Context: an optimization exercise on an open-source flow, tuned for small area, a short achievable clock period and few clock cycles per item. The choices shown serve that exercise and are no tape-out recipe.
RTL that was checked went through simulation tests only; none was proved equivalent to the original.
Some runs may be left out. An edit can pass the tests and still lose a function that they never use.
Only the layout flow was run in run 10; the RTL was not checked for function there.

`flow/standard.sh`:
```
#!/bin/bash
# synth_recipe.tcl (not shown) runs the flow's synth.tcl, then flattens the netlist and writes it again
# the make line also repeats each setting of config.mk as NAME=value (left out here)
make -C /OpenROAD-flow-scripts/flow DESIGN_CONFIG=/design/flow/config.mk WORK_HOME=/design/flow/orfs CLKGATE_MAP_FILE= SYNTH_SCRIPT=/design/flow/synth_recipe.tcl "${@:-finish}"
```
`flow/flow/run.sh`:
```
#!/bin/bash
set -euo pipefail
grep -q 'SETUP_SLACK_MARGIN=5 ' standard.sh
sed 's/SETUP_SLACK_MARGIN=5 /SETUP_SLACK_MARGIN=6.5 /' standard.sh > flow_standard.sh
bash flow_standard.sh > layout.log 2>&1
```
`flow/constraint.sdc`:
```
create_clock -name core_clock -period 11.0 [get_ports {clk}]
set_input_delay 2.2000 -clock core_clock [delete_from_list [all_inputs] [get_ports {clk}]]
set_output_delay 2.2000 -clock core_clock [all_outputs]
set_load 0.01 [all_outputs]
```
`flow/config.mk`:
```
export PLATFORM = sky130hd
export DESIGN_NAME = geofence
export DESIGN_NICKNAME = geofence
export VERILOG_FILES = /design/flow/design.v
export SDC_FILE = /design/flow/constraint.sdc
export NUM_CORES = 4
export LEC_CHECK = 0
export ABC_AREA = 1
export CAP_MARGIN = 20
export CORE_MARGIN = 2
export CORE_UTILIZATION = 40
export SETUP_SLACK_MARGIN = 5
export SLEW_MARGIN = 20
```
`flow/design.v`:
```
module geofence ( clk,reset,X,Y,valid,is_inside);
    input clk;
    input reset;
    input [9:0] X;
    input [9:0] Y;
    output reg valid;
    output reg is_inside;
    reg [3:0] cnt;           
    reg [9:0] ox, oy;        
    reg wsx, wsy, rsx, rsy, lsx, lsy;
    reg [9:0] wmx, wmy, rmx, rmy, lmx, lmy;
    reg wzx, wzy, rzx, rzy, lzx, lzy;
    reg full;
    wire signed [10:0] dx = $signed({1'b0, X}) - $signed({1'b0, ox});
    wire signed [10:0] dy = $signed({1'b0, Y}) - $signed({1'b0, oy});
    wire [9:0] ax = dx[10] ? -dx[9:0] : dx[9:0];
    wire [9:0] ay = dy[10] ? -dy[9:0] : dy[9:0];
    wire r_s1 = rsx ^ wsy, r_s2 = rsy ^ wsx;
    wire l_s1 = lsx ^ wsy, l_s2 = lsy ^ wsx;
    wire r_z = (rzx | wzy) & (rzy | wzx);
    wire l_z = (lzx | wzy) & (lzy | wzx);
    wire dr_cin = !r_s1;
    wire dl_cin = !l_s1;
    wire drs_1, drc_2, drs_3, drc_4, drs_5, drc_6, drs_7, drc_8, drs_9, drc_10, drs_11, drc_12, drs_13, drc_14, drs_15, drc_16, drs_17, drc_18, drs_19, drc_20, drs_21, drc_22, drs_23, drc_24, drs_25, drc_26, drs_27, drc_28, drs_29, drc_30, drs_31, drc_32, drs_33, drc_34, drs_35, drc_36, drs_37, drc_38, drs_39, drc_40, drs_41, drc_42, drs_43, drc_44, drs_45, drc_46, drs_47, drc_48, drs_49, drc_50, drs_51, drc_52, drs_53, drc_54, drs_55, drc_56, drs_57, drc_58, drs_59, drc_60, drs_61, drc_62, drs_63, drc_64, drs_65, drc_66, drs_67, drc_68, drs_69, drc_70, drs_71, drc_72, drs_73, drc_74, drs_75, drc_76, drs_77, drc_78, drs_79, drc_80, drs_81, drc_82, drs_83, drc_84, drs_85, drc_86, drs_87, drc_88, drs_89, drc_90, drs_91, drc_92, drs_93, drc_94, drs_95, drc_96, drs_97, drc_98, drs_99, drc_100, drs_101, drc_102, drs_103, drc_104, drs_105, drc_106, drs_107, drc_108, drs_109, drc_110, drs_111, drc_112, drs_113, drc_114, drs_115, drc_116, drs_117, drc_118, drs_119, drc_120, drs_121, drc_122, drs_123, drc_124, drs_125, drc_126, drs_127, drc_128, drs_129, drc_130, drs_131, drc_132, drs_133, drc_134, drs_135, drc_136, drs_137, drc_138, drs_139, drc_140, drs_141, drc_142, drs_143, drc_144, drs_145, drc_146, drs_147, drc_148, drs_149, drc_150, drs_151, drc_152, drs_153, drc_154, drs_155, drc_156, drs_157, drc_158, drs_159, drc_160, drs_161, drc_162, drs_163, drc_164, drs_165, drc_166, drs_167, drc_168, drs_169, drc_170, drs_171, drc_172, drs_173, drc_174, drs_175, drc_176, drs_177, drc_178, drs_179, drc_180, drs_181, drc_182, drs_183, drc_184, drs_185, drc_186, drs_187, drc_188, drs_189, drc_190, drs_191, drc_192, drs_193, drc_194, drs_195, drc_196, drs_197, drc_198, drs_199, drc_200, drs_201, drc_202, drs_203, drc_204, drs_205, drc_206, drs_207, drc_208, drs_209, drc_210, drs_211, drc_212, drs_213, drc_214, drs_215, drc_216, drs_217, drc_218, drs_219, drc_220, drs_221, drc_222, drs_223, drc_224, drs_225, drc_226, drs_227, drc_228, drs_229, drc_230, drs_231, drc_232, drs_233, drc_234, drs_235, drc_236, drs_237, drc_238, drs_239, drc_240, drs_241, drc_242, drs_243, drc_244, drs_245, drc_246, drs_247, drc_248, drs_249, drc_250, drs_251, drc_252, drs_253, drc_254, drs_255, drc_256, drs_257, drc_258, drs_259, drc_260, drs_261, drc_262, drs_263, drc_264, drs_265, drc_266, drs_267, drc_268, drs_269, drc_270, drs_271, drc_272, drs_273, drc_274, drs_275, drc_276, drs_277, drc_278, drs_279, drc_280, drs_281, drc_282, drs_283, drc_284, drs_285, drc_286, drs_287, drc_288, drs_289, drc_290, drs_291, drc_292, drs_293, drc_294, drs_295, drc_296, drs_297, drc_298, drs_299, drc_300, drs_301, drc_302, drs_303, drc_304, drs_305, drc_306, drs_307, drc_308, drs_309, drc_310, drs_311, drc_312, drs_313, drc_314, drs_315, drc_316, drs_317, drc_318, drs_319, drc_320, drs_321, drc_322, drs_323, drc_324, drs_325, drc_326, drs_327, drc_328, drs_329, drc_330, drs_331, drc_332, drs_333, drc_334, drs_335, drc_336, drs_337, drc_338, drs_339, drc_340, drs_341, drc_342, drs_343, drc_344, drs_345, drc_346, drs_347, drc_348, drs_349, drc_350, drs_351, drc_352, drs_353, drc_354, drs_355, drc_356, drs_357, drc_358, drs_359, drc_360, dls_361, dlc_362, dls_363, dlc_364, dls_365, dlc_366, dls_367, dlc_368, dls_369, dlc_370, dls_371, dlc_372, dls_373, dlc_374, dls_375, dlc_376, dls_377, dlc_378, dls_379, dlc_380, dls_381, dlc_382, dls_383, dlc_384, dls_385, dlc_386, dls_387, dlc_388, dls_389, dlc_390, dls_391, dlc_392, dls_393, dlc_394, dls_395, dlc_396, dls_397, dlc_398, dls_399, dlc_400, dls_401, dlc_402, dls_403, dlc_404, dls_405, dlc_406, dls_407, dlc_408, dls_409, dlc_410, dls_411, dlc_412, dls_413, dlc_414, dls_415, dlc_416, dls_417, dlc_418, dls_419, dlc_420, dls_421, dlc_422, dls_423, dlc_424, dls_425, dlc_426, dls_427, dlc_428, dls_429, dlc_430, dls_431, dlc_432, dls_433, dlc_434, dls_435, dlc_436, dls_437, dlc_438, dls_439, dlc_440, dls_441, dlc_442, dls_443, dlc_444, dls_445, dlc_446, dls_447, dlc_448, dls_449, dlc_450, dls_451, dlc_452, dls_453, dlc_454, dls_455, dlc_456, dls_457, dlc_458, dls_459, dlc_460, dls_461, dlc_462, dls_463, dlc_464, dls_465, dlc_466, dls_467, dlc_468, dls_469, dlc_470, dls_471, dlc_472, dls_473, dlc_474, dls_475, dlc_476, dls_477, dlc_478, dls_479, dlc_480, dls_481, dlc_482, dls_483, dlc_484, dls_485, dlc_486, dls_487, dlc_488, dls_489, dlc_490, dls_491, dlc_492, dls_493, dlc_494, dls_495, dlc_496, dls_497, dlc_498, dls_499, dlc_500, dls_501, dlc_502, dls_503, dlc_504, dls_505, dlc_506, dls_507, dlc_508, dls_509, dlc_510, dls_511, dlc_512, dls_513, dlc_514, dls_515, dlc_516, dls_517, dlc_518, dls_519, dlc_520, dls_521, dlc_522, dls_523, dlc_524, dls_525, dlc_526, dls_527, dlc_528, dls_529, dlc_530, dls_531, dlc_532, dls_533, dlc_534, dls_535, dlc_536, dls_537, dlc_538, dls_539, dlc_540, dls_541, dlc_542, dls_543, dlc_544, dls_545, dlc_546, dls_547, dlc_548, dls_549, dlc_550, dls_551, dlc_552, dls_553, dlc_554, dls_555, dlc_556, dls_557, dlc_558, dls_559, dlc_560, dls_561, dlc_562, dls_563, dlc_564, dls_565, dlc_566, dls_567, dlc_568, dls_569, dlc_570, dls_571, dlc_572, dls_573, dlc_574, dls_575, dlc_576, dls_577, dlc_578, dls_579, dlc_580, dls_581, dlc_582, dls_583, dlc_584, dls_585, dlc_586, dls_587, dlc_588, dls_589, dlc_590, dls_591, dlc_592, dls_593, dlc_594, dls_595, dlc_596, dls_597, dlc_598, dls_599, dlc_600, dls_601, dlc_602, dls_603, dlc_604, dls_605, dlc_606, dls_607, dlc_608, dls_609, dlc_610, dls_611, dlc_612, dls_613, dlc_614, dls_615, dlc_616, dls_617, dlc_618, dls_619, dlc_620, dls_621, dlc_622, dls_623, dlc_624, dls_625, dlc_626, dls_627, dlc_628, dls_629, dlc_630, dls_631, dlc_632, dls_633, dlc_634, dls_635, dlc_636, dls_637, dlc_638, dls_639, dlc_640, dls_641, dlc_642, dls_643, dlc_644, dls_645, dlc_646, dls_647, dlc_648, dls_649, dlc_650, dls_651, dlc_652, dls_653, dlc_654, dls_655, dlc_656, dls_657, dlc_658, dls_659, dlc_660, dls_661, dlc_662, dls_663, dlc_664, dls_665, dlc_666, dls_667, dlc_668, dls_669, dlc_670, dls_671, dlc_672, dls_673, dlc_674, dls_675, dlc_676, dls_677, dlc_678, dls_679, dlc_680, dls_681, dlc_682, dls_683, dlc_684, dls_685, dlc_686, dls_687, dlc_688, dls_689, dlc_690, dls_691, dlc_692, dls_693, dlc_694, dls_695, dlc_696, dls_697, dlc_698, dls_699, dlc_700, dls_701, dlc_702, dls_703, dlc_704, dls_705, dlc_706, dls_707, dlc_708, dls_709, dlc_710, dls_711, dlc_712, dls_713, dlc_714, dls_715, dlc_716, dls_717, dlc_718, dls_719, dlc_720;
    assign {drc_2, drs_1} = {1'b0, 1'b1} + {1'b0, (rmx[0] & wmy[1])} + {1'b0, (rmx[1] & wmy[0])};
    assign {drc_4, drs_3} = {1'b0, ~(rmy[0] & wmx[1])} + {1'b0, ~(rmy[1] & wmx[0])};
    assign {drc_6, drs_5} = {1'b0, 1'b1} + {1'b0, (rmx[0] & wmy[2])} + {1'b0, (rmx[1] & wmy[1])};
    assign {drc_8, drs_7} = {1'b0, (rmx[2] & wmy[0])} + {1'b0, ~(rmy[0] & wmx[2])} + {1'b0, ~(rmy[1] & wmx[1])};
    assign {drc_10, drs_9} = {1'b0, ~(rmy[2] & wmx[0])} + {1'b0, drc_4} + {1'b0, drc_2};
    assign {drc_12, drs_11} = {1'b0, drs_5} + {1'b0, drs_7};
    assign {drc_14, drs_13} = {1'b0, 1'b1} + {1'b0, (rmx[0] & wmy[3])} + {1'b0, (rmx[1] & wmy[2])};
    assign {drc_16, drs_15} = {1'b0, (rmx[2] & wmy[1])} + {1'b0, (rmx[3] & wmy[0])} + {1'b0, ~(rmy[0] & wmx[3])};
    assign {drc_18, drs_17} = {1'b0, ~(rmy[1] & wmx[2])} + {1'b0, ~(rmy[2] & wmx[1])} + {1'b0, ~(rmy[3] & wmx[0])};
    assign {drc_20, drs_19} = {1'b0, drc_6} + {1'b0, drc_8} + {1'b0, drs_13};
    assign {drc_22, drs_21} = {1'b0, drs_15} + {1'b0, drs_17} + {1'b0, drc_12};
    assign {drc_24, drs_23} = {1'b0, drc_10} + {1'b0, drs_19};
    assign {drc_26, drs_25} = {1'b0, 1'b1} + {1'b0, (rmx[0] & wmy[4])} + {1'b0, (rmx[1] & wmy[3])};
    assign {drc_28, drs_27} = {1'b0, (rmx[2] & wmy[2])} + {1'b0, (rmx[3] & wmy[1])} + {1'b0, (rmx[4] & wmy[0])};
    assign {drc_30, drs_29} = {1'b0, ~(rmy[0] & wmx[4])} + {1'b0, ~(rmy[1] & wmx[3])} + {1'b0, ~(rmy[2] & wmx[2])};
    assign {drc_32, drs_31} = {1'b0, ~(rmy[3] & wmx[1])} + {1'b0, ~(rmy[4] & wmx[0])} + {1'b0, drc_14};
    assign {drc_34, drs_33} = {1'b0, drc_16} + {1'b0, drc_18} + {1'b0, drs_25};
    assign {drc_36, drs_35} = {1'b0, drs_27} + {1'b0, drs_29} + {1'b0, drc_20};
    assign {drc_38, drs_37} = {1'b0, drs_31} + {1'b0, drs_33} + {1'b0, drc_22};
    assign {drc_40, drs_39} = {1'b0, drc_24} + {1'b0, drs_35};
    assign {drc_42, drs_41} = {1'b0, 1'b1} + {1'b0, (rmx[0] & wmy[5])} + {1'b0, (rmx[1] & wmy[4])};
    assign {drc_44, drs_43} = {1'b0, (rmx[2] & wmy[3])} + {1'b0, (rmx[3] & wmy[2])} + {1'b0, (rmx[4] & wmy[1])};
    assign {drc_46, drs_45} = {1'b0, (rmx[5] & wmy[0])} + {1'b0, ~(rmy[0] & wmx[5])} + {1'b0, ~(rmy[1] & wmx[4])};
    assign {drc_48, drs_47} = {1'b0, ~(rmy[2] & wmx[3])} + {1'b0, ~(rmy[3] & wmx[2])} + {1'b0, ~(rmy[4] & wmx[1])};
    assign {drc_50, drs_49} = {1'b0, ~(rmy[5] & wmx[0])} + {1'b0, drc_26} + {1'b0, drc_28};
    assign {drc_52, drs_51} = {1'b0, drc_30} + {1'b0, drs_41} + {1'b0, drs_43};
    assign {drc_54, drs_53} = {1'b0, drs_45} + {1'b0, drs_47} + {1'b0, drc_32};
    assign {drc_56, drs_55} = {1'b0, drc_34} + {1'b0, drs_49} + {1'b0, drs_51};
    assign {drc_58, drs_57} = {1'b0, drc_36} + {1'b0, drs_53} + {1'b0, drc_38};
    assign {drc_60, drs_59} = {1'b0, drs_55} + {1'b0, drc_40};
    assign {drc_62, drs_61} = {1'b0, 1'b1} + {1'b0, (rmx[0] & wmy[6])} + {1'b0, (rmx[1] & wmy[5])};
    assign {drc_64, drs_63} = {1'b0, (rmx[2] & wmy[4])} + {1'b0, (rmx[3] & wmy[3])} + {1'b0, (rmx[4] & wmy[2])};
    assign {drc_66, drs_65} = {1'b0, (rmx[5] & wmy[1])} + {1'b0, (rmx[6] & wmy[0])} + {1'b0, ~(rmy[0] & wmx[6])};
    assign {drc_68, drs_67} = {1'b0, ~(rmy[1] & wmx[5])} + {1'b0, ~(rmy[2] & wmx[4])} + {1'b0, ~(rmy[3] & wmx[3])};
    assign {drc_70, drs_69} = {1'b0, ~(rmy[4] & wmx[2])} + {1'b0, ~(rmy[5] & wmx[1])} + {1'b0, ~(rmy[6] & wmx[0])};
    assign {drc_72, drs_71} = {1'b0, drc_42} + {1'b0, drc_44} + {1'b0, drc_46};
    assign {drc_74, drs_73} = {1'b0, drc_48} + {1'b0, drs_61} + {1'b0, drs_63};
    assign {drc_76, drs_75} = {1'b0, drs_65} + {1'b0, drs_67} + {1'b0, drs_69};
    assign {drc_78, drs_77} = {1'b0, drc_50} + {1'b0, drc_52} + {1'b0, drs_71};
    assign {drc_80, drs_79} = {1'b0, drs_73} + {1'b0, drs_75} + {1'b0, drc_54};
    assign {drc_82, drs_81} = {1'b0, drc_56} + {1'b0, drs_77} + {1'b0, drs_79};
    assign {drc_84, drs_83} = {1'b0, drc_60} + {1'b0, drc_58};
    assign {drc_86, drs_85} = {1'b0, 1'b1} + {1'b0, (rmx[0] & wmy[7])} + {1'b0, (rmx[1] & wmy[6])};
    assign {drc_88, drs_87} = {1'b0, (rmx[2] & wmy[5])} + {1'b0, (rmx[3] & wmy[4])} + {1'b0, (rmx[4] & wmy[3])};
    assign {drc_90, drs_89} = {1'b0, (rmx[5] & wmy[2])} + {1'b0, (rmx[6] & wmy[1])} + {1'b0, (rmx[7] & wmy[0])};
    assign {drc_92, drs_91} = {1'b0, ~(rmy[0] & wmx[7])} + {1'b0, ~(rmy[1] & wmx[6])} + {1'b0, ~(rmy[2] & wmx[5])};
    assign {drc_94, drs_93} = {1'b0, ~(rmy[3] & wmx[4])} + {1'b0, ~(rmy[4] & wmx[3])} + {1'b0, ~(rmy[5] & wmx[2])};
    assign {drc_96, drs_95} = {1'b0, ~(rmy[6] & wmx[1])} + {1'b0, ~(rmy[7] & wmx[0])} + {1'b0, drc_62};
    assign {drc_98, drs_97} = {1'b0, drc_64} + {1'b0, drc_66} + {1'b0, drc_68};
    assign {drc_100, drs_99} = {1'b0, drc_70} + {1'b0, drs_85} + {1'b0, drs_87};
    assign {drc_102, drs_101} = {1'b0, drs_89} + {1'b0, drs_91} + {1'b0, drs_93};
    assign {drc_104, drs_103} = {1'b0, drc_72} + {1'b0, drc_74} + {1'b0, drc_76};
    assign {drc_106, drs_105} = {1'b0, drs_95} + {1'b0, drs_97} + {1'b0, drs_99};
    assign {drc_108, drs_107} = {1'b0, drs_101} + {1'b0, drc_78} + {1'b0, drs_103};
    assign {drc_110, drs_109} = {1'b0, drs_105} + {1'b0, drc_80} + {1'b0, drs_107};
    assign {drc_112, drs_111} = {1'b0, drc_82} + {1'b0, drc_84};
    assign {drc_114, drs_113} = {1'b0, 1'b1} + {1'b0, (rmx[0] & wmy[8])} + {1'b0, (rmx[1] & wmy[7])};
    assign {drc_116, drs_115} = {1'b0, (rmx[2] & wmy[6])} + {1'b0, (rmx[3] & wmy[5])} + {1'b0, (rmx[4] & wmy[4])};
    assign {drc_118, drs_117} = {1'b0, (rmx[5] & wmy[3])} + {1'b0, (rmx[6] & wmy[2])} + {1'b0, (rmx[7] & wmy[1])};
    assign {drc_120, drs_119} = {1'b0, (rmx[8] & wmy[0])} + {1'b0, ~(rmy[0] & wmx[8])} + {1'b0, ~(rmy[1] & wmx[7])};
    assign {drc_122, drs_121} = {1'b0, ~(rmy[2] & wmx[6])} + {1'b0, ~(rmy[3] & wmx[5])} + {1'b0, ~(rmy[4] & wmx[4])};
    assign {drc_124, drs_123} = {1'b0, ~(rmy[5] & wmx[3])} + {1'b0, ~(rmy[6] & wmx[2])} + {1'b0, ~(rmy[7] & wmx[1])};
    assign {drc_126, drs_125} = {1'b0, ~(rmy[8] & wmx[0])} + {1'b0, drc_86} + {1'b0, drc_88};
    assign {drc_128, drs_127} = {1'b0, drc_90} + {1'b0, drc_92} + {1'b0, drc_94};
    assign {drc_130, drs_129} = {1'b0, drs_113} + {1'b0, drs_115} + {1'b0, drs_117};
    assign {drc_132, drs_131} = {1'b0, drs_119} + {1'b0, drs_121} + {1'b0, drs_123};
    assign {drc_134, drs_133} = {1'b0, drc_96} + {1'b0, drc_98} + {1'b0, drc_100};
    assign {drc_136, drs_135} = {1'b0, drc_102} + {1'b0, drs_125} + {1'b0, drs_127};
    assign {drc_138, drs_137} = {1'b0, drs_129} + {1'b0, drs_131} + {1'b0, drc_104};
    assign {drc_140, drs_139} = {1'b0, drc_106} + {1'b0, drs_133} + {1'b0, drs_135};
    assign {drc_142, drs_141} = {1'b0, drc_108} + {1'b0, drs_137} + {1'b0, drs_139};
    assign {drc_144, drs_143} = {1'b0, drc_110} + {1'b0, drc_112};
    assign {drc_146, drs_145} = {1'b0, 1'b1} + {1'b0, (rmx[0] & wmy[9])} + {1'b0, (rmx[1] & wmy[8])};
    assign {drc_148, drs_147} = {1'b0, (rmx[2] & wmy[7])} + {1'b0, (rmx[3] & wmy[6])} + {1'b0, (rmx[4] & wmy[5])};
    assign {drc_150, drs_149} = {1'b0, (rmx[5] & wmy[4])} + {1'b0, (rmx[6] & wmy[3])} + {1'b0, (rmx[7] & wmy[2])};
    assign {drc_152, drs_151} = {1'b0, (rmx[8] & wmy[1])} + {1'b0, (rmx[9] & wmy[0])} + {1'b0, ~(rmy[0] & wmx[9])};
    assign {drc_154, drs_153} = {1'b0, ~(rmy[1] & wmx[8])} + {1'b0, ~(rmy[2] & wmx[7])} + {1'b0, ~(rmy[3] & wmx[6])};
    assign {drc_156, drs_155} = {1'b0, ~(rmy[4] & wmx[5])} + {1'b0, ~(rmy[5] & wmx[4])} + {1'b0, ~(rmy[6] & wmx[3])};
    assign {drc_158, drs_157} = {1'b0, ~(rmy[7] & wmx[2])} + {1'b0, ~(rmy[8] & wmx[1])} + {1'b0, ~(rmy[9] & wmx[0])};
    assign {drc_160, drs_159} = {1'b0, drc_114} + {1'b0, drc_116} + {1'b0, drc_118};
    assign {drc_162, drs_161} = {1'b0, drc_120} + {1'b0, drc_122} + {1'b0, drc_124};
    assign {drc_164, drs_163} = {1'b0, drs_145} + {1'b0, drs_147} + {1'b0, drs_149};
    assign {drc_166, drs_165} = {1'b0, drs_151} + {1'b0, drs_153} + {1'b0, drs_155};
    assign {drc_168, drs_167} = {1'b0, drs_157} + {1'b0, drc_126} + {1'b0, drc_128};
    assign {drc_170, drs_169} = {1'b0, drc_130} + {1'b0, drc_132} + {1'b0, drs_159};
    assign {drc_172, drs_171} = {1'b0, drs_161} + {1'b0, drs_163} + {1'b0, drs_165};
    assign {drc_174, drs_173} = {1'b0, drc_134} + {1'b0, drc_136} + {1'b0, drs_167};
    assign {drc_176, drs_175} = {1'b0, drs_169} + {1'b0, drs_171} + {1'b0, drc_138};
    assign {drc_178, drs_177} = {1'b0, drc_140} + {1'b0, drs_173} + {1'b0, drs_175};
    assign {drc_180, drs_179} = {1'b0, drc_142} + {1'b0, drc_144};
    assign {drc_182, drs_181} = {1'b0, 1'b1} + {1'b0, (rmx[1] & wmy[9])} + {1'b0, (rmx[2] & wmy[8])};
    assign {drc_184, drs_183} = {1'b0, (rmx[3] & wmy[7])} + {1'b0, (rmx[4] & wmy[6])} + {1'b0, (rmx[5] & wmy[5])};
    assign {drc_186, drs_185} = {1'b0, (rmx[6] & wmy[4])} + {1'b0, (rmx[7] & wmy[3])} + {1'b0, (rmx[8] & wmy[2])};
    assign {drc_188, drs_187} = {1'b0, (rmx[9] & wmy[1])} + {1'b0, ~(rmy[1] & wmx[9])} + {1'b0, ~(rmy[2] & wmx[8])};
    assign {drc_190, drs_189} = {1'b0, ~(rmy[3] & wmx[7])} + {1'b0, ~(rmy[4] & wmx[6])} + {1'b0, ~(rmy[5] & wmx[5])};
    assign {drc_192, drs_191} = {1'b0, ~(rmy[6] & wmx[4])} + {1'b0, ~(rmy[7] & wmx[3])} + {1'b0, ~(rmy[8] & wmx[2])};
    assign {drc_194, drs_193} = {1'b0, ~(rmy[9] & wmx[1])} + {1'b0, drc_146} + {1'b0, drc_148};
    assign {drc_196, drs_195} = {1'b0, drc_150} + {1'b0, drc_152} + {1'b0, drc_154};
    assign {drc_198, drs_197} = {1'b0, drc_156} + {1'b0, drc_158} + {1'b0, drs_181};
    assign {drc_200, drs_199} = {1'b0, drs_183} + {1'b0, drs_185} + {1'b0, drs_187};
    assign {drc_202, drs_201} = {1'b0, drs_189} + {1'b0, drs_191} + {1'b0, drc_160};
    assign {drc_204, drs_203} = {1'b0, drc_162} + {1'b0, drc_164} + {1'b0, drc_166};
    assign {drc_206, drs_205} = {1'b0, drs_193} + {1'b0, drs_195} + {1'b0, drs_197};
    assign {drc_208, drs_207} = {1'b0, drs_199} + {1'b0, drc_168} + {1'b0, drc_170};
    assign {drc_210, drs_209} = {1'b0, drs_201} + {1'b0, drc_172} + {1'b0, drs_203};
    assign {drc_212, drs_211} = {1'b0, drs_205} + {1'b0, drc_174} + {1'b0, drs_207};
    assign {drc_214, drs_213} = {1'b0, drs_209} + {1'b0, drc_176} + {1'b0, drs_211};
    assign {drc_216, drs_215} = {1'b0, drc_178} + {1'b0, drc_180};
    assign {drc_218, drs_217} = {1'b0, (rmx[2] & wmy[9])} + {1'b0, (rmx[3] & wmy[8])} + {1'b0, (rmx[4] & wmy[7])};
    assign {drc_220, drs_219} = {1'b0, (rmx[5] & wmy[6])} + {1'b0, (rmx[6] & wmy[5])} + {1'b0, (rmx[7] & wmy[4])};
    assign {drc_222, drs_221} = {1'b0, (rmx[8] & wmy[3])} + {1'b0, (rmx[9] & wmy[2])} + {1'b0, ~(rmy[2] & wmx[9])};
    assign {drc_224, drs_223} = {1'b0, ~(rmy[3] & wmx[8])} + {1'b0, ~(rmy[4] & wmx[7])} + {1'b0, ~(rmy[5] & wmx[6])};
    assign {drc_226, drs_225} = {1'b0, ~(rmy[6] & wmx[5])} + {1'b0, ~(rmy[7] & wmx[4])} + {1'b0, ~(rmy[8] & wmx[3])};
    assign {drc_228, drs_227} = {1'b0, ~(rmy[9] & wmx[2])} + {1'b0, drc_182} + {1'b0, drc_184};
    assign {drc_230, drs_229} = {1'b0, drc_186} + {1'b0, drc_188} + {1'b0, drc_190};
    assign {drc_232, drs_231} = {1'b0, drc_192} + {1'b0, drs_217} + {1'b0, drs_219};
    assign {drc_234, drs_233} = {1'b0, drs_221} + {1'b0, drs_223} + {1'b0, drs_225};
    assign {drc_236, drs_235} = {1'b0, drc_194} + {1'b0, drc_196} + {1'b0, drc_198};
    assign {drc_238, drs_237} = {1'b0, drc_200} + {1'b0, drs_227} + {1'b0, drs_229};
    assign {drc_240, drs_239} = {1'b0, drs_231} + {1'b0, drs_233} + {1'b0, drc_202};
    assign {drc_242, drs_241} = {1'b0, drc_204} + {1'b0, drc_206} + {1'b0, drs_235};
    assign {drc_244, drs_243} = {1'b0, drs_237} + {1'b0, drc_208} + {1'b0, drs_239};
    assign {drc_246, drs_245} = {1'b0, drc_210} + {1'b0, drs_241} + {1'b0, drc_212};
    assign {drc_248, drs_247} = {1'b0, drs_243} + {1'b0, drc_214} + {1'b0, drs_245};
    assign {drc_250, drs_249} = {1'b0, (rmx[3] & wmy[9])} + {1'b0, (rmx[4] & wmy[8])} + {1'b0, (rmx[5] & wmy[7])};
    assign {drc_252, drs_251} = {1'b0, (rmx[6] & wmy[6])} + {1'b0, (rmx[7] & wmy[5])} + {1'b0, (rmx[8] & wmy[4])};
    assign {drc_254, drs_253} = {1'b0, (rmx[9] & wmy[3])} + {1'b0, ~(rmy[3] & wmx[9])} + {1'b0, ~(rmy[4] & wmx[8])};
    assign {drc_256, drs_255} = {1'b0, ~(rmy[5] & wmx[7])} + {1'b0, ~(rmy[6] & wmx[6])} + {1'b0, ~(rmy[7] & wmx[5])};
    assign {drc_258, drs_257} = {1'b0, ~(rmy[8] & wmx[4])} + {1'b0, ~(rmy[9] & wmx[3])} + {1'b0, drc_218};
    assign {drc_260, drs_259} = {1'b0, drc_220} + {1'b0, drc_222} + {1'b0, drc_224};
    assign {drc_262, drs_261} = {1'b0, drc_226} + {1'b0, drs_249} + {1'b0, drs_251};
    assign {drc_264, drs_263} = {1'b0, drs_253} + {1'b0, drs_255} + {1'b0, drc_228};
    assign {drc_266, drs_265} = {1'b0, drc_230} + {1'b0, drc_232} + {1'b0, drc_234};
    assign {drc_268, drs_267} = {1'b0, drs_257} + {1'b0, drs_259} + {1'b0, drs_261};
    assign {drc_270, drs_269} = {1'b0, drc_236} + {1'b0, drc_238} + {1'b0, drs_263};
    assign {drc_272, drs_271} = {1'b0, drs_265} + {1'b0, drs_267} + {1'b0, drc_240};
    assign {drc_274, drs_273} = {1'b0, drc_242} + {1'b0, drs_269} + {1'b0, drc_244};
    assign {drc_276, drs_275} = {1'b0, drs_271} + {1'b0, drc_246} + {1'b0, drs_273};
    assign {drc_278, drs_277} = {1'b0, (rmx[4] & wmy[9])} + {1'b0, (rmx[5] & wmy[8])} + {1'b0, (rmx[6] & wmy[7])};
    assign {drc_280, drs_279} = {1'b0, (rmx[7] & wmy[6])} + {1'b0, (rmx[8] & wmy[5])} + {1'b0, (rmx[9] & wmy[4])};
    assign {drc_282, drs_281} = {1'b0, ~(rmy[4] & wmx[9])} + {1'b0, ~(rmy[5] & wmx[8])} + {1'b0, ~(rmy[6] & wmx[7])};
    assign {drc_284, drs_283} = {1'b0, ~(rmy[7] & wmx[6])} + {1'b0, ~(rmy[8] & wmx[5])} + {1'b0, ~(rmy[9] & wmx[4])};
    assign {drc_286, drs_285} = {1'b0, drc_250} + {1'b0, drc_252} + {1'b0, drc_254};
    assign {drc_288, drs_287} = {1'b0, drc_256} + {1'b0, drs_277} + {1'b0, drs_279};
    assign {drc_290, drs_289} = {1'b0, drs_281} + {1'b0, drs_283} + {1'b0, drc_258};
    assign {drc_292, drs_291} = {1'b0, drc_260} + {1'b0, drc_262} + {1'b0, drs_285};
    assign {drc_294, drs_293} = {1'b0, drs_287} + {1'b0, drc_264} + {1'b0, drc_266};
    assign {drc_296, drs_295} = {1'b0, drs_289} + {1'b0, drc_268} + {1'b0, drs_291};
    assign {drc_298, drs_297} = {1'b0, drc_270} + {1'b0, drs_293} + {1'b0, drs_295};
    assign {drc_300, drs_299} = {1'b0, drc_272} + {1'b0, drs_297} + {1'b0, drc_274};
    assign {drc_302, drs_301} = {1'b0, (rmx[5] & wmy[9])} + {1'b0, (rmx[6] & wmy[8])} + {1'b0, (rmx[7] & wmy[7])};
    assign {drc_304, drs_303} = {1'b0, (rmx[8] & wmy[6])} + {1'b0, (rmx[9] & wmy[5])} + {1'b0, ~(rmy[5] & wmx[9])};
    assign {drc_306, drs_305} = {1'b0, ~(rmy[6] & wmx[8])} + {1'b0, ~(rmy[7] & wmx[7])} + {1'b0, ~(rmy[8] & wmx[6])};
    assign {drc_308, drs_307} = {1'b0, ~(rmy[9] & wmx[5])} + {1'b0, drc_278} + {1'b0, drc_280};
    assign {drc_310, drs_309} = {1'b0, drc_282} + {1'b0, drc_284} + {1'b0, drs_301};
    assign {drc_312, drs_311} = {1'b0, drs_303} + {1'b0, drs_305} + {1'b0, drc_286};
    assign {drc_314, drs_313} = {1'b0, drc_288} + {1'b0, drs_307} + {1'b0, drs_309};
    assign {drc_316, drs_315} = {1'b0, drc_290} + {1'b0, drc_292} + {1'b0, drs_311};
    assign {drc_318, drs_317} = {1'b0, drs_313} + {1'b0, drc_294} + {1'b0, drc_296};
    assign {drc_320, drs_319} = {1'b0, drs_315} + {1'b0, drc_298} + {1'b0, drs_317};
    assign {drc_322, drs_321} = {1'b0, (rmx[6] & wmy[9])} + {1'b0, (rmx[7] & wmy[8])} + {1'b0, (rmx[8] & wmy[7])};
    assign {drc_324, drs_323} = {1'b0, (rmx[9] & wmy[6])} + {1'b0, ~(rmy[6] & wmx[9])} + {1'b0, ~(rmy[7] & wmx[8])};
    assign {drc_326, drs_325} = {1'b0, ~(rmy[8] & wmx[7])} + {1'b0, ~(rmy[9] & wmx[6])} + {1'b0, drc_302};
    assign {drc_328, drs_327} = {1'b0, drc_304} + {1'b0, drc_306} + {1'b0, drs_321};
    assign {drc_330, drs_329} = {1'b0, drs_323} + {1'b0, drc_308} + {1'b0, drc_310};
    assign {drc_332, drs_331} = {1'b0, drs_325} + {1'b0, drs_327} + {1'b0, drc_312};
    assign {drc_334, drs_333} = {1'b0, drc_314} + {1'b0, drs_329} + {1'b0, drc_316};
    assign {drc_336, drs_335} = {1'b0, drs_331} + {1'b0, drc_318} + {1'b0, drs_333};
    assign {drc_338, drs_337} = {1'b0, (rmx[7] & wmy[9])} + {1'b0, (rmx[8] & wmy[8])} + {1'b0, (rmx[9] & wmy[7])};
    assign {drc_340, drs_339} = {1'b0, ~(rmy[7] & wmx[9])} + {1'b0, ~(rmy[8] & wmx[8])} + {1'b0, ~(rmy[9] & wmx[7])};
    assign {drc_342, drs_341} = {1'b0, drc_322} + {1'b0, drc_324} + {1'b0, drs_337};
    assign {drc_344, drs_343} = {1'b0, drs_339} + {1'b0, drc_326} + {1'b0, drc_328};
    assign {drc_346, drs_345} = {1'b0, drs_341} + {1'b0, drc_330} + {1'b0, drs_343};
    assign {drc_348, drs_347} = {1'b0, drc_332} + {1'b0, drs_345} + {1'b0, drc_334};
    assign {drc_350, drs_349} = {1'b0, (rmx[8] & wmy[9])} + {1'b0, (rmx[9] & wmy[8])} + {1'b0, ~(rmy[8] & wmx[9])};
    assign {drc_352, drs_351} = {1'b0, ~(rmy[9] & wmx[8])} + {1'b0, drc_338} + {1'b0, drc_340};
    assign {drc_354, drs_353} = {1'b0, drs_349} + {1'b0, drc_342} + {1'b0, drs_351};
    assign {drc_356, drs_355} = {1'b0, drc_344} + {1'b0, drs_353} + {1'b0, drc_346};
    assign {drc_358, drs_357} = {1'b0, (rmx[9] & wmy[9])} + {1'b0, ~(rmy[9] & wmx[9])} + {1'b0, drc_350};
    assign {drc_360, drs_359} = {1'b0, drc_352} + {1'b0, drs_357} + {1'b0, drc_354};
    wire [20:0] dr_a = {1'b1, drc_358, drc_356, drc_348, drc_336, drc_320, drc_300, drc_276, drc_248, drc_216, drs_213, drs_177, drs_141, drs_109, drs_81, drs_57, drs_37, drs_21, drs_9, drs_1, (rmx[0] & wmy[0])};
    wire [20:0] dr_b = {1'b0, drc_360, drs_359, drs_355, drs_347, drs_335, drs_319, drs_299, drs_275, drs_247, drs_215, drs_179, drs_143, drs_111, drs_83, drs_59, drs_39, drs_23, drs_11, drs_3, ~(rmy[0] & wmx[0])};
    wire [20:0] dr_t = {1'b0, dr_a[19:0]} + {1'b0, dr_b[19:0]} + {20'd0, dr_cin};
    wire dr_sgn = dr_a[20] ^ dr_b[20] ^ dr_t[20];
    wire dr_zero = &(dr_a ^ dr_b ^ {dr_a[19:0] & dr_b[19:0], 1'b0});
    assign {dlc_362, dls_361} = {1'b0, 1'b1} + {1'b0, (lmx[0] & wmy[1])} + {1'b0, (lmx[1] & wmy[0])};
    assign {dlc_364, dls_363} = {1'b0, ~(lmy[0] & wmx[1])} + {1'b0, ~(lmy[1] & wmx[0])};
    assign {dlc_366, dls_365} = {1'b0, 1'b1} + {1'b0, (lmx[0] & wmy[2])} + {1'b0, (lmx[1] & wmy[1])};
    assign {dlc_368, dls_367} = {1'b0, (lmx[2] & wmy[0])} + {1'b0, ~(lmy[0] & wmx[2])} + {1'b0, ~(lmy[1] & wmx[1])};
    assign {dlc_370, dls_369} = {1'b0, ~(lmy[2] & wmx[0])} + {1'b0, dlc_364} + {1'b0, dlc_362};
    assign {dlc_372, dls_371} = {1'b0, dls_365} + {1'b0, dls_367};
    assign {dlc_374, dls_373} = {1'b0, 1'b1} + {1'b0, (lmx[0] & wmy[3])} + {1'b0, (lmx[1] & wmy[2])};
    assign {dlc_376, dls_375} = {1'b0, (lmx[2] & wmy[1])} + {1'b0, (lmx[3] & wmy[0])} + {1'b0, ~(lmy[0] & wmx[3])};
    assign {dlc_378, dls_377} = {1'b0, ~(lmy[1] & wmx[2])} + {1'b0, ~(lmy[2] & wmx[1])} + {1'b0, ~(lmy[3] & wmx[0])};
    assign {dlc_380, dls_379} = {1'b0, dlc_366} + {1'b0, dlc_368} + {1'b0, dls_373};
    assign {dlc_382, dls_381} = {1'b0, dls_375} + {1'b0, dls_377} + {1'b0, dlc_372};
    assign {dlc_384, dls_383} = {1'b0, dlc_370} + {1'b0, dls_379};
    assign {dlc_386, dls_385} = {1'b0, 1'b1} + {1'b0, (lmx[0] & wmy[4])} + {1'b0, (lmx[1] & wmy[3])};
    assign {dlc_388, dls_387} = {1'b0, (lmx[2] & wmy[2])} + {1'b0, (lmx[3] & wmy[1])} + {1'b0, (lmx[4] & wmy[0])};
    assign {dlc_390, dls_389} = {1'b0, ~(lmy[0] & wmx[4])} + {1'b0, ~(lmy[1] & wmx[3])} + {1'b0, ~(lmy[2] & wmx[2])};
    assign {dlc_392, dls_391} = {1'b0, ~(lmy[3] & wmx[1])} + {1'b0, ~(lmy[4] & wmx[0])} + {1'b0, dlc_374};
    assign {dlc_394, dls_393} = {1'b0, dlc_376} + {1'b0, dlc_378} + {1'b0, dls_385};
    assign {dlc_396, dls_395} = {1'b0, dls_387} + {1'b0, dls_389} + {1'b0, dlc_380};
    assign {dlc_398, dls_397} = {1'b0, dls_391} + {1'b0, dls_393} + {1'b0, dlc_382};
    assign {dlc_400, dls_399} = {1'b0, dlc_384} + {1'b0, dls_395};
    assign {dlc_402, dls_401} = {1'b0, 1'b1} + {1'b0, (lmx[0] & wmy[5])} + {1'b0, (lmx[1] & wmy[4])};
    assign {dlc_404, dls_403} = {1'b0, (lmx[2] & wmy[3])} + {1'b0, (lmx[3] & wmy[2])} + {1'b0, (lmx[4] & wmy[1])};
    assign {dlc_406, dls_405} = {1'b0, (lmx[5] & wmy[0])} + {1'b0, ~(lmy[0] & wmx[5])} + {1'b0, ~(lmy[1] & wmx[4])};
    assign {dlc_408, dls_407} = {1'b0, ~(lmy[2] & wmx[3])} + {1'b0, ~(lmy[3] & wmx[2])} + {1'b0, ~(lmy[4] & wmx[1])};
    assign {dlc_410, dls_409} = {1'b0, ~(lmy[5] & wmx[0])} + {1'b0, dlc_386} + {1'b0, dlc_388};
    assign {dlc_412, dls_411} = {1'b0, dlc_390} + {1'b0, dls_401} + {1'b0, dls_403};
    assign {dlc_414, dls_413} = {1'b0, dls_405} + {1'b0, dls_407} + {1'b0, dlc_392};
    assign {dlc_416, dls_415} = {1'b0, dlc_394} + {1'b0, dls_409} + {1'b0, dls_411};
    assign {dlc_418, dls_417} = {1'b0, dlc_396} + {1'b0, dls_413} + {1'b0, dlc_398};
    assign {dlc_420, dls_419} = {1'b0, dls_415} + {1'b0, dlc_400};
    assign {dlc_422, dls_421} = {1'b0, 1'b1} + {1'b0, (lmx[0] & wmy[6])} + {1'b0, (lmx[1] & wmy[5])};
    assign {dlc_424, dls_423} = {1'b0, (lmx[2] & wmy[4])} + {1'b0, (lmx[3] & wmy[3])} + {1'b0, (lmx[4] & wmy[2])};
    assign {dlc_426, dls_425} = {1'b0, (lmx[5] & wmy[1])} + {1'b0, (lmx[6] & wmy[0])} + {1'b0, ~(lmy[0] & wmx[6])};
    assign {dlc_428, dls_427} = {1'b0, ~(lmy[1] & wmx[5])} + {1'b0, ~(lmy[2] & wmx[4])} + {1'b0, ~(lmy[3] & wmx[3])};
    assign {dlc_430, dls_429} = {1'b0, ~(lmy[4] & wmx[2])} + {1'b0, ~(lmy[5] & wmx[1])} + {1'b0, ~(lmy[6] & wmx[0])};
    assign {dlc_432, dls_431} = {1'b0, dlc_402} + {1'b0, dlc_404} + {1'b0, dlc_406};
    assign {dlc_434, dls_433} = {1'b0, dlc_408} + {1'b0, dls_421} + {1'b0, dls_423};
    assign {dlc_436, dls_435} = {1'b0, dls_425} + {1'b0, dls_427} + {1'b0, dls_429};
    assign {dlc_438, dls_437} = {1'b0, dlc_410} + {1'b0, dlc_412} + {1'b0, dls_431};
    assign {dlc_440, dls_439} = {1'b0, dls_433} + {1'b0, dls_435} + {1'b0, dlc_414};
    assign {dlc_442, dls_441} = {1'b0, dlc_416} + {1'b0, dls_437} + {1'b0, dls_439};
    assign {dlc_444, dls_443} = {1'b0, dlc_420} + {1'b0, dlc_418};
    assign {dlc_446, dls_445} = {1'b0, 1'b1} + {1'b0, (lmx[0] & wmy[7])} + {1'b0, (lmx[1] & wmy[6])};
    assign {dlc_448, dls_447} = {1'b0, (lmx[2] & wmy[5])} + {1'b0, (lmx[3] & wmy[4])} + {1'b0, (lmx[4] & wmy[3])};
    assign {dlc_450, dls_449} = {1'b0, (lmx[5] & wmy[2])} + {1'b0, (lmx[6] & wmy[1])} + {1'b0, (lmx[7] & wmy[0])};
    assign {dlc_452, dls_451} = {1'b0, ~(lmy[0] & wmx[7])} + {1'b0, ~(lmy[1] & wmx[6])} + {1'b0, ~(lmy[2] & wmx[5])};
    assign {dlc_454, dls_453} = {1'b0, ~(lmy[3] & wmx[4])} + {1'b0, ~(lmy[4] & wmx[3])} + {1'b0, ~(lmy[5] & wmx[2])};
    assign {dlc_456, dls_455} = {1'b0, ~(lmy[6] & wmx[1])} + {1'b0, ~(lmy[7] & wmx[0])} + {1'b0, dlc_422};
    assign {dlc_458, dls_457} = {1'b0, dlc_424} + {1'b0, dlc_426} + {1'b0, dlc_428};
    assign {dlc_460, dls_459} = {1'b0, dlc_430} + {1'b0, dls_445} + {1'b0, dls_447};
    assign {dlc_462, dls_461} = {1'b0, dls_449} + {1'b0, dls_451} + {1'b0, dls_453};
    assign {dlc_464, dls_463} = {1'b0, dlc_432} + {1'b0, dlc_434} + {1'b0, dlc_436};
    assign {dlc_466, dls_465} = {1'b0, dls_455} + {1'b0, dls_457} + {1'b0, dls_459};
    assign {dlc_468, dls_467} = {1'b0, dls_461} + {1'b0, dlc_438} + {1'b0, dls_463};
    assign {dlc_470, dls_469} = {1'b0, dls_465} + {1'b0, dlc_440} + {1'b0, dls_467};
    assign {dlc_472, dls_471} = {1'b0, dlc_442} + {1'b0, dlc_444};
    assign {dlc_474, dls_473} = {1'b0, 1'b1} + {1'b0, (lmx[0] & wmy[8])} + {1'b0, (lmx[1] & wmy[7])};
    assign {dlc_476, dls_475} = {1'b0, (lmx[2] & wmy[6])} + {1'b0, (lmx[3] & wmy[5])} + {1'b0, (lmx[4] & wmy[4])};
    assign {dlc_478, dls_477} = {1'b0, (lmx[5] & wmy[3])} + {1'b0, (lmx[6] & wmy[2])} + {1'b0, (lmx[7] & wmy[1])};
    assign {dlc_480, dls_479} = {1'b0, (lmx[8] & wmy[0])} + {1'b0, ~(lmy[0] & wmx[8])} + {1'b0, ~(lmy[1] & wmx[7])};
    assign {dlc_482, dls_481} = {1'b0, ~(lmy[2] & wmx[6])} + {1'b0, ~(lmy[3] & wmx[5])} + {1'b0, ~(lmy[4] & wmx[4])};
    assign {dlc_484, dls_483} = {1'b0, ~(lmy[5] & wmx[3])} + {1'b0, ~(lmy[6] & wmx[2])} + {1'b0, ~(lmy[7] & wmx[1])};
    assign {dlc_486, dls_485} = {1'b0, ~(lmy[8] & wmx[0])} + {1'b0, dlc_446} + {1'b0, dlc_448};
    assign {dlc_488, dls_487} = {1'b0, dlc_450} + {1'b0, dlc_452} + {1'b0, dlc_454};
    assign {dlc_490, dls_489} = {1'b0, dls_473} + {1'b0, dls_475} + {1'b0, dls_477};
    assign {dlc_492, dls_491} = {1'b0, dls_479} + {1'b0, dls_481} + {1'b0, dls_483};
    assign {dlc_494, dls_493} = {1'b0, dlc_456} + {1'b0, dlc_458} + {1'b0, dlc_460};
    assign {dlc_496, dls_495} = {1'b0, dlc_462} + {1'b0, dls_485} + {1'b0, dls_487};
    assign {dlc_498, dls_497} = {1'b0, dls_489} + {1'b0, dls_491} + {1'b0, dlc_464};
    assign {dlc_500, dls_499} = {1'b0, dlc_466} + {1'b0, dls_493} + {1'b0, dls_495};
    assign {dlc_502, dls_501} = {1'b0, dlc_468} + {1'b0, dls_497} + {1'b0, dls_499};
    assign {dlc_504, dls_503} = {1'b0, dlc_470} + {1'b0, dlc_472};
    assign {dlc_506, dls_505} = {1'b0, 1'b1} + {1'b0, (lmx[0] & wmy[9])} + {1'b0, (lmx[1] & wmy[8])};
    assign {dlc_508, dls_507} = {1'b0, (lmx[2] & wmy[7])} + {1'b0, (lmx[3] & wmy[6])} + {1'b0, (lmx[4] & wmy[5])};
    assign {dlc_510, dls_509} = {1'b0, (lmx[5] & wmy[4])} + {1'b0, (lmx[6] & wmy[3])} + {1'b0, (lmx[7] & wmy[2])};
    assign {dlc_512, dls_511} = {1'b0, (lmx[8] & wmy[1])} + {1'b0, (lmx[9] & wmy[0])} + {1'b0, ~(lmy[0] & wmx[9])};
    assign {dlc_514, dls_513} = {1'b0, ~(lmy[1] & wmx[8])} + {1'b0, ~(lmy[2] & wmx[7])} + {1'b0, ~(lmy[3] & wmx[6])};
    assign {dlc_516, dls_515} = {1'b0, ~(lmy[4] & wmx[5])} + {1'b0, ~(lmy[5] & wmx[4])} + {1'b0, ~(lmy[6] & wmx[3])};
    assign {dlc_518, dls_517} = {1'b0, ~(lmy[7] & wmx[2])} + {1'b0, ~(lmy[8] & wmx[1])} + {1'b0, ~(lmy[9] & wmx[0])};
    assign {dlc_520, dls_519} = {1'b0, dlc_474} + {1'b0, dlc_476} + {1'b0, dlc_478};
    assign {dlc_522, dls_521} = {1'b0, dlc_480} + {1'b0, dlc_482} + {1'b0, dlc_484};
    assign {dlc_524, dls_523} = {1'b0, dls_505} + {1'b0, dls_507} + {1'b0, dls_509};
    assign {dlc_526, dls_525} = {1'b0, dls_511} + {1'b0, dls_513} + {1'b0, dls_515};
    assign {dlc_528, dls_527} = {1'b0, dls_517} + {1'b0, dlc_486} + {1'b0, dlc_488};
    assign {dlc_530, dls_529} = {1'b0, dlc_490} + {1'b0, dlc_492} + {1'b0, dls_519};
    assign {dlc_532, dls_531} = {1'b0, dls_521} + {1'b0, dls_523} + {1'b0, dls_525};
    assign {dlc_534, dls_533} = {1'b0, dlc_494} + {1'b0, dlc_496} + {1'b0, dls_527};
    assign {dlc_536, dls_535} = {1'b0, dls_529} + {1'b0, dls_531} + {1'b0, dlc_498};
    assign {dlc_538, dls_537} = {1'b0, dlc_500} + {1'b0, dls_533} + {1'b0, dls_535};
    assign {dlc_540, dls_539} = {1'b0, dlc_502} + {1'b0, dlc_504};
    assign {dlc_542, dls_541} = {1'b0, 1'b1} + {1'b0, (lmx[1] & wmy[9])} + {1'b0, (lmx[2] & wmy[8])};
    assign {dlc_544, dls_543} = {1'b0, (lmx[3] & wmy[7])} + {1'b0, (lmx[4] & wmy[6])} + {1'b0, (lmx[5] & wmy[5])};
    assign {dlc_546, dls_545} = {1'b0, (lmx[6] & wmy[4])} + {1'b0, (lmx[7] & wmy[3])} + {1'b0, (lmx[8] & wmy[2])};
    assign {dlc_548, dls_547} = {1'b0, (lmx[9] & wmy[1])} + {1'b0, ~(lmy[1] & wmx[9])} + {1'b0, ~(lmy[2] & wmx[8])};
    assign {dlc_550, dls_549} = {1'b0, ~(lmy[3] & wmx[7])} + {1'b0, ~(lmy[4] & wmx[6])} + {1'b0, ~(lmy[5] & wmx[5])};
    assign {dlc_552, dls_551} = {1'b0, ~(lmy[6] & wmx[4])} + {1'b0, ~(lmy[7] & wmx[3])} + {1'b0, ~(lmy[8] & wmx[2])};
    assign {dlc_554, dls_553} = {1'b0, ~(lmy[9] & wmx[1])} + {1'b0, dlc_506} + {1'b0, dlc_508};
    assign {dlc_556, dls_555} = {1'b0, dlc_510} + {1'b0, dlc_512} + {1'b0, dlc_514};
    assign {dlc_558, dls_557} = {1'b0, dlc_516} + {1'b0, dlc_518} + {1'b0, dls_541};
    assign {dlc_560, dls_559} = {1'b0, dls_543} + {1'b0, dls_545} + {1'b0, dls_547};
    assign {dlc_562, dls_561} = {1'b0, dls_549} + {1'b0, dls_551} + {1'b0, dlc_520};
    assign {dlc_564, dls_563} = {1'b0, dlc_522} + {1'b0, dlc_524} + {1'b0, dlc_526};
    assign {dlc_566, dls_565} = {1'b0, dls_553} + {1'b0, dls_555} + {1'b0, dls_557};
    assign {dlc_568, dls_567} = {1'b0, dls_559} + {1'b0, dlc_528} + {1'b0, dlc_530};
    assign {dlc_570, dls_569} = {1'b0, dls_561} + {1'b0, dlc_532} + {1'b0, dls_563};
    assign {dlc_572, dls_571} = {1'b0, dls_565} + {1'b0, dlc_534} + {1'b0, dls_567};
    assign {dlc_574, dls_573} = {1'b0, dls_569} + {1'b0, dlc_536} + {1'b0, dls_571};
    assign {dlc_576, dls_575} = {1'b0, dlc_538} + {1'b0, dlc_540};
    assign {dlc_578, dls_577} = {1'b0, (lmx[2] & wmy[9])} + {1'b0, (lmx[3] & wmy[8])} + {1'b0, (lmx[4] & wmy[7])};
    assign {dlc_580, dls_579} = {1'b0, (lmx[5] & wmy[6])} + {1'b0, (lmx[6] & wmy[5])} + {1'b0, (lmx[7] & wmy[4])};
    assign {dlc_582, dls_581} = {1'b0, (lmx[8] & wmy[3])} + {1'b0, (lmx[9] & wmy[2])} + {1'b0, ~(lmy[2] & wmx[9])};
    assign {dlc_584, dls_583} = {1'b0, ~(lmy[3] & wmx[8])} + {1'b0, ~(lmy[4] & wmx[7])} + {1'b0, ~(lmy[5] & wmx[6])};
    assign {dlc_586, dls_585} = {1'b0, ~(lmy[6] & wmx[5])} + {1'b0, ~(lmy[7] & wmx[4])} + {1'b0, ~(lmy[8] & wmx[3])};
    assign {dlc_588, dls_587} = {1'b0, ~(lmy[9] & wmx[2])} + {1'b0, dlc_542} + {1'b0, dlc_544};
    assign {dlc_590, dls_589} = {1'b0, dlc_546} + {1'b0, dlc_548} + {1'b0, dlc_550};
    assign {dlc_592, dls_591} = {1'b0, dlc_552} + {1'b0, dls_577} + {1'b0, dls_579};
    assign {dlc_594, dls_593} = {1'b0, dls_581} + {1'b0, dls_583} + {1'b0, dls_585};
    assign {dlc_596, dls_595} = {1'b0, dlc_554} + {1'b0, dlc_556} + {1'b0, dlc_558};
    assign {dlc_598, dls_597} = {1'b0, dlc_560} + {1'b0, dls_587} + {1'b0, dls_589};
    assign {dlc_600, dls_599} = {1'b0, dls_591} + {1'b0, dls_593} + {1'b0, dlc_562};
    assign {dlc_602, dls_601} = {1'b0, dlc_564} + {1'b0, dlc_566} + {1'b0, dls_595};
    assign {dlc_604, dls_603} = {1'b0, dls_597} + {1'b0, dlc_568} + {1'b0, dls_599};
    assign {dlc_606, dls_605} = {1'b0, dlc_570} + {1'b0, dls_601} + {1'b0, dlc_572};
    assign {dlc_608, dls_607} = {1'b0, dls_603} + {1'b0, dlc_574} + {1'b0, dls_605};
    assign {dlc_610, dls_609} = {1'b0, (lmx[3] & wmy[9])} + {1'b0, (lmx[4] & wmy[8])} + {1'b0, (lmx[5] & wmy[7])};
    assign {dlc_612, dls_611} = {1'b0, (lmx[6] & wmy[6])} + {1'b0, (lmx[7] & wmy[5])} + {1'b0, (lmx[8] & wmy[4])};
    assign {dlc_614, dls_613} = {1'b0, (lmx[9] & wmy[3])} + {1'b0, ~(lmy[3] & wmx[9])} + {1'b0, ~(lmy[4] & wmx[8])};
    assign {dlc_616, dls_615} = {1'b0, ~(lmy[5] & wmx[7])} + {1'b0, ~(lmy[6] & wmx[6])} + {1'b0, ~(lmy[7] & wmx[5])};
    assign {dlc_618, dls_617} = {1'b0, ~(lmy[8] & wmx[4])} + {1'b0, ~(lmy[9] & wmx[3])} + {1'b0, dlc_578};
    assign {dlc_620, dls_619} = {1'b0, dlc_580} + {1'b0, dlc_582} + {1'b0, dlc_584};
    assign {dlc_622, dls_621} = {1'b0, dlc_586} + {1'b0, dls_609} + {1'b0, dls_611};
    assign {dlc_624, dls_623} = {1'b0, dls_613} + {1'b0, dls_615} + {1'b0, dlc_588};
    assign {dlc_626, dls_625} = {1'b0, dlc_590} + {1'b0, dlc_592} + {1'b0, dlc_594};
    assign {dlc_628, dls_627} = {1'b0, dls_617} + {1'b0, dls_619} + {1'b0, dls_621};
    assign {dlc_630, dls_629} = {1'b0, dlc_596} + {1'b0, dlc_598} + {1'b0, dls_623};
    assign {dlc_632, dls_631} = {1'b0, dls_625} + {1'b0, dls_627} + {1'b0, dlc_600};
    assign {dlc_634, dls_633} = {1'b0, dlc_602} + {1'b0, dls_629} + {1'b0, dlc_604};
    assign {dlc_636, dls_635} = {1'b0, dls_631} + {1'b0, dlc_606} + {1'b0, dls_633};
    assign {dlc_638, dls_637} = {1'b0, (lmx[4] & wmy[9])} + {1'b0, (lmx[5] & wmy[8])} + {1'b0, (lmx[6] & wmy[7])};
    assign {dlc_640, dls_639} = {1'b0, (lmx[7] & wmy[6])} + {1'b0, (lmx[8] & wmy[5])} + {1'b0, (lmx[9] & wmy[4])};
    assign {dlc_642, dls_641} = {1'b0, ~(lmy[4] & wmx[9])} + {1'b0, ~(lmy[5] & wmx[8])} + {1'b0, ~(lmy[6] & wmx[7])};
    assign {dlc_644, dls_643} = {1'b0, ~(lmy[7] & wmx[6])} + {1'b0, ~(lmy[8] & wmx[5])} + {1'b0, ~(lmy[9] & wmx[4])};
    assign {dlc_646, dls_645} = {1'b0, dlc_610} + {1'b0, dlc_612} + {1'b0, dlc_614};
    assign {dlc_648, dls_647} = {1'b0, dlc_616} + {1'b0, dls_637} + {1'b0, dls_639};
    assign {dlc_650, dls_649} = {1'b0, dls_641} + {1'b0, dls_643} + {1'b0, dlc_618};
    assign {dlc_652, dls_651} = {1'b0, dlc_620} + {1'b0, dlc_622} + {1'b0, dls_645};
    assign {dlc_654, dls_653} = {1'b0, dls_647} + {1'b0, dlc_624} + {1'b0, dlc_626};
    assign {dlc_656, dls_655} = {1'b0, dls_649} + {1'b0, dlc_628} + {1'b0, dls_651};
    assign {dlc_658, dls_657} = {1'b0, dlc_630} + {1'b0, dls_653} + {1'b0, dls_655};
    assign {dlc_660, dls_659} = {1'b0, dlc_632} + {1'b0, dls_657} + {1'b0, dlc_634};
    assign {dlc_662, dls_661} = {1'b0, (lmx[5] & wmy[9])} + {1'b0, (lmx[6] & wmy[8])} + {1'b0, (lmx[7] & wmy[7])};
    assign {dlc_664, dls_663} = {1'b0, (lmx[8] & wmy[6])} + {1'b0, (lmx[9] & wmy[5])} + {1'b0, ~(lmy[5] & wmx[9])};
    assign {dlc_666, dls_665} = {1'b0, ~(lmy[6] & wmx[8])} + {1'b0, ~(lmy[7] & wmx[7])} + {1'b0, ~(lmy[8] & wmx[6])};
    assign {dlc_668, dls_667} = {1'b0, ~(lmy[9] & wmx[5])} + {1'b0, dlc_638} + {1'b0, dlc_640};
    assign {dlc_670, dls_669} = {1'b0, dlc_642} + {1'b0, dlc_644} + {1'b0, dls_661};
    assign {dlc_672, dls_671} = {1'b0, dls_663} + {1'b0, dls_665} + {1'b0, dlc_646};
    assign {dlc_674, dls_673} = {1'b0, dlc_648} + {1'b0, dls_667} + {1'b0, dls_669};
    assign {dlc_676, dls_675} = {1'b0, dlc_650} + {1'b0, dlc_652} + {1'b0, dls_671};
    assign {dlc_678, dls_677} = {1'b0, dls_673} + {1'b0, dlc_654} + {1'b0, dlc_656};
    assign {dlc_680, dls_679} = {1'b0, dls_675} + {1'b0, dlc_658} + {1'b0, dls_677};
    assign {dlc_682, dls_681} = {1'b0, (lmx[6] & wmy[9])} + {1'b0, (lmx[7] & wmy[8])} + {1'b0, (lmx[8] & wmy[7])};
    assign {dlc_684, dls_683} = {1'b0, (lmx[9] & wmy[6])} + {1'b0, ~(lmy[6] & wmx[9])} + {1'b0, ~(lmy[7] & wmx[8])};
    assign {dlc_686, dls_685} = {1'b0, ~(lmy[8] & wmx[7])} + {1'b0, ~(lmy[9] & wmx[6])} + {1'b0, dlc_662};
    assign {dlc_688, dls_687} = {1'b0, dlc_664} + {1'b0, dlc_666} + {1'b0, dls_681};
    assign {dlc_690, dls_689} = {1'b0, dls_683} + {1'b0, dlc_668} + {1'b0, dlc_670};
    assign {dlc_692, dls_691} = {1'b0, dls_685} + {1'b0, dls_687} + {1'b0, dlc_672};
    assign {dlc_694, dls_693} = {1'b0, dlc_674} + {1'b0, dls_689} + {1'b0, dlc_676};
    assign {dlc_696, dls_695} = {1'b0, dls_691} + {1'b0, dlc_678} + {1'b0, dls_693};
    assign {dlc_698, dls_697} = {1'b0, (lmx[7] & wmy[9])} + {1'b0, (lmx[8] & wmy[8])} + {1'b0, (lmx[9] & wmy[7])};
    assign {dlc_700, dls_699} = {1'b0, ~(lmy[7] & wmx[9])} + {1'b0, ~(lmy[8] & wmx[8])} + {1'b0, ~(lmy[9] & wmx[7])};
    assign {dlc_702, dls_701} = {1'b0, dlc_682} + {1'b0, dlc_684} + {1'b0, dls_697};
    assign {dlc_704, dls_703} = {1'b0, dls_699} + {1'b0, dlc_686} + {1'b0, dlc_688};
    assign {dlc_706, dls_705} = {1'b0, dls_701} + {1'b0, dlc_690} + {1'b0, dls_703};
    assign {dlc_708, dls_707} = {1'b0, dlc_692} + {1'b0, dls_705} + {1'b0, dlc_694};
    assign {dlc_710, dls_709} = {1'b0, (lmx[8] & wmy[9])} + {1'b0, (lmx[9] & wmy[8])} + {1'b0, ~(lmy[8] & wmx[9])};
    assign {dlc_712, dls_711} = {1'b0, ~(lmy[9] & wmx[8])} + {1'b0, dlc_698} + {1'b0, dlc_700};
    assign {dlc_714, dls_713} = {1'b0, dls_709} + {1'b0, dlc_702} + {1'b0, dls_711};
    assign {dlc_716, dls_715} = {1'b0, dlc_704} + {1'b0, dls_713} + {1'b0, dlc_706};
    assign {dlc_718, dls_717} = {1'b0, (lmx[9] & wmy[9])} + {1'b0, ~(lmy[9] & wmx[9])} + {1'b0, dlc_710};
    assign {dlc_720, dls_719} = {1'b0, dlc_712} + {1'b0, dls_717} + {1'b0, dlc_714};
    wire [20:0] dl_a = {1'b1, dlc_718, dlc_716, dlc_708, dlc_696, dlc_680, dlc_660, dlc_636, dlc_608, dlc_576, dls_573, dls_537, dls_501, dls_469, dls_441, dls_417, dls_397, dls_381, dls_369, dls_361, (lmx[0] & wmy[0])};
    wire [20:0] dl_b = {1'b0, dlc_720, dls_719, dls_715, dls_707, dls_695, dls_679, dls_659, dls_635, dls_607, dls_575, dls_539, dls_503, dls_471, dls_443, dls_419, dls_399, dls_383, dls_371, dls_363, ~(lmy[0] & wmx[0])};
    wire [20:0] dl_t = {1'b0, dl_a[19:0]} + {1'b0, dl_b[19:0]} + {20'd0, dl_cin};
    wire dl_sgn = dl_a[20] ^ dl_b[20] ^ dl_t[20];
    wire dl_zero = &(dl_a ^ dl_b ^ {dl_a[19:0] & dl_b[19:0], 1'b0});
    wire cr_neg = (r_s1 == r_s2) ? (dr_sgn ^ r_s1) : (r_s1 && !r_z);
    wire cl_neg = (l_s1 == l_s2) ? (dl_sgn ^ l_s1) : (l_s1 && !l_z);
    wire cr_zero = (r_s1 == r_s2) ? dr_zero : r_z;
    wire cl_zero = (l_s1 == l_s2) ? dl_zero : l_z;
    wire cr_pos = !cr_neg && !cr_zero;
    wire cl_pos = !cl_neg && !cl_zero;
    wire w_zero = wzx && wzy;
    wire w_opp = ((wsx != rsx) && !wzx) || ((wsy != rsy) && !wzy);
    wire first = (cnt == 4'd2);
    wire step = (cnt >= 4'd3) && (cnt <= 4'd7);
    wire set_l = !cl_neg && !cr_neg;
    wire set_r = cr_neg && cl_neg;
    wire to_full = w_zero
                 || (cl_pos && !cr_pos)
                 || (cr_neg && !cl_neg)
                 || (cr_zero && cl_zero && w_opp);
    always @(posedge clk or posedge reset) begin
        if (reset) begin
            cnt <= 4'd0;
            valid <= 1'b0;
        end else begin
            cnt <= valid ? 4'd0 : cnt + 4'd1;
            valid <= !valid && ((cnt == 4'd7) || ((cnt == 4'd5 || cnt == 4'd6) && (full || to_full)));
        end
    end
    always @(posedge clk) begin
        if (cnt == 4'd0) begin
            ox <= X;
            oy <= Y;
        end
        wsx <= dx[10]; wmx <= ax; wzx <= (dx == 11'sd0);
        wsy <= dy[10]; wmy <= ay; wzy <= (dy == 11'sd0);
        if (first || (step && set_r)) begin
            rsx <= wsx; rmx <= wmx; rzx <= wzx;
            rsy <= wsy; rmy <= wmy; rzy <= wzy;
        end
        if (first || (step && set_l)) begin
            lsx <= wsx; lmx <= wmx; lzx <= wzx;
            lsy <= wsy; lmy <= wmy; lzy <= wzy;
        end
        if (first)
            full <= w_zero;
        else if (step)
            full <= full || to_full;
        is_inside <= full || to_full;
    end
endmodule
```
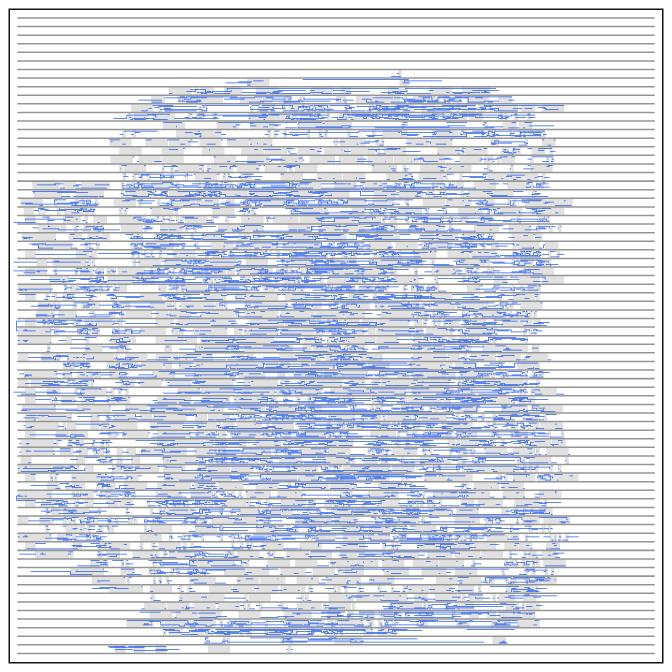
Run 1: met1 routing
Supply wires on this layer in grey. Cells faint in the background.
longest straight run = 54.3 microns
nets with wire on the layer = 2290
share of all routed wire = 39%
wire length on this layer = 17100 microns

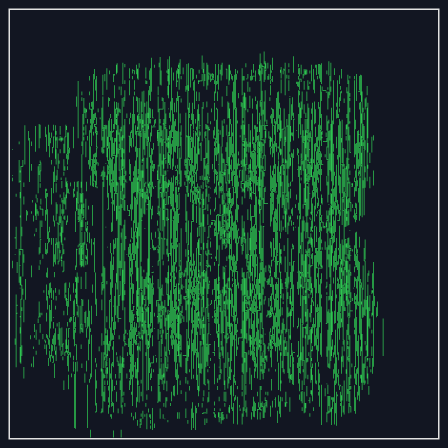
Run 1: metal 2
nets with wire on the layer = 2058
longest straight run = 67.3 microns
main direction = vertical

==> implementation parameters, run 1 <==
Parameter                              Value

Routing
  DR vias/cell ... 4.87
  Detailed-route wire length on metal 1 ... 17100 microns
  Length of routed met2 wiring ... 21700 microns
  Top routing layer used ... met4
  Wire length on met3 ... 3310 microns
  Detail-routed net length per standard cell ... 17.3 microns
  Post-route DRC violation count ... 0

Floorplan
  Initial core utilization ... 40.4%
  Core region area ... 40600 sq um
  Die extent in y ... 207 microns
  I/O pin count ... 24

Global routing
  Total overflow reported by the global router ... 0
  Overall track demand over capacity in global routing ... 21.8%

Run
  Maxcap violations ... 0

Clock tree
  Post CTS Setup Buffer Count ... 112
  Clock transition at path regs ... 80 ps
  Clock root cell ... clkbuf_16

Synthesis
  Share of the synthesized area in the top cell type ... 41.5%
  Share of the synthesized netlist area taken by xor and xnor gates ... 2.74%
  Count of mapped cells out of synthesis ... 1880
  Most area-hungry cell type in the Yosys netlist ... fa_1
  Fraction of the mapped netlist area in adder cells ... 49.6%
  Top_reg_cell synth ... edfxtp_1
  Register area share after synthesis ... 16.4%
  Area fraction in and, or, nand and nor cells after synthesis ... 14.9%
  Net count of the mapped netlist ... 2348

Hold path
  Source of the worst hold timing path ... valid

Timing
  Final worst path period need ... 5930 ps
  Actual slew at the worst max-slew pin ... 983 ps
  Endpoints failing hold ... 0
  Worst-case setup margin in the final layout ... 5070 ps
  Max Transition Viols Final ... 0
  Setup repair after global routing missed its margin ... true
  Headroom to the max-slew limit ... 34.3%

Worst setup path
  Critical path data arrival time ... 6010 ps
  Kind of end point of the critical path ... register
  Series of cell instances along the critical path ... nand2_1 -> inv_2 -> fa_2 -> inv_2 -> fa_2 -> fa_2 -> fa_2 -> fa_2 -> fa_2 -> inv_2 -> fa_2 -> ha_1 -> nand2_2 -> nor2_1 -> a21oi_1 -> nor2_1 -> nor2_2 -> nand2_1 -> nand2_2 -> nand3_4 -> buf_4 -> o31ai_4 -> buf_6
  Reg2reg path depth ... 23
  Top cell family by delay on the critical path ... adder cells
  Number of buffer and inverter stages on the critical path ... 5
  R2R Path Start ... lmx[5]

Cells and area
  Most used cells in the layout excluding fill and tap cells ... inv_1 (519), nand2_1 (492), fa_1 (260), ha_1 (101), buf_4 (101)
  Layout clock buffer count ... 9
  Post-layout net count ... 2449
  Non-clock buffer area fraction after layout ... 8.28%
  Inverters ... 541
  Clock network area share ... 1.58%
  Number of signal-net buffers in the layout ... 166
  Count of inserted antenna diode cells ... 0

Placed design
  Worst setup slack after placement ... 4060 ps
  Total placed cells including tap cells ... 2370

Status
  Result of the run ... complete, no violations
Testbench counts for the RTL of run 1, summed over its fixed seeds: cycles 20,369, items 2,400.
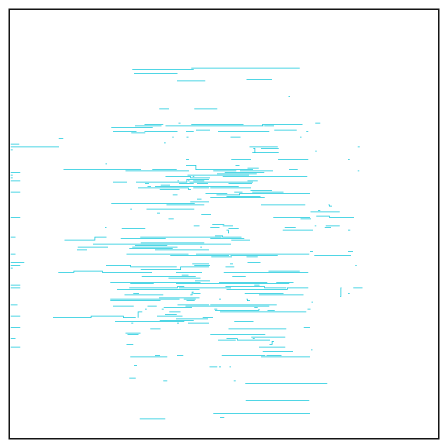
Run 1: metal 3
main direction = horizontal
wire length on this layer = 3310 microns
longest straight run = 66.2 microns
nets with wire on the layer = 148
share of all routed wire = 7.6%
aggregate routed wire length: 43600 microns
vias after detailed routing: 12260
M3 GR Usage: 3.14%

## Run 2: what changed since run 1
==> flow/flow/run.sh (replaced) <==
#!/bin/bash
set -euo pipefail
grep -q 'SETUP_SLACK_MARGIN=5 ' standard.sh
sed 's/SETUP_SLACK_MARGIN=5 /SETUP_SLACK_MARGIN=5.5 /' standard.sh > flow_standard.sh
bash flow_standard.sh > layout.log 2>&1
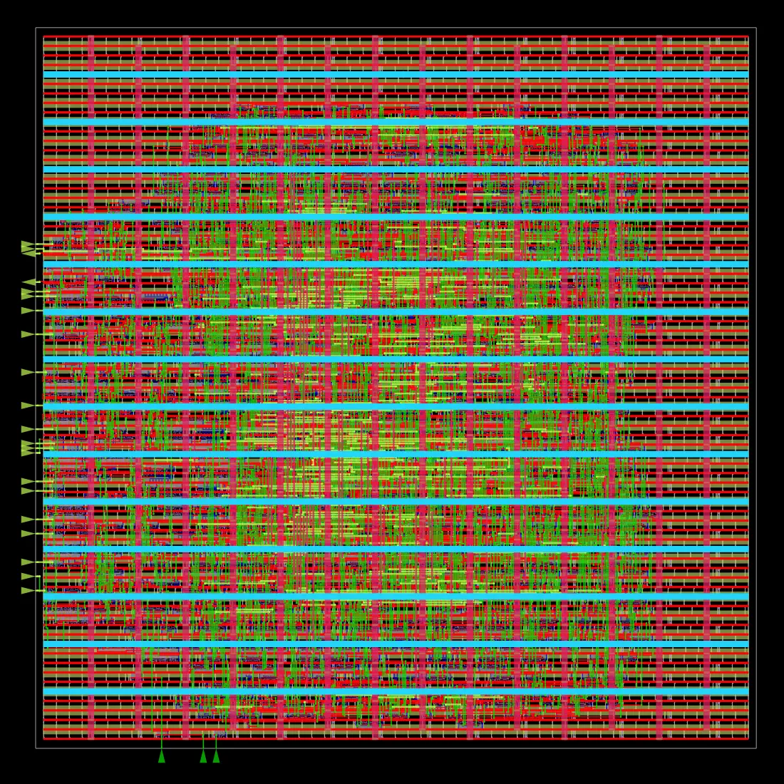
Run 2: finished layout with every layer on
row cnt: 74
final instance area: 19400 sq um
I/O pin count: 24
aggregate routed wire length: 44700 microns

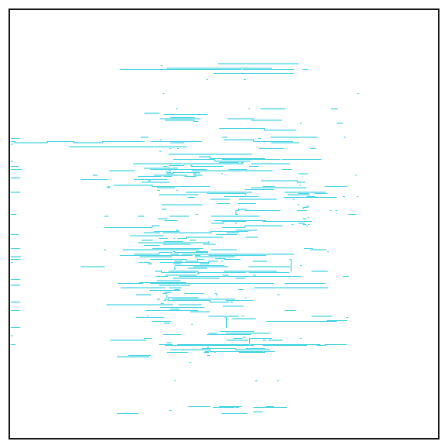
Run 2: metal 3
nets with wire on the layer = 183
longest straight run = 59.3 microns
main direction = horizontal
wire length on this layer = 3730 microns

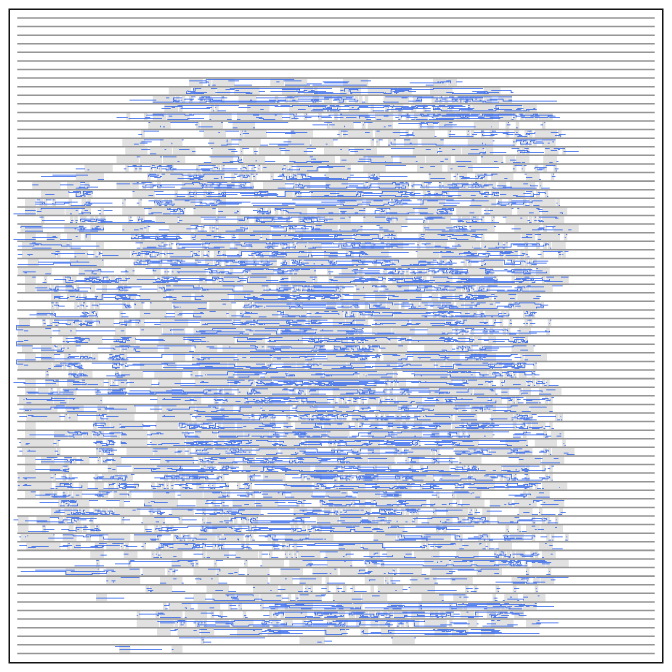
Run 2: met1 routing
Supply wires on this layer in grey. Cells faint in the background.
vias after detailed routing: 12456
met1 Resource Use GR: 27.1%

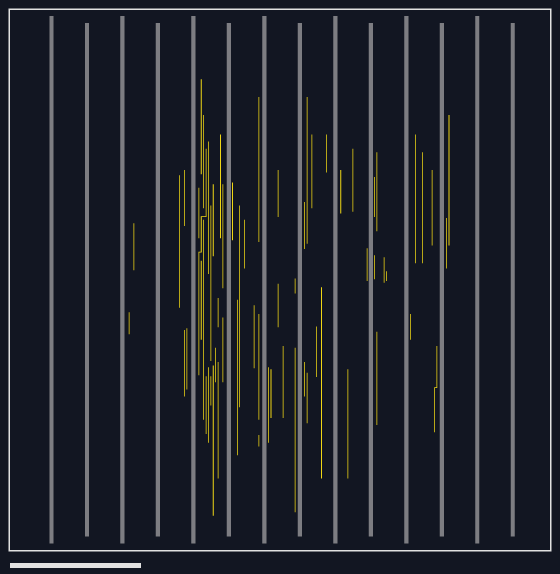
Run 2: met4 routing
The bar under the picture is 50 microns long. Supply wires on this layer in grey.
nets with wire on the layer = 59
share of all routed wire = 4.5%

==> run 2 against run 1 <==
- utilization up 0.54 points
- register-to-register slack gained 20 ps
- wire length up 2.6%
- clock-buffer cell count did not move
- worst hold slack got worse by 19 ps
- fmax is 0.29% higher
- final cell count is 0.71% higher
- area after synthesis stayed put
- critical path type unchanged
- highest routed layer unchanged
==> implementation parameters, run 2 <==
Parameter                              Value

Floorplan
  Initial core utilization ... 40.4% (unchanged)
  Core region area ... 40600 sq um (unchanged)
  Die extent in y ... 207 microns (unchanged)

Synthesis
  Share of the synthesized netlist area taken by xor and xnor gates ... 2.74% (unchanged)
  Register area share after synthesis ... 16.4% (unchanged)
  Net count of the mapped netlist ... 2348 (unchanged)
  Area of the mapped netlist ... 16400 sq um
  Most area-hungry cell type in the Yosys netlist ... fa_1
  Share of the synthesized area in the top cell type ... 41.5% (unchanged)
  Combinational family with the most area after synthesis ... adder cells
  Count of mapped cells out of synthesis ... 1880 (unchanged)
  Top_reg_cell synth ... edfxtp_1
  Fraction of the mapped netlist area in adder cells ... 49.6% (unchanged)
  Area fraction in and, or, nand and nor cells after synthesis ... 14.9% (unchanged)

Timing
  Share of the clock period used by the worst path ... 53.7%
  Setup repair after global routing missed its margin ... true
  Max Transition Viols Final ... 0 (unchanged)
  Headroom to the max-slew limit ... 37.4% (+3.1 points)
  Actual slew at the worst max-slew pin ... 937 ps (-46.0 ps)
  Endpoints failing hold ... 0 (unchanged)
  Final worst path period need ... 5910 ps (-17.4 ps)
  Worst-case setup margin in the final layout ... 5090 ps (+17.4 ps)
  Final hold slack ... 475 ps

Cells and area
  Number of signal-net buffers in the layout ... 184 (+11%)
  Fraction of layout cells with a size suffix above 1 ... 19.0%
  Inverters ... 541 (unchanged)
  Layout clock buffer count ... 9 (unchanged)
  Count of inserted antenna diode cells ... 0 (unchanged)
  Most used cells in the layout excluding fill and tap cells ... inv_1 (507), nand2_1 (485), fa_1 (258), buf_4 (109), ha_1 (100)
  Non-clock buffer area fraction after layout ... 9.22% (+0.94 points)

Run
  Maxcap violations ... 0 (unchanged)

Global routing
  Total overflow reported by the global router ... 0 (unchanged)
  Overall track demand over capacity in global routing ... 21.2% (-0.60 points)
  M3 GR Usage ... 3.64% (+0.50 points)
  Global-route wire length before repair ... 68700 microns

Worst setup path
  Top fanout value on the critical path ... 3
  Reg2reg path depth ... 27 (+17%)
  Kind of end point of the critical path ... register
  Critical path data arrival time ... 6200 ps (+190 ps)
  R2R Path Start ... lmx[5]
  Number of buffer and inverter stages on the critical path ... 6 (+1)

Routing
  Detail-routed net length per standard cell ... 17.6 microns (+1.9%)
  DR vias/cell ... 4.91 (+0.88%)
  Wire length on met3 ... 3730 microns (+12%)
  Length of routed met2 wiring ... 21800 microns (+0.69%)
  Top routing layer used ... met4
  Post-route DRC violation count ... 0 (unchanged)
  Detailed-route wire length on metal 1 ... 17100 microns (+0.23%)

Hold path
  Worst-case hold path end point ... cnt[0]
  Source of the worst hold timing path ... valid
  Hold Path Cell Cnt ... 1

Placed design
  DP Area ... 17200 sq um
  Port-buffer cells ... 23
  Total placed cells including tap cells ... 2369 (-0.042%)
  Worst setup slack after placement ... 4120 ps (+60.8 ps)

Clock tree
  Clock transition at path regs ... 80 ps (about the same)
  Post CTS Setup Buffer Count ... 94 (-16%)
  Clock insertion delay at the later pin of the skew report ... 350 ps
  Clock tree from TritonCTS ... yes

Status
  Result of the run ... complete, no violations
## Run 3: what changed since run 2
--- a/flow/design.v
+++ b/flow/design.v
@@ -404,8 +404,6 @@
     wire step = (cnt >= 4'd3) && (cnt <= 4'd7);
-    wire set_l = !cl_neg && !cr_neg;
-    wire set_r = cr_neg && cl_neg;
+    wire set_l = !cl_neg;
+    wire set_r = cr_neg;
     wire to_full = w_zero
-                 || (cl_pos && !cr_pos)
-                 || (cr_neg && !cl_neg)
-                 || (cr_zero && cl_zero && w_opp);
+                 || (!cl_neg && (cr_neg || cr_zero) && !(cl_zero && cr_zero && !w_opp));
     always @(posedge clk or posedge reset) begin
==> flow/run.sh (new file) <==
#!/bin/bash
# synth_recipe.tcl (not shown) runs the flow's synth.tcl, then flattens the netlist and writes it again
# the make line also repeats each setting of config.mk as NAME=value (left out here)
make -C /OpenROAD-flow-scripts/flow DESIGN_CONFIG=/design/flow/config.mk WORK_HOME=/design/flow/orfs CLKGATE_MAP_FILE= SYNTH_SCRIPT=/design/flow/synth_recipe.tcl finish
--- a/flow/config.mk
+++ b/flow/config.mk
@@ -7,3 +7,2 @@
 export LEC_CHECK = 0
-export ABC_AREA = 1
 export CAP_MARGIN = 20
removed: flow/flow/run.sh
removed: flow/standard.sh
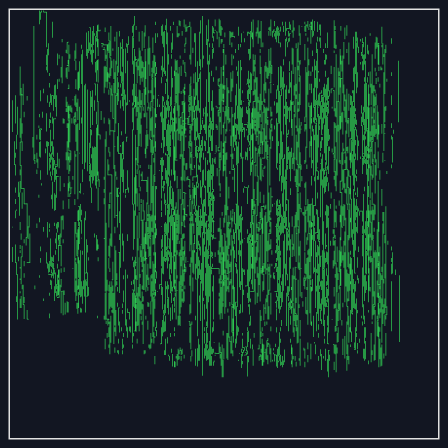
Run 3: metal 2
longest straight run = 75.8 microns
share of all routed wire = 49%
nets with wire on the layer = 1797
GR Layer Usage met2: 35.5%
aggregate routed wire length: 40800 microns
vias after detailed routing: 10613

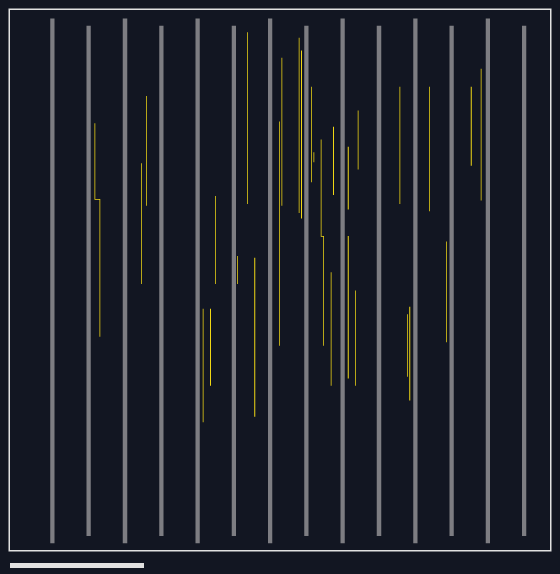
Run 3: met4 routing
The bar under the picture is 50 microns long. Supply wires on this layer in grey.
nets with wire on the layer = 27
main direction = vertical
wire length on this layer = 1250 microns
share of all routed wire = 3.1%

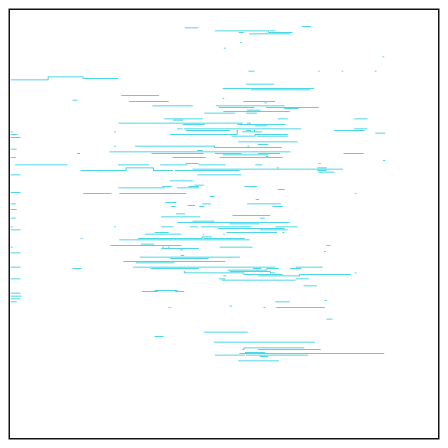
Run 3: metal 3
M3 GR Usage: 3.08%

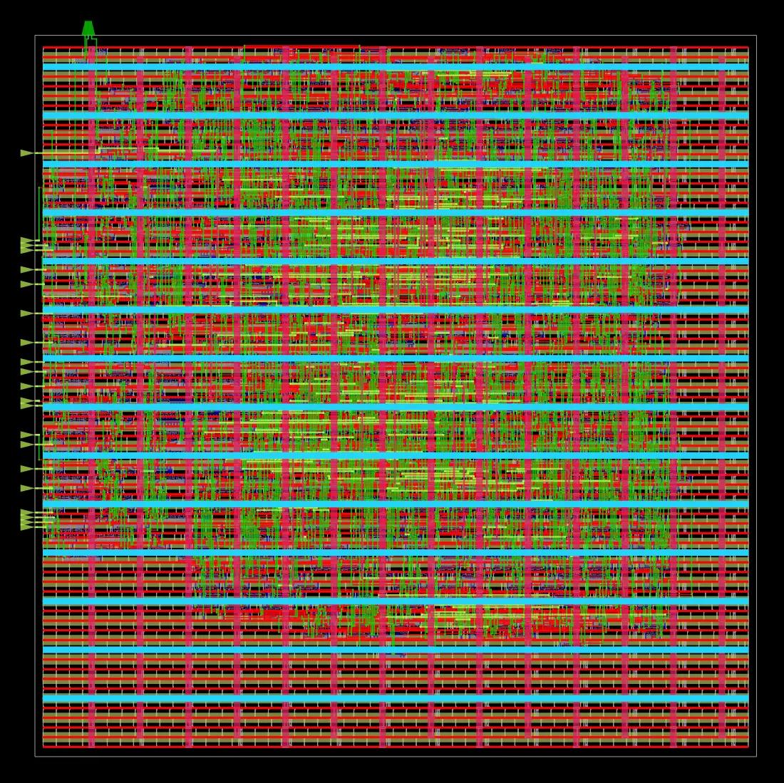
Run 3: finished layout with every layer on
die width: 202 microns
non-filler instance count after layout: 2083

==> run 3 against run 2 <==
- area after synthesis fell by 4.5%
- critical path depth decreased by 7
- first-iteration DRC count is 31% lower
- synthesized cell count fell by 23%
- sequential share of layout area increased by 0.83 points
- utilization fell by 0.56 points
- fmax down 6.4%
- clock skew decreased by 4.0 ps
- worst hold slack improved by 41 ps
- setup slack worse by 410 ps
- critical path type unchanged
- critical endpoint is now full
- highest routed layer unchanged
==> implementation parameters, run 3 <==
Parameter                              Value

Cells and area
  Number of combinational gates with multiple inputs ... 1092
  Final instance area ... 18200 sq um (-6.0%)
  Layout clock buffer count ... 9 (unchanged)
  Sequential cell area share ... 15.0%
  Util after Layout ... 47.2%
  Fraction of layout cells with a size suffix above 1 ... 16.9% (-2.1 points)
  Inverters ... 210 (-61%)
  Area delta synth->final ... 16.4%
  Non-clock buffer area fraction after layout ... 7.53% (-1.7 points)
  Multi-input combinational area share ... 67.8%
  Count of inserted antenna diode cells ... 1 (+1)
  Top cell category ... multi-input combinational cells
  Number of signal-net buffers in the layout ... 147 (-20%)
  Post-layout net count ... 2027
  Area of combinational cells with multiple inputs ... 12400 sq um
  Most used cells in the layout excluding fill and tap cells ... fa_1 (284), and2_1 (282), inv_1 (204), nand2_1 (127), ha_1 (102)
  Area of all sequential standard cells ... 2740 sq um

Synthesis
  Share of synthesized flip-flops with an asynchronous set or reset ... 5.05%
  Share of the synthesized area in the top cell type ... 43.4% (+1.9 points)
  Net count of the mapped netlist ... 1922 (-18%)
  Count of mapped cells out of synthesis ... 1454 (-23%)
  Fraction of the mapped netlist area in adder cells ... 51.9% (+2.3 points)
  Area of the mapped netlist ... 15700 sq um (-4.5%)
  Register area share after synthesis ... 17.2% (+0.77 points)
  Combinational family with the most area after synthesis ... adder cells
  Most area-consuming cells after synthesis ... fa_1 (43%), edfxtp_1 (13%), and2_1 (12%), ha_1 (8.5%), inv_1 (5.0%)
  Share of the synthesized netlist area taken by xor and xnor gates ... 3.35% (+0.62 points)
  Area fraction in compound gates after synthesis ... 3.23%
  Area fraction in and, or, nand and nor cells after synthesis ... 18.0% (+3.1 points)
  Most area-hungry cell type in the Yosys netlist ... fa_1
  Top post-synthesis cells by count ... fa_1 (340), and2_1 (300), inv_1 (209)
  Top_reg_cell synth ... edfxtp_1
  Post-Syn Area per Cell ... 10.8 sq um

Routing
  Detail-routed net length per standard cell ... 19.6 microns (+11%)
  Wire length on met3 ... 2730 microns (-27%)
  Length of routed met2 wiring ... 19900 microns (-8.7%)
  Post-route DRC violation count ... 0 (unchanged)
  Antenna-violating nets left ... 0
  Drt initial violations ... 660
  Detailed-route wire length on metal 1 ... 16800 microns (-1.8%)
  Top routing layer used ... met4
  DR vias/cell ... 5.10 (+3.7%)
  Number of detailed-route iterations in the first pass ... 8

Global routing
  Met1 Resource Use GR ... 27.5% (+0.45 points)
  Peak-usage layer in the global routing report ... met2
  Antenna violations before repair ... 0
  Total overflow reported by the global router ... 0 (unchanged)
  Global-route wire length before repair ... 65100 microns (-5.2%)
  Number of global-route vias before repair ... 11972
  Overall track demand over capacity in global routing ... 20.8% (-0.42 points)

Timing
  Max Transition Viols Final ... 0 (unchanged)
  Worst-case setup margin in the final layout ... 4680 ps (-407 ps)
  Post-Route Setup TNS ... 0 ps
  Final worst path period need ... 6320 ps (+407 ps)
  Headroom to the max-slew limit ... 30.0% (-7.4 points)
  Endpoints failing hold ... 0 (unchanged)
  Fin Clk Skew ... 9.21 ps
  Setup repair after global routing missed its margin ... true
  Actual slew at the worst max-slew pin ... 1040 ps (+104 ps)
  Final hold slack ... 515 ps (+40.7 ps)
  Share of the clock period used by the worst path ... 57.4% (+3.7 points)

Clock tree
  Clock transition at path regs ... 70 ps (about the same)
  Max Root-Sink Buffers ... 2
  Clock tree from TritonCTS ... yes
  Total of hold buffers inserted after clock tree synthesis ... 0
  Clock buffers created by TritonCTS ... 9
  Post CTS Setup Buffer Count ... 79 (-16%)
  Clock insertion delay at the later pin of the skew report ... 350 ps (about the same)

Floorplan
  Core region area ... 38600 sq um (-4.9%)
  Tap cells ... 518
  I/O pin count ... 24 (unchanged)
  Row cnt ... 72 (-2.7%)
  Area of the die ... 40800 sq um
  Initial core utilization ... 40.6% (+0.19 points)

Worst setup path
  Register-to-register path setup slack ... 4680 ps
  Number of buffer and inverter stages on the critical path ... 4 (-2)
  Endpoint of the worst setup timing path ... full
  Critical path data arrival time ... 6530 ps (+330 ps)
  Top cell family by delay on the critical path ... adder cells
  Reg2reg path depth ... 20 (-26%)
  R2R Path Start ... rmy[3]
  Top fanout value on the critical path ... 5 (+2)
  Series of cell instances along the critical path ... buf_6 -> buf_6 -> and2_4 -> fa_1 -> fa_2 -> fa_2 -> fa_2 -> fa_2 -> fa_1 -> inv_1 -> fa_1 -> inv_2 -> fa_1 -> nor4b_2 -> nand4_1 -> nor4_4 -> a31o_2 -> nor3_1 -> a311o_1 -> a21oi_2
  Kind of end point of the critical path ... register

Placed design
  Worst setup slack after placement ... 3890 ps (-230 ps)
  Final RePlAce weighted congestion ... 0.858
  DP Area ... 16500 sq um (-4.3%)
  Port-buffer cells ... 23 (unchanged)
  Total placed cells including tap cells ... 1951 (-18%)

Run
  Maxcap violations ... 0 (unchanged)

Status
  Result of the run ... complete, no violations

Hold path
  Worst-case hold path end point ... cnt[0]
  Hold Path Cell Cnt ... 1 (unchanged)
  Source of the worst hold timing path ... cnt[0]
Testbench counts for the RTL of run 3, summed over its fixed seeds: cycles 20,369, items 2,400.
## Run 4: what changed since run 3
--- a/flow/design.v
+++ b/flow/design.v
@@ -9,6 +9,11 @@
     reg [9:0] ox, oy;        
-    reg wsx, wsy, rsx, rsy, lsx, lsy;
-    reg [9:0] wmx, wmy, rmx, rmy, lmx, lmy;
-    reg wzx, wzy, rzx, rzy, lzx, lzy;
+    reg wsx, wsy, wzx, wzy;
+    reg [9:0] wmx, wmy;
+    reg [23:0] wp, rq, lq;
+    reg ld_rq, ld_lq;
     reg full;
+    wire rsx, rsy, lsx, lsy, rzx, rzy, lzx, lzy;
+    wire [9:0] rmx, rmy, lmx, lmy;
+    assign {rsx, rmx, rzx, rsy, rmy, rzy} = ld_rq ? wp : rq;
+    assign {lsx, lmx, lzx, lsy, lmy, lzy} = ld_lq ? wp : lq;
     wire signed [10:0] dx = $signed({1'b0, X}) - $signed({1'b0, ox});
@@ -404,6 +409,8 @@
     wire step = (cnt >= 4'd3) && (cnt <= 4'd7);
-    wire set_l = !cl_neg;
-    wire set_r = cr_neg;
+    wire set_l = !cl_neg && !cr_neg;
+    wire set_r = cr_neg && cl_neg;
     wire to_full = w_zero
-                 || (!cl_neg && (cr_neg || cr_zero) && !(cl_zero && cr_zero && !w_opp));
+                 || (cl_pos && !cr_pos)
+                 || (cr_neg && !cl_neg)
+                 || (cr_zero && cl_zero && w_opp);
     always @(posedge clk or posedge reset) begin
@@ -424,10 +431,7 @@
         wsy <= dy[10]; wmy <= ay; wzy <= (dy == 11'sd0);
-        if (first || (step && set_r)) begin
-            rsx <= wsx; rmx <= wmx; rzx <= wzx;
-            rsy <= wsy; rmy <= wmy; rzy <= wzy;
-        end
-        if (first || (step && set_l)) begin
-            lsx <= wsx; lmx <= wmx; lzx <= wzx;
-            lsy <= wsy; lmy <= wmy; lzy <= wzy;
-        end
+        wp <= {wsx, wmx, wzx, wsy, wmy, wzy};
+        rq <= {rsx, rmx, rzx, rsy, rmy, rzy};
+        lq <= {lsx, lmx, lzx, lsy, lmy, lzy};
+        ld_rq <= first || (step && set_r);
+        ld_lq <= first || (step && set_l);
         if (first)
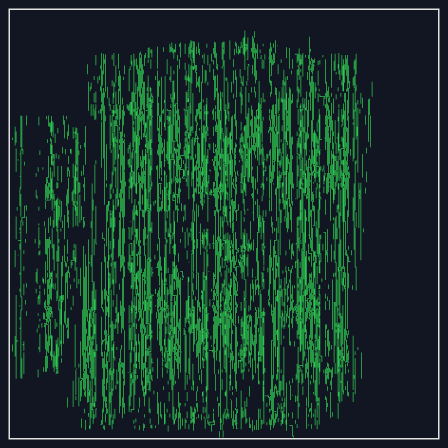
Run 4: metal 2
GR Layer Usage met2: 36.5%
aggregate routed wire length: 43200 microns
vias after detailed routing: 11203

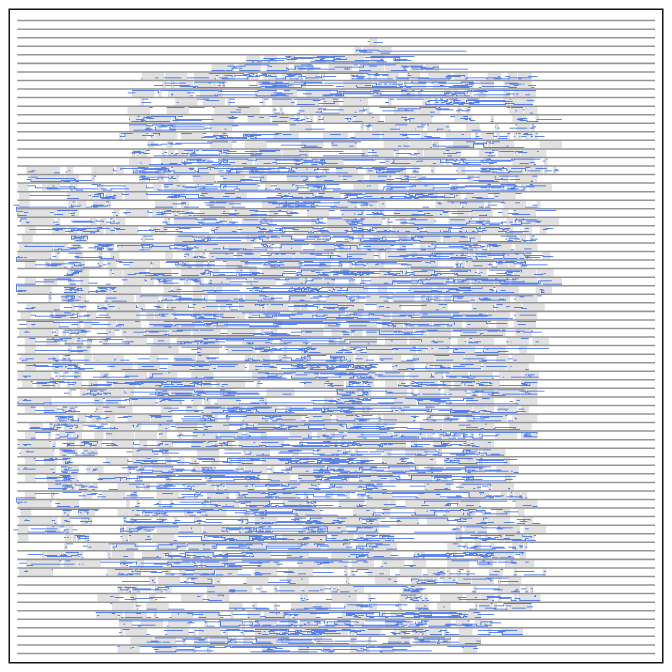
Run 4: met1 routing
Supply wires on this layer in grey. Cells faint in the background.
longest straight run = 73.6 microns
share of all routed wire = 41%
main direction = horizontal
wire length on this layer = 17900 microns
met1 Resource Use GR: 27.5%

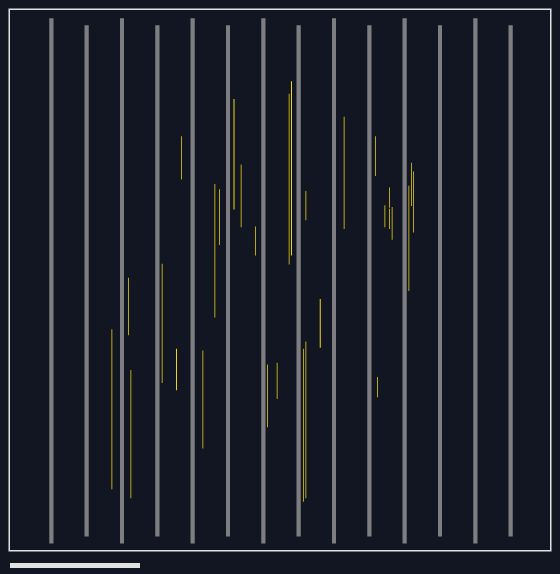
Run 4: met4 routing
The bar under the picture is 50 microns long. Supply wires on this layer in grey.

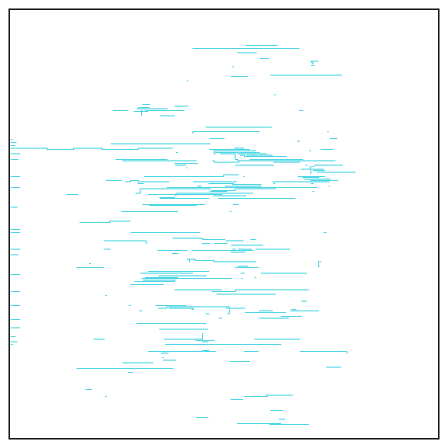
Run 4: metal 3
longest straight run = 72.7 microns
share of all routed wire = 6.1%
wire length on this layer = 2650 microns
nets with wire on the layer = 118

==> run 4 against run 3 <==
- critical path depth rose by 2
- sequential share of layout area fell by 0.69 points
- via count rose by 5.6%
- fmax fell by 2.0%
- critical path type unchanged
- critical endpoint unchanged
==> implementation parameters, run 4 <==
Parameter                              Value

Routing
  Wire length on met3 ... 2650 microns (-3.0%)
  Detail-routed net length per standard cell ... 19.6 microns (+0.40%)
  Length of routed met2 wiring ... 21800 microns (+9.2%)
  Top routing layer used ... met4
  Detailed-route wire length on metal 1 ... 17900 microns (+6.1%)
  Drt initial violations ... 713 (+8.0%)
  Antenna-violating nets left ... 0 (unchanged)
  Number of detailed-route iterations in the first pass ... 6 (-2)
  Post-route DRC violation count ... 0 (unchanged)

Timing
  Endpoints failing hold ... 0 (unchanged)
  Actual slew at the worst max-slew pin ... 816 ps (-225 ps)
  Final hold slack ... 478 ps (-37.6 ps)
  Post-Route Setup TNS ... 0 ps (unchanged)
  Max Transition Viols Final ... 0 (unchanged)
  Fin Clk Skew ... 15.2 ps (+5.95 ps)
  Worst-case setup margin in the final layout ... 4550 ps (-132 ps)
  Share of the clock period used by the worst path ... 58.6% (+1.2 points)

Run
  Maxcap violations ... 0 (unchanged)

Worst setup path
  Top cell family by delay on the critical path ... adder cells
  Number of buffer and inverter stages on the critical path ... 5 (+1)
  Worst reg2reg endpoint ... full
  Endpoint of the worst setup timing path ... full
  Kind of end point of the critical path ... register
  Register-to-register path setup slack ... 4550 ps (-130 ps)
  Critical path data arrival time ... 6600 ps (+70 ps)
  R2R Path Start ... ld_lq
  Reg2reg path depth ... 22 (+10%)

Synthesis
  Area of the mapped netlist ... 16500 sq um (+5.6%)
  Count of mapped cells out of synthesis ... 1587 (+9.1%)
  Area fraction in compound gates after synthesis ... 3.65% (+0.42 points)
  Combinational family with the most area after synthesis ... adder cells
  Top post-synthesis cells by count ... fa_1 (340), inv_1 (237), nor2b_1 (216)
  Share of synthesized flip-flops with an asynchronous set or reset ... 4.00% (-1.1 points)
  Share of the synthesized area in the top cell type ... 41.1% (-2.3 points)
  Top_reg_cell synth ... dfxtp_1
  Number of flops mapped to enable cells by yosys ... 21
  Most area-hungry cell type in the Yosys netlist ... fa_1
  Net count of the mapped netlist ... 2055 (+6.9%)
  Area fraction in and, or, nand and nor cells after synthesis ... 16.7% (-1.2 points)

Cells and area
  Most used cells in the layout excluding fill and tap cells ... fa_1 (288), inv_1 (233), nor2b_1 (211), nand2_1 (123), ha_1 (102)
  Fraction of layout cells with a size suffix above 1 ... 16.0% (-0.91 points)
  Number of signal-net buffers in the layout ... 125 (-15%)
  Count of inserted antenna diode cells ... 1 (unchanged)
  Area of all sequential standard cells ... 2750 sq um (+0.41%)
  Post-layout net count ... 2120 (+4.6%)
  Layout clock buffer count ... 18 (+9)
  Multi-input combinational area share ... 68.3% (+0.47 points)
  Top cell category ... multi-input combinational cells
  Area of combinational cells with multiple inputs ... 13100 sq um (+6.0%)
  Sequential cell area share ... 14.3% (-0.69 points)
  Inverters ... 237 (+13%)
  Non-clock buffer area fraction after layout ... 6.12% (-1.4 points)
  Area delta synth->final ... 16.1%
  Number of combinational gates with multiple inputs ... 1146 (+4.9%)

Clock tree
  Clock transition at path regs ... 60 ps (about the same)
  Total of hold buffers inserted after clock tree synthesis ... 0 (unchanged)
  Clock insertion delay at the later pin of the skew report ... 420 ps (+70 ps)
  Clock buffers created by TritonCTS ... 17 (+8)
  Max Root-Sink Buffers ... 2 (unchanged)
  Post CTS Setup Buffer Count ... 67 (-15%)
  Clock tree from TritonCTS ... yes

Global routing
  Number of global-route vias before repair ... 12940 (+8.1%)
  Total overflow reported by the global router ... 0 (unchanged)
  Global-route wire length before repair ... 70600 microns (+8.5%)
  M3 GR Usage ... 3.74% (+0.66 points)
  Antenna violations before repair ... 1 (+1)
  Overall track demand over capacity in global routing ... 21.2% (+0.38 points)
  Peak-usage layer in the global routing report ... met2

Status
  Result of the run ... complete, no violations

Floorplan
  Area of the die ... 43000 sq um (+5.4%)
  Tap cells ... 532 (+2.7%)
  Row cnt ... 74 (+2.8%)
  Core region area ... 40800 sq um (+5.7%)
  I/O pin count ... 24 (unchanged)
  Initial core utilization ... 40.5% (about the same)

Placed design
  DP Area ... 17600 sq um (+6.7%)
  Port-buffer cells ... 23 (unchanged)
  Worst setup slack after placement ... 3590 ps (-295 ps)
  Total placed cells including tap cells ... 2091 (+7.2%)

Hold path
  Source of the worst hold timing path ... lq[12]
  Worst-case hold path end point ... lq[12]
Testbench counts for the RTL of run 4, summed over its fixed seeds: cycles 20,369, items 2,400.
## Run 5: what changed since run 4
--- a/flow/design.v
+++ b/flow/design.v
@@ -5,15 +5,10 @@
     input [9:0] Y;
-    output reg valid;
-    output reg is_inside;
+    output valid;
+    output is_inside;
     reg [3:0] cnt;           
     reg [9:0] ox, oy;        
-    reg wsx, wsy, wzx, wzy;
-    reg [9:0] wmx, wmy;
-    reg [23:0] wp, rq, lq;
-    reg ld_rq, ld_lq;
+    reg wsx, wsy, rsx, rsy, lsx, lsy;
+    reg [9:0] wmx, wmy, rmx, rmy, lmx, lmy;
+    reg wzx, wzy, rzx, rzy, lzx, lzy;
     reg full;
-    wire rsx, rsy, lsx, lsy, rzx, rzy, lzx, lzy;
-    wire [9:0] rmx, rmy, lmx, lmy;
-    assign {rsx, rmx, rzx, rsy, rmy, rzy} = ld_rq ? wp : rq;
-    assign {lsx, lmx, lzx, lsy, lmy, lzy} = ld_lq ? wp : lq;
     wire signed [10:0] dx = $signed({1'b0, X}) - $signed({1'b0, ox});
@@ -409,16 +404,15 @@
     wire step = (cnt >= 4'd3) && (cnt <= 4'd7);
-    wire set_l = !cl_neg && !cr_neg;
-    wire set_r = cr_neg && cl_neg;
-    wire to_full = w_zero
-                 || (cl_pos && !cr_pos)
-                 || (cr_neg && !cl_neg)
-                 || (cr_zero && cl_zero && w_opp);
+    wire set_l = !cl_neg;
+    wire set_r = cr_neg;
+    reg f_wz, f_step, f_cln, f_crn, f_clz, f_crz, f_opp;
+    wire to_full = f_wz
+                 || (f_step && !f_cln && (f_crn || f_crz) && !(f_clz && f_crz && !f_opp));
+    wire full_now = (cnt == 4'd3) ? to_full : (full || to_full);
+    assign valid = (cnt == 4'd8) || ((cnt == 4'd6 || cnt == 4'd7) && full_now);
+    assign is_inside = full_now;
     always @(posedge clk or posedge reset) begin
-        if (reset) begin
+        if (reset)
             cnt <= 4'd0;
-            valid <= 1'b0;
-        end else begin
+        else
             cnt <= valid ? 4'd0 : cnt + 4'd1;
-            valid <= !valid && ((cnt == 4'd7) || ((cnt == 4'd5 || cnt == 4'd6) && (full || to_full)));
-        end
     end
@@ -431,12 +425,15 @@
         wsy <= dy[10]; wmy <= ay; wzy <= (dy == 11'sd0);
-        wp <= {wsx, wmx, wzx, wsy, wmy, wzy};
-        rq <= {rsx, rmx, rzx, rsy, rmy, rzy};
-        lq <= {lsx, lmx, lzx, lsy, lmy, lzy};
-        ld_rq <= first || (step && set_r);
-        ld_lq <= first || (step && set_l);
-        if (first)
-            full <= w_zero;
-        else if (step)
-            full <= full || to_full;
-        is_inside <= full || to_full;
+        if (first || (step && set_r)) begin
+            rsx <= wsx; rmx <= wmx; rzx <= wzx;
+            rsy <= wsy; rmy <= wmy; rzy <= wzy;
+        end
+        if (first || (step && set_l)) begin
+            lsx <= wsx; lmx <= wmx; lzx <= wzx;
+            lsy <= wsy; lmy <= wmy; lzy <= wzy;
+        end
+        f_wz <= w_zero; f_step <= step;
+        f_cln <= cl_neg; f_crn <= cr_neg;
+        f_clz <= cl_zero; f_crz <= cr_zero;
+        f_opp <= w_opp;
+        full <= full_now;
     end
--- a/flow/config.mk
+++ b/flow/config.mk
@@ -7,2 +7,3 @@
 export LEC_CHECK = 0
+export ABC_AREA = 1
 export CAP_MARGIN = 20
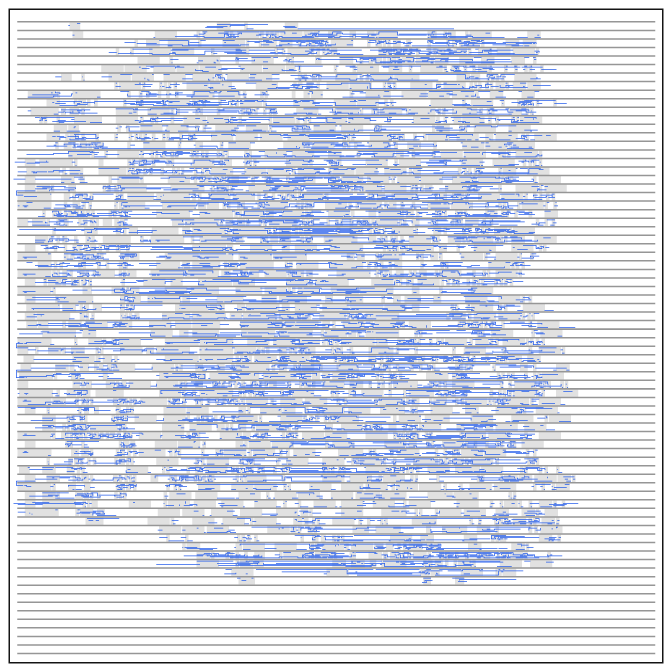
Run 5: met1 routing
Supply wires on this layer in grey. Cells faint in the background.
vias after detailed routing: 12383
met1 Resource Use GR: 26.5%
aggregate routed wire length: 43000 microns

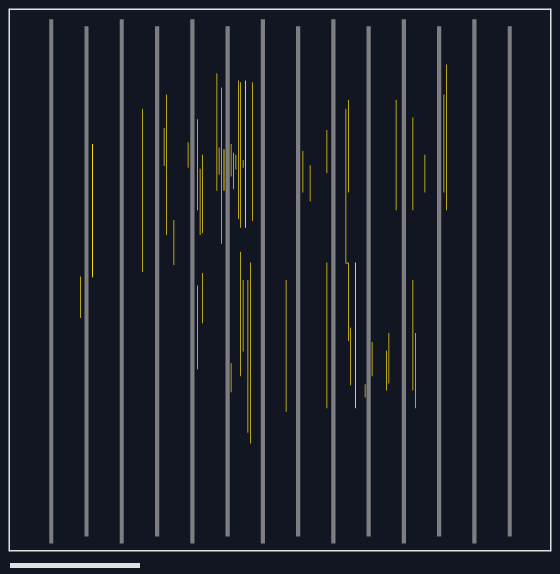
Run 5: met4 routing
The bar under the picture is 50 microns long. Supply wires on this layer in grey.
longest straight run = 69.4 microns
share of all routed wire = 3.8%

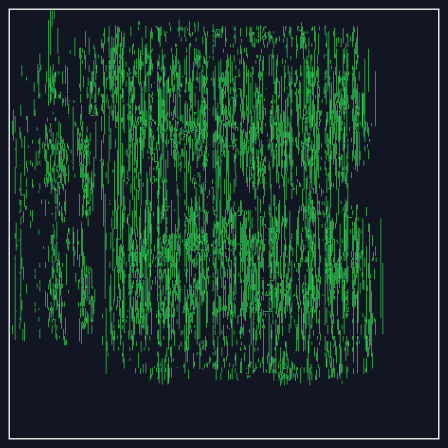
Run 5: metal 2
GR Layer Usage met2: 34.0%

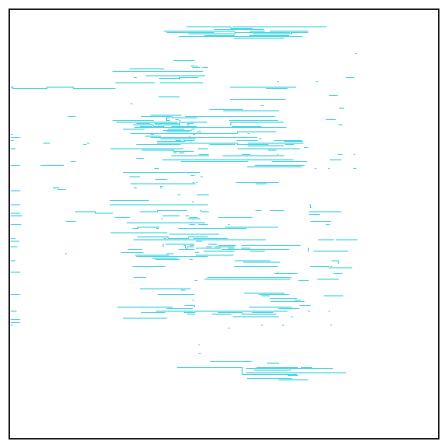
Run 5: metal 3
share of all routed wire = 8.6%
wire length on this layer = 3690 microns
longest straight run = 73.6 microns
main direction = horizontal
nets with wire on the layer = 176
M3 GR Usage: 3.52%

==> run 5 against run 4 <==
- first-iteration DRC count is 43% higher
- clock skew decreased by 3.7 ps
- still clean
- area after synthesis is 0.40% higher
- final cell count rose by 16%
- cell area is 2.8% lower
- global-route usage shrank 0.93 points
- worst hold slack better by 11 ps
- synthesized cell count rose by 23%
- critical path depth is 2 lower
- setup slack improved by 640 ps
==> implementation parameters, run 5 <==
Parameter                              Value

Routing
  Top routing layer used ... met4
  Detailed-route wire length on metal 1 ... 16900 microns (-5.3%)
  Drt initial violations ... 1018 (+43%)
  Post-route DRC violation count ... 0 (unchanged)
  Antenna-violating nets left ... 0 (unchanged)
  Detail-routed net length per standard cell ... 16.9 microns (-14%)
  Number of detailed-route iterations in the first pass ... 6 (unchanged)
  Length of routed met2 wiring ... 20800 microns (-4.6%)
  Wire length on met3 ... 3690 microns (+39%)

Synthesis
  Most area-hungry cell type in the Yosys netlist ... fa_1
  Number of flops mapped to enable cells by yosys ... 68 (+220%)
  Share of the synthesized netlist area taken by xor and xnor gates ... 1.47%
  Fraction of the mapped netlist area in adder cells ... 48.9%
  Net count of the mapped netlist ... 2413 (+17%)
  Area fraction in compound gates after synthesis ... 2.32% (-1.3 points)
  Share of synthesized flip-flops with an asynchronous set or reset ... 3.85% (-0.15 points)
  Count of mapped cells out of synthesis ... 1946 (+23%)
  Area of the mapped netlist ... 16600 sq um (+0.40%)
  Register bit total from synthesis ... 104
  Top_reg_cell synth ... edfxtp_1
  Share of the synthesized area in the top cell type ... 41.0% (-0.16 points)
  Area fraction in and, or, nand and nor cells after synthesis ... 16.0% (-0.74 points)
  Top post-synthesis cells by count ... inv_1 (562), nand2_1 (541), fa_1 (340)
  Combinational family with the most area after synthesis ... adder cells
  Register area share after synthesis ... 16.8%

Cells and area
  Post-layout net count ... 2475 (+17%)
  Number of combinational gates with multiple inputs ... 1204 (+5.1%)
  Most common cell after layout, fill and taps aside ... inv_1
  Area of combinational cells with multiple inputs ... 11600 sq um (-11%)
  Sequential cell area share ... 15.1% (+0.80 points)
  Number of signal-net buffers in the layout ... 126 (+0.80%)
  Top cell category ... multi-input combinational cells
  Multi-input combinational area share ... 62.3% (-6.0 points)
  Layout clock buffer count ... 11 (-7)
  Count of inserted antenna diode cells ... 0 (-1)
  Non-clock buffer area fraction after layout ... 6.23% (+0.12 points)
  Area of all sequential standard cells ... 2820 sq um (+2.6%)
  Fraction of layout cells with a size suffix above 1 ... 9.14% (-6.9 points)
  Number of fillers in the final layout ... 3976
  Inverters ... 563 (+140%)
  Most used cells in the layout excluding fill and tap cells ... inv_1 (561), nand2_1 (538), fa_1 (315), ha_1 (103), buf_4 (86)
  Area delta synth->final ... 12.4%

Worst setup path
  R2R Path Start ... lmx[5]
  Critical path data arrival time ... 6080 ps (-520 ps)
  Register-to-register path setup slack ... 5190 ps (+640 ps)
  Endpoint of the worst setup timing path ... f_clz
  Launching element type of the critical path ... register
  Kind of end point of the critical path ... register
  Class of the most critical setup path ... register to register
  Worst reg2reg endpoint ... f_clz
  Number of buffer and inverter stages on the critical path ... 5 (unchanged)
  Reg2reg path depth ... 20 (-9.1%)
  Top cell family by delay on the critical path ... adder cells

Floorplan
  Initial core utilization ... 40.6% (+0.070 points)
  Tap cells ... 532 (unchanged)
  Die extent in y ... 208 microns
  I/O pin count ... 24 (unchanged)
  Core region area ... 40900 sq um (+0.23%)
  Area of the die ... 43200 sq um (+0.39%)
  Row cnt ... 74 (unchanged)

Timing
  Actual slew at the worst max-slew pin ... 1250 ps (+439 ps)
  Post-Route Setup TNS ... 0 ps (unchanged)
  Endpoints failing hold ... 0 (unchanged)
  Share of the clock period used by the worst path ... 52.8% (-5.9 points)
  Final hold slack ... 488 ps (+10.5 ps)
  Max Transition Viols Final ... 0 (unchanged)
  Fin Clk Skew ... 11.5 ps (-3.67 ps)
  Worst-case setup margin in the final layout ... 5190 ps (+644 ps)

Global routing
  Maximum number of pins on one net before global-route repair ... 23
  Total overflow reported by the global router ... 0 (unchanged)
  Antenna violations before repair ... 0 (-1)
  Peak-usage layer in the global routing report ... met2
  Global-route wire length before repair ... 68200 microns (-3.4%)
  Overall track demand over capacity in global routing ... 20.3% (-0.93 points)
  Number of global-route vias before repair ... 12940 (unchanged)

Clock tree
  Clock tree from TritonCTS ... yes
  Clock insertion delay at the later pin of the skew report ... 350 ps (-70 ps)
  Post CTS Setup Buffer Count ... 44 (-34%)
  Clock buffers created by TritonCTS ... 9 (-8)
  Clock transition at path regs ... 70 ps (about the same)
  Total of hold buffers inserted after clock tree synthesis ... 0 (unchanged)

Status
  Result of the run ... complete, no violations

Hold path
  Source of the worst hold timing path ... cnt[0]
  Worst-case hold path end point ... cnt[0]

Placed design
  DP Area ... 17300 sq um (-1.6%)
  Port-buffer cells ... 23 (unchanged)
  Total placed cells including tap cells ... 2436 (+16%)
  Worst setup slack after placement ... 4340 ps (+751 ps)

Run
  Maxcap violations ... 0 (unchanged)
Testbench counts for the RTL of run 5, summed over its fixed seeds: cycles 20,369, items 2,400.
## Run 6: what changed since run 5
--- a/flow/config.mk
+++ b/flow/config.mk
@@ -7,3 +7,2 @@
 export LEC_CHECK = 0
-export ABC_AREA = 1
 export CAP_MARGIN = 20
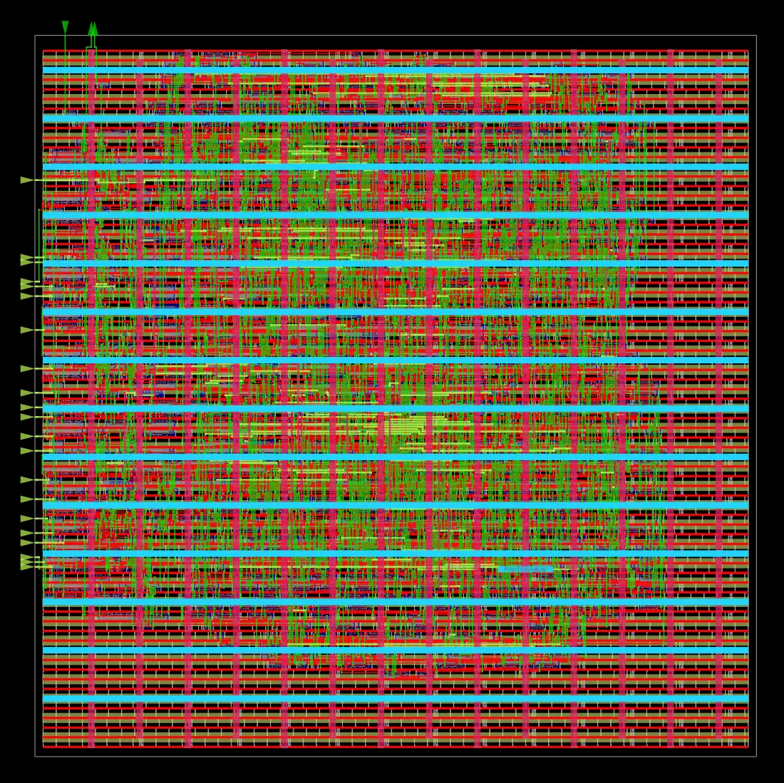
Run 6: finished layout with every layer on
final instance area: 18000 sq um
non-filler instance count after layout: 2080

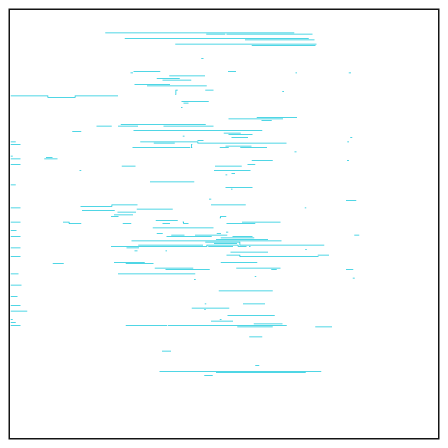
Run 6: metal 3
longest straight run = 89.2 microns
main direction = horizontal
nets with wire on the layer = 98
M3 GR Usage: 2.63%
vias after detailed routing: 10494
aggregate routed wire length: 39700 microns

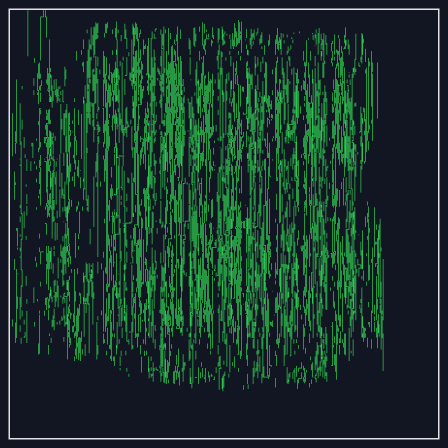
Run 6: metal 2
nets with wire on the layer = 1778
share of all routed wire = 51%
wire length on this layer = 20.1 mm

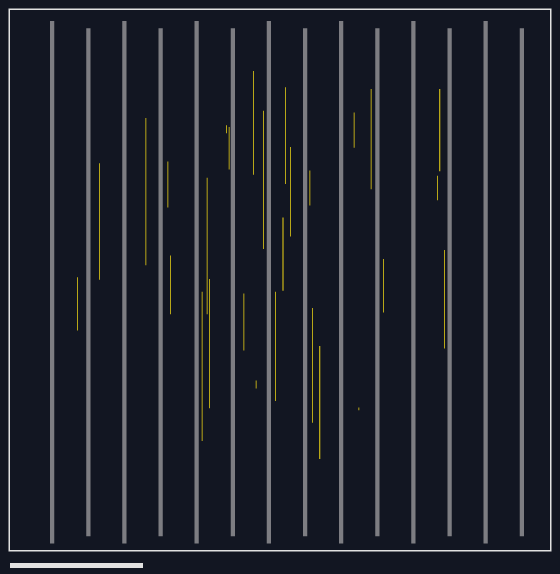
Run 6: met4 routing
The bar under the picture is 50 microns long. Supply wires on this layer in grey.
nets with wire on the layer = 22
longest straight run = 55.8 microns
main direction = vertical
wire length on this layer = 827 microns
share of all routed wire = 2.1%

==> run 6 against run 5 <==
- still clean on timing, DRC and antenna
- sequential cell count is the same
- cell area shrank 3.4%
- utilization grew 0.81 points
- worst hold slack lost 5.8 ps
- area after synthesis shrank 4.7%
- via count shrank 15%
==> implementation parameters, run 6 <==
Parameter                              Value

Routing
  Antenna-violating nets left ... 0 (unchanged)
  Detailed-route wire length on metal 1 ... 16600 microns (-2.1%)
  Length of routed met2 wiring ... 20100 microns (-3.2%)
  Detail-routed net length per standard cell ... 19.1 microns (+13%)
  Drt initial violations ... 648 (-36%)
  Top routing layer used ... met5

Cells and area
  Multi-input combinational area share ... 68.3% (+6.0 points)
  Post-layout net count ... 2024 (-18%)
  Number of signal-net buffers in the layout ... 128 (+1.6%)
  Most used cells in the layout excluding fill and tap cells ... fa_1 (304), and2_1 (275), inv_1 (209), nand2_1 (129), ha_1 (101)
  Count of inserted antenna diode cells ... 0 (unchanged)
  Inverters ... 213 (-62%)

Synthesis
  Count of mapped cells out of synthesis ... 1476 (-24%)
  Area of the mapped netlist ... 15800 sq um (-4.7%)
  Net count of the mapped netlist ... 1943 (-19%)
  Combinational family with the most area after synthesis ... adder cells
  Top post-synthesis cells by count ... fa_1 (340), and2_1 (294), inv_1 (213)
  Register bit total from synthesis ... 104 (unchanged)
  Share of the synthesized netlist area taken by xor and xnor gates ... 3.21% (+1.7 points)
  Area fraction in compound gates after synthesis ... 3.37% (+1.0 points)
  Area fraction in and, or, nand and nor cells after synthesis ... 17.8% (+1.8 points)

Worst setup path
  Launching element type of the critical path ... register
  Kind of end point of the critical path ... register
  Register-to-register path setup slack ... 4930 ps (-260 ps)
  Class of the most critical setup path ... register to register
  Endpoint of the worst setup timing path ... rmx[5]
  Worst reg2reg endpoint ... rmx[5]
  R2R Path Start ... rmx[6]

Floorplan
  Core region area ... 38800 sq um (-5.1%)
  Area of the die ... 41200 sq um (-4.7%)
  Tap cells ... 518 (-2.6%)

Global routing
  Global-route wire length before repair ... 64300 microns (-5.7%)
  Met1 Resource Use GR ... 27.0% (+0.51 points)
  Maximum number of pins on one net before global-route repair ... 23 (unchanged)
  Overall track demand over capacity in global routing ... 20.5% (+0.25 points)

Placed design
  Port-buffer cells ... 23 (unchanged)
  Worst setup slack after placement ... 3890 ps (-458 ps)

Clock tree
  Post CTS Setup Buffer Count ... 83 (+89%)
  Clock transition at path regs ... 60 ps (about the same)

Timing
  Fin Clk Skew ... 9.43 ps (-2.06 ps)
  Worst-case setup margin in the final layout ... 4930 ps (-262 ps)

Status
  Result of the run ... complete, no violations
## Run 7: what changed since run 6
--- a/flow/config.mk
+++ b/flow/config.mk
@@ -7,2 +7,3 @@
 export LEC_CHECK = 0
+export ABC_AREA = 1
 export CAP_MARGIN = 20
@@ -12 +13,2 @@
 export SLEW_MARGIN = 20
+export TNS_END_PERCENT = 0
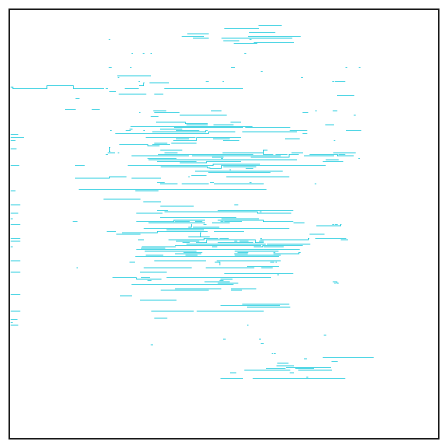
Run 7: metal 3
nets with wire on the layer = 162
share of all routed wire = 8.6%
longest straight run = 90.9 microns
M3 GR Usage: 4.30%
vias after detailed routing: 12400

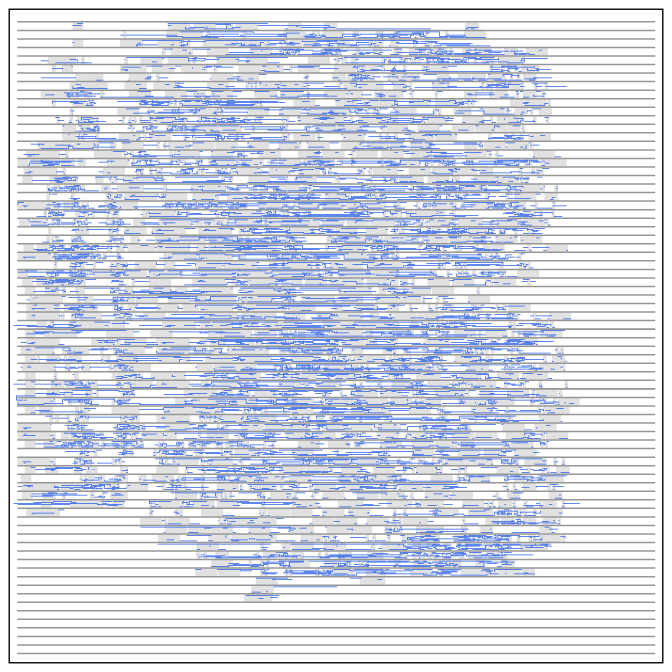
Run 7: met1 routing
Supply wires on this layer in grey. Cells faint in the background.
aggregate routed wire length: 43100 microns
met1 Resource Use GR: 26.9%

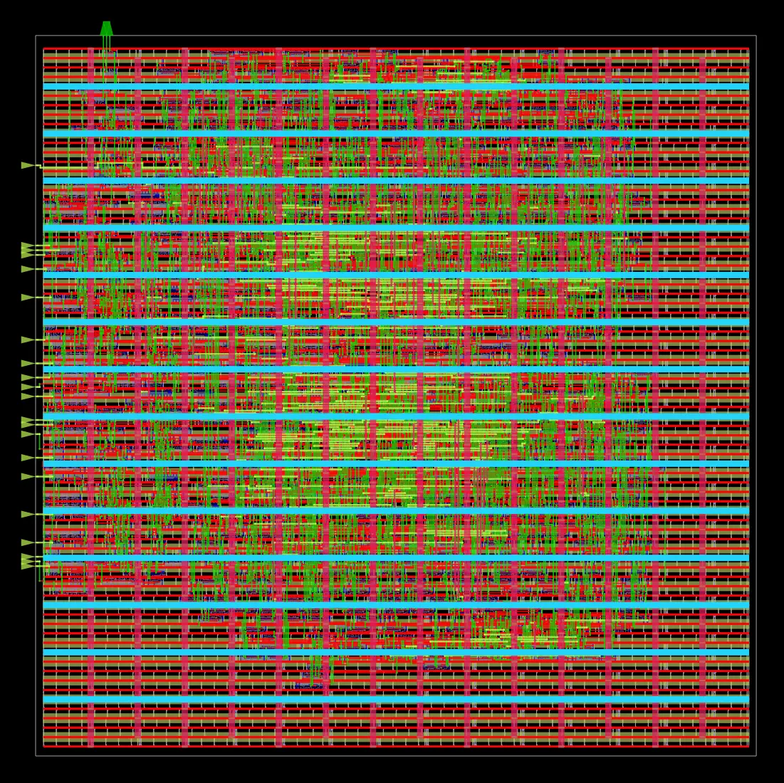
Run 7: finished layout with every layer on
non-filler instance count after layout: 2541
die width: 208 microns
die extent in y: 208 microns

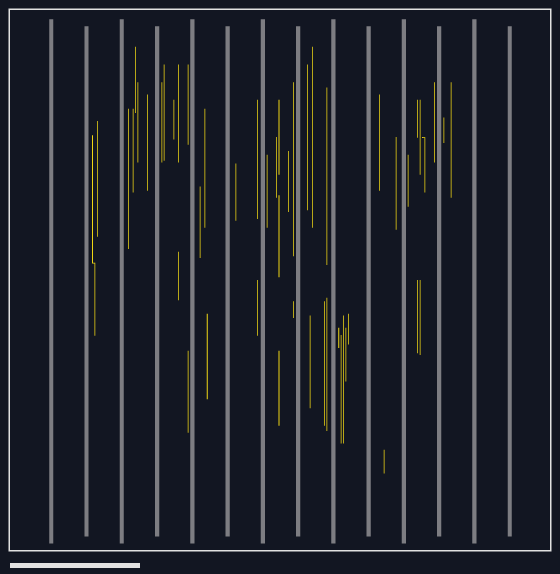
Run 7: met4 routing
The bar under the picture is 50 microns long. Supply wires on this layer in grey.
main direction = vertical
nets with wire on the layer = 46
wire length on this layer = 1690 microns
longest straight run = 69.4 microns
share of all routed wire = 3.9%

==> run 7 against run 6 <==
- clock skew up 7.7 ps
- sequential share of layout area is 0.60 points lower
- die area up 4.9%
- first-iteration DRC count increased by 51%
- register-to-register slack improved by 260 ps
- clock-buffer cell count shrank 5
==> implementation parameters, run 7 <==
Parameter                              Value

Status
  Result of the run ... complete, no violations

Cells and area
  Inverters ... 563 (+160%)
  Clock network area share ... 1.49%
  Multi-input combinational area share ... 62.7% (-5.5 points)
  Post-layout net count ... 2471 (+22%)
  Count of inserted antenna diode cells ... 0 (unchanged)
  Most used cells in the layout excluding fill and tap cells ... inv_1 (562), nand2_1 (538), fa_1 (309), ha_1 (102), buf_4 (81)
  Final instance area ... 18600 sq um (+3.2%)
  Top cell category ... multi-input combinational cells
  Most common cell after layout, fill and taps aside ... inv_1
  Number of signal-net buffers in the layout ... 122 (-4.7%)
  Non-clock buffer area fraction after layout ... 5.77%

Placed design
  Port-buffer cells ... 23 (unchanged)
  Total placed cells including tap cells ... 2438
  Worst setup slack after placement ... 4100 ps (+209 ps)

Timing
  Fin Clk Skew ... 17.2 ps (+7.73 ps)
  Highest clock rate ... 172 MHz
  Worst-case setup margin in the final layout ... 5190 ps (+260 ps)
  Actual slew at the worst max-slew pin ... 1320 ps
  Final worst path period need ... 5810 ps
  Endpoints failing hold ... 0

Synthesis
  Area of the mapped netlist ... 16600 sq um (+5.0%)
  Area fraction in and, or, nand and nor cells after synthesis ... 16.0% (-1.8 points)
  Count of mapped cells out of synthesis ... 1946 (+32%)
  Area fraction in compound gates after synthesis ... 2.32% (-1.0 points)
  Top post-synthesis cells by count ... inv_1 (562), nand2_1 (541), fa_1 (340)
  Fraction of the mapped netlist area in adder cells ... 48.9%
  Most area-hungry cell type in the Yosys netlist ... fa_1
  Register bit total from synthesis ... 104 (unchanged)
  Net count of the mapped netlist ... 2413 (+24%)
  Combinational family with the most area after synthesis ... adder cells
  Share of the synthesized netlist area taken by xor and xnor gates ... 1.47% (-1.7 points)
  Top_reg_cell synth ... edfxtp_1

Worst setup path
  Top fanout value on the critical path ... 7
  Worst reg2reg endpoint ... lmx[2]
  Class of the most critical setup path ... register to register
  R2R Path Start ... lmx[7]
  Series of cell instances along the critical path ... buf_4 -> nand2_1 -> inv_1 -> fa_1 -> inv_1 -> fa_1 -> fa_1 -> fa_2 -> fa_1 -> fa_1 -> inv_1 -> ha_1 -> nand2_1 -> inv_1 -> nand4_1 -> nor3b_2 -> nand2_1 -> nand2_1 -> nand2_1 -> nand3b_1 -> nand2_4 -> nand2_4
  Register-to-register path setup slack ... 5190 ps (+260 ps)
  Launching element type of the critical path ... register
  Kind of end point of the critical path ... register
  Endpoint of the worst setup timing path ... lmx[2]

Routing
  Detailed-route wire length on metal 1 ... 17000 microns (+2.4%)
  DR vias/cell ... 4.88
  Number of detailed-route iterations in the first pass ... 5
  Length of routed met2 wiring ... 20700 microns (+3.1%)
  Drt initial violations ... 979 (+51%)
  Detail-routed net length per standard cell ... 16.9 microns (-11%)
  Antenna-violating nets left ... 0 (unchanged)
  Top routing layer used ... met4
  Wire length on met3 ... 3680 microns

Clock tree
  Post CTS Setup Buffer Count ... 57 (-31%)
  Clock transition at path regs ... 80 ps (+20 ps)
  Clock root cell ... clkbuf_16
  Clock tree from TritonCTS ... yes

Hold path
  Worst-case hold path end point ... cnt[0]
  Min-Delay Path Class ... register to register

Floorplan
  Area of the die ... 43200 sq um (+4.9%)
  Core region area ... 40900 sq um (+5.4%)
  Tap cells ... 532 (+2.7%)
  I/O pin count ... 24

Global routing
  Overall track demand over capacity in global routing ... 21.0% (+0.46 points)
  Global-route wire length before repair ... 70600 microns (+9.7%)
  Peak-usage layer in the global routing report ... met2
  Maximum number of pins on one net before global-route repair ... 23 (unchanged)
## Run 8: what changed since run 7
--- a/flow/config.mk
+++ b/flow/config.mk
@@ -7,3 +7,2 @@
 export LEC_CHECK = 0
-export ABC_AREA = 1
 export CAP_MARGIN = 20
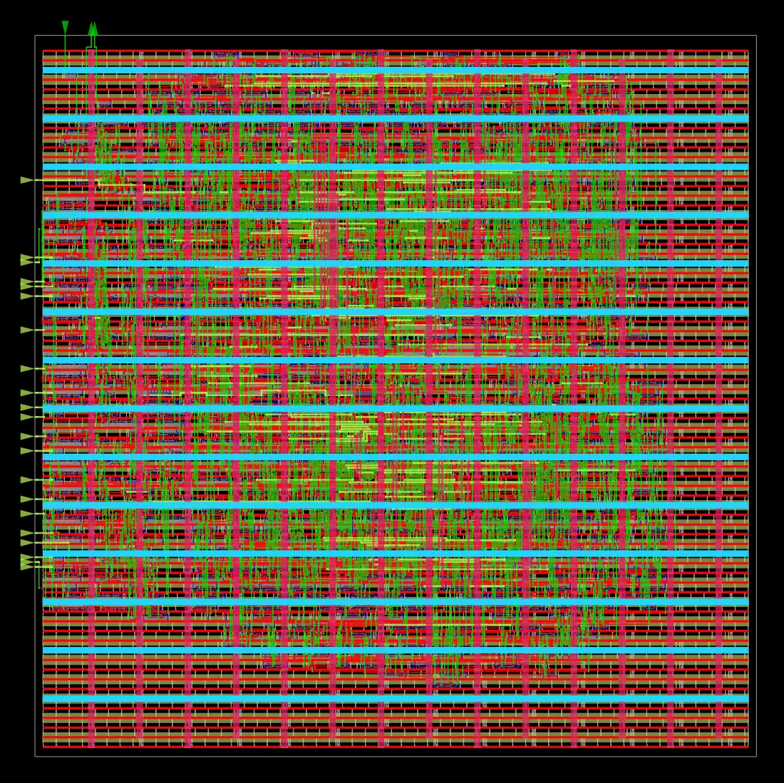
Run 8: finished layout with every layer on
aggregate routed wire length: 40400 microns
final instance area: 17900 sq um

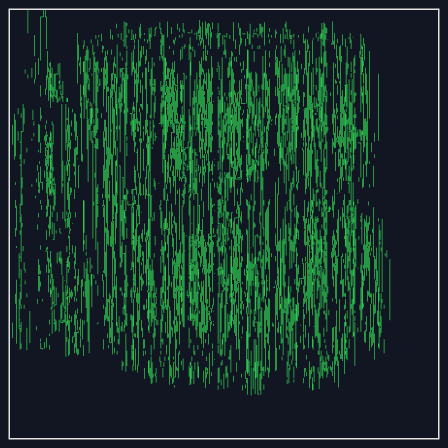
Run 8: metal 2
longest straight run = 55.1 microns
wire length on this layer = 20.1 mm
share of all routed wire = 50%
main direction = vertical

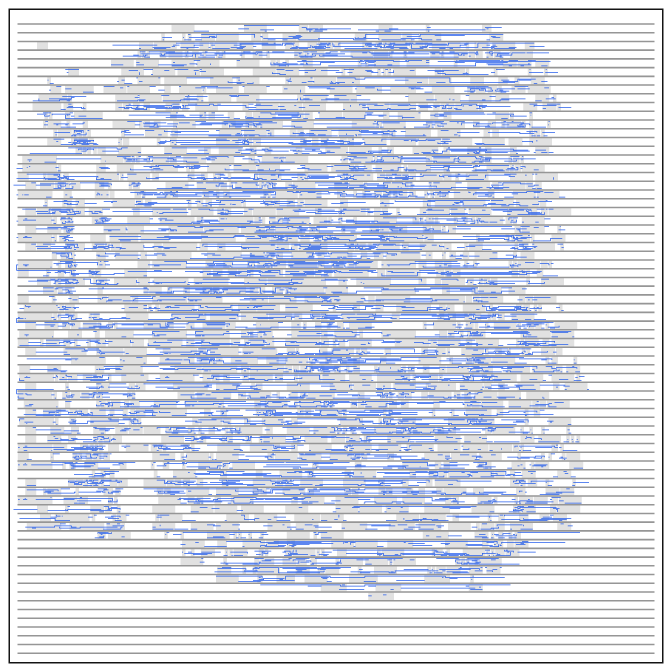
Run 8: met1 routing
Supply wires on this layer in grey. Cells faint in the background.
main direction = horizontal
share of all routed wire = 41%

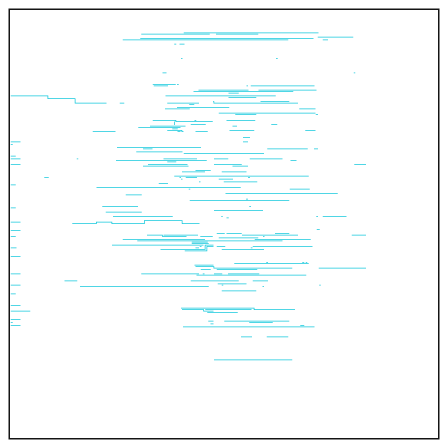
Run 8: metal 3
main direction = horizontal
nets with wire on the layer = 107
wire length on this layer = 2720 microns
share of all routed wire = 6.7%
vias after detailed routing: 10625
M3 GR Usage: 3.93%

==> run 8 against run 7 <==
- still clean on timing, DRC and antenna
- wire length is 6.2% lower
- via count decreased by 14%
- critical endpoint is now rmx[8]
==> implementation parameters, run 8 <==
Parameter                              Value

Status
  Result of the run ... complete, no violations

Worst setup path
  Register-to-register path setup slack ... 4930 ps (-260 ps)
  Number of buffer and inverter stages on the critical path ... 3
  Endpoint of the worst setup timing path ... rmx[8]
  R2R Path Start ... rmy[6]
  Series of cell instances along the critical path ... and2_4 -> fa_1 -> fa_2 -> fa_2 -> fa_1 -> fa_2 -> inv_1 -> fa_2 -> fa_1 -> ha_1 -> nand4_1 -> o221a_2 -> o21ai_2 -> a21oi_2 -> o21ai_2 -> mux2i_2 -> buf_4 -> o31ai_4 -> buf_6
  Kind of end point of the critical path ... register
  Critical path data arrival time ... 6130 ps
  Worst reg2reg endpoint ... rmx[8]
  Number of logic stages on the critical path including buffering ... 19
  Worst path slowest cell ... edfxtp_1
  Launching element type of the critical path ... register
  Req. time, crit path ... 11050 ps
  Class of the most critical setup path ... register to register
  Worst setup path startpoint ... rmy[6]
  Top fanout value on the critical path ... 8 (+1)
  Reg2reg path depth ... 19

Routing
  Number of detailed-route iterations in the first pass ... 5 (unchanged)
  DR vias/cell ... 5.14 (+5.2%)
  Detail-routed net length per standard cell ... 19.5 microns (+15%)
  Antenna-violating nets left ... 0 (unchanged)
  Top routing layer used ... met4
  Post-route DRC violation count ... 0
  Length of routed met2 wiring ... 20100 microns (-2.9%)
  Detailed-route wire length on metal 1 ... 16500 microns (-2.5%)
  Drt initial violations ... 703 (-28%)
  Wire length on met3 ... 2720 microns (-26%)

Clock tree
  Clock tree from TritonCTS ... yes
  Clock insertion delay at the later pin of the skew report ... 340 ps
  Clock buffers created by TritonCTS ... 9
  Post CTS Setup Buffer Count ... 67 (+18%)
  Clock transition at path regs ... 70 ps (about the same)
  Clock root cell ... clkbuf_16
  Max Root-Sink Buffers ... 2

Cells and area
  Count of inserted antenna diode cells ... 0 (unchanged)
  Most common cell after layout, fill and taps aside ... fa_1
  Fraction of layout cells with a size suffix above 1 ... 12.0%
  Non-filler instance count after layout ... 2069 (-19%)
  Area of combinational cells with multiple inputs ... 12300 sq um
  Top cell category ... multi-input combinational cells
  Multi-input combinational area share ... 68.5% (+5.8 points)
  Inverters ... 213 (-62%)
  Clock network area share ... 1.78% (+0.29 points)
  Area delta synth->final ... 13.0%
  Most used cells in the layout excluding fill and tap cells ... fa_1 (308), and2_1 (284), inv_1 (213), nand2_1 (129), ha_1 (104)
  Layout clock buffer count ... 12
  Post-layout net count ... 2013 (-19%)
  Number of signal-net buffers in the layout ... 117 (-4.1%)
  Non-clock buffer area fraction after layout ... 5.82% (+0.043 points)

Timing
  Worst-case setup margin in the final layout ... 4930 ps (-264 ps)
  Post-Route Setup TNS ... 0 ps
  Total setup violations reported at the end of the flow ... 0
  Final worst path period need ... 6070 ps (+264 ps)
  Highest clock rate ... 165 MHz (-4.3%)
  Actual slew at the worst max-slew pin ... 878 ps (-438 ps)
  Endpoints failing hold ... 0 (unchanged)
  Share of the clock period used by the worst path ... 55.2%
  Fin Clk Skew ... 7.77 ps (-9.40 ps)
  Headroom to the max-slew limit ... 41.4%

Synthesis
  Fraction of the mapped netlist area in adder cells ... 51.3% (+2.4 points)
  Register bit total from synthesis ... 104 (unchanged)
  Area fraction in compound gates after synthesis ... 3.37% (+1.0 points)
  Area fraction in and, or, nand and nor cells after synthesis ... 17.8% (+1.8 points)
  Combinational family with the most area after synthesis ... adder cells
  Most frequent cell after synthesis ... fa_1
  Top_reg_cell synth ... edfxtp_1
  Number of flops mapped to enable cells by yosys ... 68
  Net count of the mapped netlist ... 1943 (-19%)
  Post-Syn Area per Cell ... 10.7 sq um
  Count of mapped cells out of synthesis ... 1476 (-24%)
  Area of the mapped netlist ... 15800 sq um (-4.7%)
  Mux share of post-synthesis cell area ... 0.261%
  Top post-synthesis cells by count ... fa_1 (340), and2_1 (294), inv_1 (213)
  Share of the synthesized netlist area taken by xor and xnor gates ... 3.21% (+1.7 points)
  Most area-hungry cell type in the Yosys netlist ... fa_1

Placed design
  Worst setup slack after placement ... 3970 ps (-124 ps)
  Final RePlAce weighted congestion ... 0.831
  Total placed cells including tap cells ... 1971 (-19%)
  Port-buffer cells ... 23 (unchanged)

Floorplan
  Die width ... 203 microns (-2.4%)
  Tap cells ... 518 (-2.6%)
  Core region area ... 38800 sq um (-5.1%)
  I/O pin count ... 24 (unchanged)
  Row cnt ... 72
  Initial core utilization ... 40.8%
  Die extent in y ... 203 microns (-2.4%)
  Area of the die ... 41200 sq um (-4.7%)

Global routing
  Total overflow reported by the global router ... 0
  Antenna violations before repair ... 0
  Overall track demand over capacity in global routing ... 21.0% (+0.037 points)
  Maximum number of pins on one net before global-route repair ... 23 (unchanged)
  Global-route wire length before repair ... 65600 microns (-7.1%)
  Peak-usage layer in the global routing report ... met2
  Met1 Resource Use GR ... 27.6% (+0.70 points)
  GR Layer Usage met2 ... 35.7%

Hold path
  Min-Delay Path Class ... register to register
  Worst-case hold path end point ... cnt[0]
  Hold Path Cell Cnt ... 1
## Run 9: what changed since run 8
==> flow/flow/run.sh (new file) <==
#!/bin/bash
set -euo pipefail
grep -q 'SETUP_SLACK_MARGIN=5 ' standard.sh
sed 's/SETUP_SLACK_MARGIN=5 /SETUP_SLACK_MARGIN=5.6 /' standard.sh > flow_standard.sh
bash flow_standard.sh > layout.log 2>&1
==> flow/standard.sh (new file) <==
#!/bin/bash
# synth_recipe.tcl (not shown) runs the flow's synth.tcl, then flattens the netlist and writes it again
# the make line also repeats each setting of config.mk as NAME=value (left out here)
make -C /OpenROAD-flow-scripts/flow DESIGN_CONFIG=/design/flow/config.mk WORK_HOME=/design/flow/orfs CLKGATE_MAP_FILE= SYNTH_SCRIPT=/design/flow/synth_recipe.tcl "${@:-finish}"
--- a/flow/config.mk
+++ b/flow/config.mk
@@ -7,2 +7,3 @@
 export LEC_CHECK = 0
+export ABC_AREA = 1
 export CAP_MARGIN = 20
removed: flow/run.sh
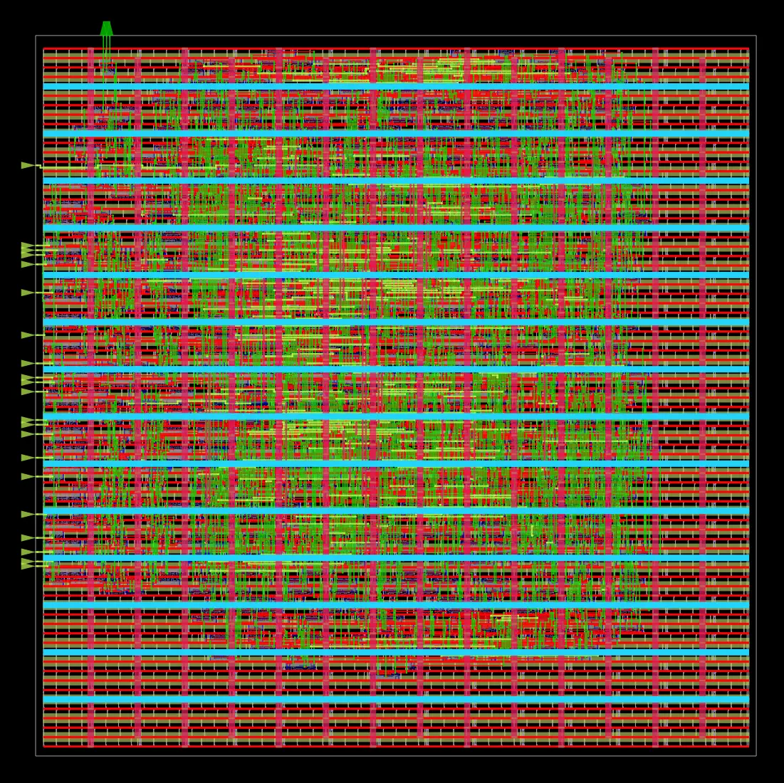
Run 9: finished layout with every layer on
area of the die: 43200 sq um
non-filler instance count after layout: 2564
aggregate routed wire length: 43700 microns

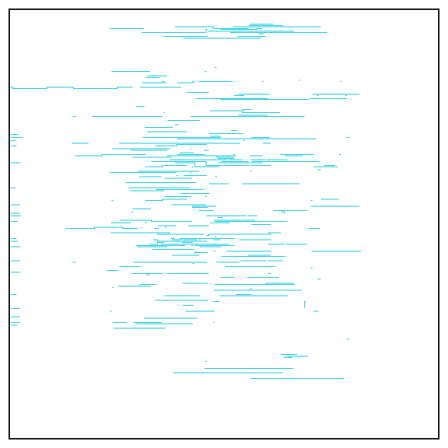
Run 9: metal 3
wire length on this layer = 3270 microns
share of all routed wire = 7.5%

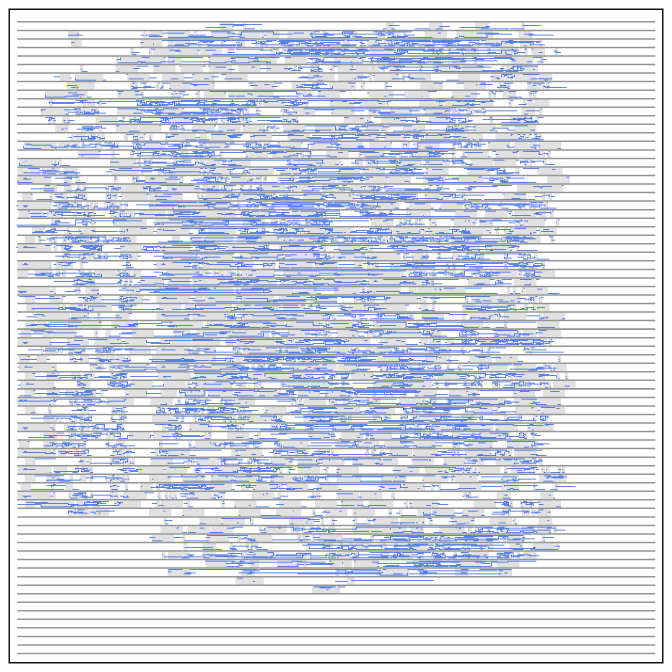
Run 9: met1 routing
Supply wires on this layer in grey. Cells faint in the background.
nets with wire on the layer = 2347
longest straight run = 47.8 microns
main direction = horizontal
wire length on this layer = 17200 microns
met1 Resource Use GR: 26.6%
vias after detailed routing: 12432

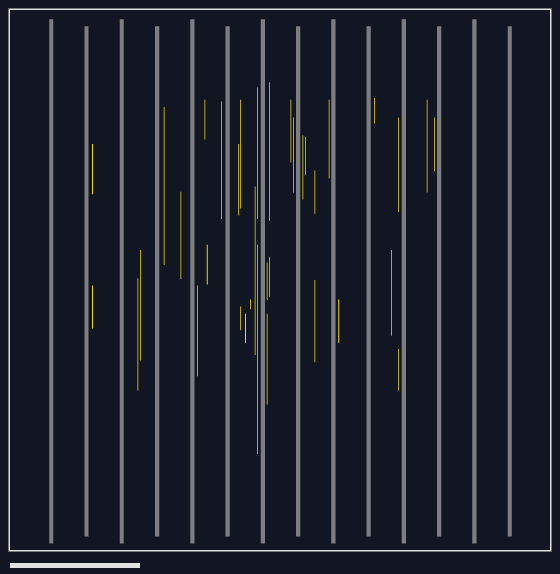
Run 9: met4 routing
The bar under the picture is 50 microns long. Supply wires on this layer in grey.
main direction = vertical
wire length on this layer = 1060 microns
nets with wire on the layer = 31
share of all routed wire = 2.4%
longest straight run = 80.2 microns

==> run 9 against run 8 <==
- wire length rose by 8.1%
- via count is 17% higher
- critical path depth up 2
- global-route usage shrank 0.088 points
- setup slack better by 310 ps
- die area is 4.9% higher
- area after synthesis up 5.0%
- sequential cell count is the same
- clock-buffer cell count rose by 3
- utilization rose by 0.59 points
- clock skew rose by 0.93 ps
- final cell count increased by 24%
- highest routed layer unchanged
==> implementation parameters, run 9 <==
Parameter                              Value

Clock tree
  Clock transition at path regs ... 70 ps (about the same)
  Clock root cell ... clkbuf_16
  Post CTS Setup Buffer Count ... 92 (+37%)

Timing
  Share of the clock period used by the worst path ... 52.4% (-2.9 points)
  Actual slew at the worst max-slew pin ... 841 ps (-37.1 ps)
  Highest clock rate ... 174 MHz (+5.4%)
  Final worst path period need ... 5760 ps (-314 ps)
  Endpoints failing hold ... 0 (unchanged)

Routing
  Drt initial violations ... 868 (+23%)
  Antenna-violating nets left ... 0 (unchanged)
  Top routing layer used ... met4
  Length of routed met2 wiring ... 22100 microns (+10%)
  Detailed-route wire length on metal 1 ... 17200 microns (+3.9%)
  Detail-routed net length per standard cell ... 17.0 microns (-13%)
  DR vias/cell ... 4.85 (-5.6%)

Cells and area
  Final instance area ... 19100 sq um (+6.7%)
  Multi-input combinational area share ... 61.7% (-6.8 points)
  Most used cells in the layout excluding fill and tap cells ... inv_1 (551), nand2_1 (532), fa_1 (288), ha_1 (101), buf_4 (96)
  Clock network area share ... 1.73% (-0.047 points)
  Count of inserted antenna diode cells ... 0 (unchanged)
  Post-layout net count ... 2494 (+24%)
  Area of combinational cells with multiple inputs ... 11800 sq um (-3.9%)
  Top cell category ... multi-input combinational cells
  Number of signal-net buffers in the layout ... 145 (+24%)

Placed design
  Total placed cells including tap cells ... 2433 (+23%)
  Worst setup slack after placement ... 4690 ps (+716 ps)
  Port-buffer cells ... 23 (unchanged)
  Final RePlAce weighted congestion ... 0.911 (+9.7%)

Status
  Result of the run ... complete, no violations

Global routing
  Global-route wire length before repair ... 70300 microns (+7.1%)
  GR Layer Usage met2 ... 36.3% (+0.62 points)
  Total overflow reported by the global router ... 0 (unchanged)
  Overall track demand over capacity in global routing ... 20.9% (-0.088 points)
  M3 GR Usage ... 3.65% (-0.29 points)

Worst setup path
  Reg2reg path depth ... 21 (+2)
  Number of logic stages on the critical path including buffering ... 21 (+2)
  R2R Path Start ... lmx[3]
  Kind of end point of the critical path ... register
  Endpoint of the worst setup timing path ... lsy
  Number of buffer and inverter stages on the critical path ... 4 (+1)
  Critical path data arrival time ... 5790 ps (-340 ps)

Synthesis
  Top post-synthesis cells by count ... inv_1 (562), nand2_1 (541), fa_1 (340)
  Area of the mapped netlist ... 16600 sq um (+5.0%)
  Most area-hungry cell type in the Yosys netlist ... fa_1
  Net count of the mapped netlist ... 2413 (+24%)
  Area fraction in compound gates after synthesis ... 2.32% (-1.0 points)
  Top_reg_cell synth ... edfxtp_1

Floorplan
  Die width ... 208 microns (+2.4%)
  Initial core utilization ... 40.6% (-0.16 points)

Hold path
  Worst-case hold path end point ... cnt[0]
  Min-Delay Path Class ... register to register
  Hold Path Cell Cnt ... 1 (unchanged)
## Run 10: what changed since run 9
--- a/flow/design.v
+++ b/flow/design.v
@@ -406,2 +406,6 @@
     wire set_r = cr_neg;
+    wire r_eq = step && (r_s1 == r_s2);
+    wire l_eq = step && (l_s1 == l_s2);
+    wire ld_r = r_eq ? (dr_sgn ^ r_s1) : (first || (step && r_s1 && !r_z));
+    wire ld_l = l_eq ? !(dl_sgn ^ l_s1) : (first || (step && !(l_s1 && !l_z)));
     reg f_wz, f_step, f_cln, f_crn, f_clz, f_crz, f_opp;
@@ -425,3 +429,3 @@
         wsy <= dy[10]; wmy <= ay; wzy <= (dy == 11'sd0);
-        if (first || (step && set_r)) begin
+        if (ld_r) begin
             rsx <= wsx; rmx <= wmx; rzx <= wzx;
@@ -429,3 +433,3 @@
         end
-        if (first || (step && set_l)) begin
+        if (ld_l) begin
             lsx <= wsx; lmx <= wmx; lzx <= wzx;
==> flow/run.sh (new file) <==
#!/bin/bash
# synth_recipe.tcl (not shown) runs the flow's synth.tcl, then flattens the netlist and writes it again
# the make line also repeats each setting of config.mk as NAME=value (left out here)
make -C /OpenROAD-flow-scripts/flow DESIGN_CONFIG=/design/flow/config.mk WORK_HOME=/design/flow/orfs CLKGATE_MAP_FILE= SYNTH_SCRIPT=/design/flow/synth_recipe.tcl finish
--- a/flow/config.mk
+++ b/flow/config.mk
@@ -7,3 +7,2 @@
 export LEC_CHECK = 0
-export ABC_AREA = 1
 export CAP_MARGIN = 20
removed: flow/flow/run.sh
removed: flow/standard.sh
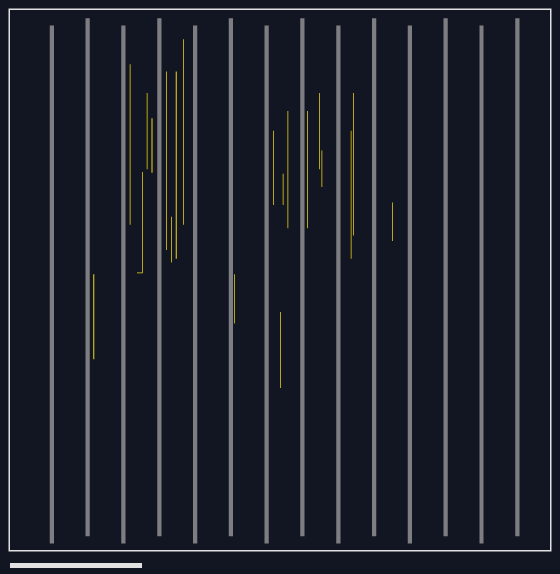
Run 10: met4 routing
The bar under the picture is 50 microns long. Supply wires on this layer in grey.
vias after detailed routing: 10831
aggregate routed wire length: 40400 microns

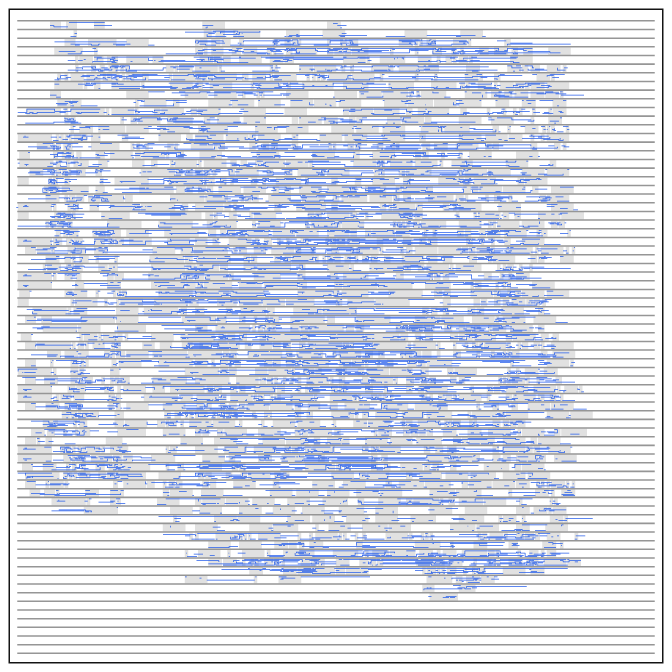
Run 10: met1 routing
Supply wires on this layer in grey. Cells faint in the background.
nets with wire on the layer = 1834
wire length on this layer = 17300 microns
main direction = horizontal
longest straight run = 51.5 microns
share of all routed wire = 43%
met1 Resource Use GR: 27.2%

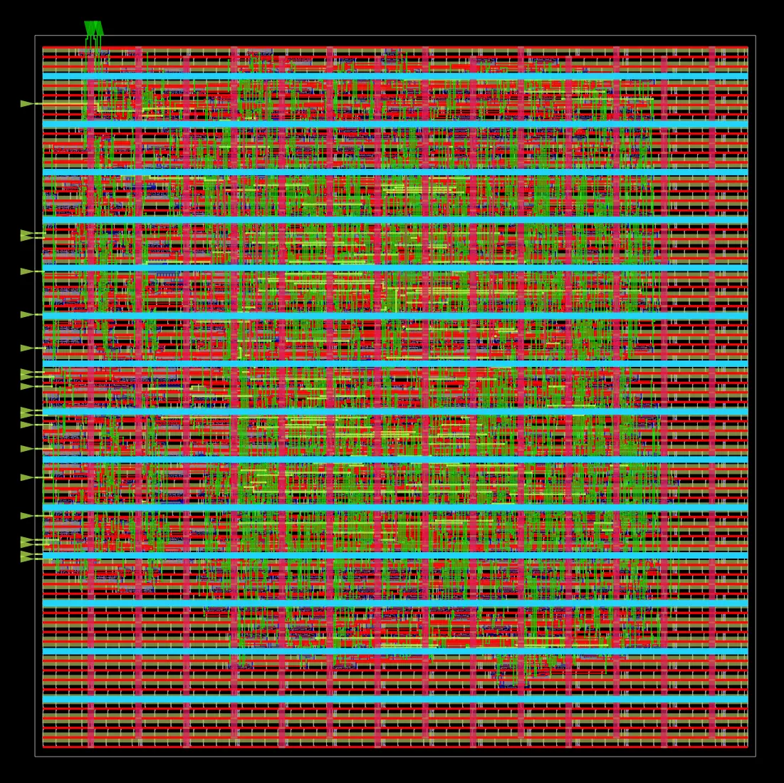
Run 10: finished layout with every layer on
row cnt: 73
die width: 205 microns
Util after Layout: 46.2%

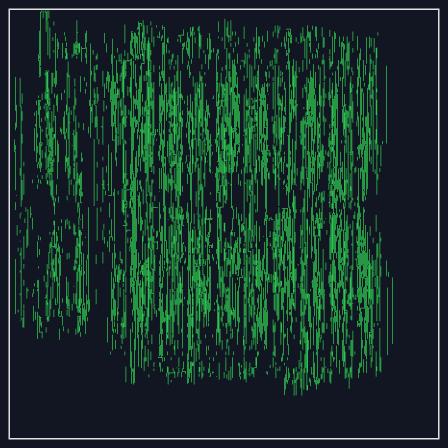
Run 10: metal 2
main direction = vertical
nets with wire on the layer = 1805
longest straight run = 70.4 microns
GR Layer Usage met2: 35.3%

==> run 10 against run 9 <==
- via count decreased by 13%
- setup slack got worse by 300 ps
- die area decreased by 3.0%
- wire length decreased by 7.5%
- register-to-register slack got worse by 300 ps
- worst hold slack got worse by 0.70 ps
- global-route usage decreased by 0.43 points
- sequential share of layout area increased by 0.48 points
==> implementation parameters, run 10 <==
Parameter                              Value

Hold path
  Hold Path Cell Cnt ... 1 (unchanged)
  Min-Delay Path Class ... register to register
  Source of the worst hold timing path ... cnt[0]
  Worst-case hold path end point ... cnt[0]

Clock tree
  Post CTS Setup Buffer Count ... 77 (-16%)
  CTS sink count ... 104
  Resize count post-CTS ... 73
  Total of hold buffers inserted after clock tree synthesis ... 0
  Max Root-Sink Buffers ... 2
  Clock transition at path regs ... 70 ps (about the same)
  Clock root cell ... clkbuf_16
  Clock buffers created by TritonCTS ... 9
  Clock insertion delay at the later pin of the skew report ... 360 ps

Worst setup path
  Reg2reg path depth ... 20 (-4.8%)
  Series of cell instances along the critical path ... buf_6 -> and2_4 -> fa_2 -> inv_2 -> fa_2 -> fa_2 -> fa_2 -> fa_2 -> fa_1 -> inv_2 -> fa_2 -> ha_4 -> nand2_4 -> nor4_4 -> a211oi_2 -> o41ai_4 -> buf_4 -> mux2i_4 -> o22a_2 -> buf_6
  Register-to-register path setup slack ... 4940 ps
  R2R Path Start ... lmx[6]
  Cell with the most instances on the worst path ... fa_2
  Kind of end point of the critical path ... register
  Number of logic stages on the critical path including buffering ... 20 (-4.8%)
  Top fanout value on the critical path ... 4
  Critical Path Max Stage Delay ... 570 ps
  Launching element type of the critical path ... register
  Req. time, crit path ... 11080 ps
  Number of buffer and inverter stages on the critical path ... 5 (+1)
  Worst setup path startpoint ... lmx[6]
  Endpoint of the worst setup timing path ... lzy
  Critical path data arrival time ... 6130 ps (+340 ps)

Cells and area
  Number of flip-flops and latches ... 104
  Multi-input combinational area share ... 68.6% (+6.8 points)
  Count of inserted antenna diode cells ... 0 (unchanged)
  Top cell category ... multi-input combinational cells
  Number of fillers in the final layout ... 3700
  Layout clock buffer count ... 10
  Number of signal-net buffers in the layout ... 132 (-9.0%)
  Most used cells in the layout excluding fill and tap cells ... fa_1 (294), and2_1 (287), inv_1 (212), nand2_1 (141), ha_1 (101)
  Sequential cell area share ... 15.3%
  Area of all sequential standard cells ... 2810 sq um
  Final instance area ... 18300 sq um (-3.9%)
  Number of combinational gates with multiple inputs ... 1137
  Area of combinational cells with multiple inputs ... 12600 sq um (+6.8%)
  Post-layout net count ... 2068 (-17%)
  Most common cell after layout, fill and taps aside ... fa_1
  Clock network area share ... 1.67% (-0.060 points)
  Non-filler instance count after layout ... 2131 (-17%)
  Area delta synth->final ... 13.9%

Global routing
  Number of global-route vias before repair ... 11916
  Total overflow reported by the global router ... 0 (unchanged)
  Overall track demand over capacity in global routing ... 20.5% (-0.43 points)
  Antenna violations before repair ... 2
  Peak-usage layer in the global routing report ... met2
  M3 GR Usage ... 3.17% (-0.48 points)
  Global-route wire length before repair ... 65200 microns (-7.2%)

Placed design
  Post-DP HPWL ... 30100 microns
  Total placed cells including tap cells ... 2022 (-17%)
  Worst setup slack after placement ... 4080 ps (-609 ps)
  DP Area ... 17000 sq um
  Port-buffer cells ... 23 (unchanged)
  Final RePlAce weighted congestion ... 0.856 (-6.1%)

Timing
  Max Transition Viols Final ... 0
  Share of the clock period used by the worst path ... 55.1% (+2.7 points)
  Actual slew at the worst max-slew pin ... 939 ps (+97.7 ps)
  Final worst path period need ... 6060 ps (+298 ps)
  Worst-case setup margin in the final layout ... 4940 ps
  Headroom to the max-slew limit ... 37.4%
  Final hold slack ... 494 ps
  Endpoints failing hold ... 0 (unchanged)
  Highest clock rate ... 165 MHz (-4.9%)

Routing
  Number of detailed-route iterations in the first pass ... 9
  Antenna-violating nets left ... 0 (unchanged)
  Wire length on met3 ... 2040 microns
  Detail-routed net length per standard cell ... 19.0 microns (+11%)
  Detailed-route wire length on metal 1 ... 17300 microns (+0.63%)
  Length of routed met2 wiring ... 20300 microns (-8.2%)
  Top routing layer used ... met4
  DR vias/cell ... 5.08 (+4.8%)
  Drt initial violations ... 665 (-23%)

Synthesis
  Most area-hungry cell type in the Yosys netlist ... fa_1
  Top post-synthesis cells by count ... fa_1 (340), and2_1 (296), inv_1 (216)
  Post-Syn Area per Cell ... 10.6 sq um
  Combinational family with the most area after synthesis ... adder cells
  Most frequent cell after synthesis ... fa_1
  Area of the mapped netlist ... 16100 sq um (-3.0%)
  Register area share after synthesis ... 17.3%
  Mux share of post-synthesis cell area ... 0.194%
  Yosys synthesis warning count ... 1
  Most area-consuming cells after synthesis ... fa_1 (42%), edfxtp_1 (13%), and2_1 (11%), ha_1 (8.2%), inv_1 (5.0%)
  Register bit total from synthesis ... 104
  Net count of the mapped netlist ... 1986 (-18%)
  Count of mapped cells out of synthesis ... 1519
  Area fraction in and, or, nand and nor cells after synthesis ... 18.1%
  Top_reg_cell synth ... edfxtp_1
  Area fraction in compound gates after synthesis ... 4.47% (+2.1 points)

Floorplan
  Initial core utilization ... 40.5% (-0.048 points)
  Area of the die ... 41900 sq um (-3.0%)
  Core region area ... 39700 sq um
  I/O pin count ... 24
  Tap cells ... 525

Status
  Result of the run ... complete, no violations

Run
  Maxcap violations ... 0
## Run 11: what changed since run 10
--- a/flow/design.v
+++ b/flow/design.v
@@ -9,6 +9,11 @@
     reg [9:0] ox, oy;        
-    reg wsx, wsy, rsx, rsy, lsx, lsy;
-    reg [9:0] wmx, wmy, rmx, rmy, lmx, lmy;
-    reg wzx, wzy, rzx, rzy, lzx, lzy;
+    reg wsx, wsy, wzx, wzy;
+    reg [9:0] wmx, wmy;
+    reg [23:0] wp, rq, lq;
+    reg ld_rq, ld_lq;
     reg full;
+    wire rsx, rsy, lsx, lsy, rzx, rzy, lzx, lzy;
+    wire [9:0] rmx, rmy, lmx, lmy;
+    assign {rsx, rmx, rzx, rsy, rmy, rzy} = ld_rq ? wp : rq;
+    assign {lsx, lmx, lzx, lsy, lmy, lzy} = ld_lq ? wp : lq;
     wire signed [10:0] dx = $signed({1'b0, X}) - $signed({1'b0, ox});
@@ -406,6 +411,2 @@
     wire set_r = cr_neg;
-    wire r_eq = step && (r_s1 == r_s2);
-    wire l_eq = step && (l_s1 == l_s2);
-    wire ld_r = r_eq ? (dr_sgn ^ r_s1) : (first || (step && r_s1 && !r_z));
-    wire ld_l = l_eq ? !(dl_sgn ^ l_s1) : (first || (step && !(l_s1 && !l_z)));
     reg f_wz, f_step, f_cln, f_crn, f_clz, f_crz, f_opp;
@@ -429,10 +430,7 @@
         wsy <= dy[10]; wmy <= ay; wzy <= (dy == 11'sd0);
-        if (ld_r) begin
-            rsx <= wsx; rmx <= wmx; rzx <= wzx;
-            rsy <= wsy; rmy <= wmy; rzy <= wzy;
-        end
-        if (ld_l) begin
-            lsx <= wsx; lmx <= wmx; lzx <= wzx;
-            lsy <= wsy; lmy <= wmy; lzy <= wzy;
-        end
+        wp <= {wsx, wmx, wzx, wsy, wmy, wzy};
+        rq <= {rsx, rmx, rzx, rsy, rmy, rzy};
+        lq <= {lsx, lmx, lzx, lsy, lmy, lzy};
+        ld_rq <= first || (step && set_r);
+        ld_lq <= first || (step && set_l);
         f_wz <= w_zero; f_step <= step;
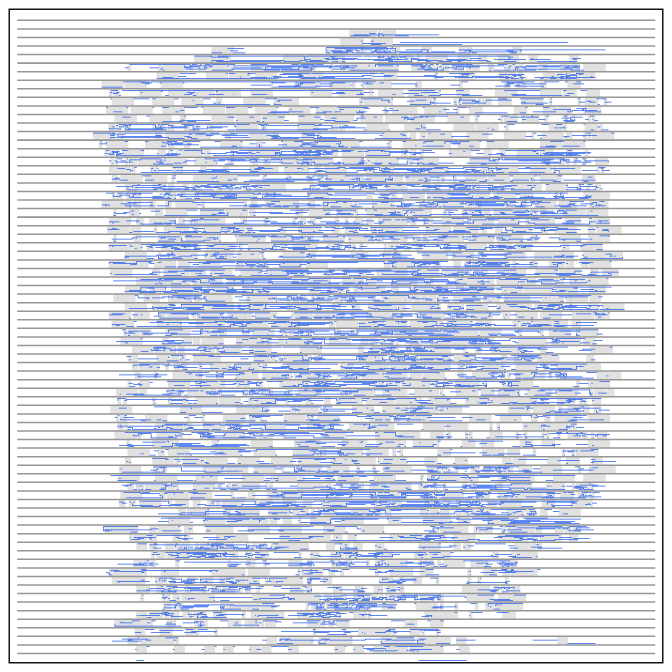
Run 11: met1 routing
Supply wires on this layer in grey. Cells faint in the background.
nets with wire on the layer = 1915
main direction = horizontal
share of all routed wire = 42%

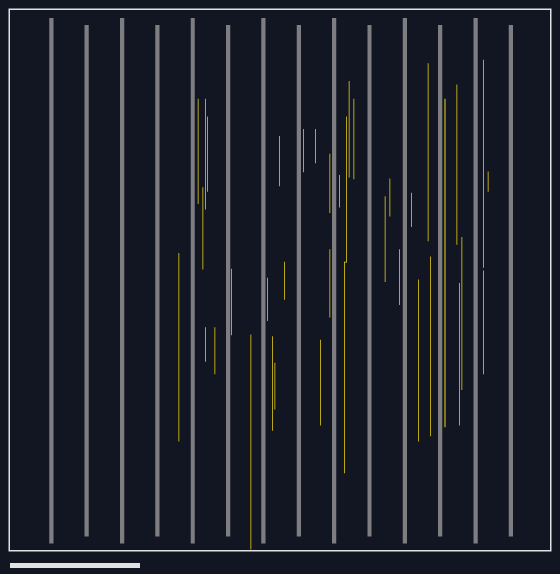
Run 11: met4 routing
The bar under the picture is 50 microns long. Supply wires on this layer in grey.
longest straight run = 126 microns
share of all routed wire = 3.3%

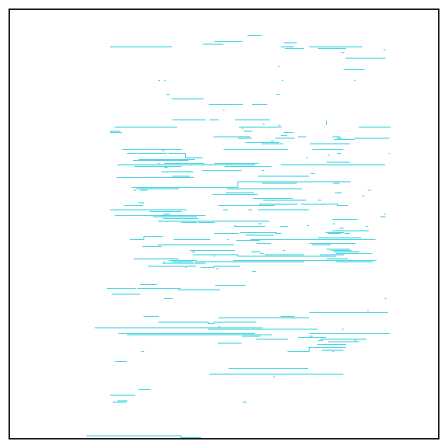
Run 11: metal 3
longest straight run = 81.0 microns
main direction = horizontal
share of all routed wire = 7.0%
vias after detailed routing: 11445
aggregate routed wire length: 45200 microns

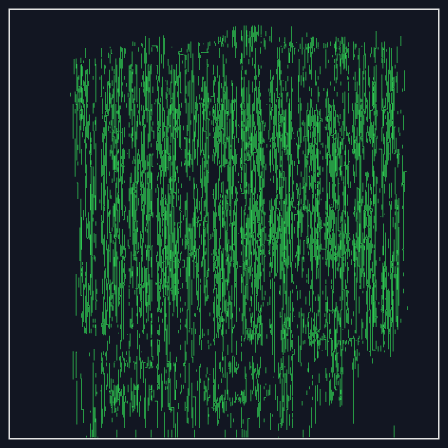
Run 11: metal 2
main direction = vertical
wire length on this layer = 21.6 mm
share of all routed wire = 48%
longest straight run = 65.3 microns
nets with wire on the layer = 1879
GR Layer Usage met2: 36.5%

==> run 11 against run 10 <==
- still clean on timing, DRC and antenna
- wire length rose by 12%
- largest cell class unchanged
- register-to-register slack barely moved
- cell area increased by 4.9%
- clock-buffer cell count is 8 higher
- first-iteration DRC count grew 13%
- critical path type unchanged
- die area increased by 2.6%
- global-route usage up 1.6 points
- non-clock buffer count up 2
- final cell count rose by 3.6%
- fmax barely moved
- area after synthesis is 2.6% higher
==> implementation parameters, run 11 <==
Parameter                              Value

Status
  Result of the run ... complete, no violations

Placed design
  Total placed cells including tap cells ... 2088 (+3.3%)
  Post-DP HPWL ... 31500 microns (+4.4%)

Synthesis
  Register area share after synthesis ... 17.1% (-0.20 points)
  Area fraction in compound gates after synthesis ... 3.25% (-1.2 points)
  Combinational family with the most area after synthesis ... adder cells
  Count of mapped cells out of synthesis ... 1587 (+4.5%)
  Net count of the mapped netlist ... 2054 (+3.4%)
  Top post-synthesis cells by count ... fa_1 (340), inv_1 (235), nor2b_1 (214)
  Top_reg_cell synth ... dfxtp_1
  Mux share of post-synthesis cell area ... 3.13% (+2.9 points)
  Yosys synthesis warning count ... 1 (unchanged)
  Area of the mapped netlist ... 16500 sq um (+2.6%)
  Register bit total from synthesis ... 130 (+25%)
  Most area-consuming cells after synthesis ... fa_1 (41%), dfxtp_1 (13%), nor2b_1 (8.1%), ha_1 (7.9%), inv_1 (5.3%)
  Most frequent cell after synthesis ... fa_1
  Post-Syn Area per Cell ... 10.4 sq um (-1.8%)

Clock tree
  Clock insertion delay at the later pin of the skew report ... 440 ps (+80 ps)
  Clock buffers created by TritonCTS ... 17 (+8)
  CTS sink count ... 130 (+25%)
  Resize count post-CTS ... 115 (+58%)
  Max Root-Sink Buffers ... 2 (unchanged)
  Total of hold buffers inserted after clock tree synthesis ... 0 (unchanged)

Cells and area
  Util after Layout ... 47.1% (+0.96 points)
  Final instance area ... 19200 sq um (+4.9%)
  Top cell category ... multi-input combinational cells
  Number of flip-flops and latches ... 130 (+25%)
  Most common cell after layout, fill and taps aside ... fa_1
  Area of combinational cells with multiple inputs ... 13000 sq um (+3.3%)
  Multi-input combinational area share ... 67.5% (-1.0 points)
  Clock network area share ... 2.96% (+1.3 points)
  Number of combinational gates with multiple inputs ... 1144 (+0.62%)
  Most used cells in the layout excluding fill and tap cells ... fa_1 (295), inv_1 (232), nor2b_1 (206), nand2_1 (131), ha_1 (103)
  Count of inserted antenna diode cells ... 0 (unchanged)

Timing
  Highest clock rate ... 165 MHz (about the same)
  Actual slew at the worst max-slew pin ... 984 ps (+44.6 ps)
  Headroom to the max-slew limit ... 34.4% (-3.0 points)
  Endpoints failing hold ... 0 (unchanged)
  Max Transition Viols Final ... 0 (unchanged)

Worst setup path
  Reg2reg path depth ... 22 (+10%)
  Launching element type of the critical path ... register
  Cell with the most instances on the worst path ... fa_2
  Kind of end point of the critical path ... register
  Critical Path Max Stage Delay ... 540 ps (-30 ps)
  Req. time, crit path ... 11320 ps (+240 ps)
  Number of logic stages on the critical path including buffering ... 22 (+10%)
  Series of cell instances along the critical path ... buf_12 -> buf_4 -> buf_12 -> mux2i_4 -> buf_6 -> nor2b_4 -> fa_1 -> fa_2 -> fa_2 -> fa_1 -> fa_2 -> inv_1 -> fa_2 -> fa_2 -> ha_2 -> fa_1 -> a31oi_1 -> o21ai_1 -> a31oi_1 -> o211ai_1 -> mux2i_1 -> a22o_1

Hold path
  Worst-case hold path end point ... wp[0]
  Source of the worst hold timing path ... wzy

Run
  Maxcap violations ... 0 (unchanged)

Routing
  Detailed-route wire length on metal 1 ... 18900 microns (+9.4%)
  Drt initial violations ... 751 (+13%)

Global routing
  Number of global-route vias before repair ... 12864 (+8.0%)
  Antenna violations before repair ... 2 (unchanged)
  Total overflow reported by the global router ... 0 (unchanged)
  Peak-usage layer in the global routing report ... met2
  Global-route wire length before repair ... 72100 microns (+11%)

Floorplan
  Tap cells ... 532 (+1.3%)
  Core region area ... 40800 sq um (+2.8%)
Testbench counts for the RTL of run 11, summed over its fixed seeds: cycles 20,369, items 2,400.
## Run 12: large edit since run 11, in outline
flow/design.v: 442 -> 371 lines; modules unchanged: 0
  geofence: edited, 442 -> 371 lines
--- a/flow/config.mk
+++ b/flow/config.mk
@@ -6,4 +6,5 @@
 export NUM_CORES = 4
 export LEC_CHECK = 0
+export ABC_AREA = 1
 export CAP_MARGIN = 20
 export CORE_MARGIN = 2
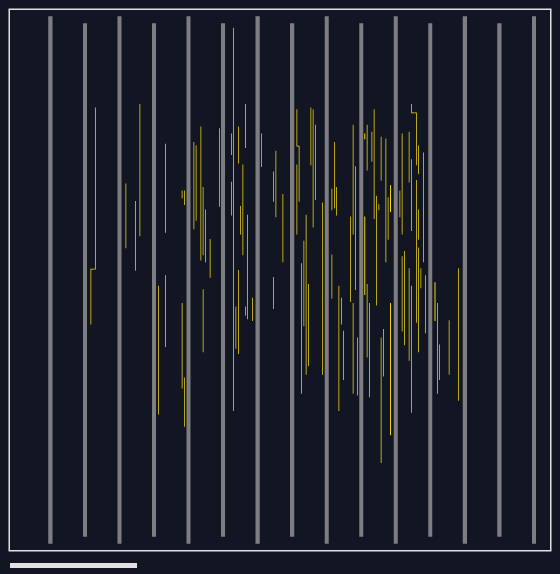
Run 12: met4 routing
The bar under the picture is 50 microns long. Supply wires on this layer in grey.
nets with wire on the layer = 82
main direction = vertical
wire length on this layer = 2800 microns
share of all routed wire = 5.2%
vias after detailed routing: 14432
aggregate routed wire length: 53800 microns

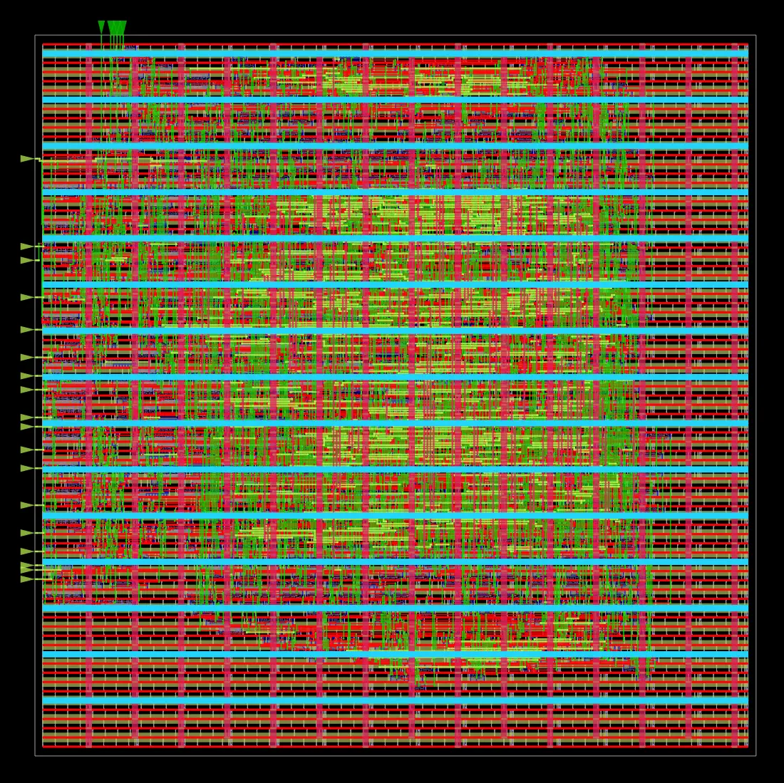
Run 12: finished layout with every layer on
row cnt: 76
final instance area: 19400 sq um
die width: 212 microns
area of the die: 45000 sq um
non-filler instance count after layout: 2616

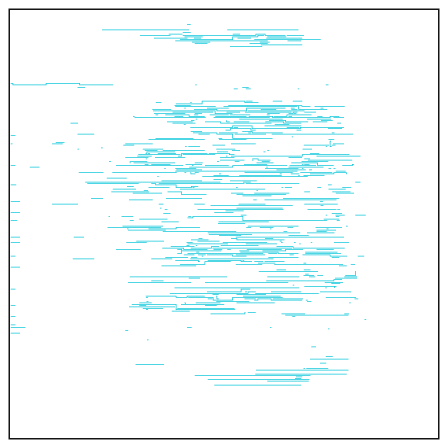
Run 12: metal 3
wire length on this layer = 5970 microns
longest straight run = 66.7 microns
main direction = horizontal

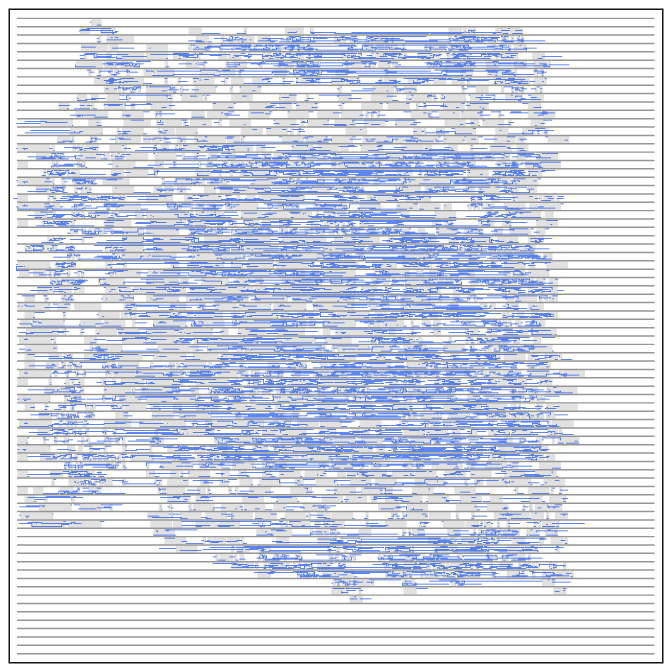
Run 12: met1 routing
Supply wires on this layer in grey. Cells faint in the background.
wire length on this layer = 20.6 mm
main direction = horizontal
nets with wire on the layer = 2158
longest straight run = 58.0 microns

==> run 12 against run 11 <==
- synthesized cell count rose by 24%
- sequential cell count is 1 higher
- fmax grew 3.1%
- final cell count is 18% higher
- critical endpoint is now ly[1]
- highest routed layer unchanged
==> implementation parameters, run 12 <==
Parameter                              Value

Status
  Result of the run ... complete, no violations

Timing
  Actual slew at the worst max-slew pin ... 1100 ps (+113 ps)
  Headroom to the max-slew limit ... 26.8% (-7.6 points)
  Max Transition Viols Final ... 0 (unchanged)
  Endpoints failing hold ... 0 (unchanged)

Worst setup path
  Reg2reg path depth ... 19 (-14%)
  Series of cell instances along the critical path ... inv_4 -> xor2_1 -> fa_1 -> fa_1 -> fa_1 -> fa_1 -> fa_1 -> fa_1 -> inv_1 -> ha_1 -> nand2_1 -> nand2_1 -> nand2_1 -> nand2_1 -> a21oi_1 -> nand3_1 -> nand2_1 -> nand3_4 -> nand2_8
  Cell with the most instances on the worst path ... fa_1
  Kind of end point of the critical path ... register
  Number of logic stages on the critical path including buffering ... 19 (-14%)
  Critical Path Max Stage Delay ... 660 ps (+120 ps)

Synthesis
  Yosys synthesis warning count ... 1 (unchanged)
  Area of the mapped netlist ... 17300 sq um (+4.9%)
  Count of mapped cells out of synthesis ... 1961 (+24%)
  Most area-consuming cells after synthesis ... fa_1 (24%), xor2_1 (15%), ha_1 (11%), edfxtp_1 (11%), o22ai_1 (7.4%)
  Top_reg_cell synth ... edfxtp_1
  Post-Syn Area per Cell ... 8.84 sq um (-15%)
  Most frequent cell after synthesis ... inv_1
  Mux share of post-synthesis cell area ... 0.455% (-2.7 points)
  Register area share after synthesis ... 18.9% (+1.9 points)

Global routing
  Total overflow reported by the global router ... 0 (unchanged)
  GR Layer Usage met2 ... 38.4% (+1.9 points)
  Number of global-route vias before repair ... 14158 (+10%)
  Antenna violations before repair ... 1 (-1)

Clock tree
  Total of hold buffers inserted after clock tree synthesis ... 0 (unchanged)
  Clock buffers created by TritonCTS ... 17 (unchanged)
  CTS sink count ... 131 (+0.77%)
  Resize count post-CTS ... 26 (-77%)
  Clock insertion delay at the later pin of the skew report ... 420 ps (-20 ps)

Cells and area
  Area of combinational cells with multiple inputs ... 12400 sq um (-4.2%)
  Number of flip-flops and latches ... 131 (+0.77%)
  Count of inserted antenna diode cells ... 0 (unchanged)
  Util after Layout ... 45.3% (-1.8 points)
  Most used cells in the layout excluding fill and tap cells ... inv_1 (298), xor2_1 (287), nand2_1 (276), fa_1 (208), o22ai_1 (204)
  Most common cell after layout, fill and taps aside ... inv_1
  Clock network area share ... 3.02% (+0.066 points)

Placed design
  Post-DP HPWL ... 39100 microns (+24%)

Floorplan
  Tap cells ... 585 (+10%)
  Core region area ... 42900 sq um (+5.0%)

Routing
  Drt initial violations ... 1658 (+120%)
  Detailed-route wire length on metal 1 ... 20600 microns (+8.8%)

Hold path
  Worst-case hold path end point ... rx[1]
  Source of the worst hold timing path ... wx[1]

Run
  Maxcap violations ... 0 (unchanged)
Testbench counts for the RTL of run 12, summed over its fixed seeds: cycles 20,369, items 2,400.
## Run 13: what changed since run 12
--- a/flow/config.mk
+++ b/flow/config.mk
@@ -7,3 +7,2 @@
 export LEC_CHECK = 0
-export ABC_AREA = 1
 export CAP_MARGIN = 20
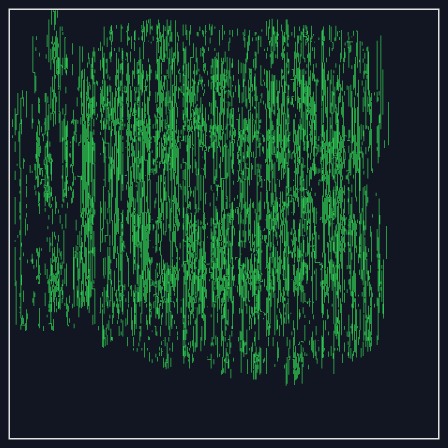
Run 13: metal 2
nets with wire on the layer = 1808
main direction = vertical
vias after detailed routing: 12966
aggregate routed wire length: 48900 microns
GR Layer Usage met2: 36.6%

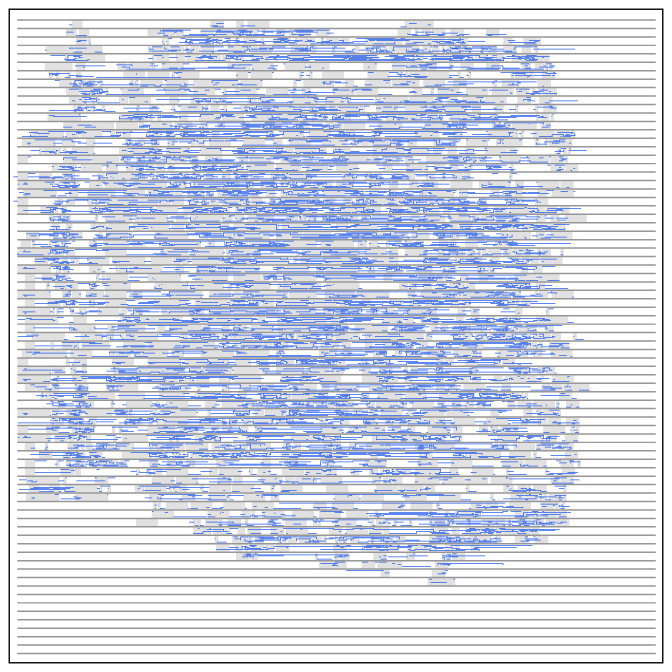
Run 13: met1 routing
Supply wires on this layer in grey. Cells faint in the background.
share of all routed wire = 41%
nets with wire on the layer = 1901
main direction = horizontal
longest straight run = 72.7 microns
wire length on this layer = 20.1 mm

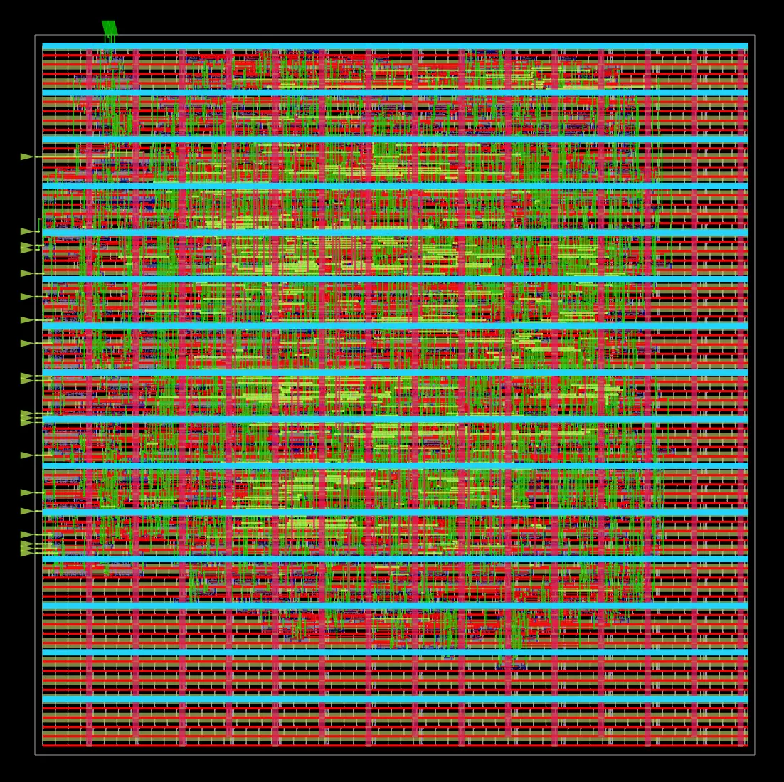
Run 13: finished layout with every layer on
non-filler instance count after layout: 2305
die extent in y: 210 microns
area of the die: 44100 sq um
die width: 210 microns

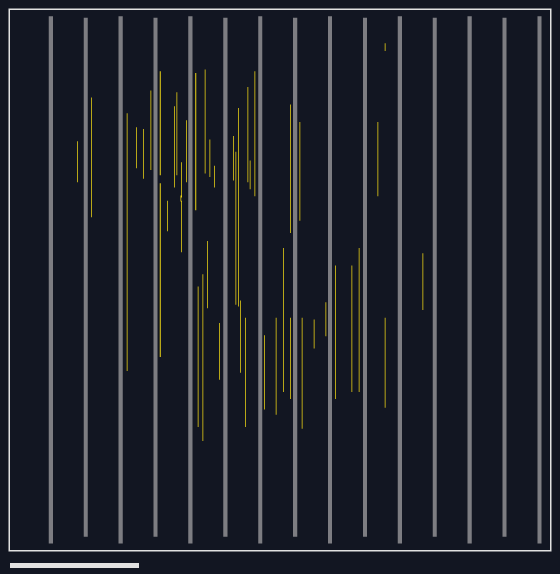
Run 13: met4 routing
The bar under the picture is 50 microns long. Supply wires on this layer in grey.

==> run 13 against run 12 <==
- via count is 10% lower
- worst hold slack better by 0.60 ps
- die area fell by 2.1%
- setup slack got worse by 68 ps
- utilization rose by 1.6 points
- register-to-register slack lost 70 ps
- largest cell class unchanged
- wire length shrank 9.2%
- sequential share of layout area barely moved
==> implementation parameters, run 13 <==
Parameter                              Value

Synthesis
  Share of the synthesized netlist area taken by xor and xnor gates ... 17.7%
  Register area share after synthesis ... 19.4% (+0.41 points)
  Count of mapped cells out of synthesis ... 1694 (-14%)
  Combinational family with the most area after synthesis ... adder cells
  Area fraction in compound gates after synthesis ... 13.4%
  Most frequent cell after synthesis ... xor2_1
  Mux share of post-synthesis cell area ... 0.951% (+0.50 points)
  Area fraction in and, or, nand and nor cells after synthesis ... 5.19%
  Area of the mapped netlist ... 17000 sq um (-2.1%)
  Most area-consuming cells after synthesis ... fa_1 (25%), xor2_1 (12%), ha_1 (12%), edfxtp_1 (11%), a22oi_1 (8.9%)
  Share of synthesized flip-flops with an asynchronous set or reset ... 3.05%
  Yosys synthesis warning count ... 1 (unchanged)
  Post-Syn Area per Cell ... 10.0 sq um (+13%)
  Register bit total from synthesis ... 131
  Top_reg_cell synth ... edfxtp_1

Global routing
  Total overflow reported by the global router ... 0 (unchanged)
  Number of global-route vias before repair ... 13558 (-4.2%)
  M3 GR Usage ... 4.28%
  Global-route wire length before repair ... 76900 microns
  Overall track demand over capacity in global routing ... 22.6%
  Antenna violations before repair ... 0 (-1)

Worst setup path
  Critical path data arrival time ... 6090 ps
  Cell with the most instances on the worst path ... fa_2
  Series of cell instances along the critical path ... buf_4 -> a22oi_2 -> xor2_1 -> fa_1 -> fa_2 -> fa_2 -> fa_2 -> fa_2 -> fa_1 -> inv_2 -> ha_4 -> and3_4 -> a221oi_4 -> a31oi_4 -> or4b_4 -> buf_6 -> a31oi_4 -> clkbuf_16
  Kind of end point of the critical path ... register
  Top fanout value on the critical path ... 6
  Endpoint of the worst setup timing path ... lx[8]
  Critical Path Max Stage Delay ... 550 ps (-110 ps)
  Worst setup path startpoint ... lx[7]
  Worst path slowest cell ... fa_1
  Number of logic stages on the critical path including buffering ... 18 (-1)
  Reg2reg path depth ... 18 (-1)
  Launching element type of the critical path ... register

Placed design
  Final RePlAce weighted congestion ... 0.844
  Total placed cells including tap cells ... 2157
  DP Area ... 17600 sq um
  Post-DP HPWL ... 34000 microns (-13%)

Cells and area
  Layout clock buffer count ... 26
  Multi-input combinational area share ... 65.1%
  Clock network area share ... 3.13% (+0.11 points)
  Most used cells in the layout excluding fill and tap cells ... xor2_1 (233), inv_1 (201), a22oi_1 (184), fa_1 (180), ha_1 (150)
  Number of flip-flops and latches ... 131 (unchanged)
  Non-clock buffer area fraction after layout ... 7.45%
  Final instance area ... 19700 sq um (+1.3%)
  Number of combinational gates with multiple inputs ... 1235
  Post-layout net count ... 2140
  Area delta synth->final ... 16.1%
  Top cell category ... multi-input combinational cells
  Count of inserted antenna diode cells ... 0 (unchanged)
  Area of combinational cells with multiple inputs ... 12800 sq um (+3.0%)
  Most common cell after layout, fill and taps aside ... xor2_1
  Inverters ... 204
  Util after Layout ... 47.0% (+1.6 points)
  Fraction of layout cells with a size suffix above 1 ... 15.1%

Floorplan
  Tap cells ... 539 (-7.9%)
  Initial core utilization ... 40.4%
  Core region area ... 41900 sq um (-2.2%)
  Row cnt ... 75 (-1.3%)

Status
  Result of the run ... complete, no violations

Clock tree
  Clock root cell ... clkbuf_16
  Clock transition at path regs ... 60 ps
  Clock buffers created by TritonCTS ... 17 (unchanged)
  Resize count post-CTS ... 76 (+190%)
  Total of hold buffers inserted after clock tree synthesis ... 0 (unchanged)
  CTS sink count ... 131 (unchanged)
  Clock insertion delay at the later pin of the skew report ... 420 ps (about the same)

Timing
  Setup repair after global routing missed its margin ... true
  Highest clock rate ... 168 MHz
  Total setup violations reported at the end of the flow ... 0
  Endpoints failing hold ... 0 (unchanged)
  Headroom to the max-slew limit ... 40.8% (+14 points)
  Actual slew at the worst max-slew pin ... 888 ps (-208 ps)
  Share of the clock period used by the worst path ... 54.0%
  Final worst path period need ... 5940 ps
  Max Transition Viols Final ... 0 (unchanged)
  Post-Route Setup TNS ... 0 ps

Run
  Maxcap violations ... 0 (unchanged)

Routing
  Number of detailed-route iterations in the first pass ... 7
  Length of routed met2 wiring ... 22900 microns
  Drt initial violations ... 1299 (-22%)
  Detailed-route wire length on metal 1 ... 20100 microns (-2.6%)
  Antenna-violating nets left ... 0
  Wire length on met3 ... 4290 microns

Hold path
  Hold Path Cell Cnt ... 0
  Worst-case hold path end point ... rx[1]
  Source of the worst hold timing path ... wx[1]
## Run 14: large edit since run 13, in outline
flow/design.v: 371 -> 640 lines; modules unchanged: 0
  geofence: edited, 371 -> 640 lines
--- a/flow/config.mk
+++ b/flow/config.mk
@@ -11,3 +11,2 @@
 export SETUP_SLACK_MARGIN = 5
 export SLEW_MARGIN = 20
-export TNS_END_PERCENT = 0
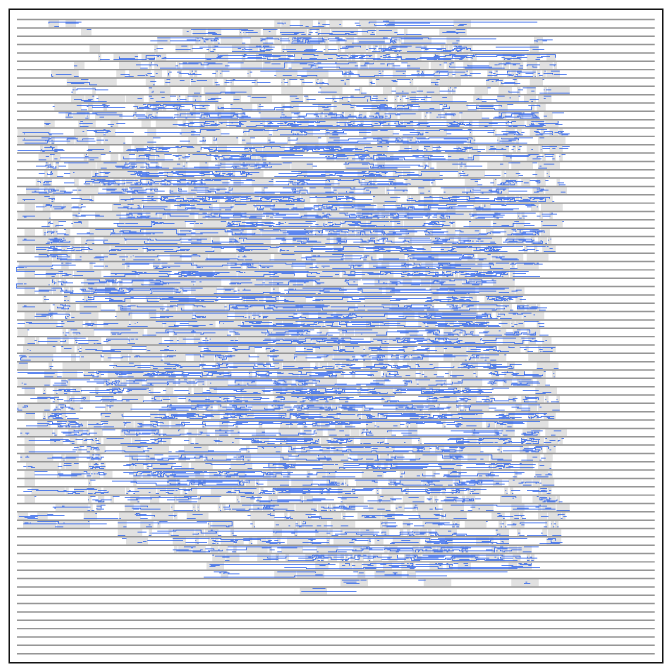
Run 14: met1 routing
Supply wires on this layer in grey. Cells faint in the background.
nets with wire on the layer = 2061
longest straight run = 64.4 microns

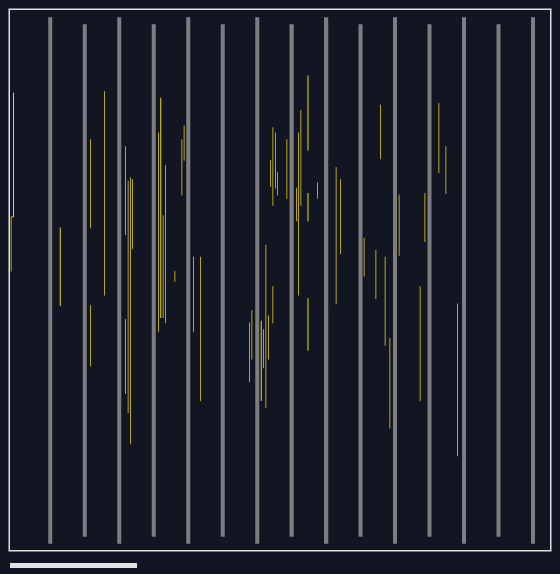
Run 14: met4 routing
The bar under the picture is 50 microns long. Supply wires on this layer in grey.
nets with wire on the layer = 43
wire length on this layer = 1780 microns
longest straight run = 105 microns
main direction = vertical

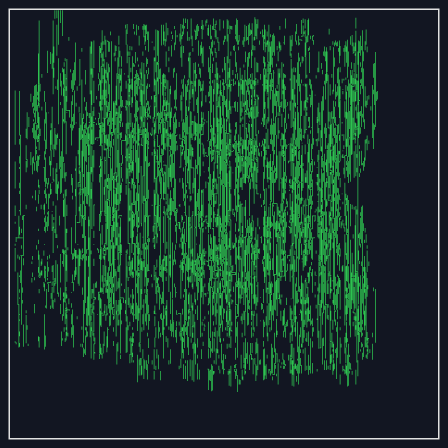
Run 14: metal 2
wire length on this layer = 24.2 mm
share of all routed wire = 47%
nets with wire on the layer = 1952
longest straight run = 106 microns
main direction = vertical
aggregate routed wire length: 51100 microns
vias after detailed routing: 13398
GR Layer Usage met2: 37.6%

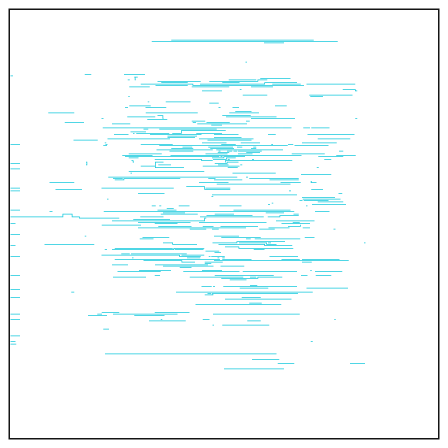
Run 14: metal 3
wire length on this layer = 4790 microns
longest straight run = 94.3 microns
nets with wire on the layer = 176
M3 GR Usage: 5.54%

==> run 14 against run 13 <==
- critical path type unchanged
- cell area grew 4.3%
- utilization grew 0.83 points
- non-clock buffer count grew 3
- final cell count grew 7.8%
- still clean on timing, DRC and antenna
- sequential share of layout area shrank 1.3 points
- sequential cell count shrank 5
- critical endpoint is now ry[2]
==> implementation parameters, run 14 <==
Parameter                              Value

Routing
  Top routing layer used ... met4
  Drt initial violations ... 1398 (+7.6%)
  Wire length on met3 ... 4790 microns (+12%)
  Antenna-violating nets left ... 0 (unchanged)
  Length of routed met2 wiring ... 24200 microns (+5.6%)
  Number of detailed-route iterations in the first pass ... 7 (unchanged)
  Detailed-route wire length on metal 1 ... 20400 microns (+1.6%)

Floorplan
  Core region area ... 43000 sq um (+2.5%)
  Die extent in y ... 213 microns (+1.2%)
  Row cnt ... 76 (+1.3%)
  Tap cells ... 585 (+8.5%)
  Die width ... 213 microns (+1.2%)
  Initial core utilization ... 40.5% (about the same)
  Area of the die ... 45200 sq um (+2.5%)

Timing
  Total setup violations reported at the end of the flow ... 0 (unchanged)
  Highest clock rate ... 166 MHz (-1.2%)
  Share of the clock period used by the worst path ... 54.7% (+0.64 points)
  Max Transition Viols Final ... 0 (unchanged)
  Headroom to the max-slew limit ... 54.9% (+14 points)
  Actual slew at the worst max-slew pin ... 677 ps (-211 ps)
  Setup repair after global routing missed its margin ... true
  Endpoints failing hold ... 0 (unchanged)
  Final worst path period need ... 6010 ps (+70.7 ps)
  Post-Route Setup TNS ... 0 ps (unchanged)

Global routing
  Maximum number of pins on one net before global-route repair ... 27
  Global-route wire length before repair ... 78100 microns (+1.6%)
  Total overflow reported by the global router ... 0 (unchanged)
  Overall track demand over capacity in global routing ... 23.0% (+0.37 points)
  Number of global-route vias before repair ... 13938 (+2.8%)
  Antenna violations before repair ... 0 (unchanged)

Worst setup path
  Top fanout value on the critical path ... 6 (unchanged)
  Worst path slowest cell ... fa_1
  Endpoint of the worst setup timing path ... ry[2]
  Number of logic stages on the critical path including buffering ... 22 (+4)
  Class of the most critical setup path ... register to register
  Reg2reg path depth ... 22 (+4)
  Series of cell instances along the critical path ... buf_6 -> a22oi_2 -> xnor2_2 -> fa_1 -> inv_1 -> fa_1 -> fa_1 -> inv_1 -> fa_1 -> fa_1 -> inv_1 -> ha_4 -> nand3_1 -> nor3_2 -> nand2_1 -> a21oi_4 -> nor3_2 -> buf_4 -> or4_4 -> buf_6 -> a21oi_4 -> buf_6
  Launching element type of the critical path ... register
  Critical Path Max Stage Delay ... 590 ps (+40 ps)
  Critical path data arrival time ... 6140 ps (+50 ps)
  R2R Path Start ... lx[9]
  Register-to-register path setup slack ... 4990 ps
  Top cell family by delay on the critical path ... adder cells
  Cell with the most instances on the worst path ... fa_1
  Req. time, crit path ... 11130 ps
  Kind of end point of the critical path ... register
  Worst setup path startpoint ... lx[9]

Cells and area
  Clock network area share ... 2.70% (-0.43 points)
  Top cell category ... multi-input combinational cells
  Count of inserted antenna diode cells ... 0 (unchanged)
  Number of signal-net buffers in the layout ... 167
  Area delta synth->final ... 18.1%
  Inverters ... 353 (+73%)
  Non-clock buffer area fraction after layout ... 8.08% (+0.63 points)
  Post-layout net count ... 2276 (+6.4%)
  Area of combinational cells with multiple inputs ... 13000 sq um (+1.6%)
  Number of combinational gates with multiple inputs ... 1222 (-1.1%)
  Fraction of layout cells with a size suffix above 1 ... 16.6% (+1.6 points)
  Layout clock buffer count ... 21 (-19%)
  Most used cells in the layout excluding fill and tap cells ... inv_1 (335), xnor2_1 (260), fa_1 (191), a22oi_1 (176), ha_1 (140)
  Non-filler instance count after layout ... 2485 (+7.8%)
  Multi-input combinational area share ... 63.4% (-1.7 points)
  Util after Layout ... 47.8% (+0.83 points)
  Most common cell after layout, fill and taps aside ... inv_1
  Number of flip-flops and latches ... 126 (-3.8%)
  Final instance area ... 20500 sq um (+4.3%)

Synthesis
  Area fraction in compound gates after synthesis ... 11.9% (-1.4 points)
  Combinational family with the most area after synthesis ... adder cells
  Most frequent cell after synthesis ... inv_1
  Yosys synthesis warning count ... 1 (unchanged)
  Share of synthesized flip-flops with an asynchronous set or reset ... 3.97% (+0.91 points)
  Area fraction in and, or, nand and nor cells after synthesis ... 5.17% (-0.021 points)
  Area of the mapped netlist ... 17400 sq um (+2.6%)
  Mux share of post-synthesis cell area ... 1.05% (+0.099 points)
  Top_reg_cell synth ... edfxtp_1
  Share of the synthesized netlist area taken by xor and xnor gates ... 17.6% (-0.088 points)
  Post-Syn Area per Cell ... 9.54 sq um (-4.7%)
  Count of different cell masters after synthesis ... 53
  Count of mapped cells out of synthesis ... 1823 (+7.6%)
  Register area share after synthesis ... 18.4% (-0.97 points)
  Register bit total from synthesis ... 126 (-3.8%)
  Most area-consuming cells after synthesis ... fa_1 (24%), xnor2_1 (13%), edfxtp_1 (11%), ha_1 (11%), a22oi_1 (8.6%)

Placed design
  Post-DP HPWL ... 33800 microns (-0.66%)
  Total placed cells including tap cells ... 2337 (+8.3%)
  Final RePlAce weighted congestion ... 0.847 (+0.36%)
  DP Area ... 18100 sq um (+3.0%)

Clock tree
  Clock transition at path regs ... 60 ps (about the same)
  CTS sink count ... 126 (-3.8%)
  Clock buffers created by TritonCTS ... 17 (unchanged)
  Total of hold buffers inserted after clock tree synthesis ... 0 (unchanged)
  Clock root cell ... clkbuf_16
  Resize count post-CTS ... 84 (+11%)
  Clock insertion delay at the later pin of the skew report ... 410 ps (about the same)

Hold path
  Hold Path Cell Cnt ... 0 (unchanged)
  Worst-case hold path end point ... ry[2]
  Min-Delay Path Class ... register to register
  Source of the worst hold timing path ... wy[2]

Status
  Result of the run ... complete, no violations

Run
  Maxcap violations ... 0 (unchanged)
Testbench counts for the RTL of run 14, summed over its fixed seeds: cycles 20,369, items 2,400.

==> gallery <==
Finished layout with every layer on.
image #1
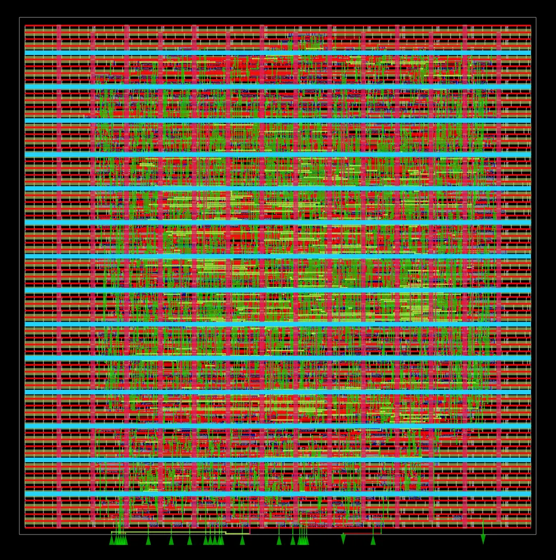
image #2
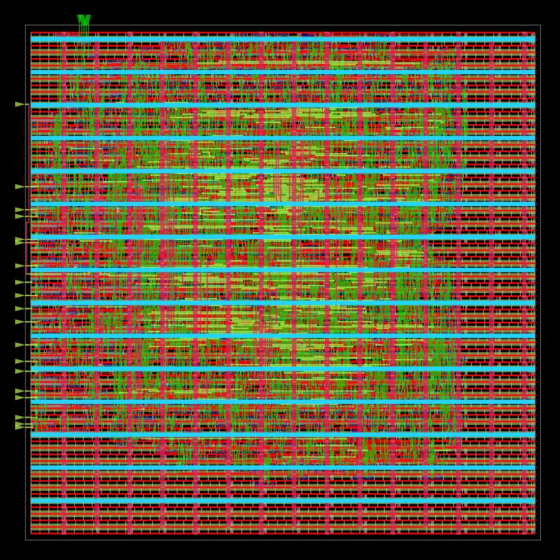
image #3
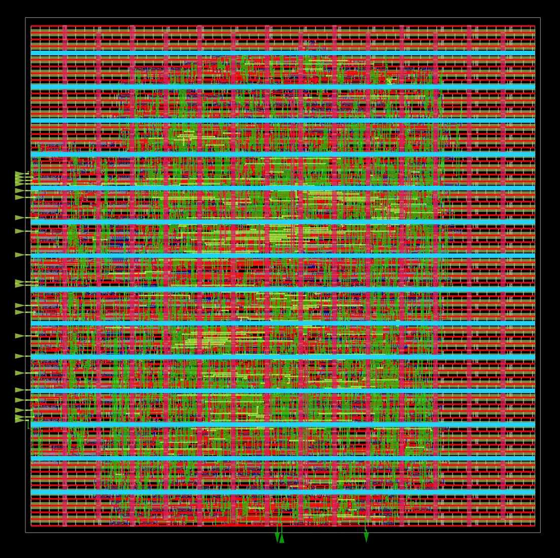
image #4
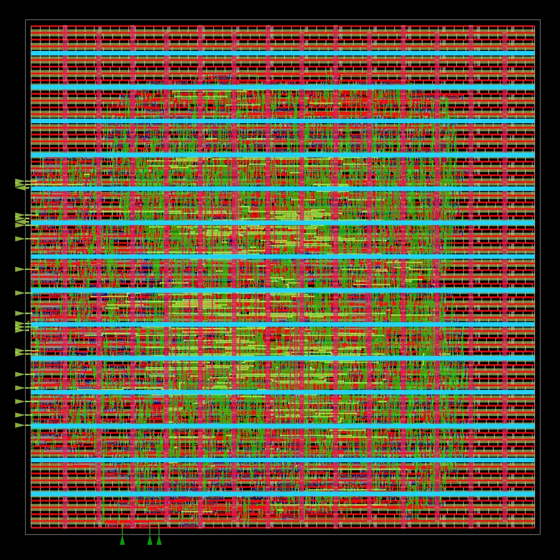
run 11 -> image #1
run 14 -> image #2
run 1 -> image #4
run 4 -> image #3

what the ideal ports hide:
Ports are ideal in the flow. The routed layouts listed here were re-timed in OpenROAD.
Step 1 (the two cells are an assumption about what drives the block):
set clk [get_ports {clk}]
set_driving_cell -lib_cell sky130_fd_sc_hd__clkbuf_16 $clk
set_driving_cell -lib_cell sky130_fd_sc_hd__buf_2 [delete_from_list [all_inputs] $clk]
Step 2, shift: input delay + t, output delay - t, t = (earliest + latest rising clock arrival at the registers) / 2. This alone moves slack from input paths to output paths.
Slacks: ideal / step 1 / step 2; pairs: ideal / step 1.
| run | t, ns | slack for setup (ns) | worst setup path at the end | slew at the worst register clock pin (ns) |
|---|---|---|---|---|
| run 1 | 0.401 | 5.071 / 5.071 / 5.071 | register to register | 0.08 / 0.08 |
| run 2 | 0.394 | 5.088 / 5.088 / 5.088 | register to register | 0.08 / 0.08 |
| run 3 | 0.390 | 4.681 / 4.681 / 4.681 | register to register | 0.08 / 0.08 |
| run 4 | 0.459 | 4.549 / 4.549 / 4.549 | register to register | 0.07 / 0.07 |
| run 5 | 0.385 | 5.193 / 5.193 / 5.193 | register to register | 0.07 / 0.07 |
| run 6 | 0.381 | 4.931 / 4.931 / 4.931 | register to register | 0.07 / 0.07 |
| run 7 | 0.394 | 5.191 / 5.191 / 5.191 | register to register | 0.08 / 0.08 |
| run 8 | 0.384 | 4.928 / 4.928 / 4.928 | register to register | 0.07 / 0.07 |
| run 9 | 0.386 | 5.241 / 5.241 / 5.241 | register to register | 0.07 / 0.07 |
| run 10 | 0.398 | 4.943 / 4.943 / 4.943 | register to register | 0.07 / 0.07 |
| run 11 | 0.476 | 4.946 / 4.946 / 4.946 | register to register | 0.07 / 0.07 |
| run 12 | 0.457 | 5.127 / 5.127 / 5.127 | register to register | 0.06 / 0.06 |
| run 13 | 0.459 | 5.059 / 5.059 / 5.059 | register to register | 0.06 / 0.06 |
| run 14 | 0.451 | 4.988 / 4.988 / 4.988 | register to register | 0.06 / 0.06 |
After both steps setup and hold are still met in every run listed.
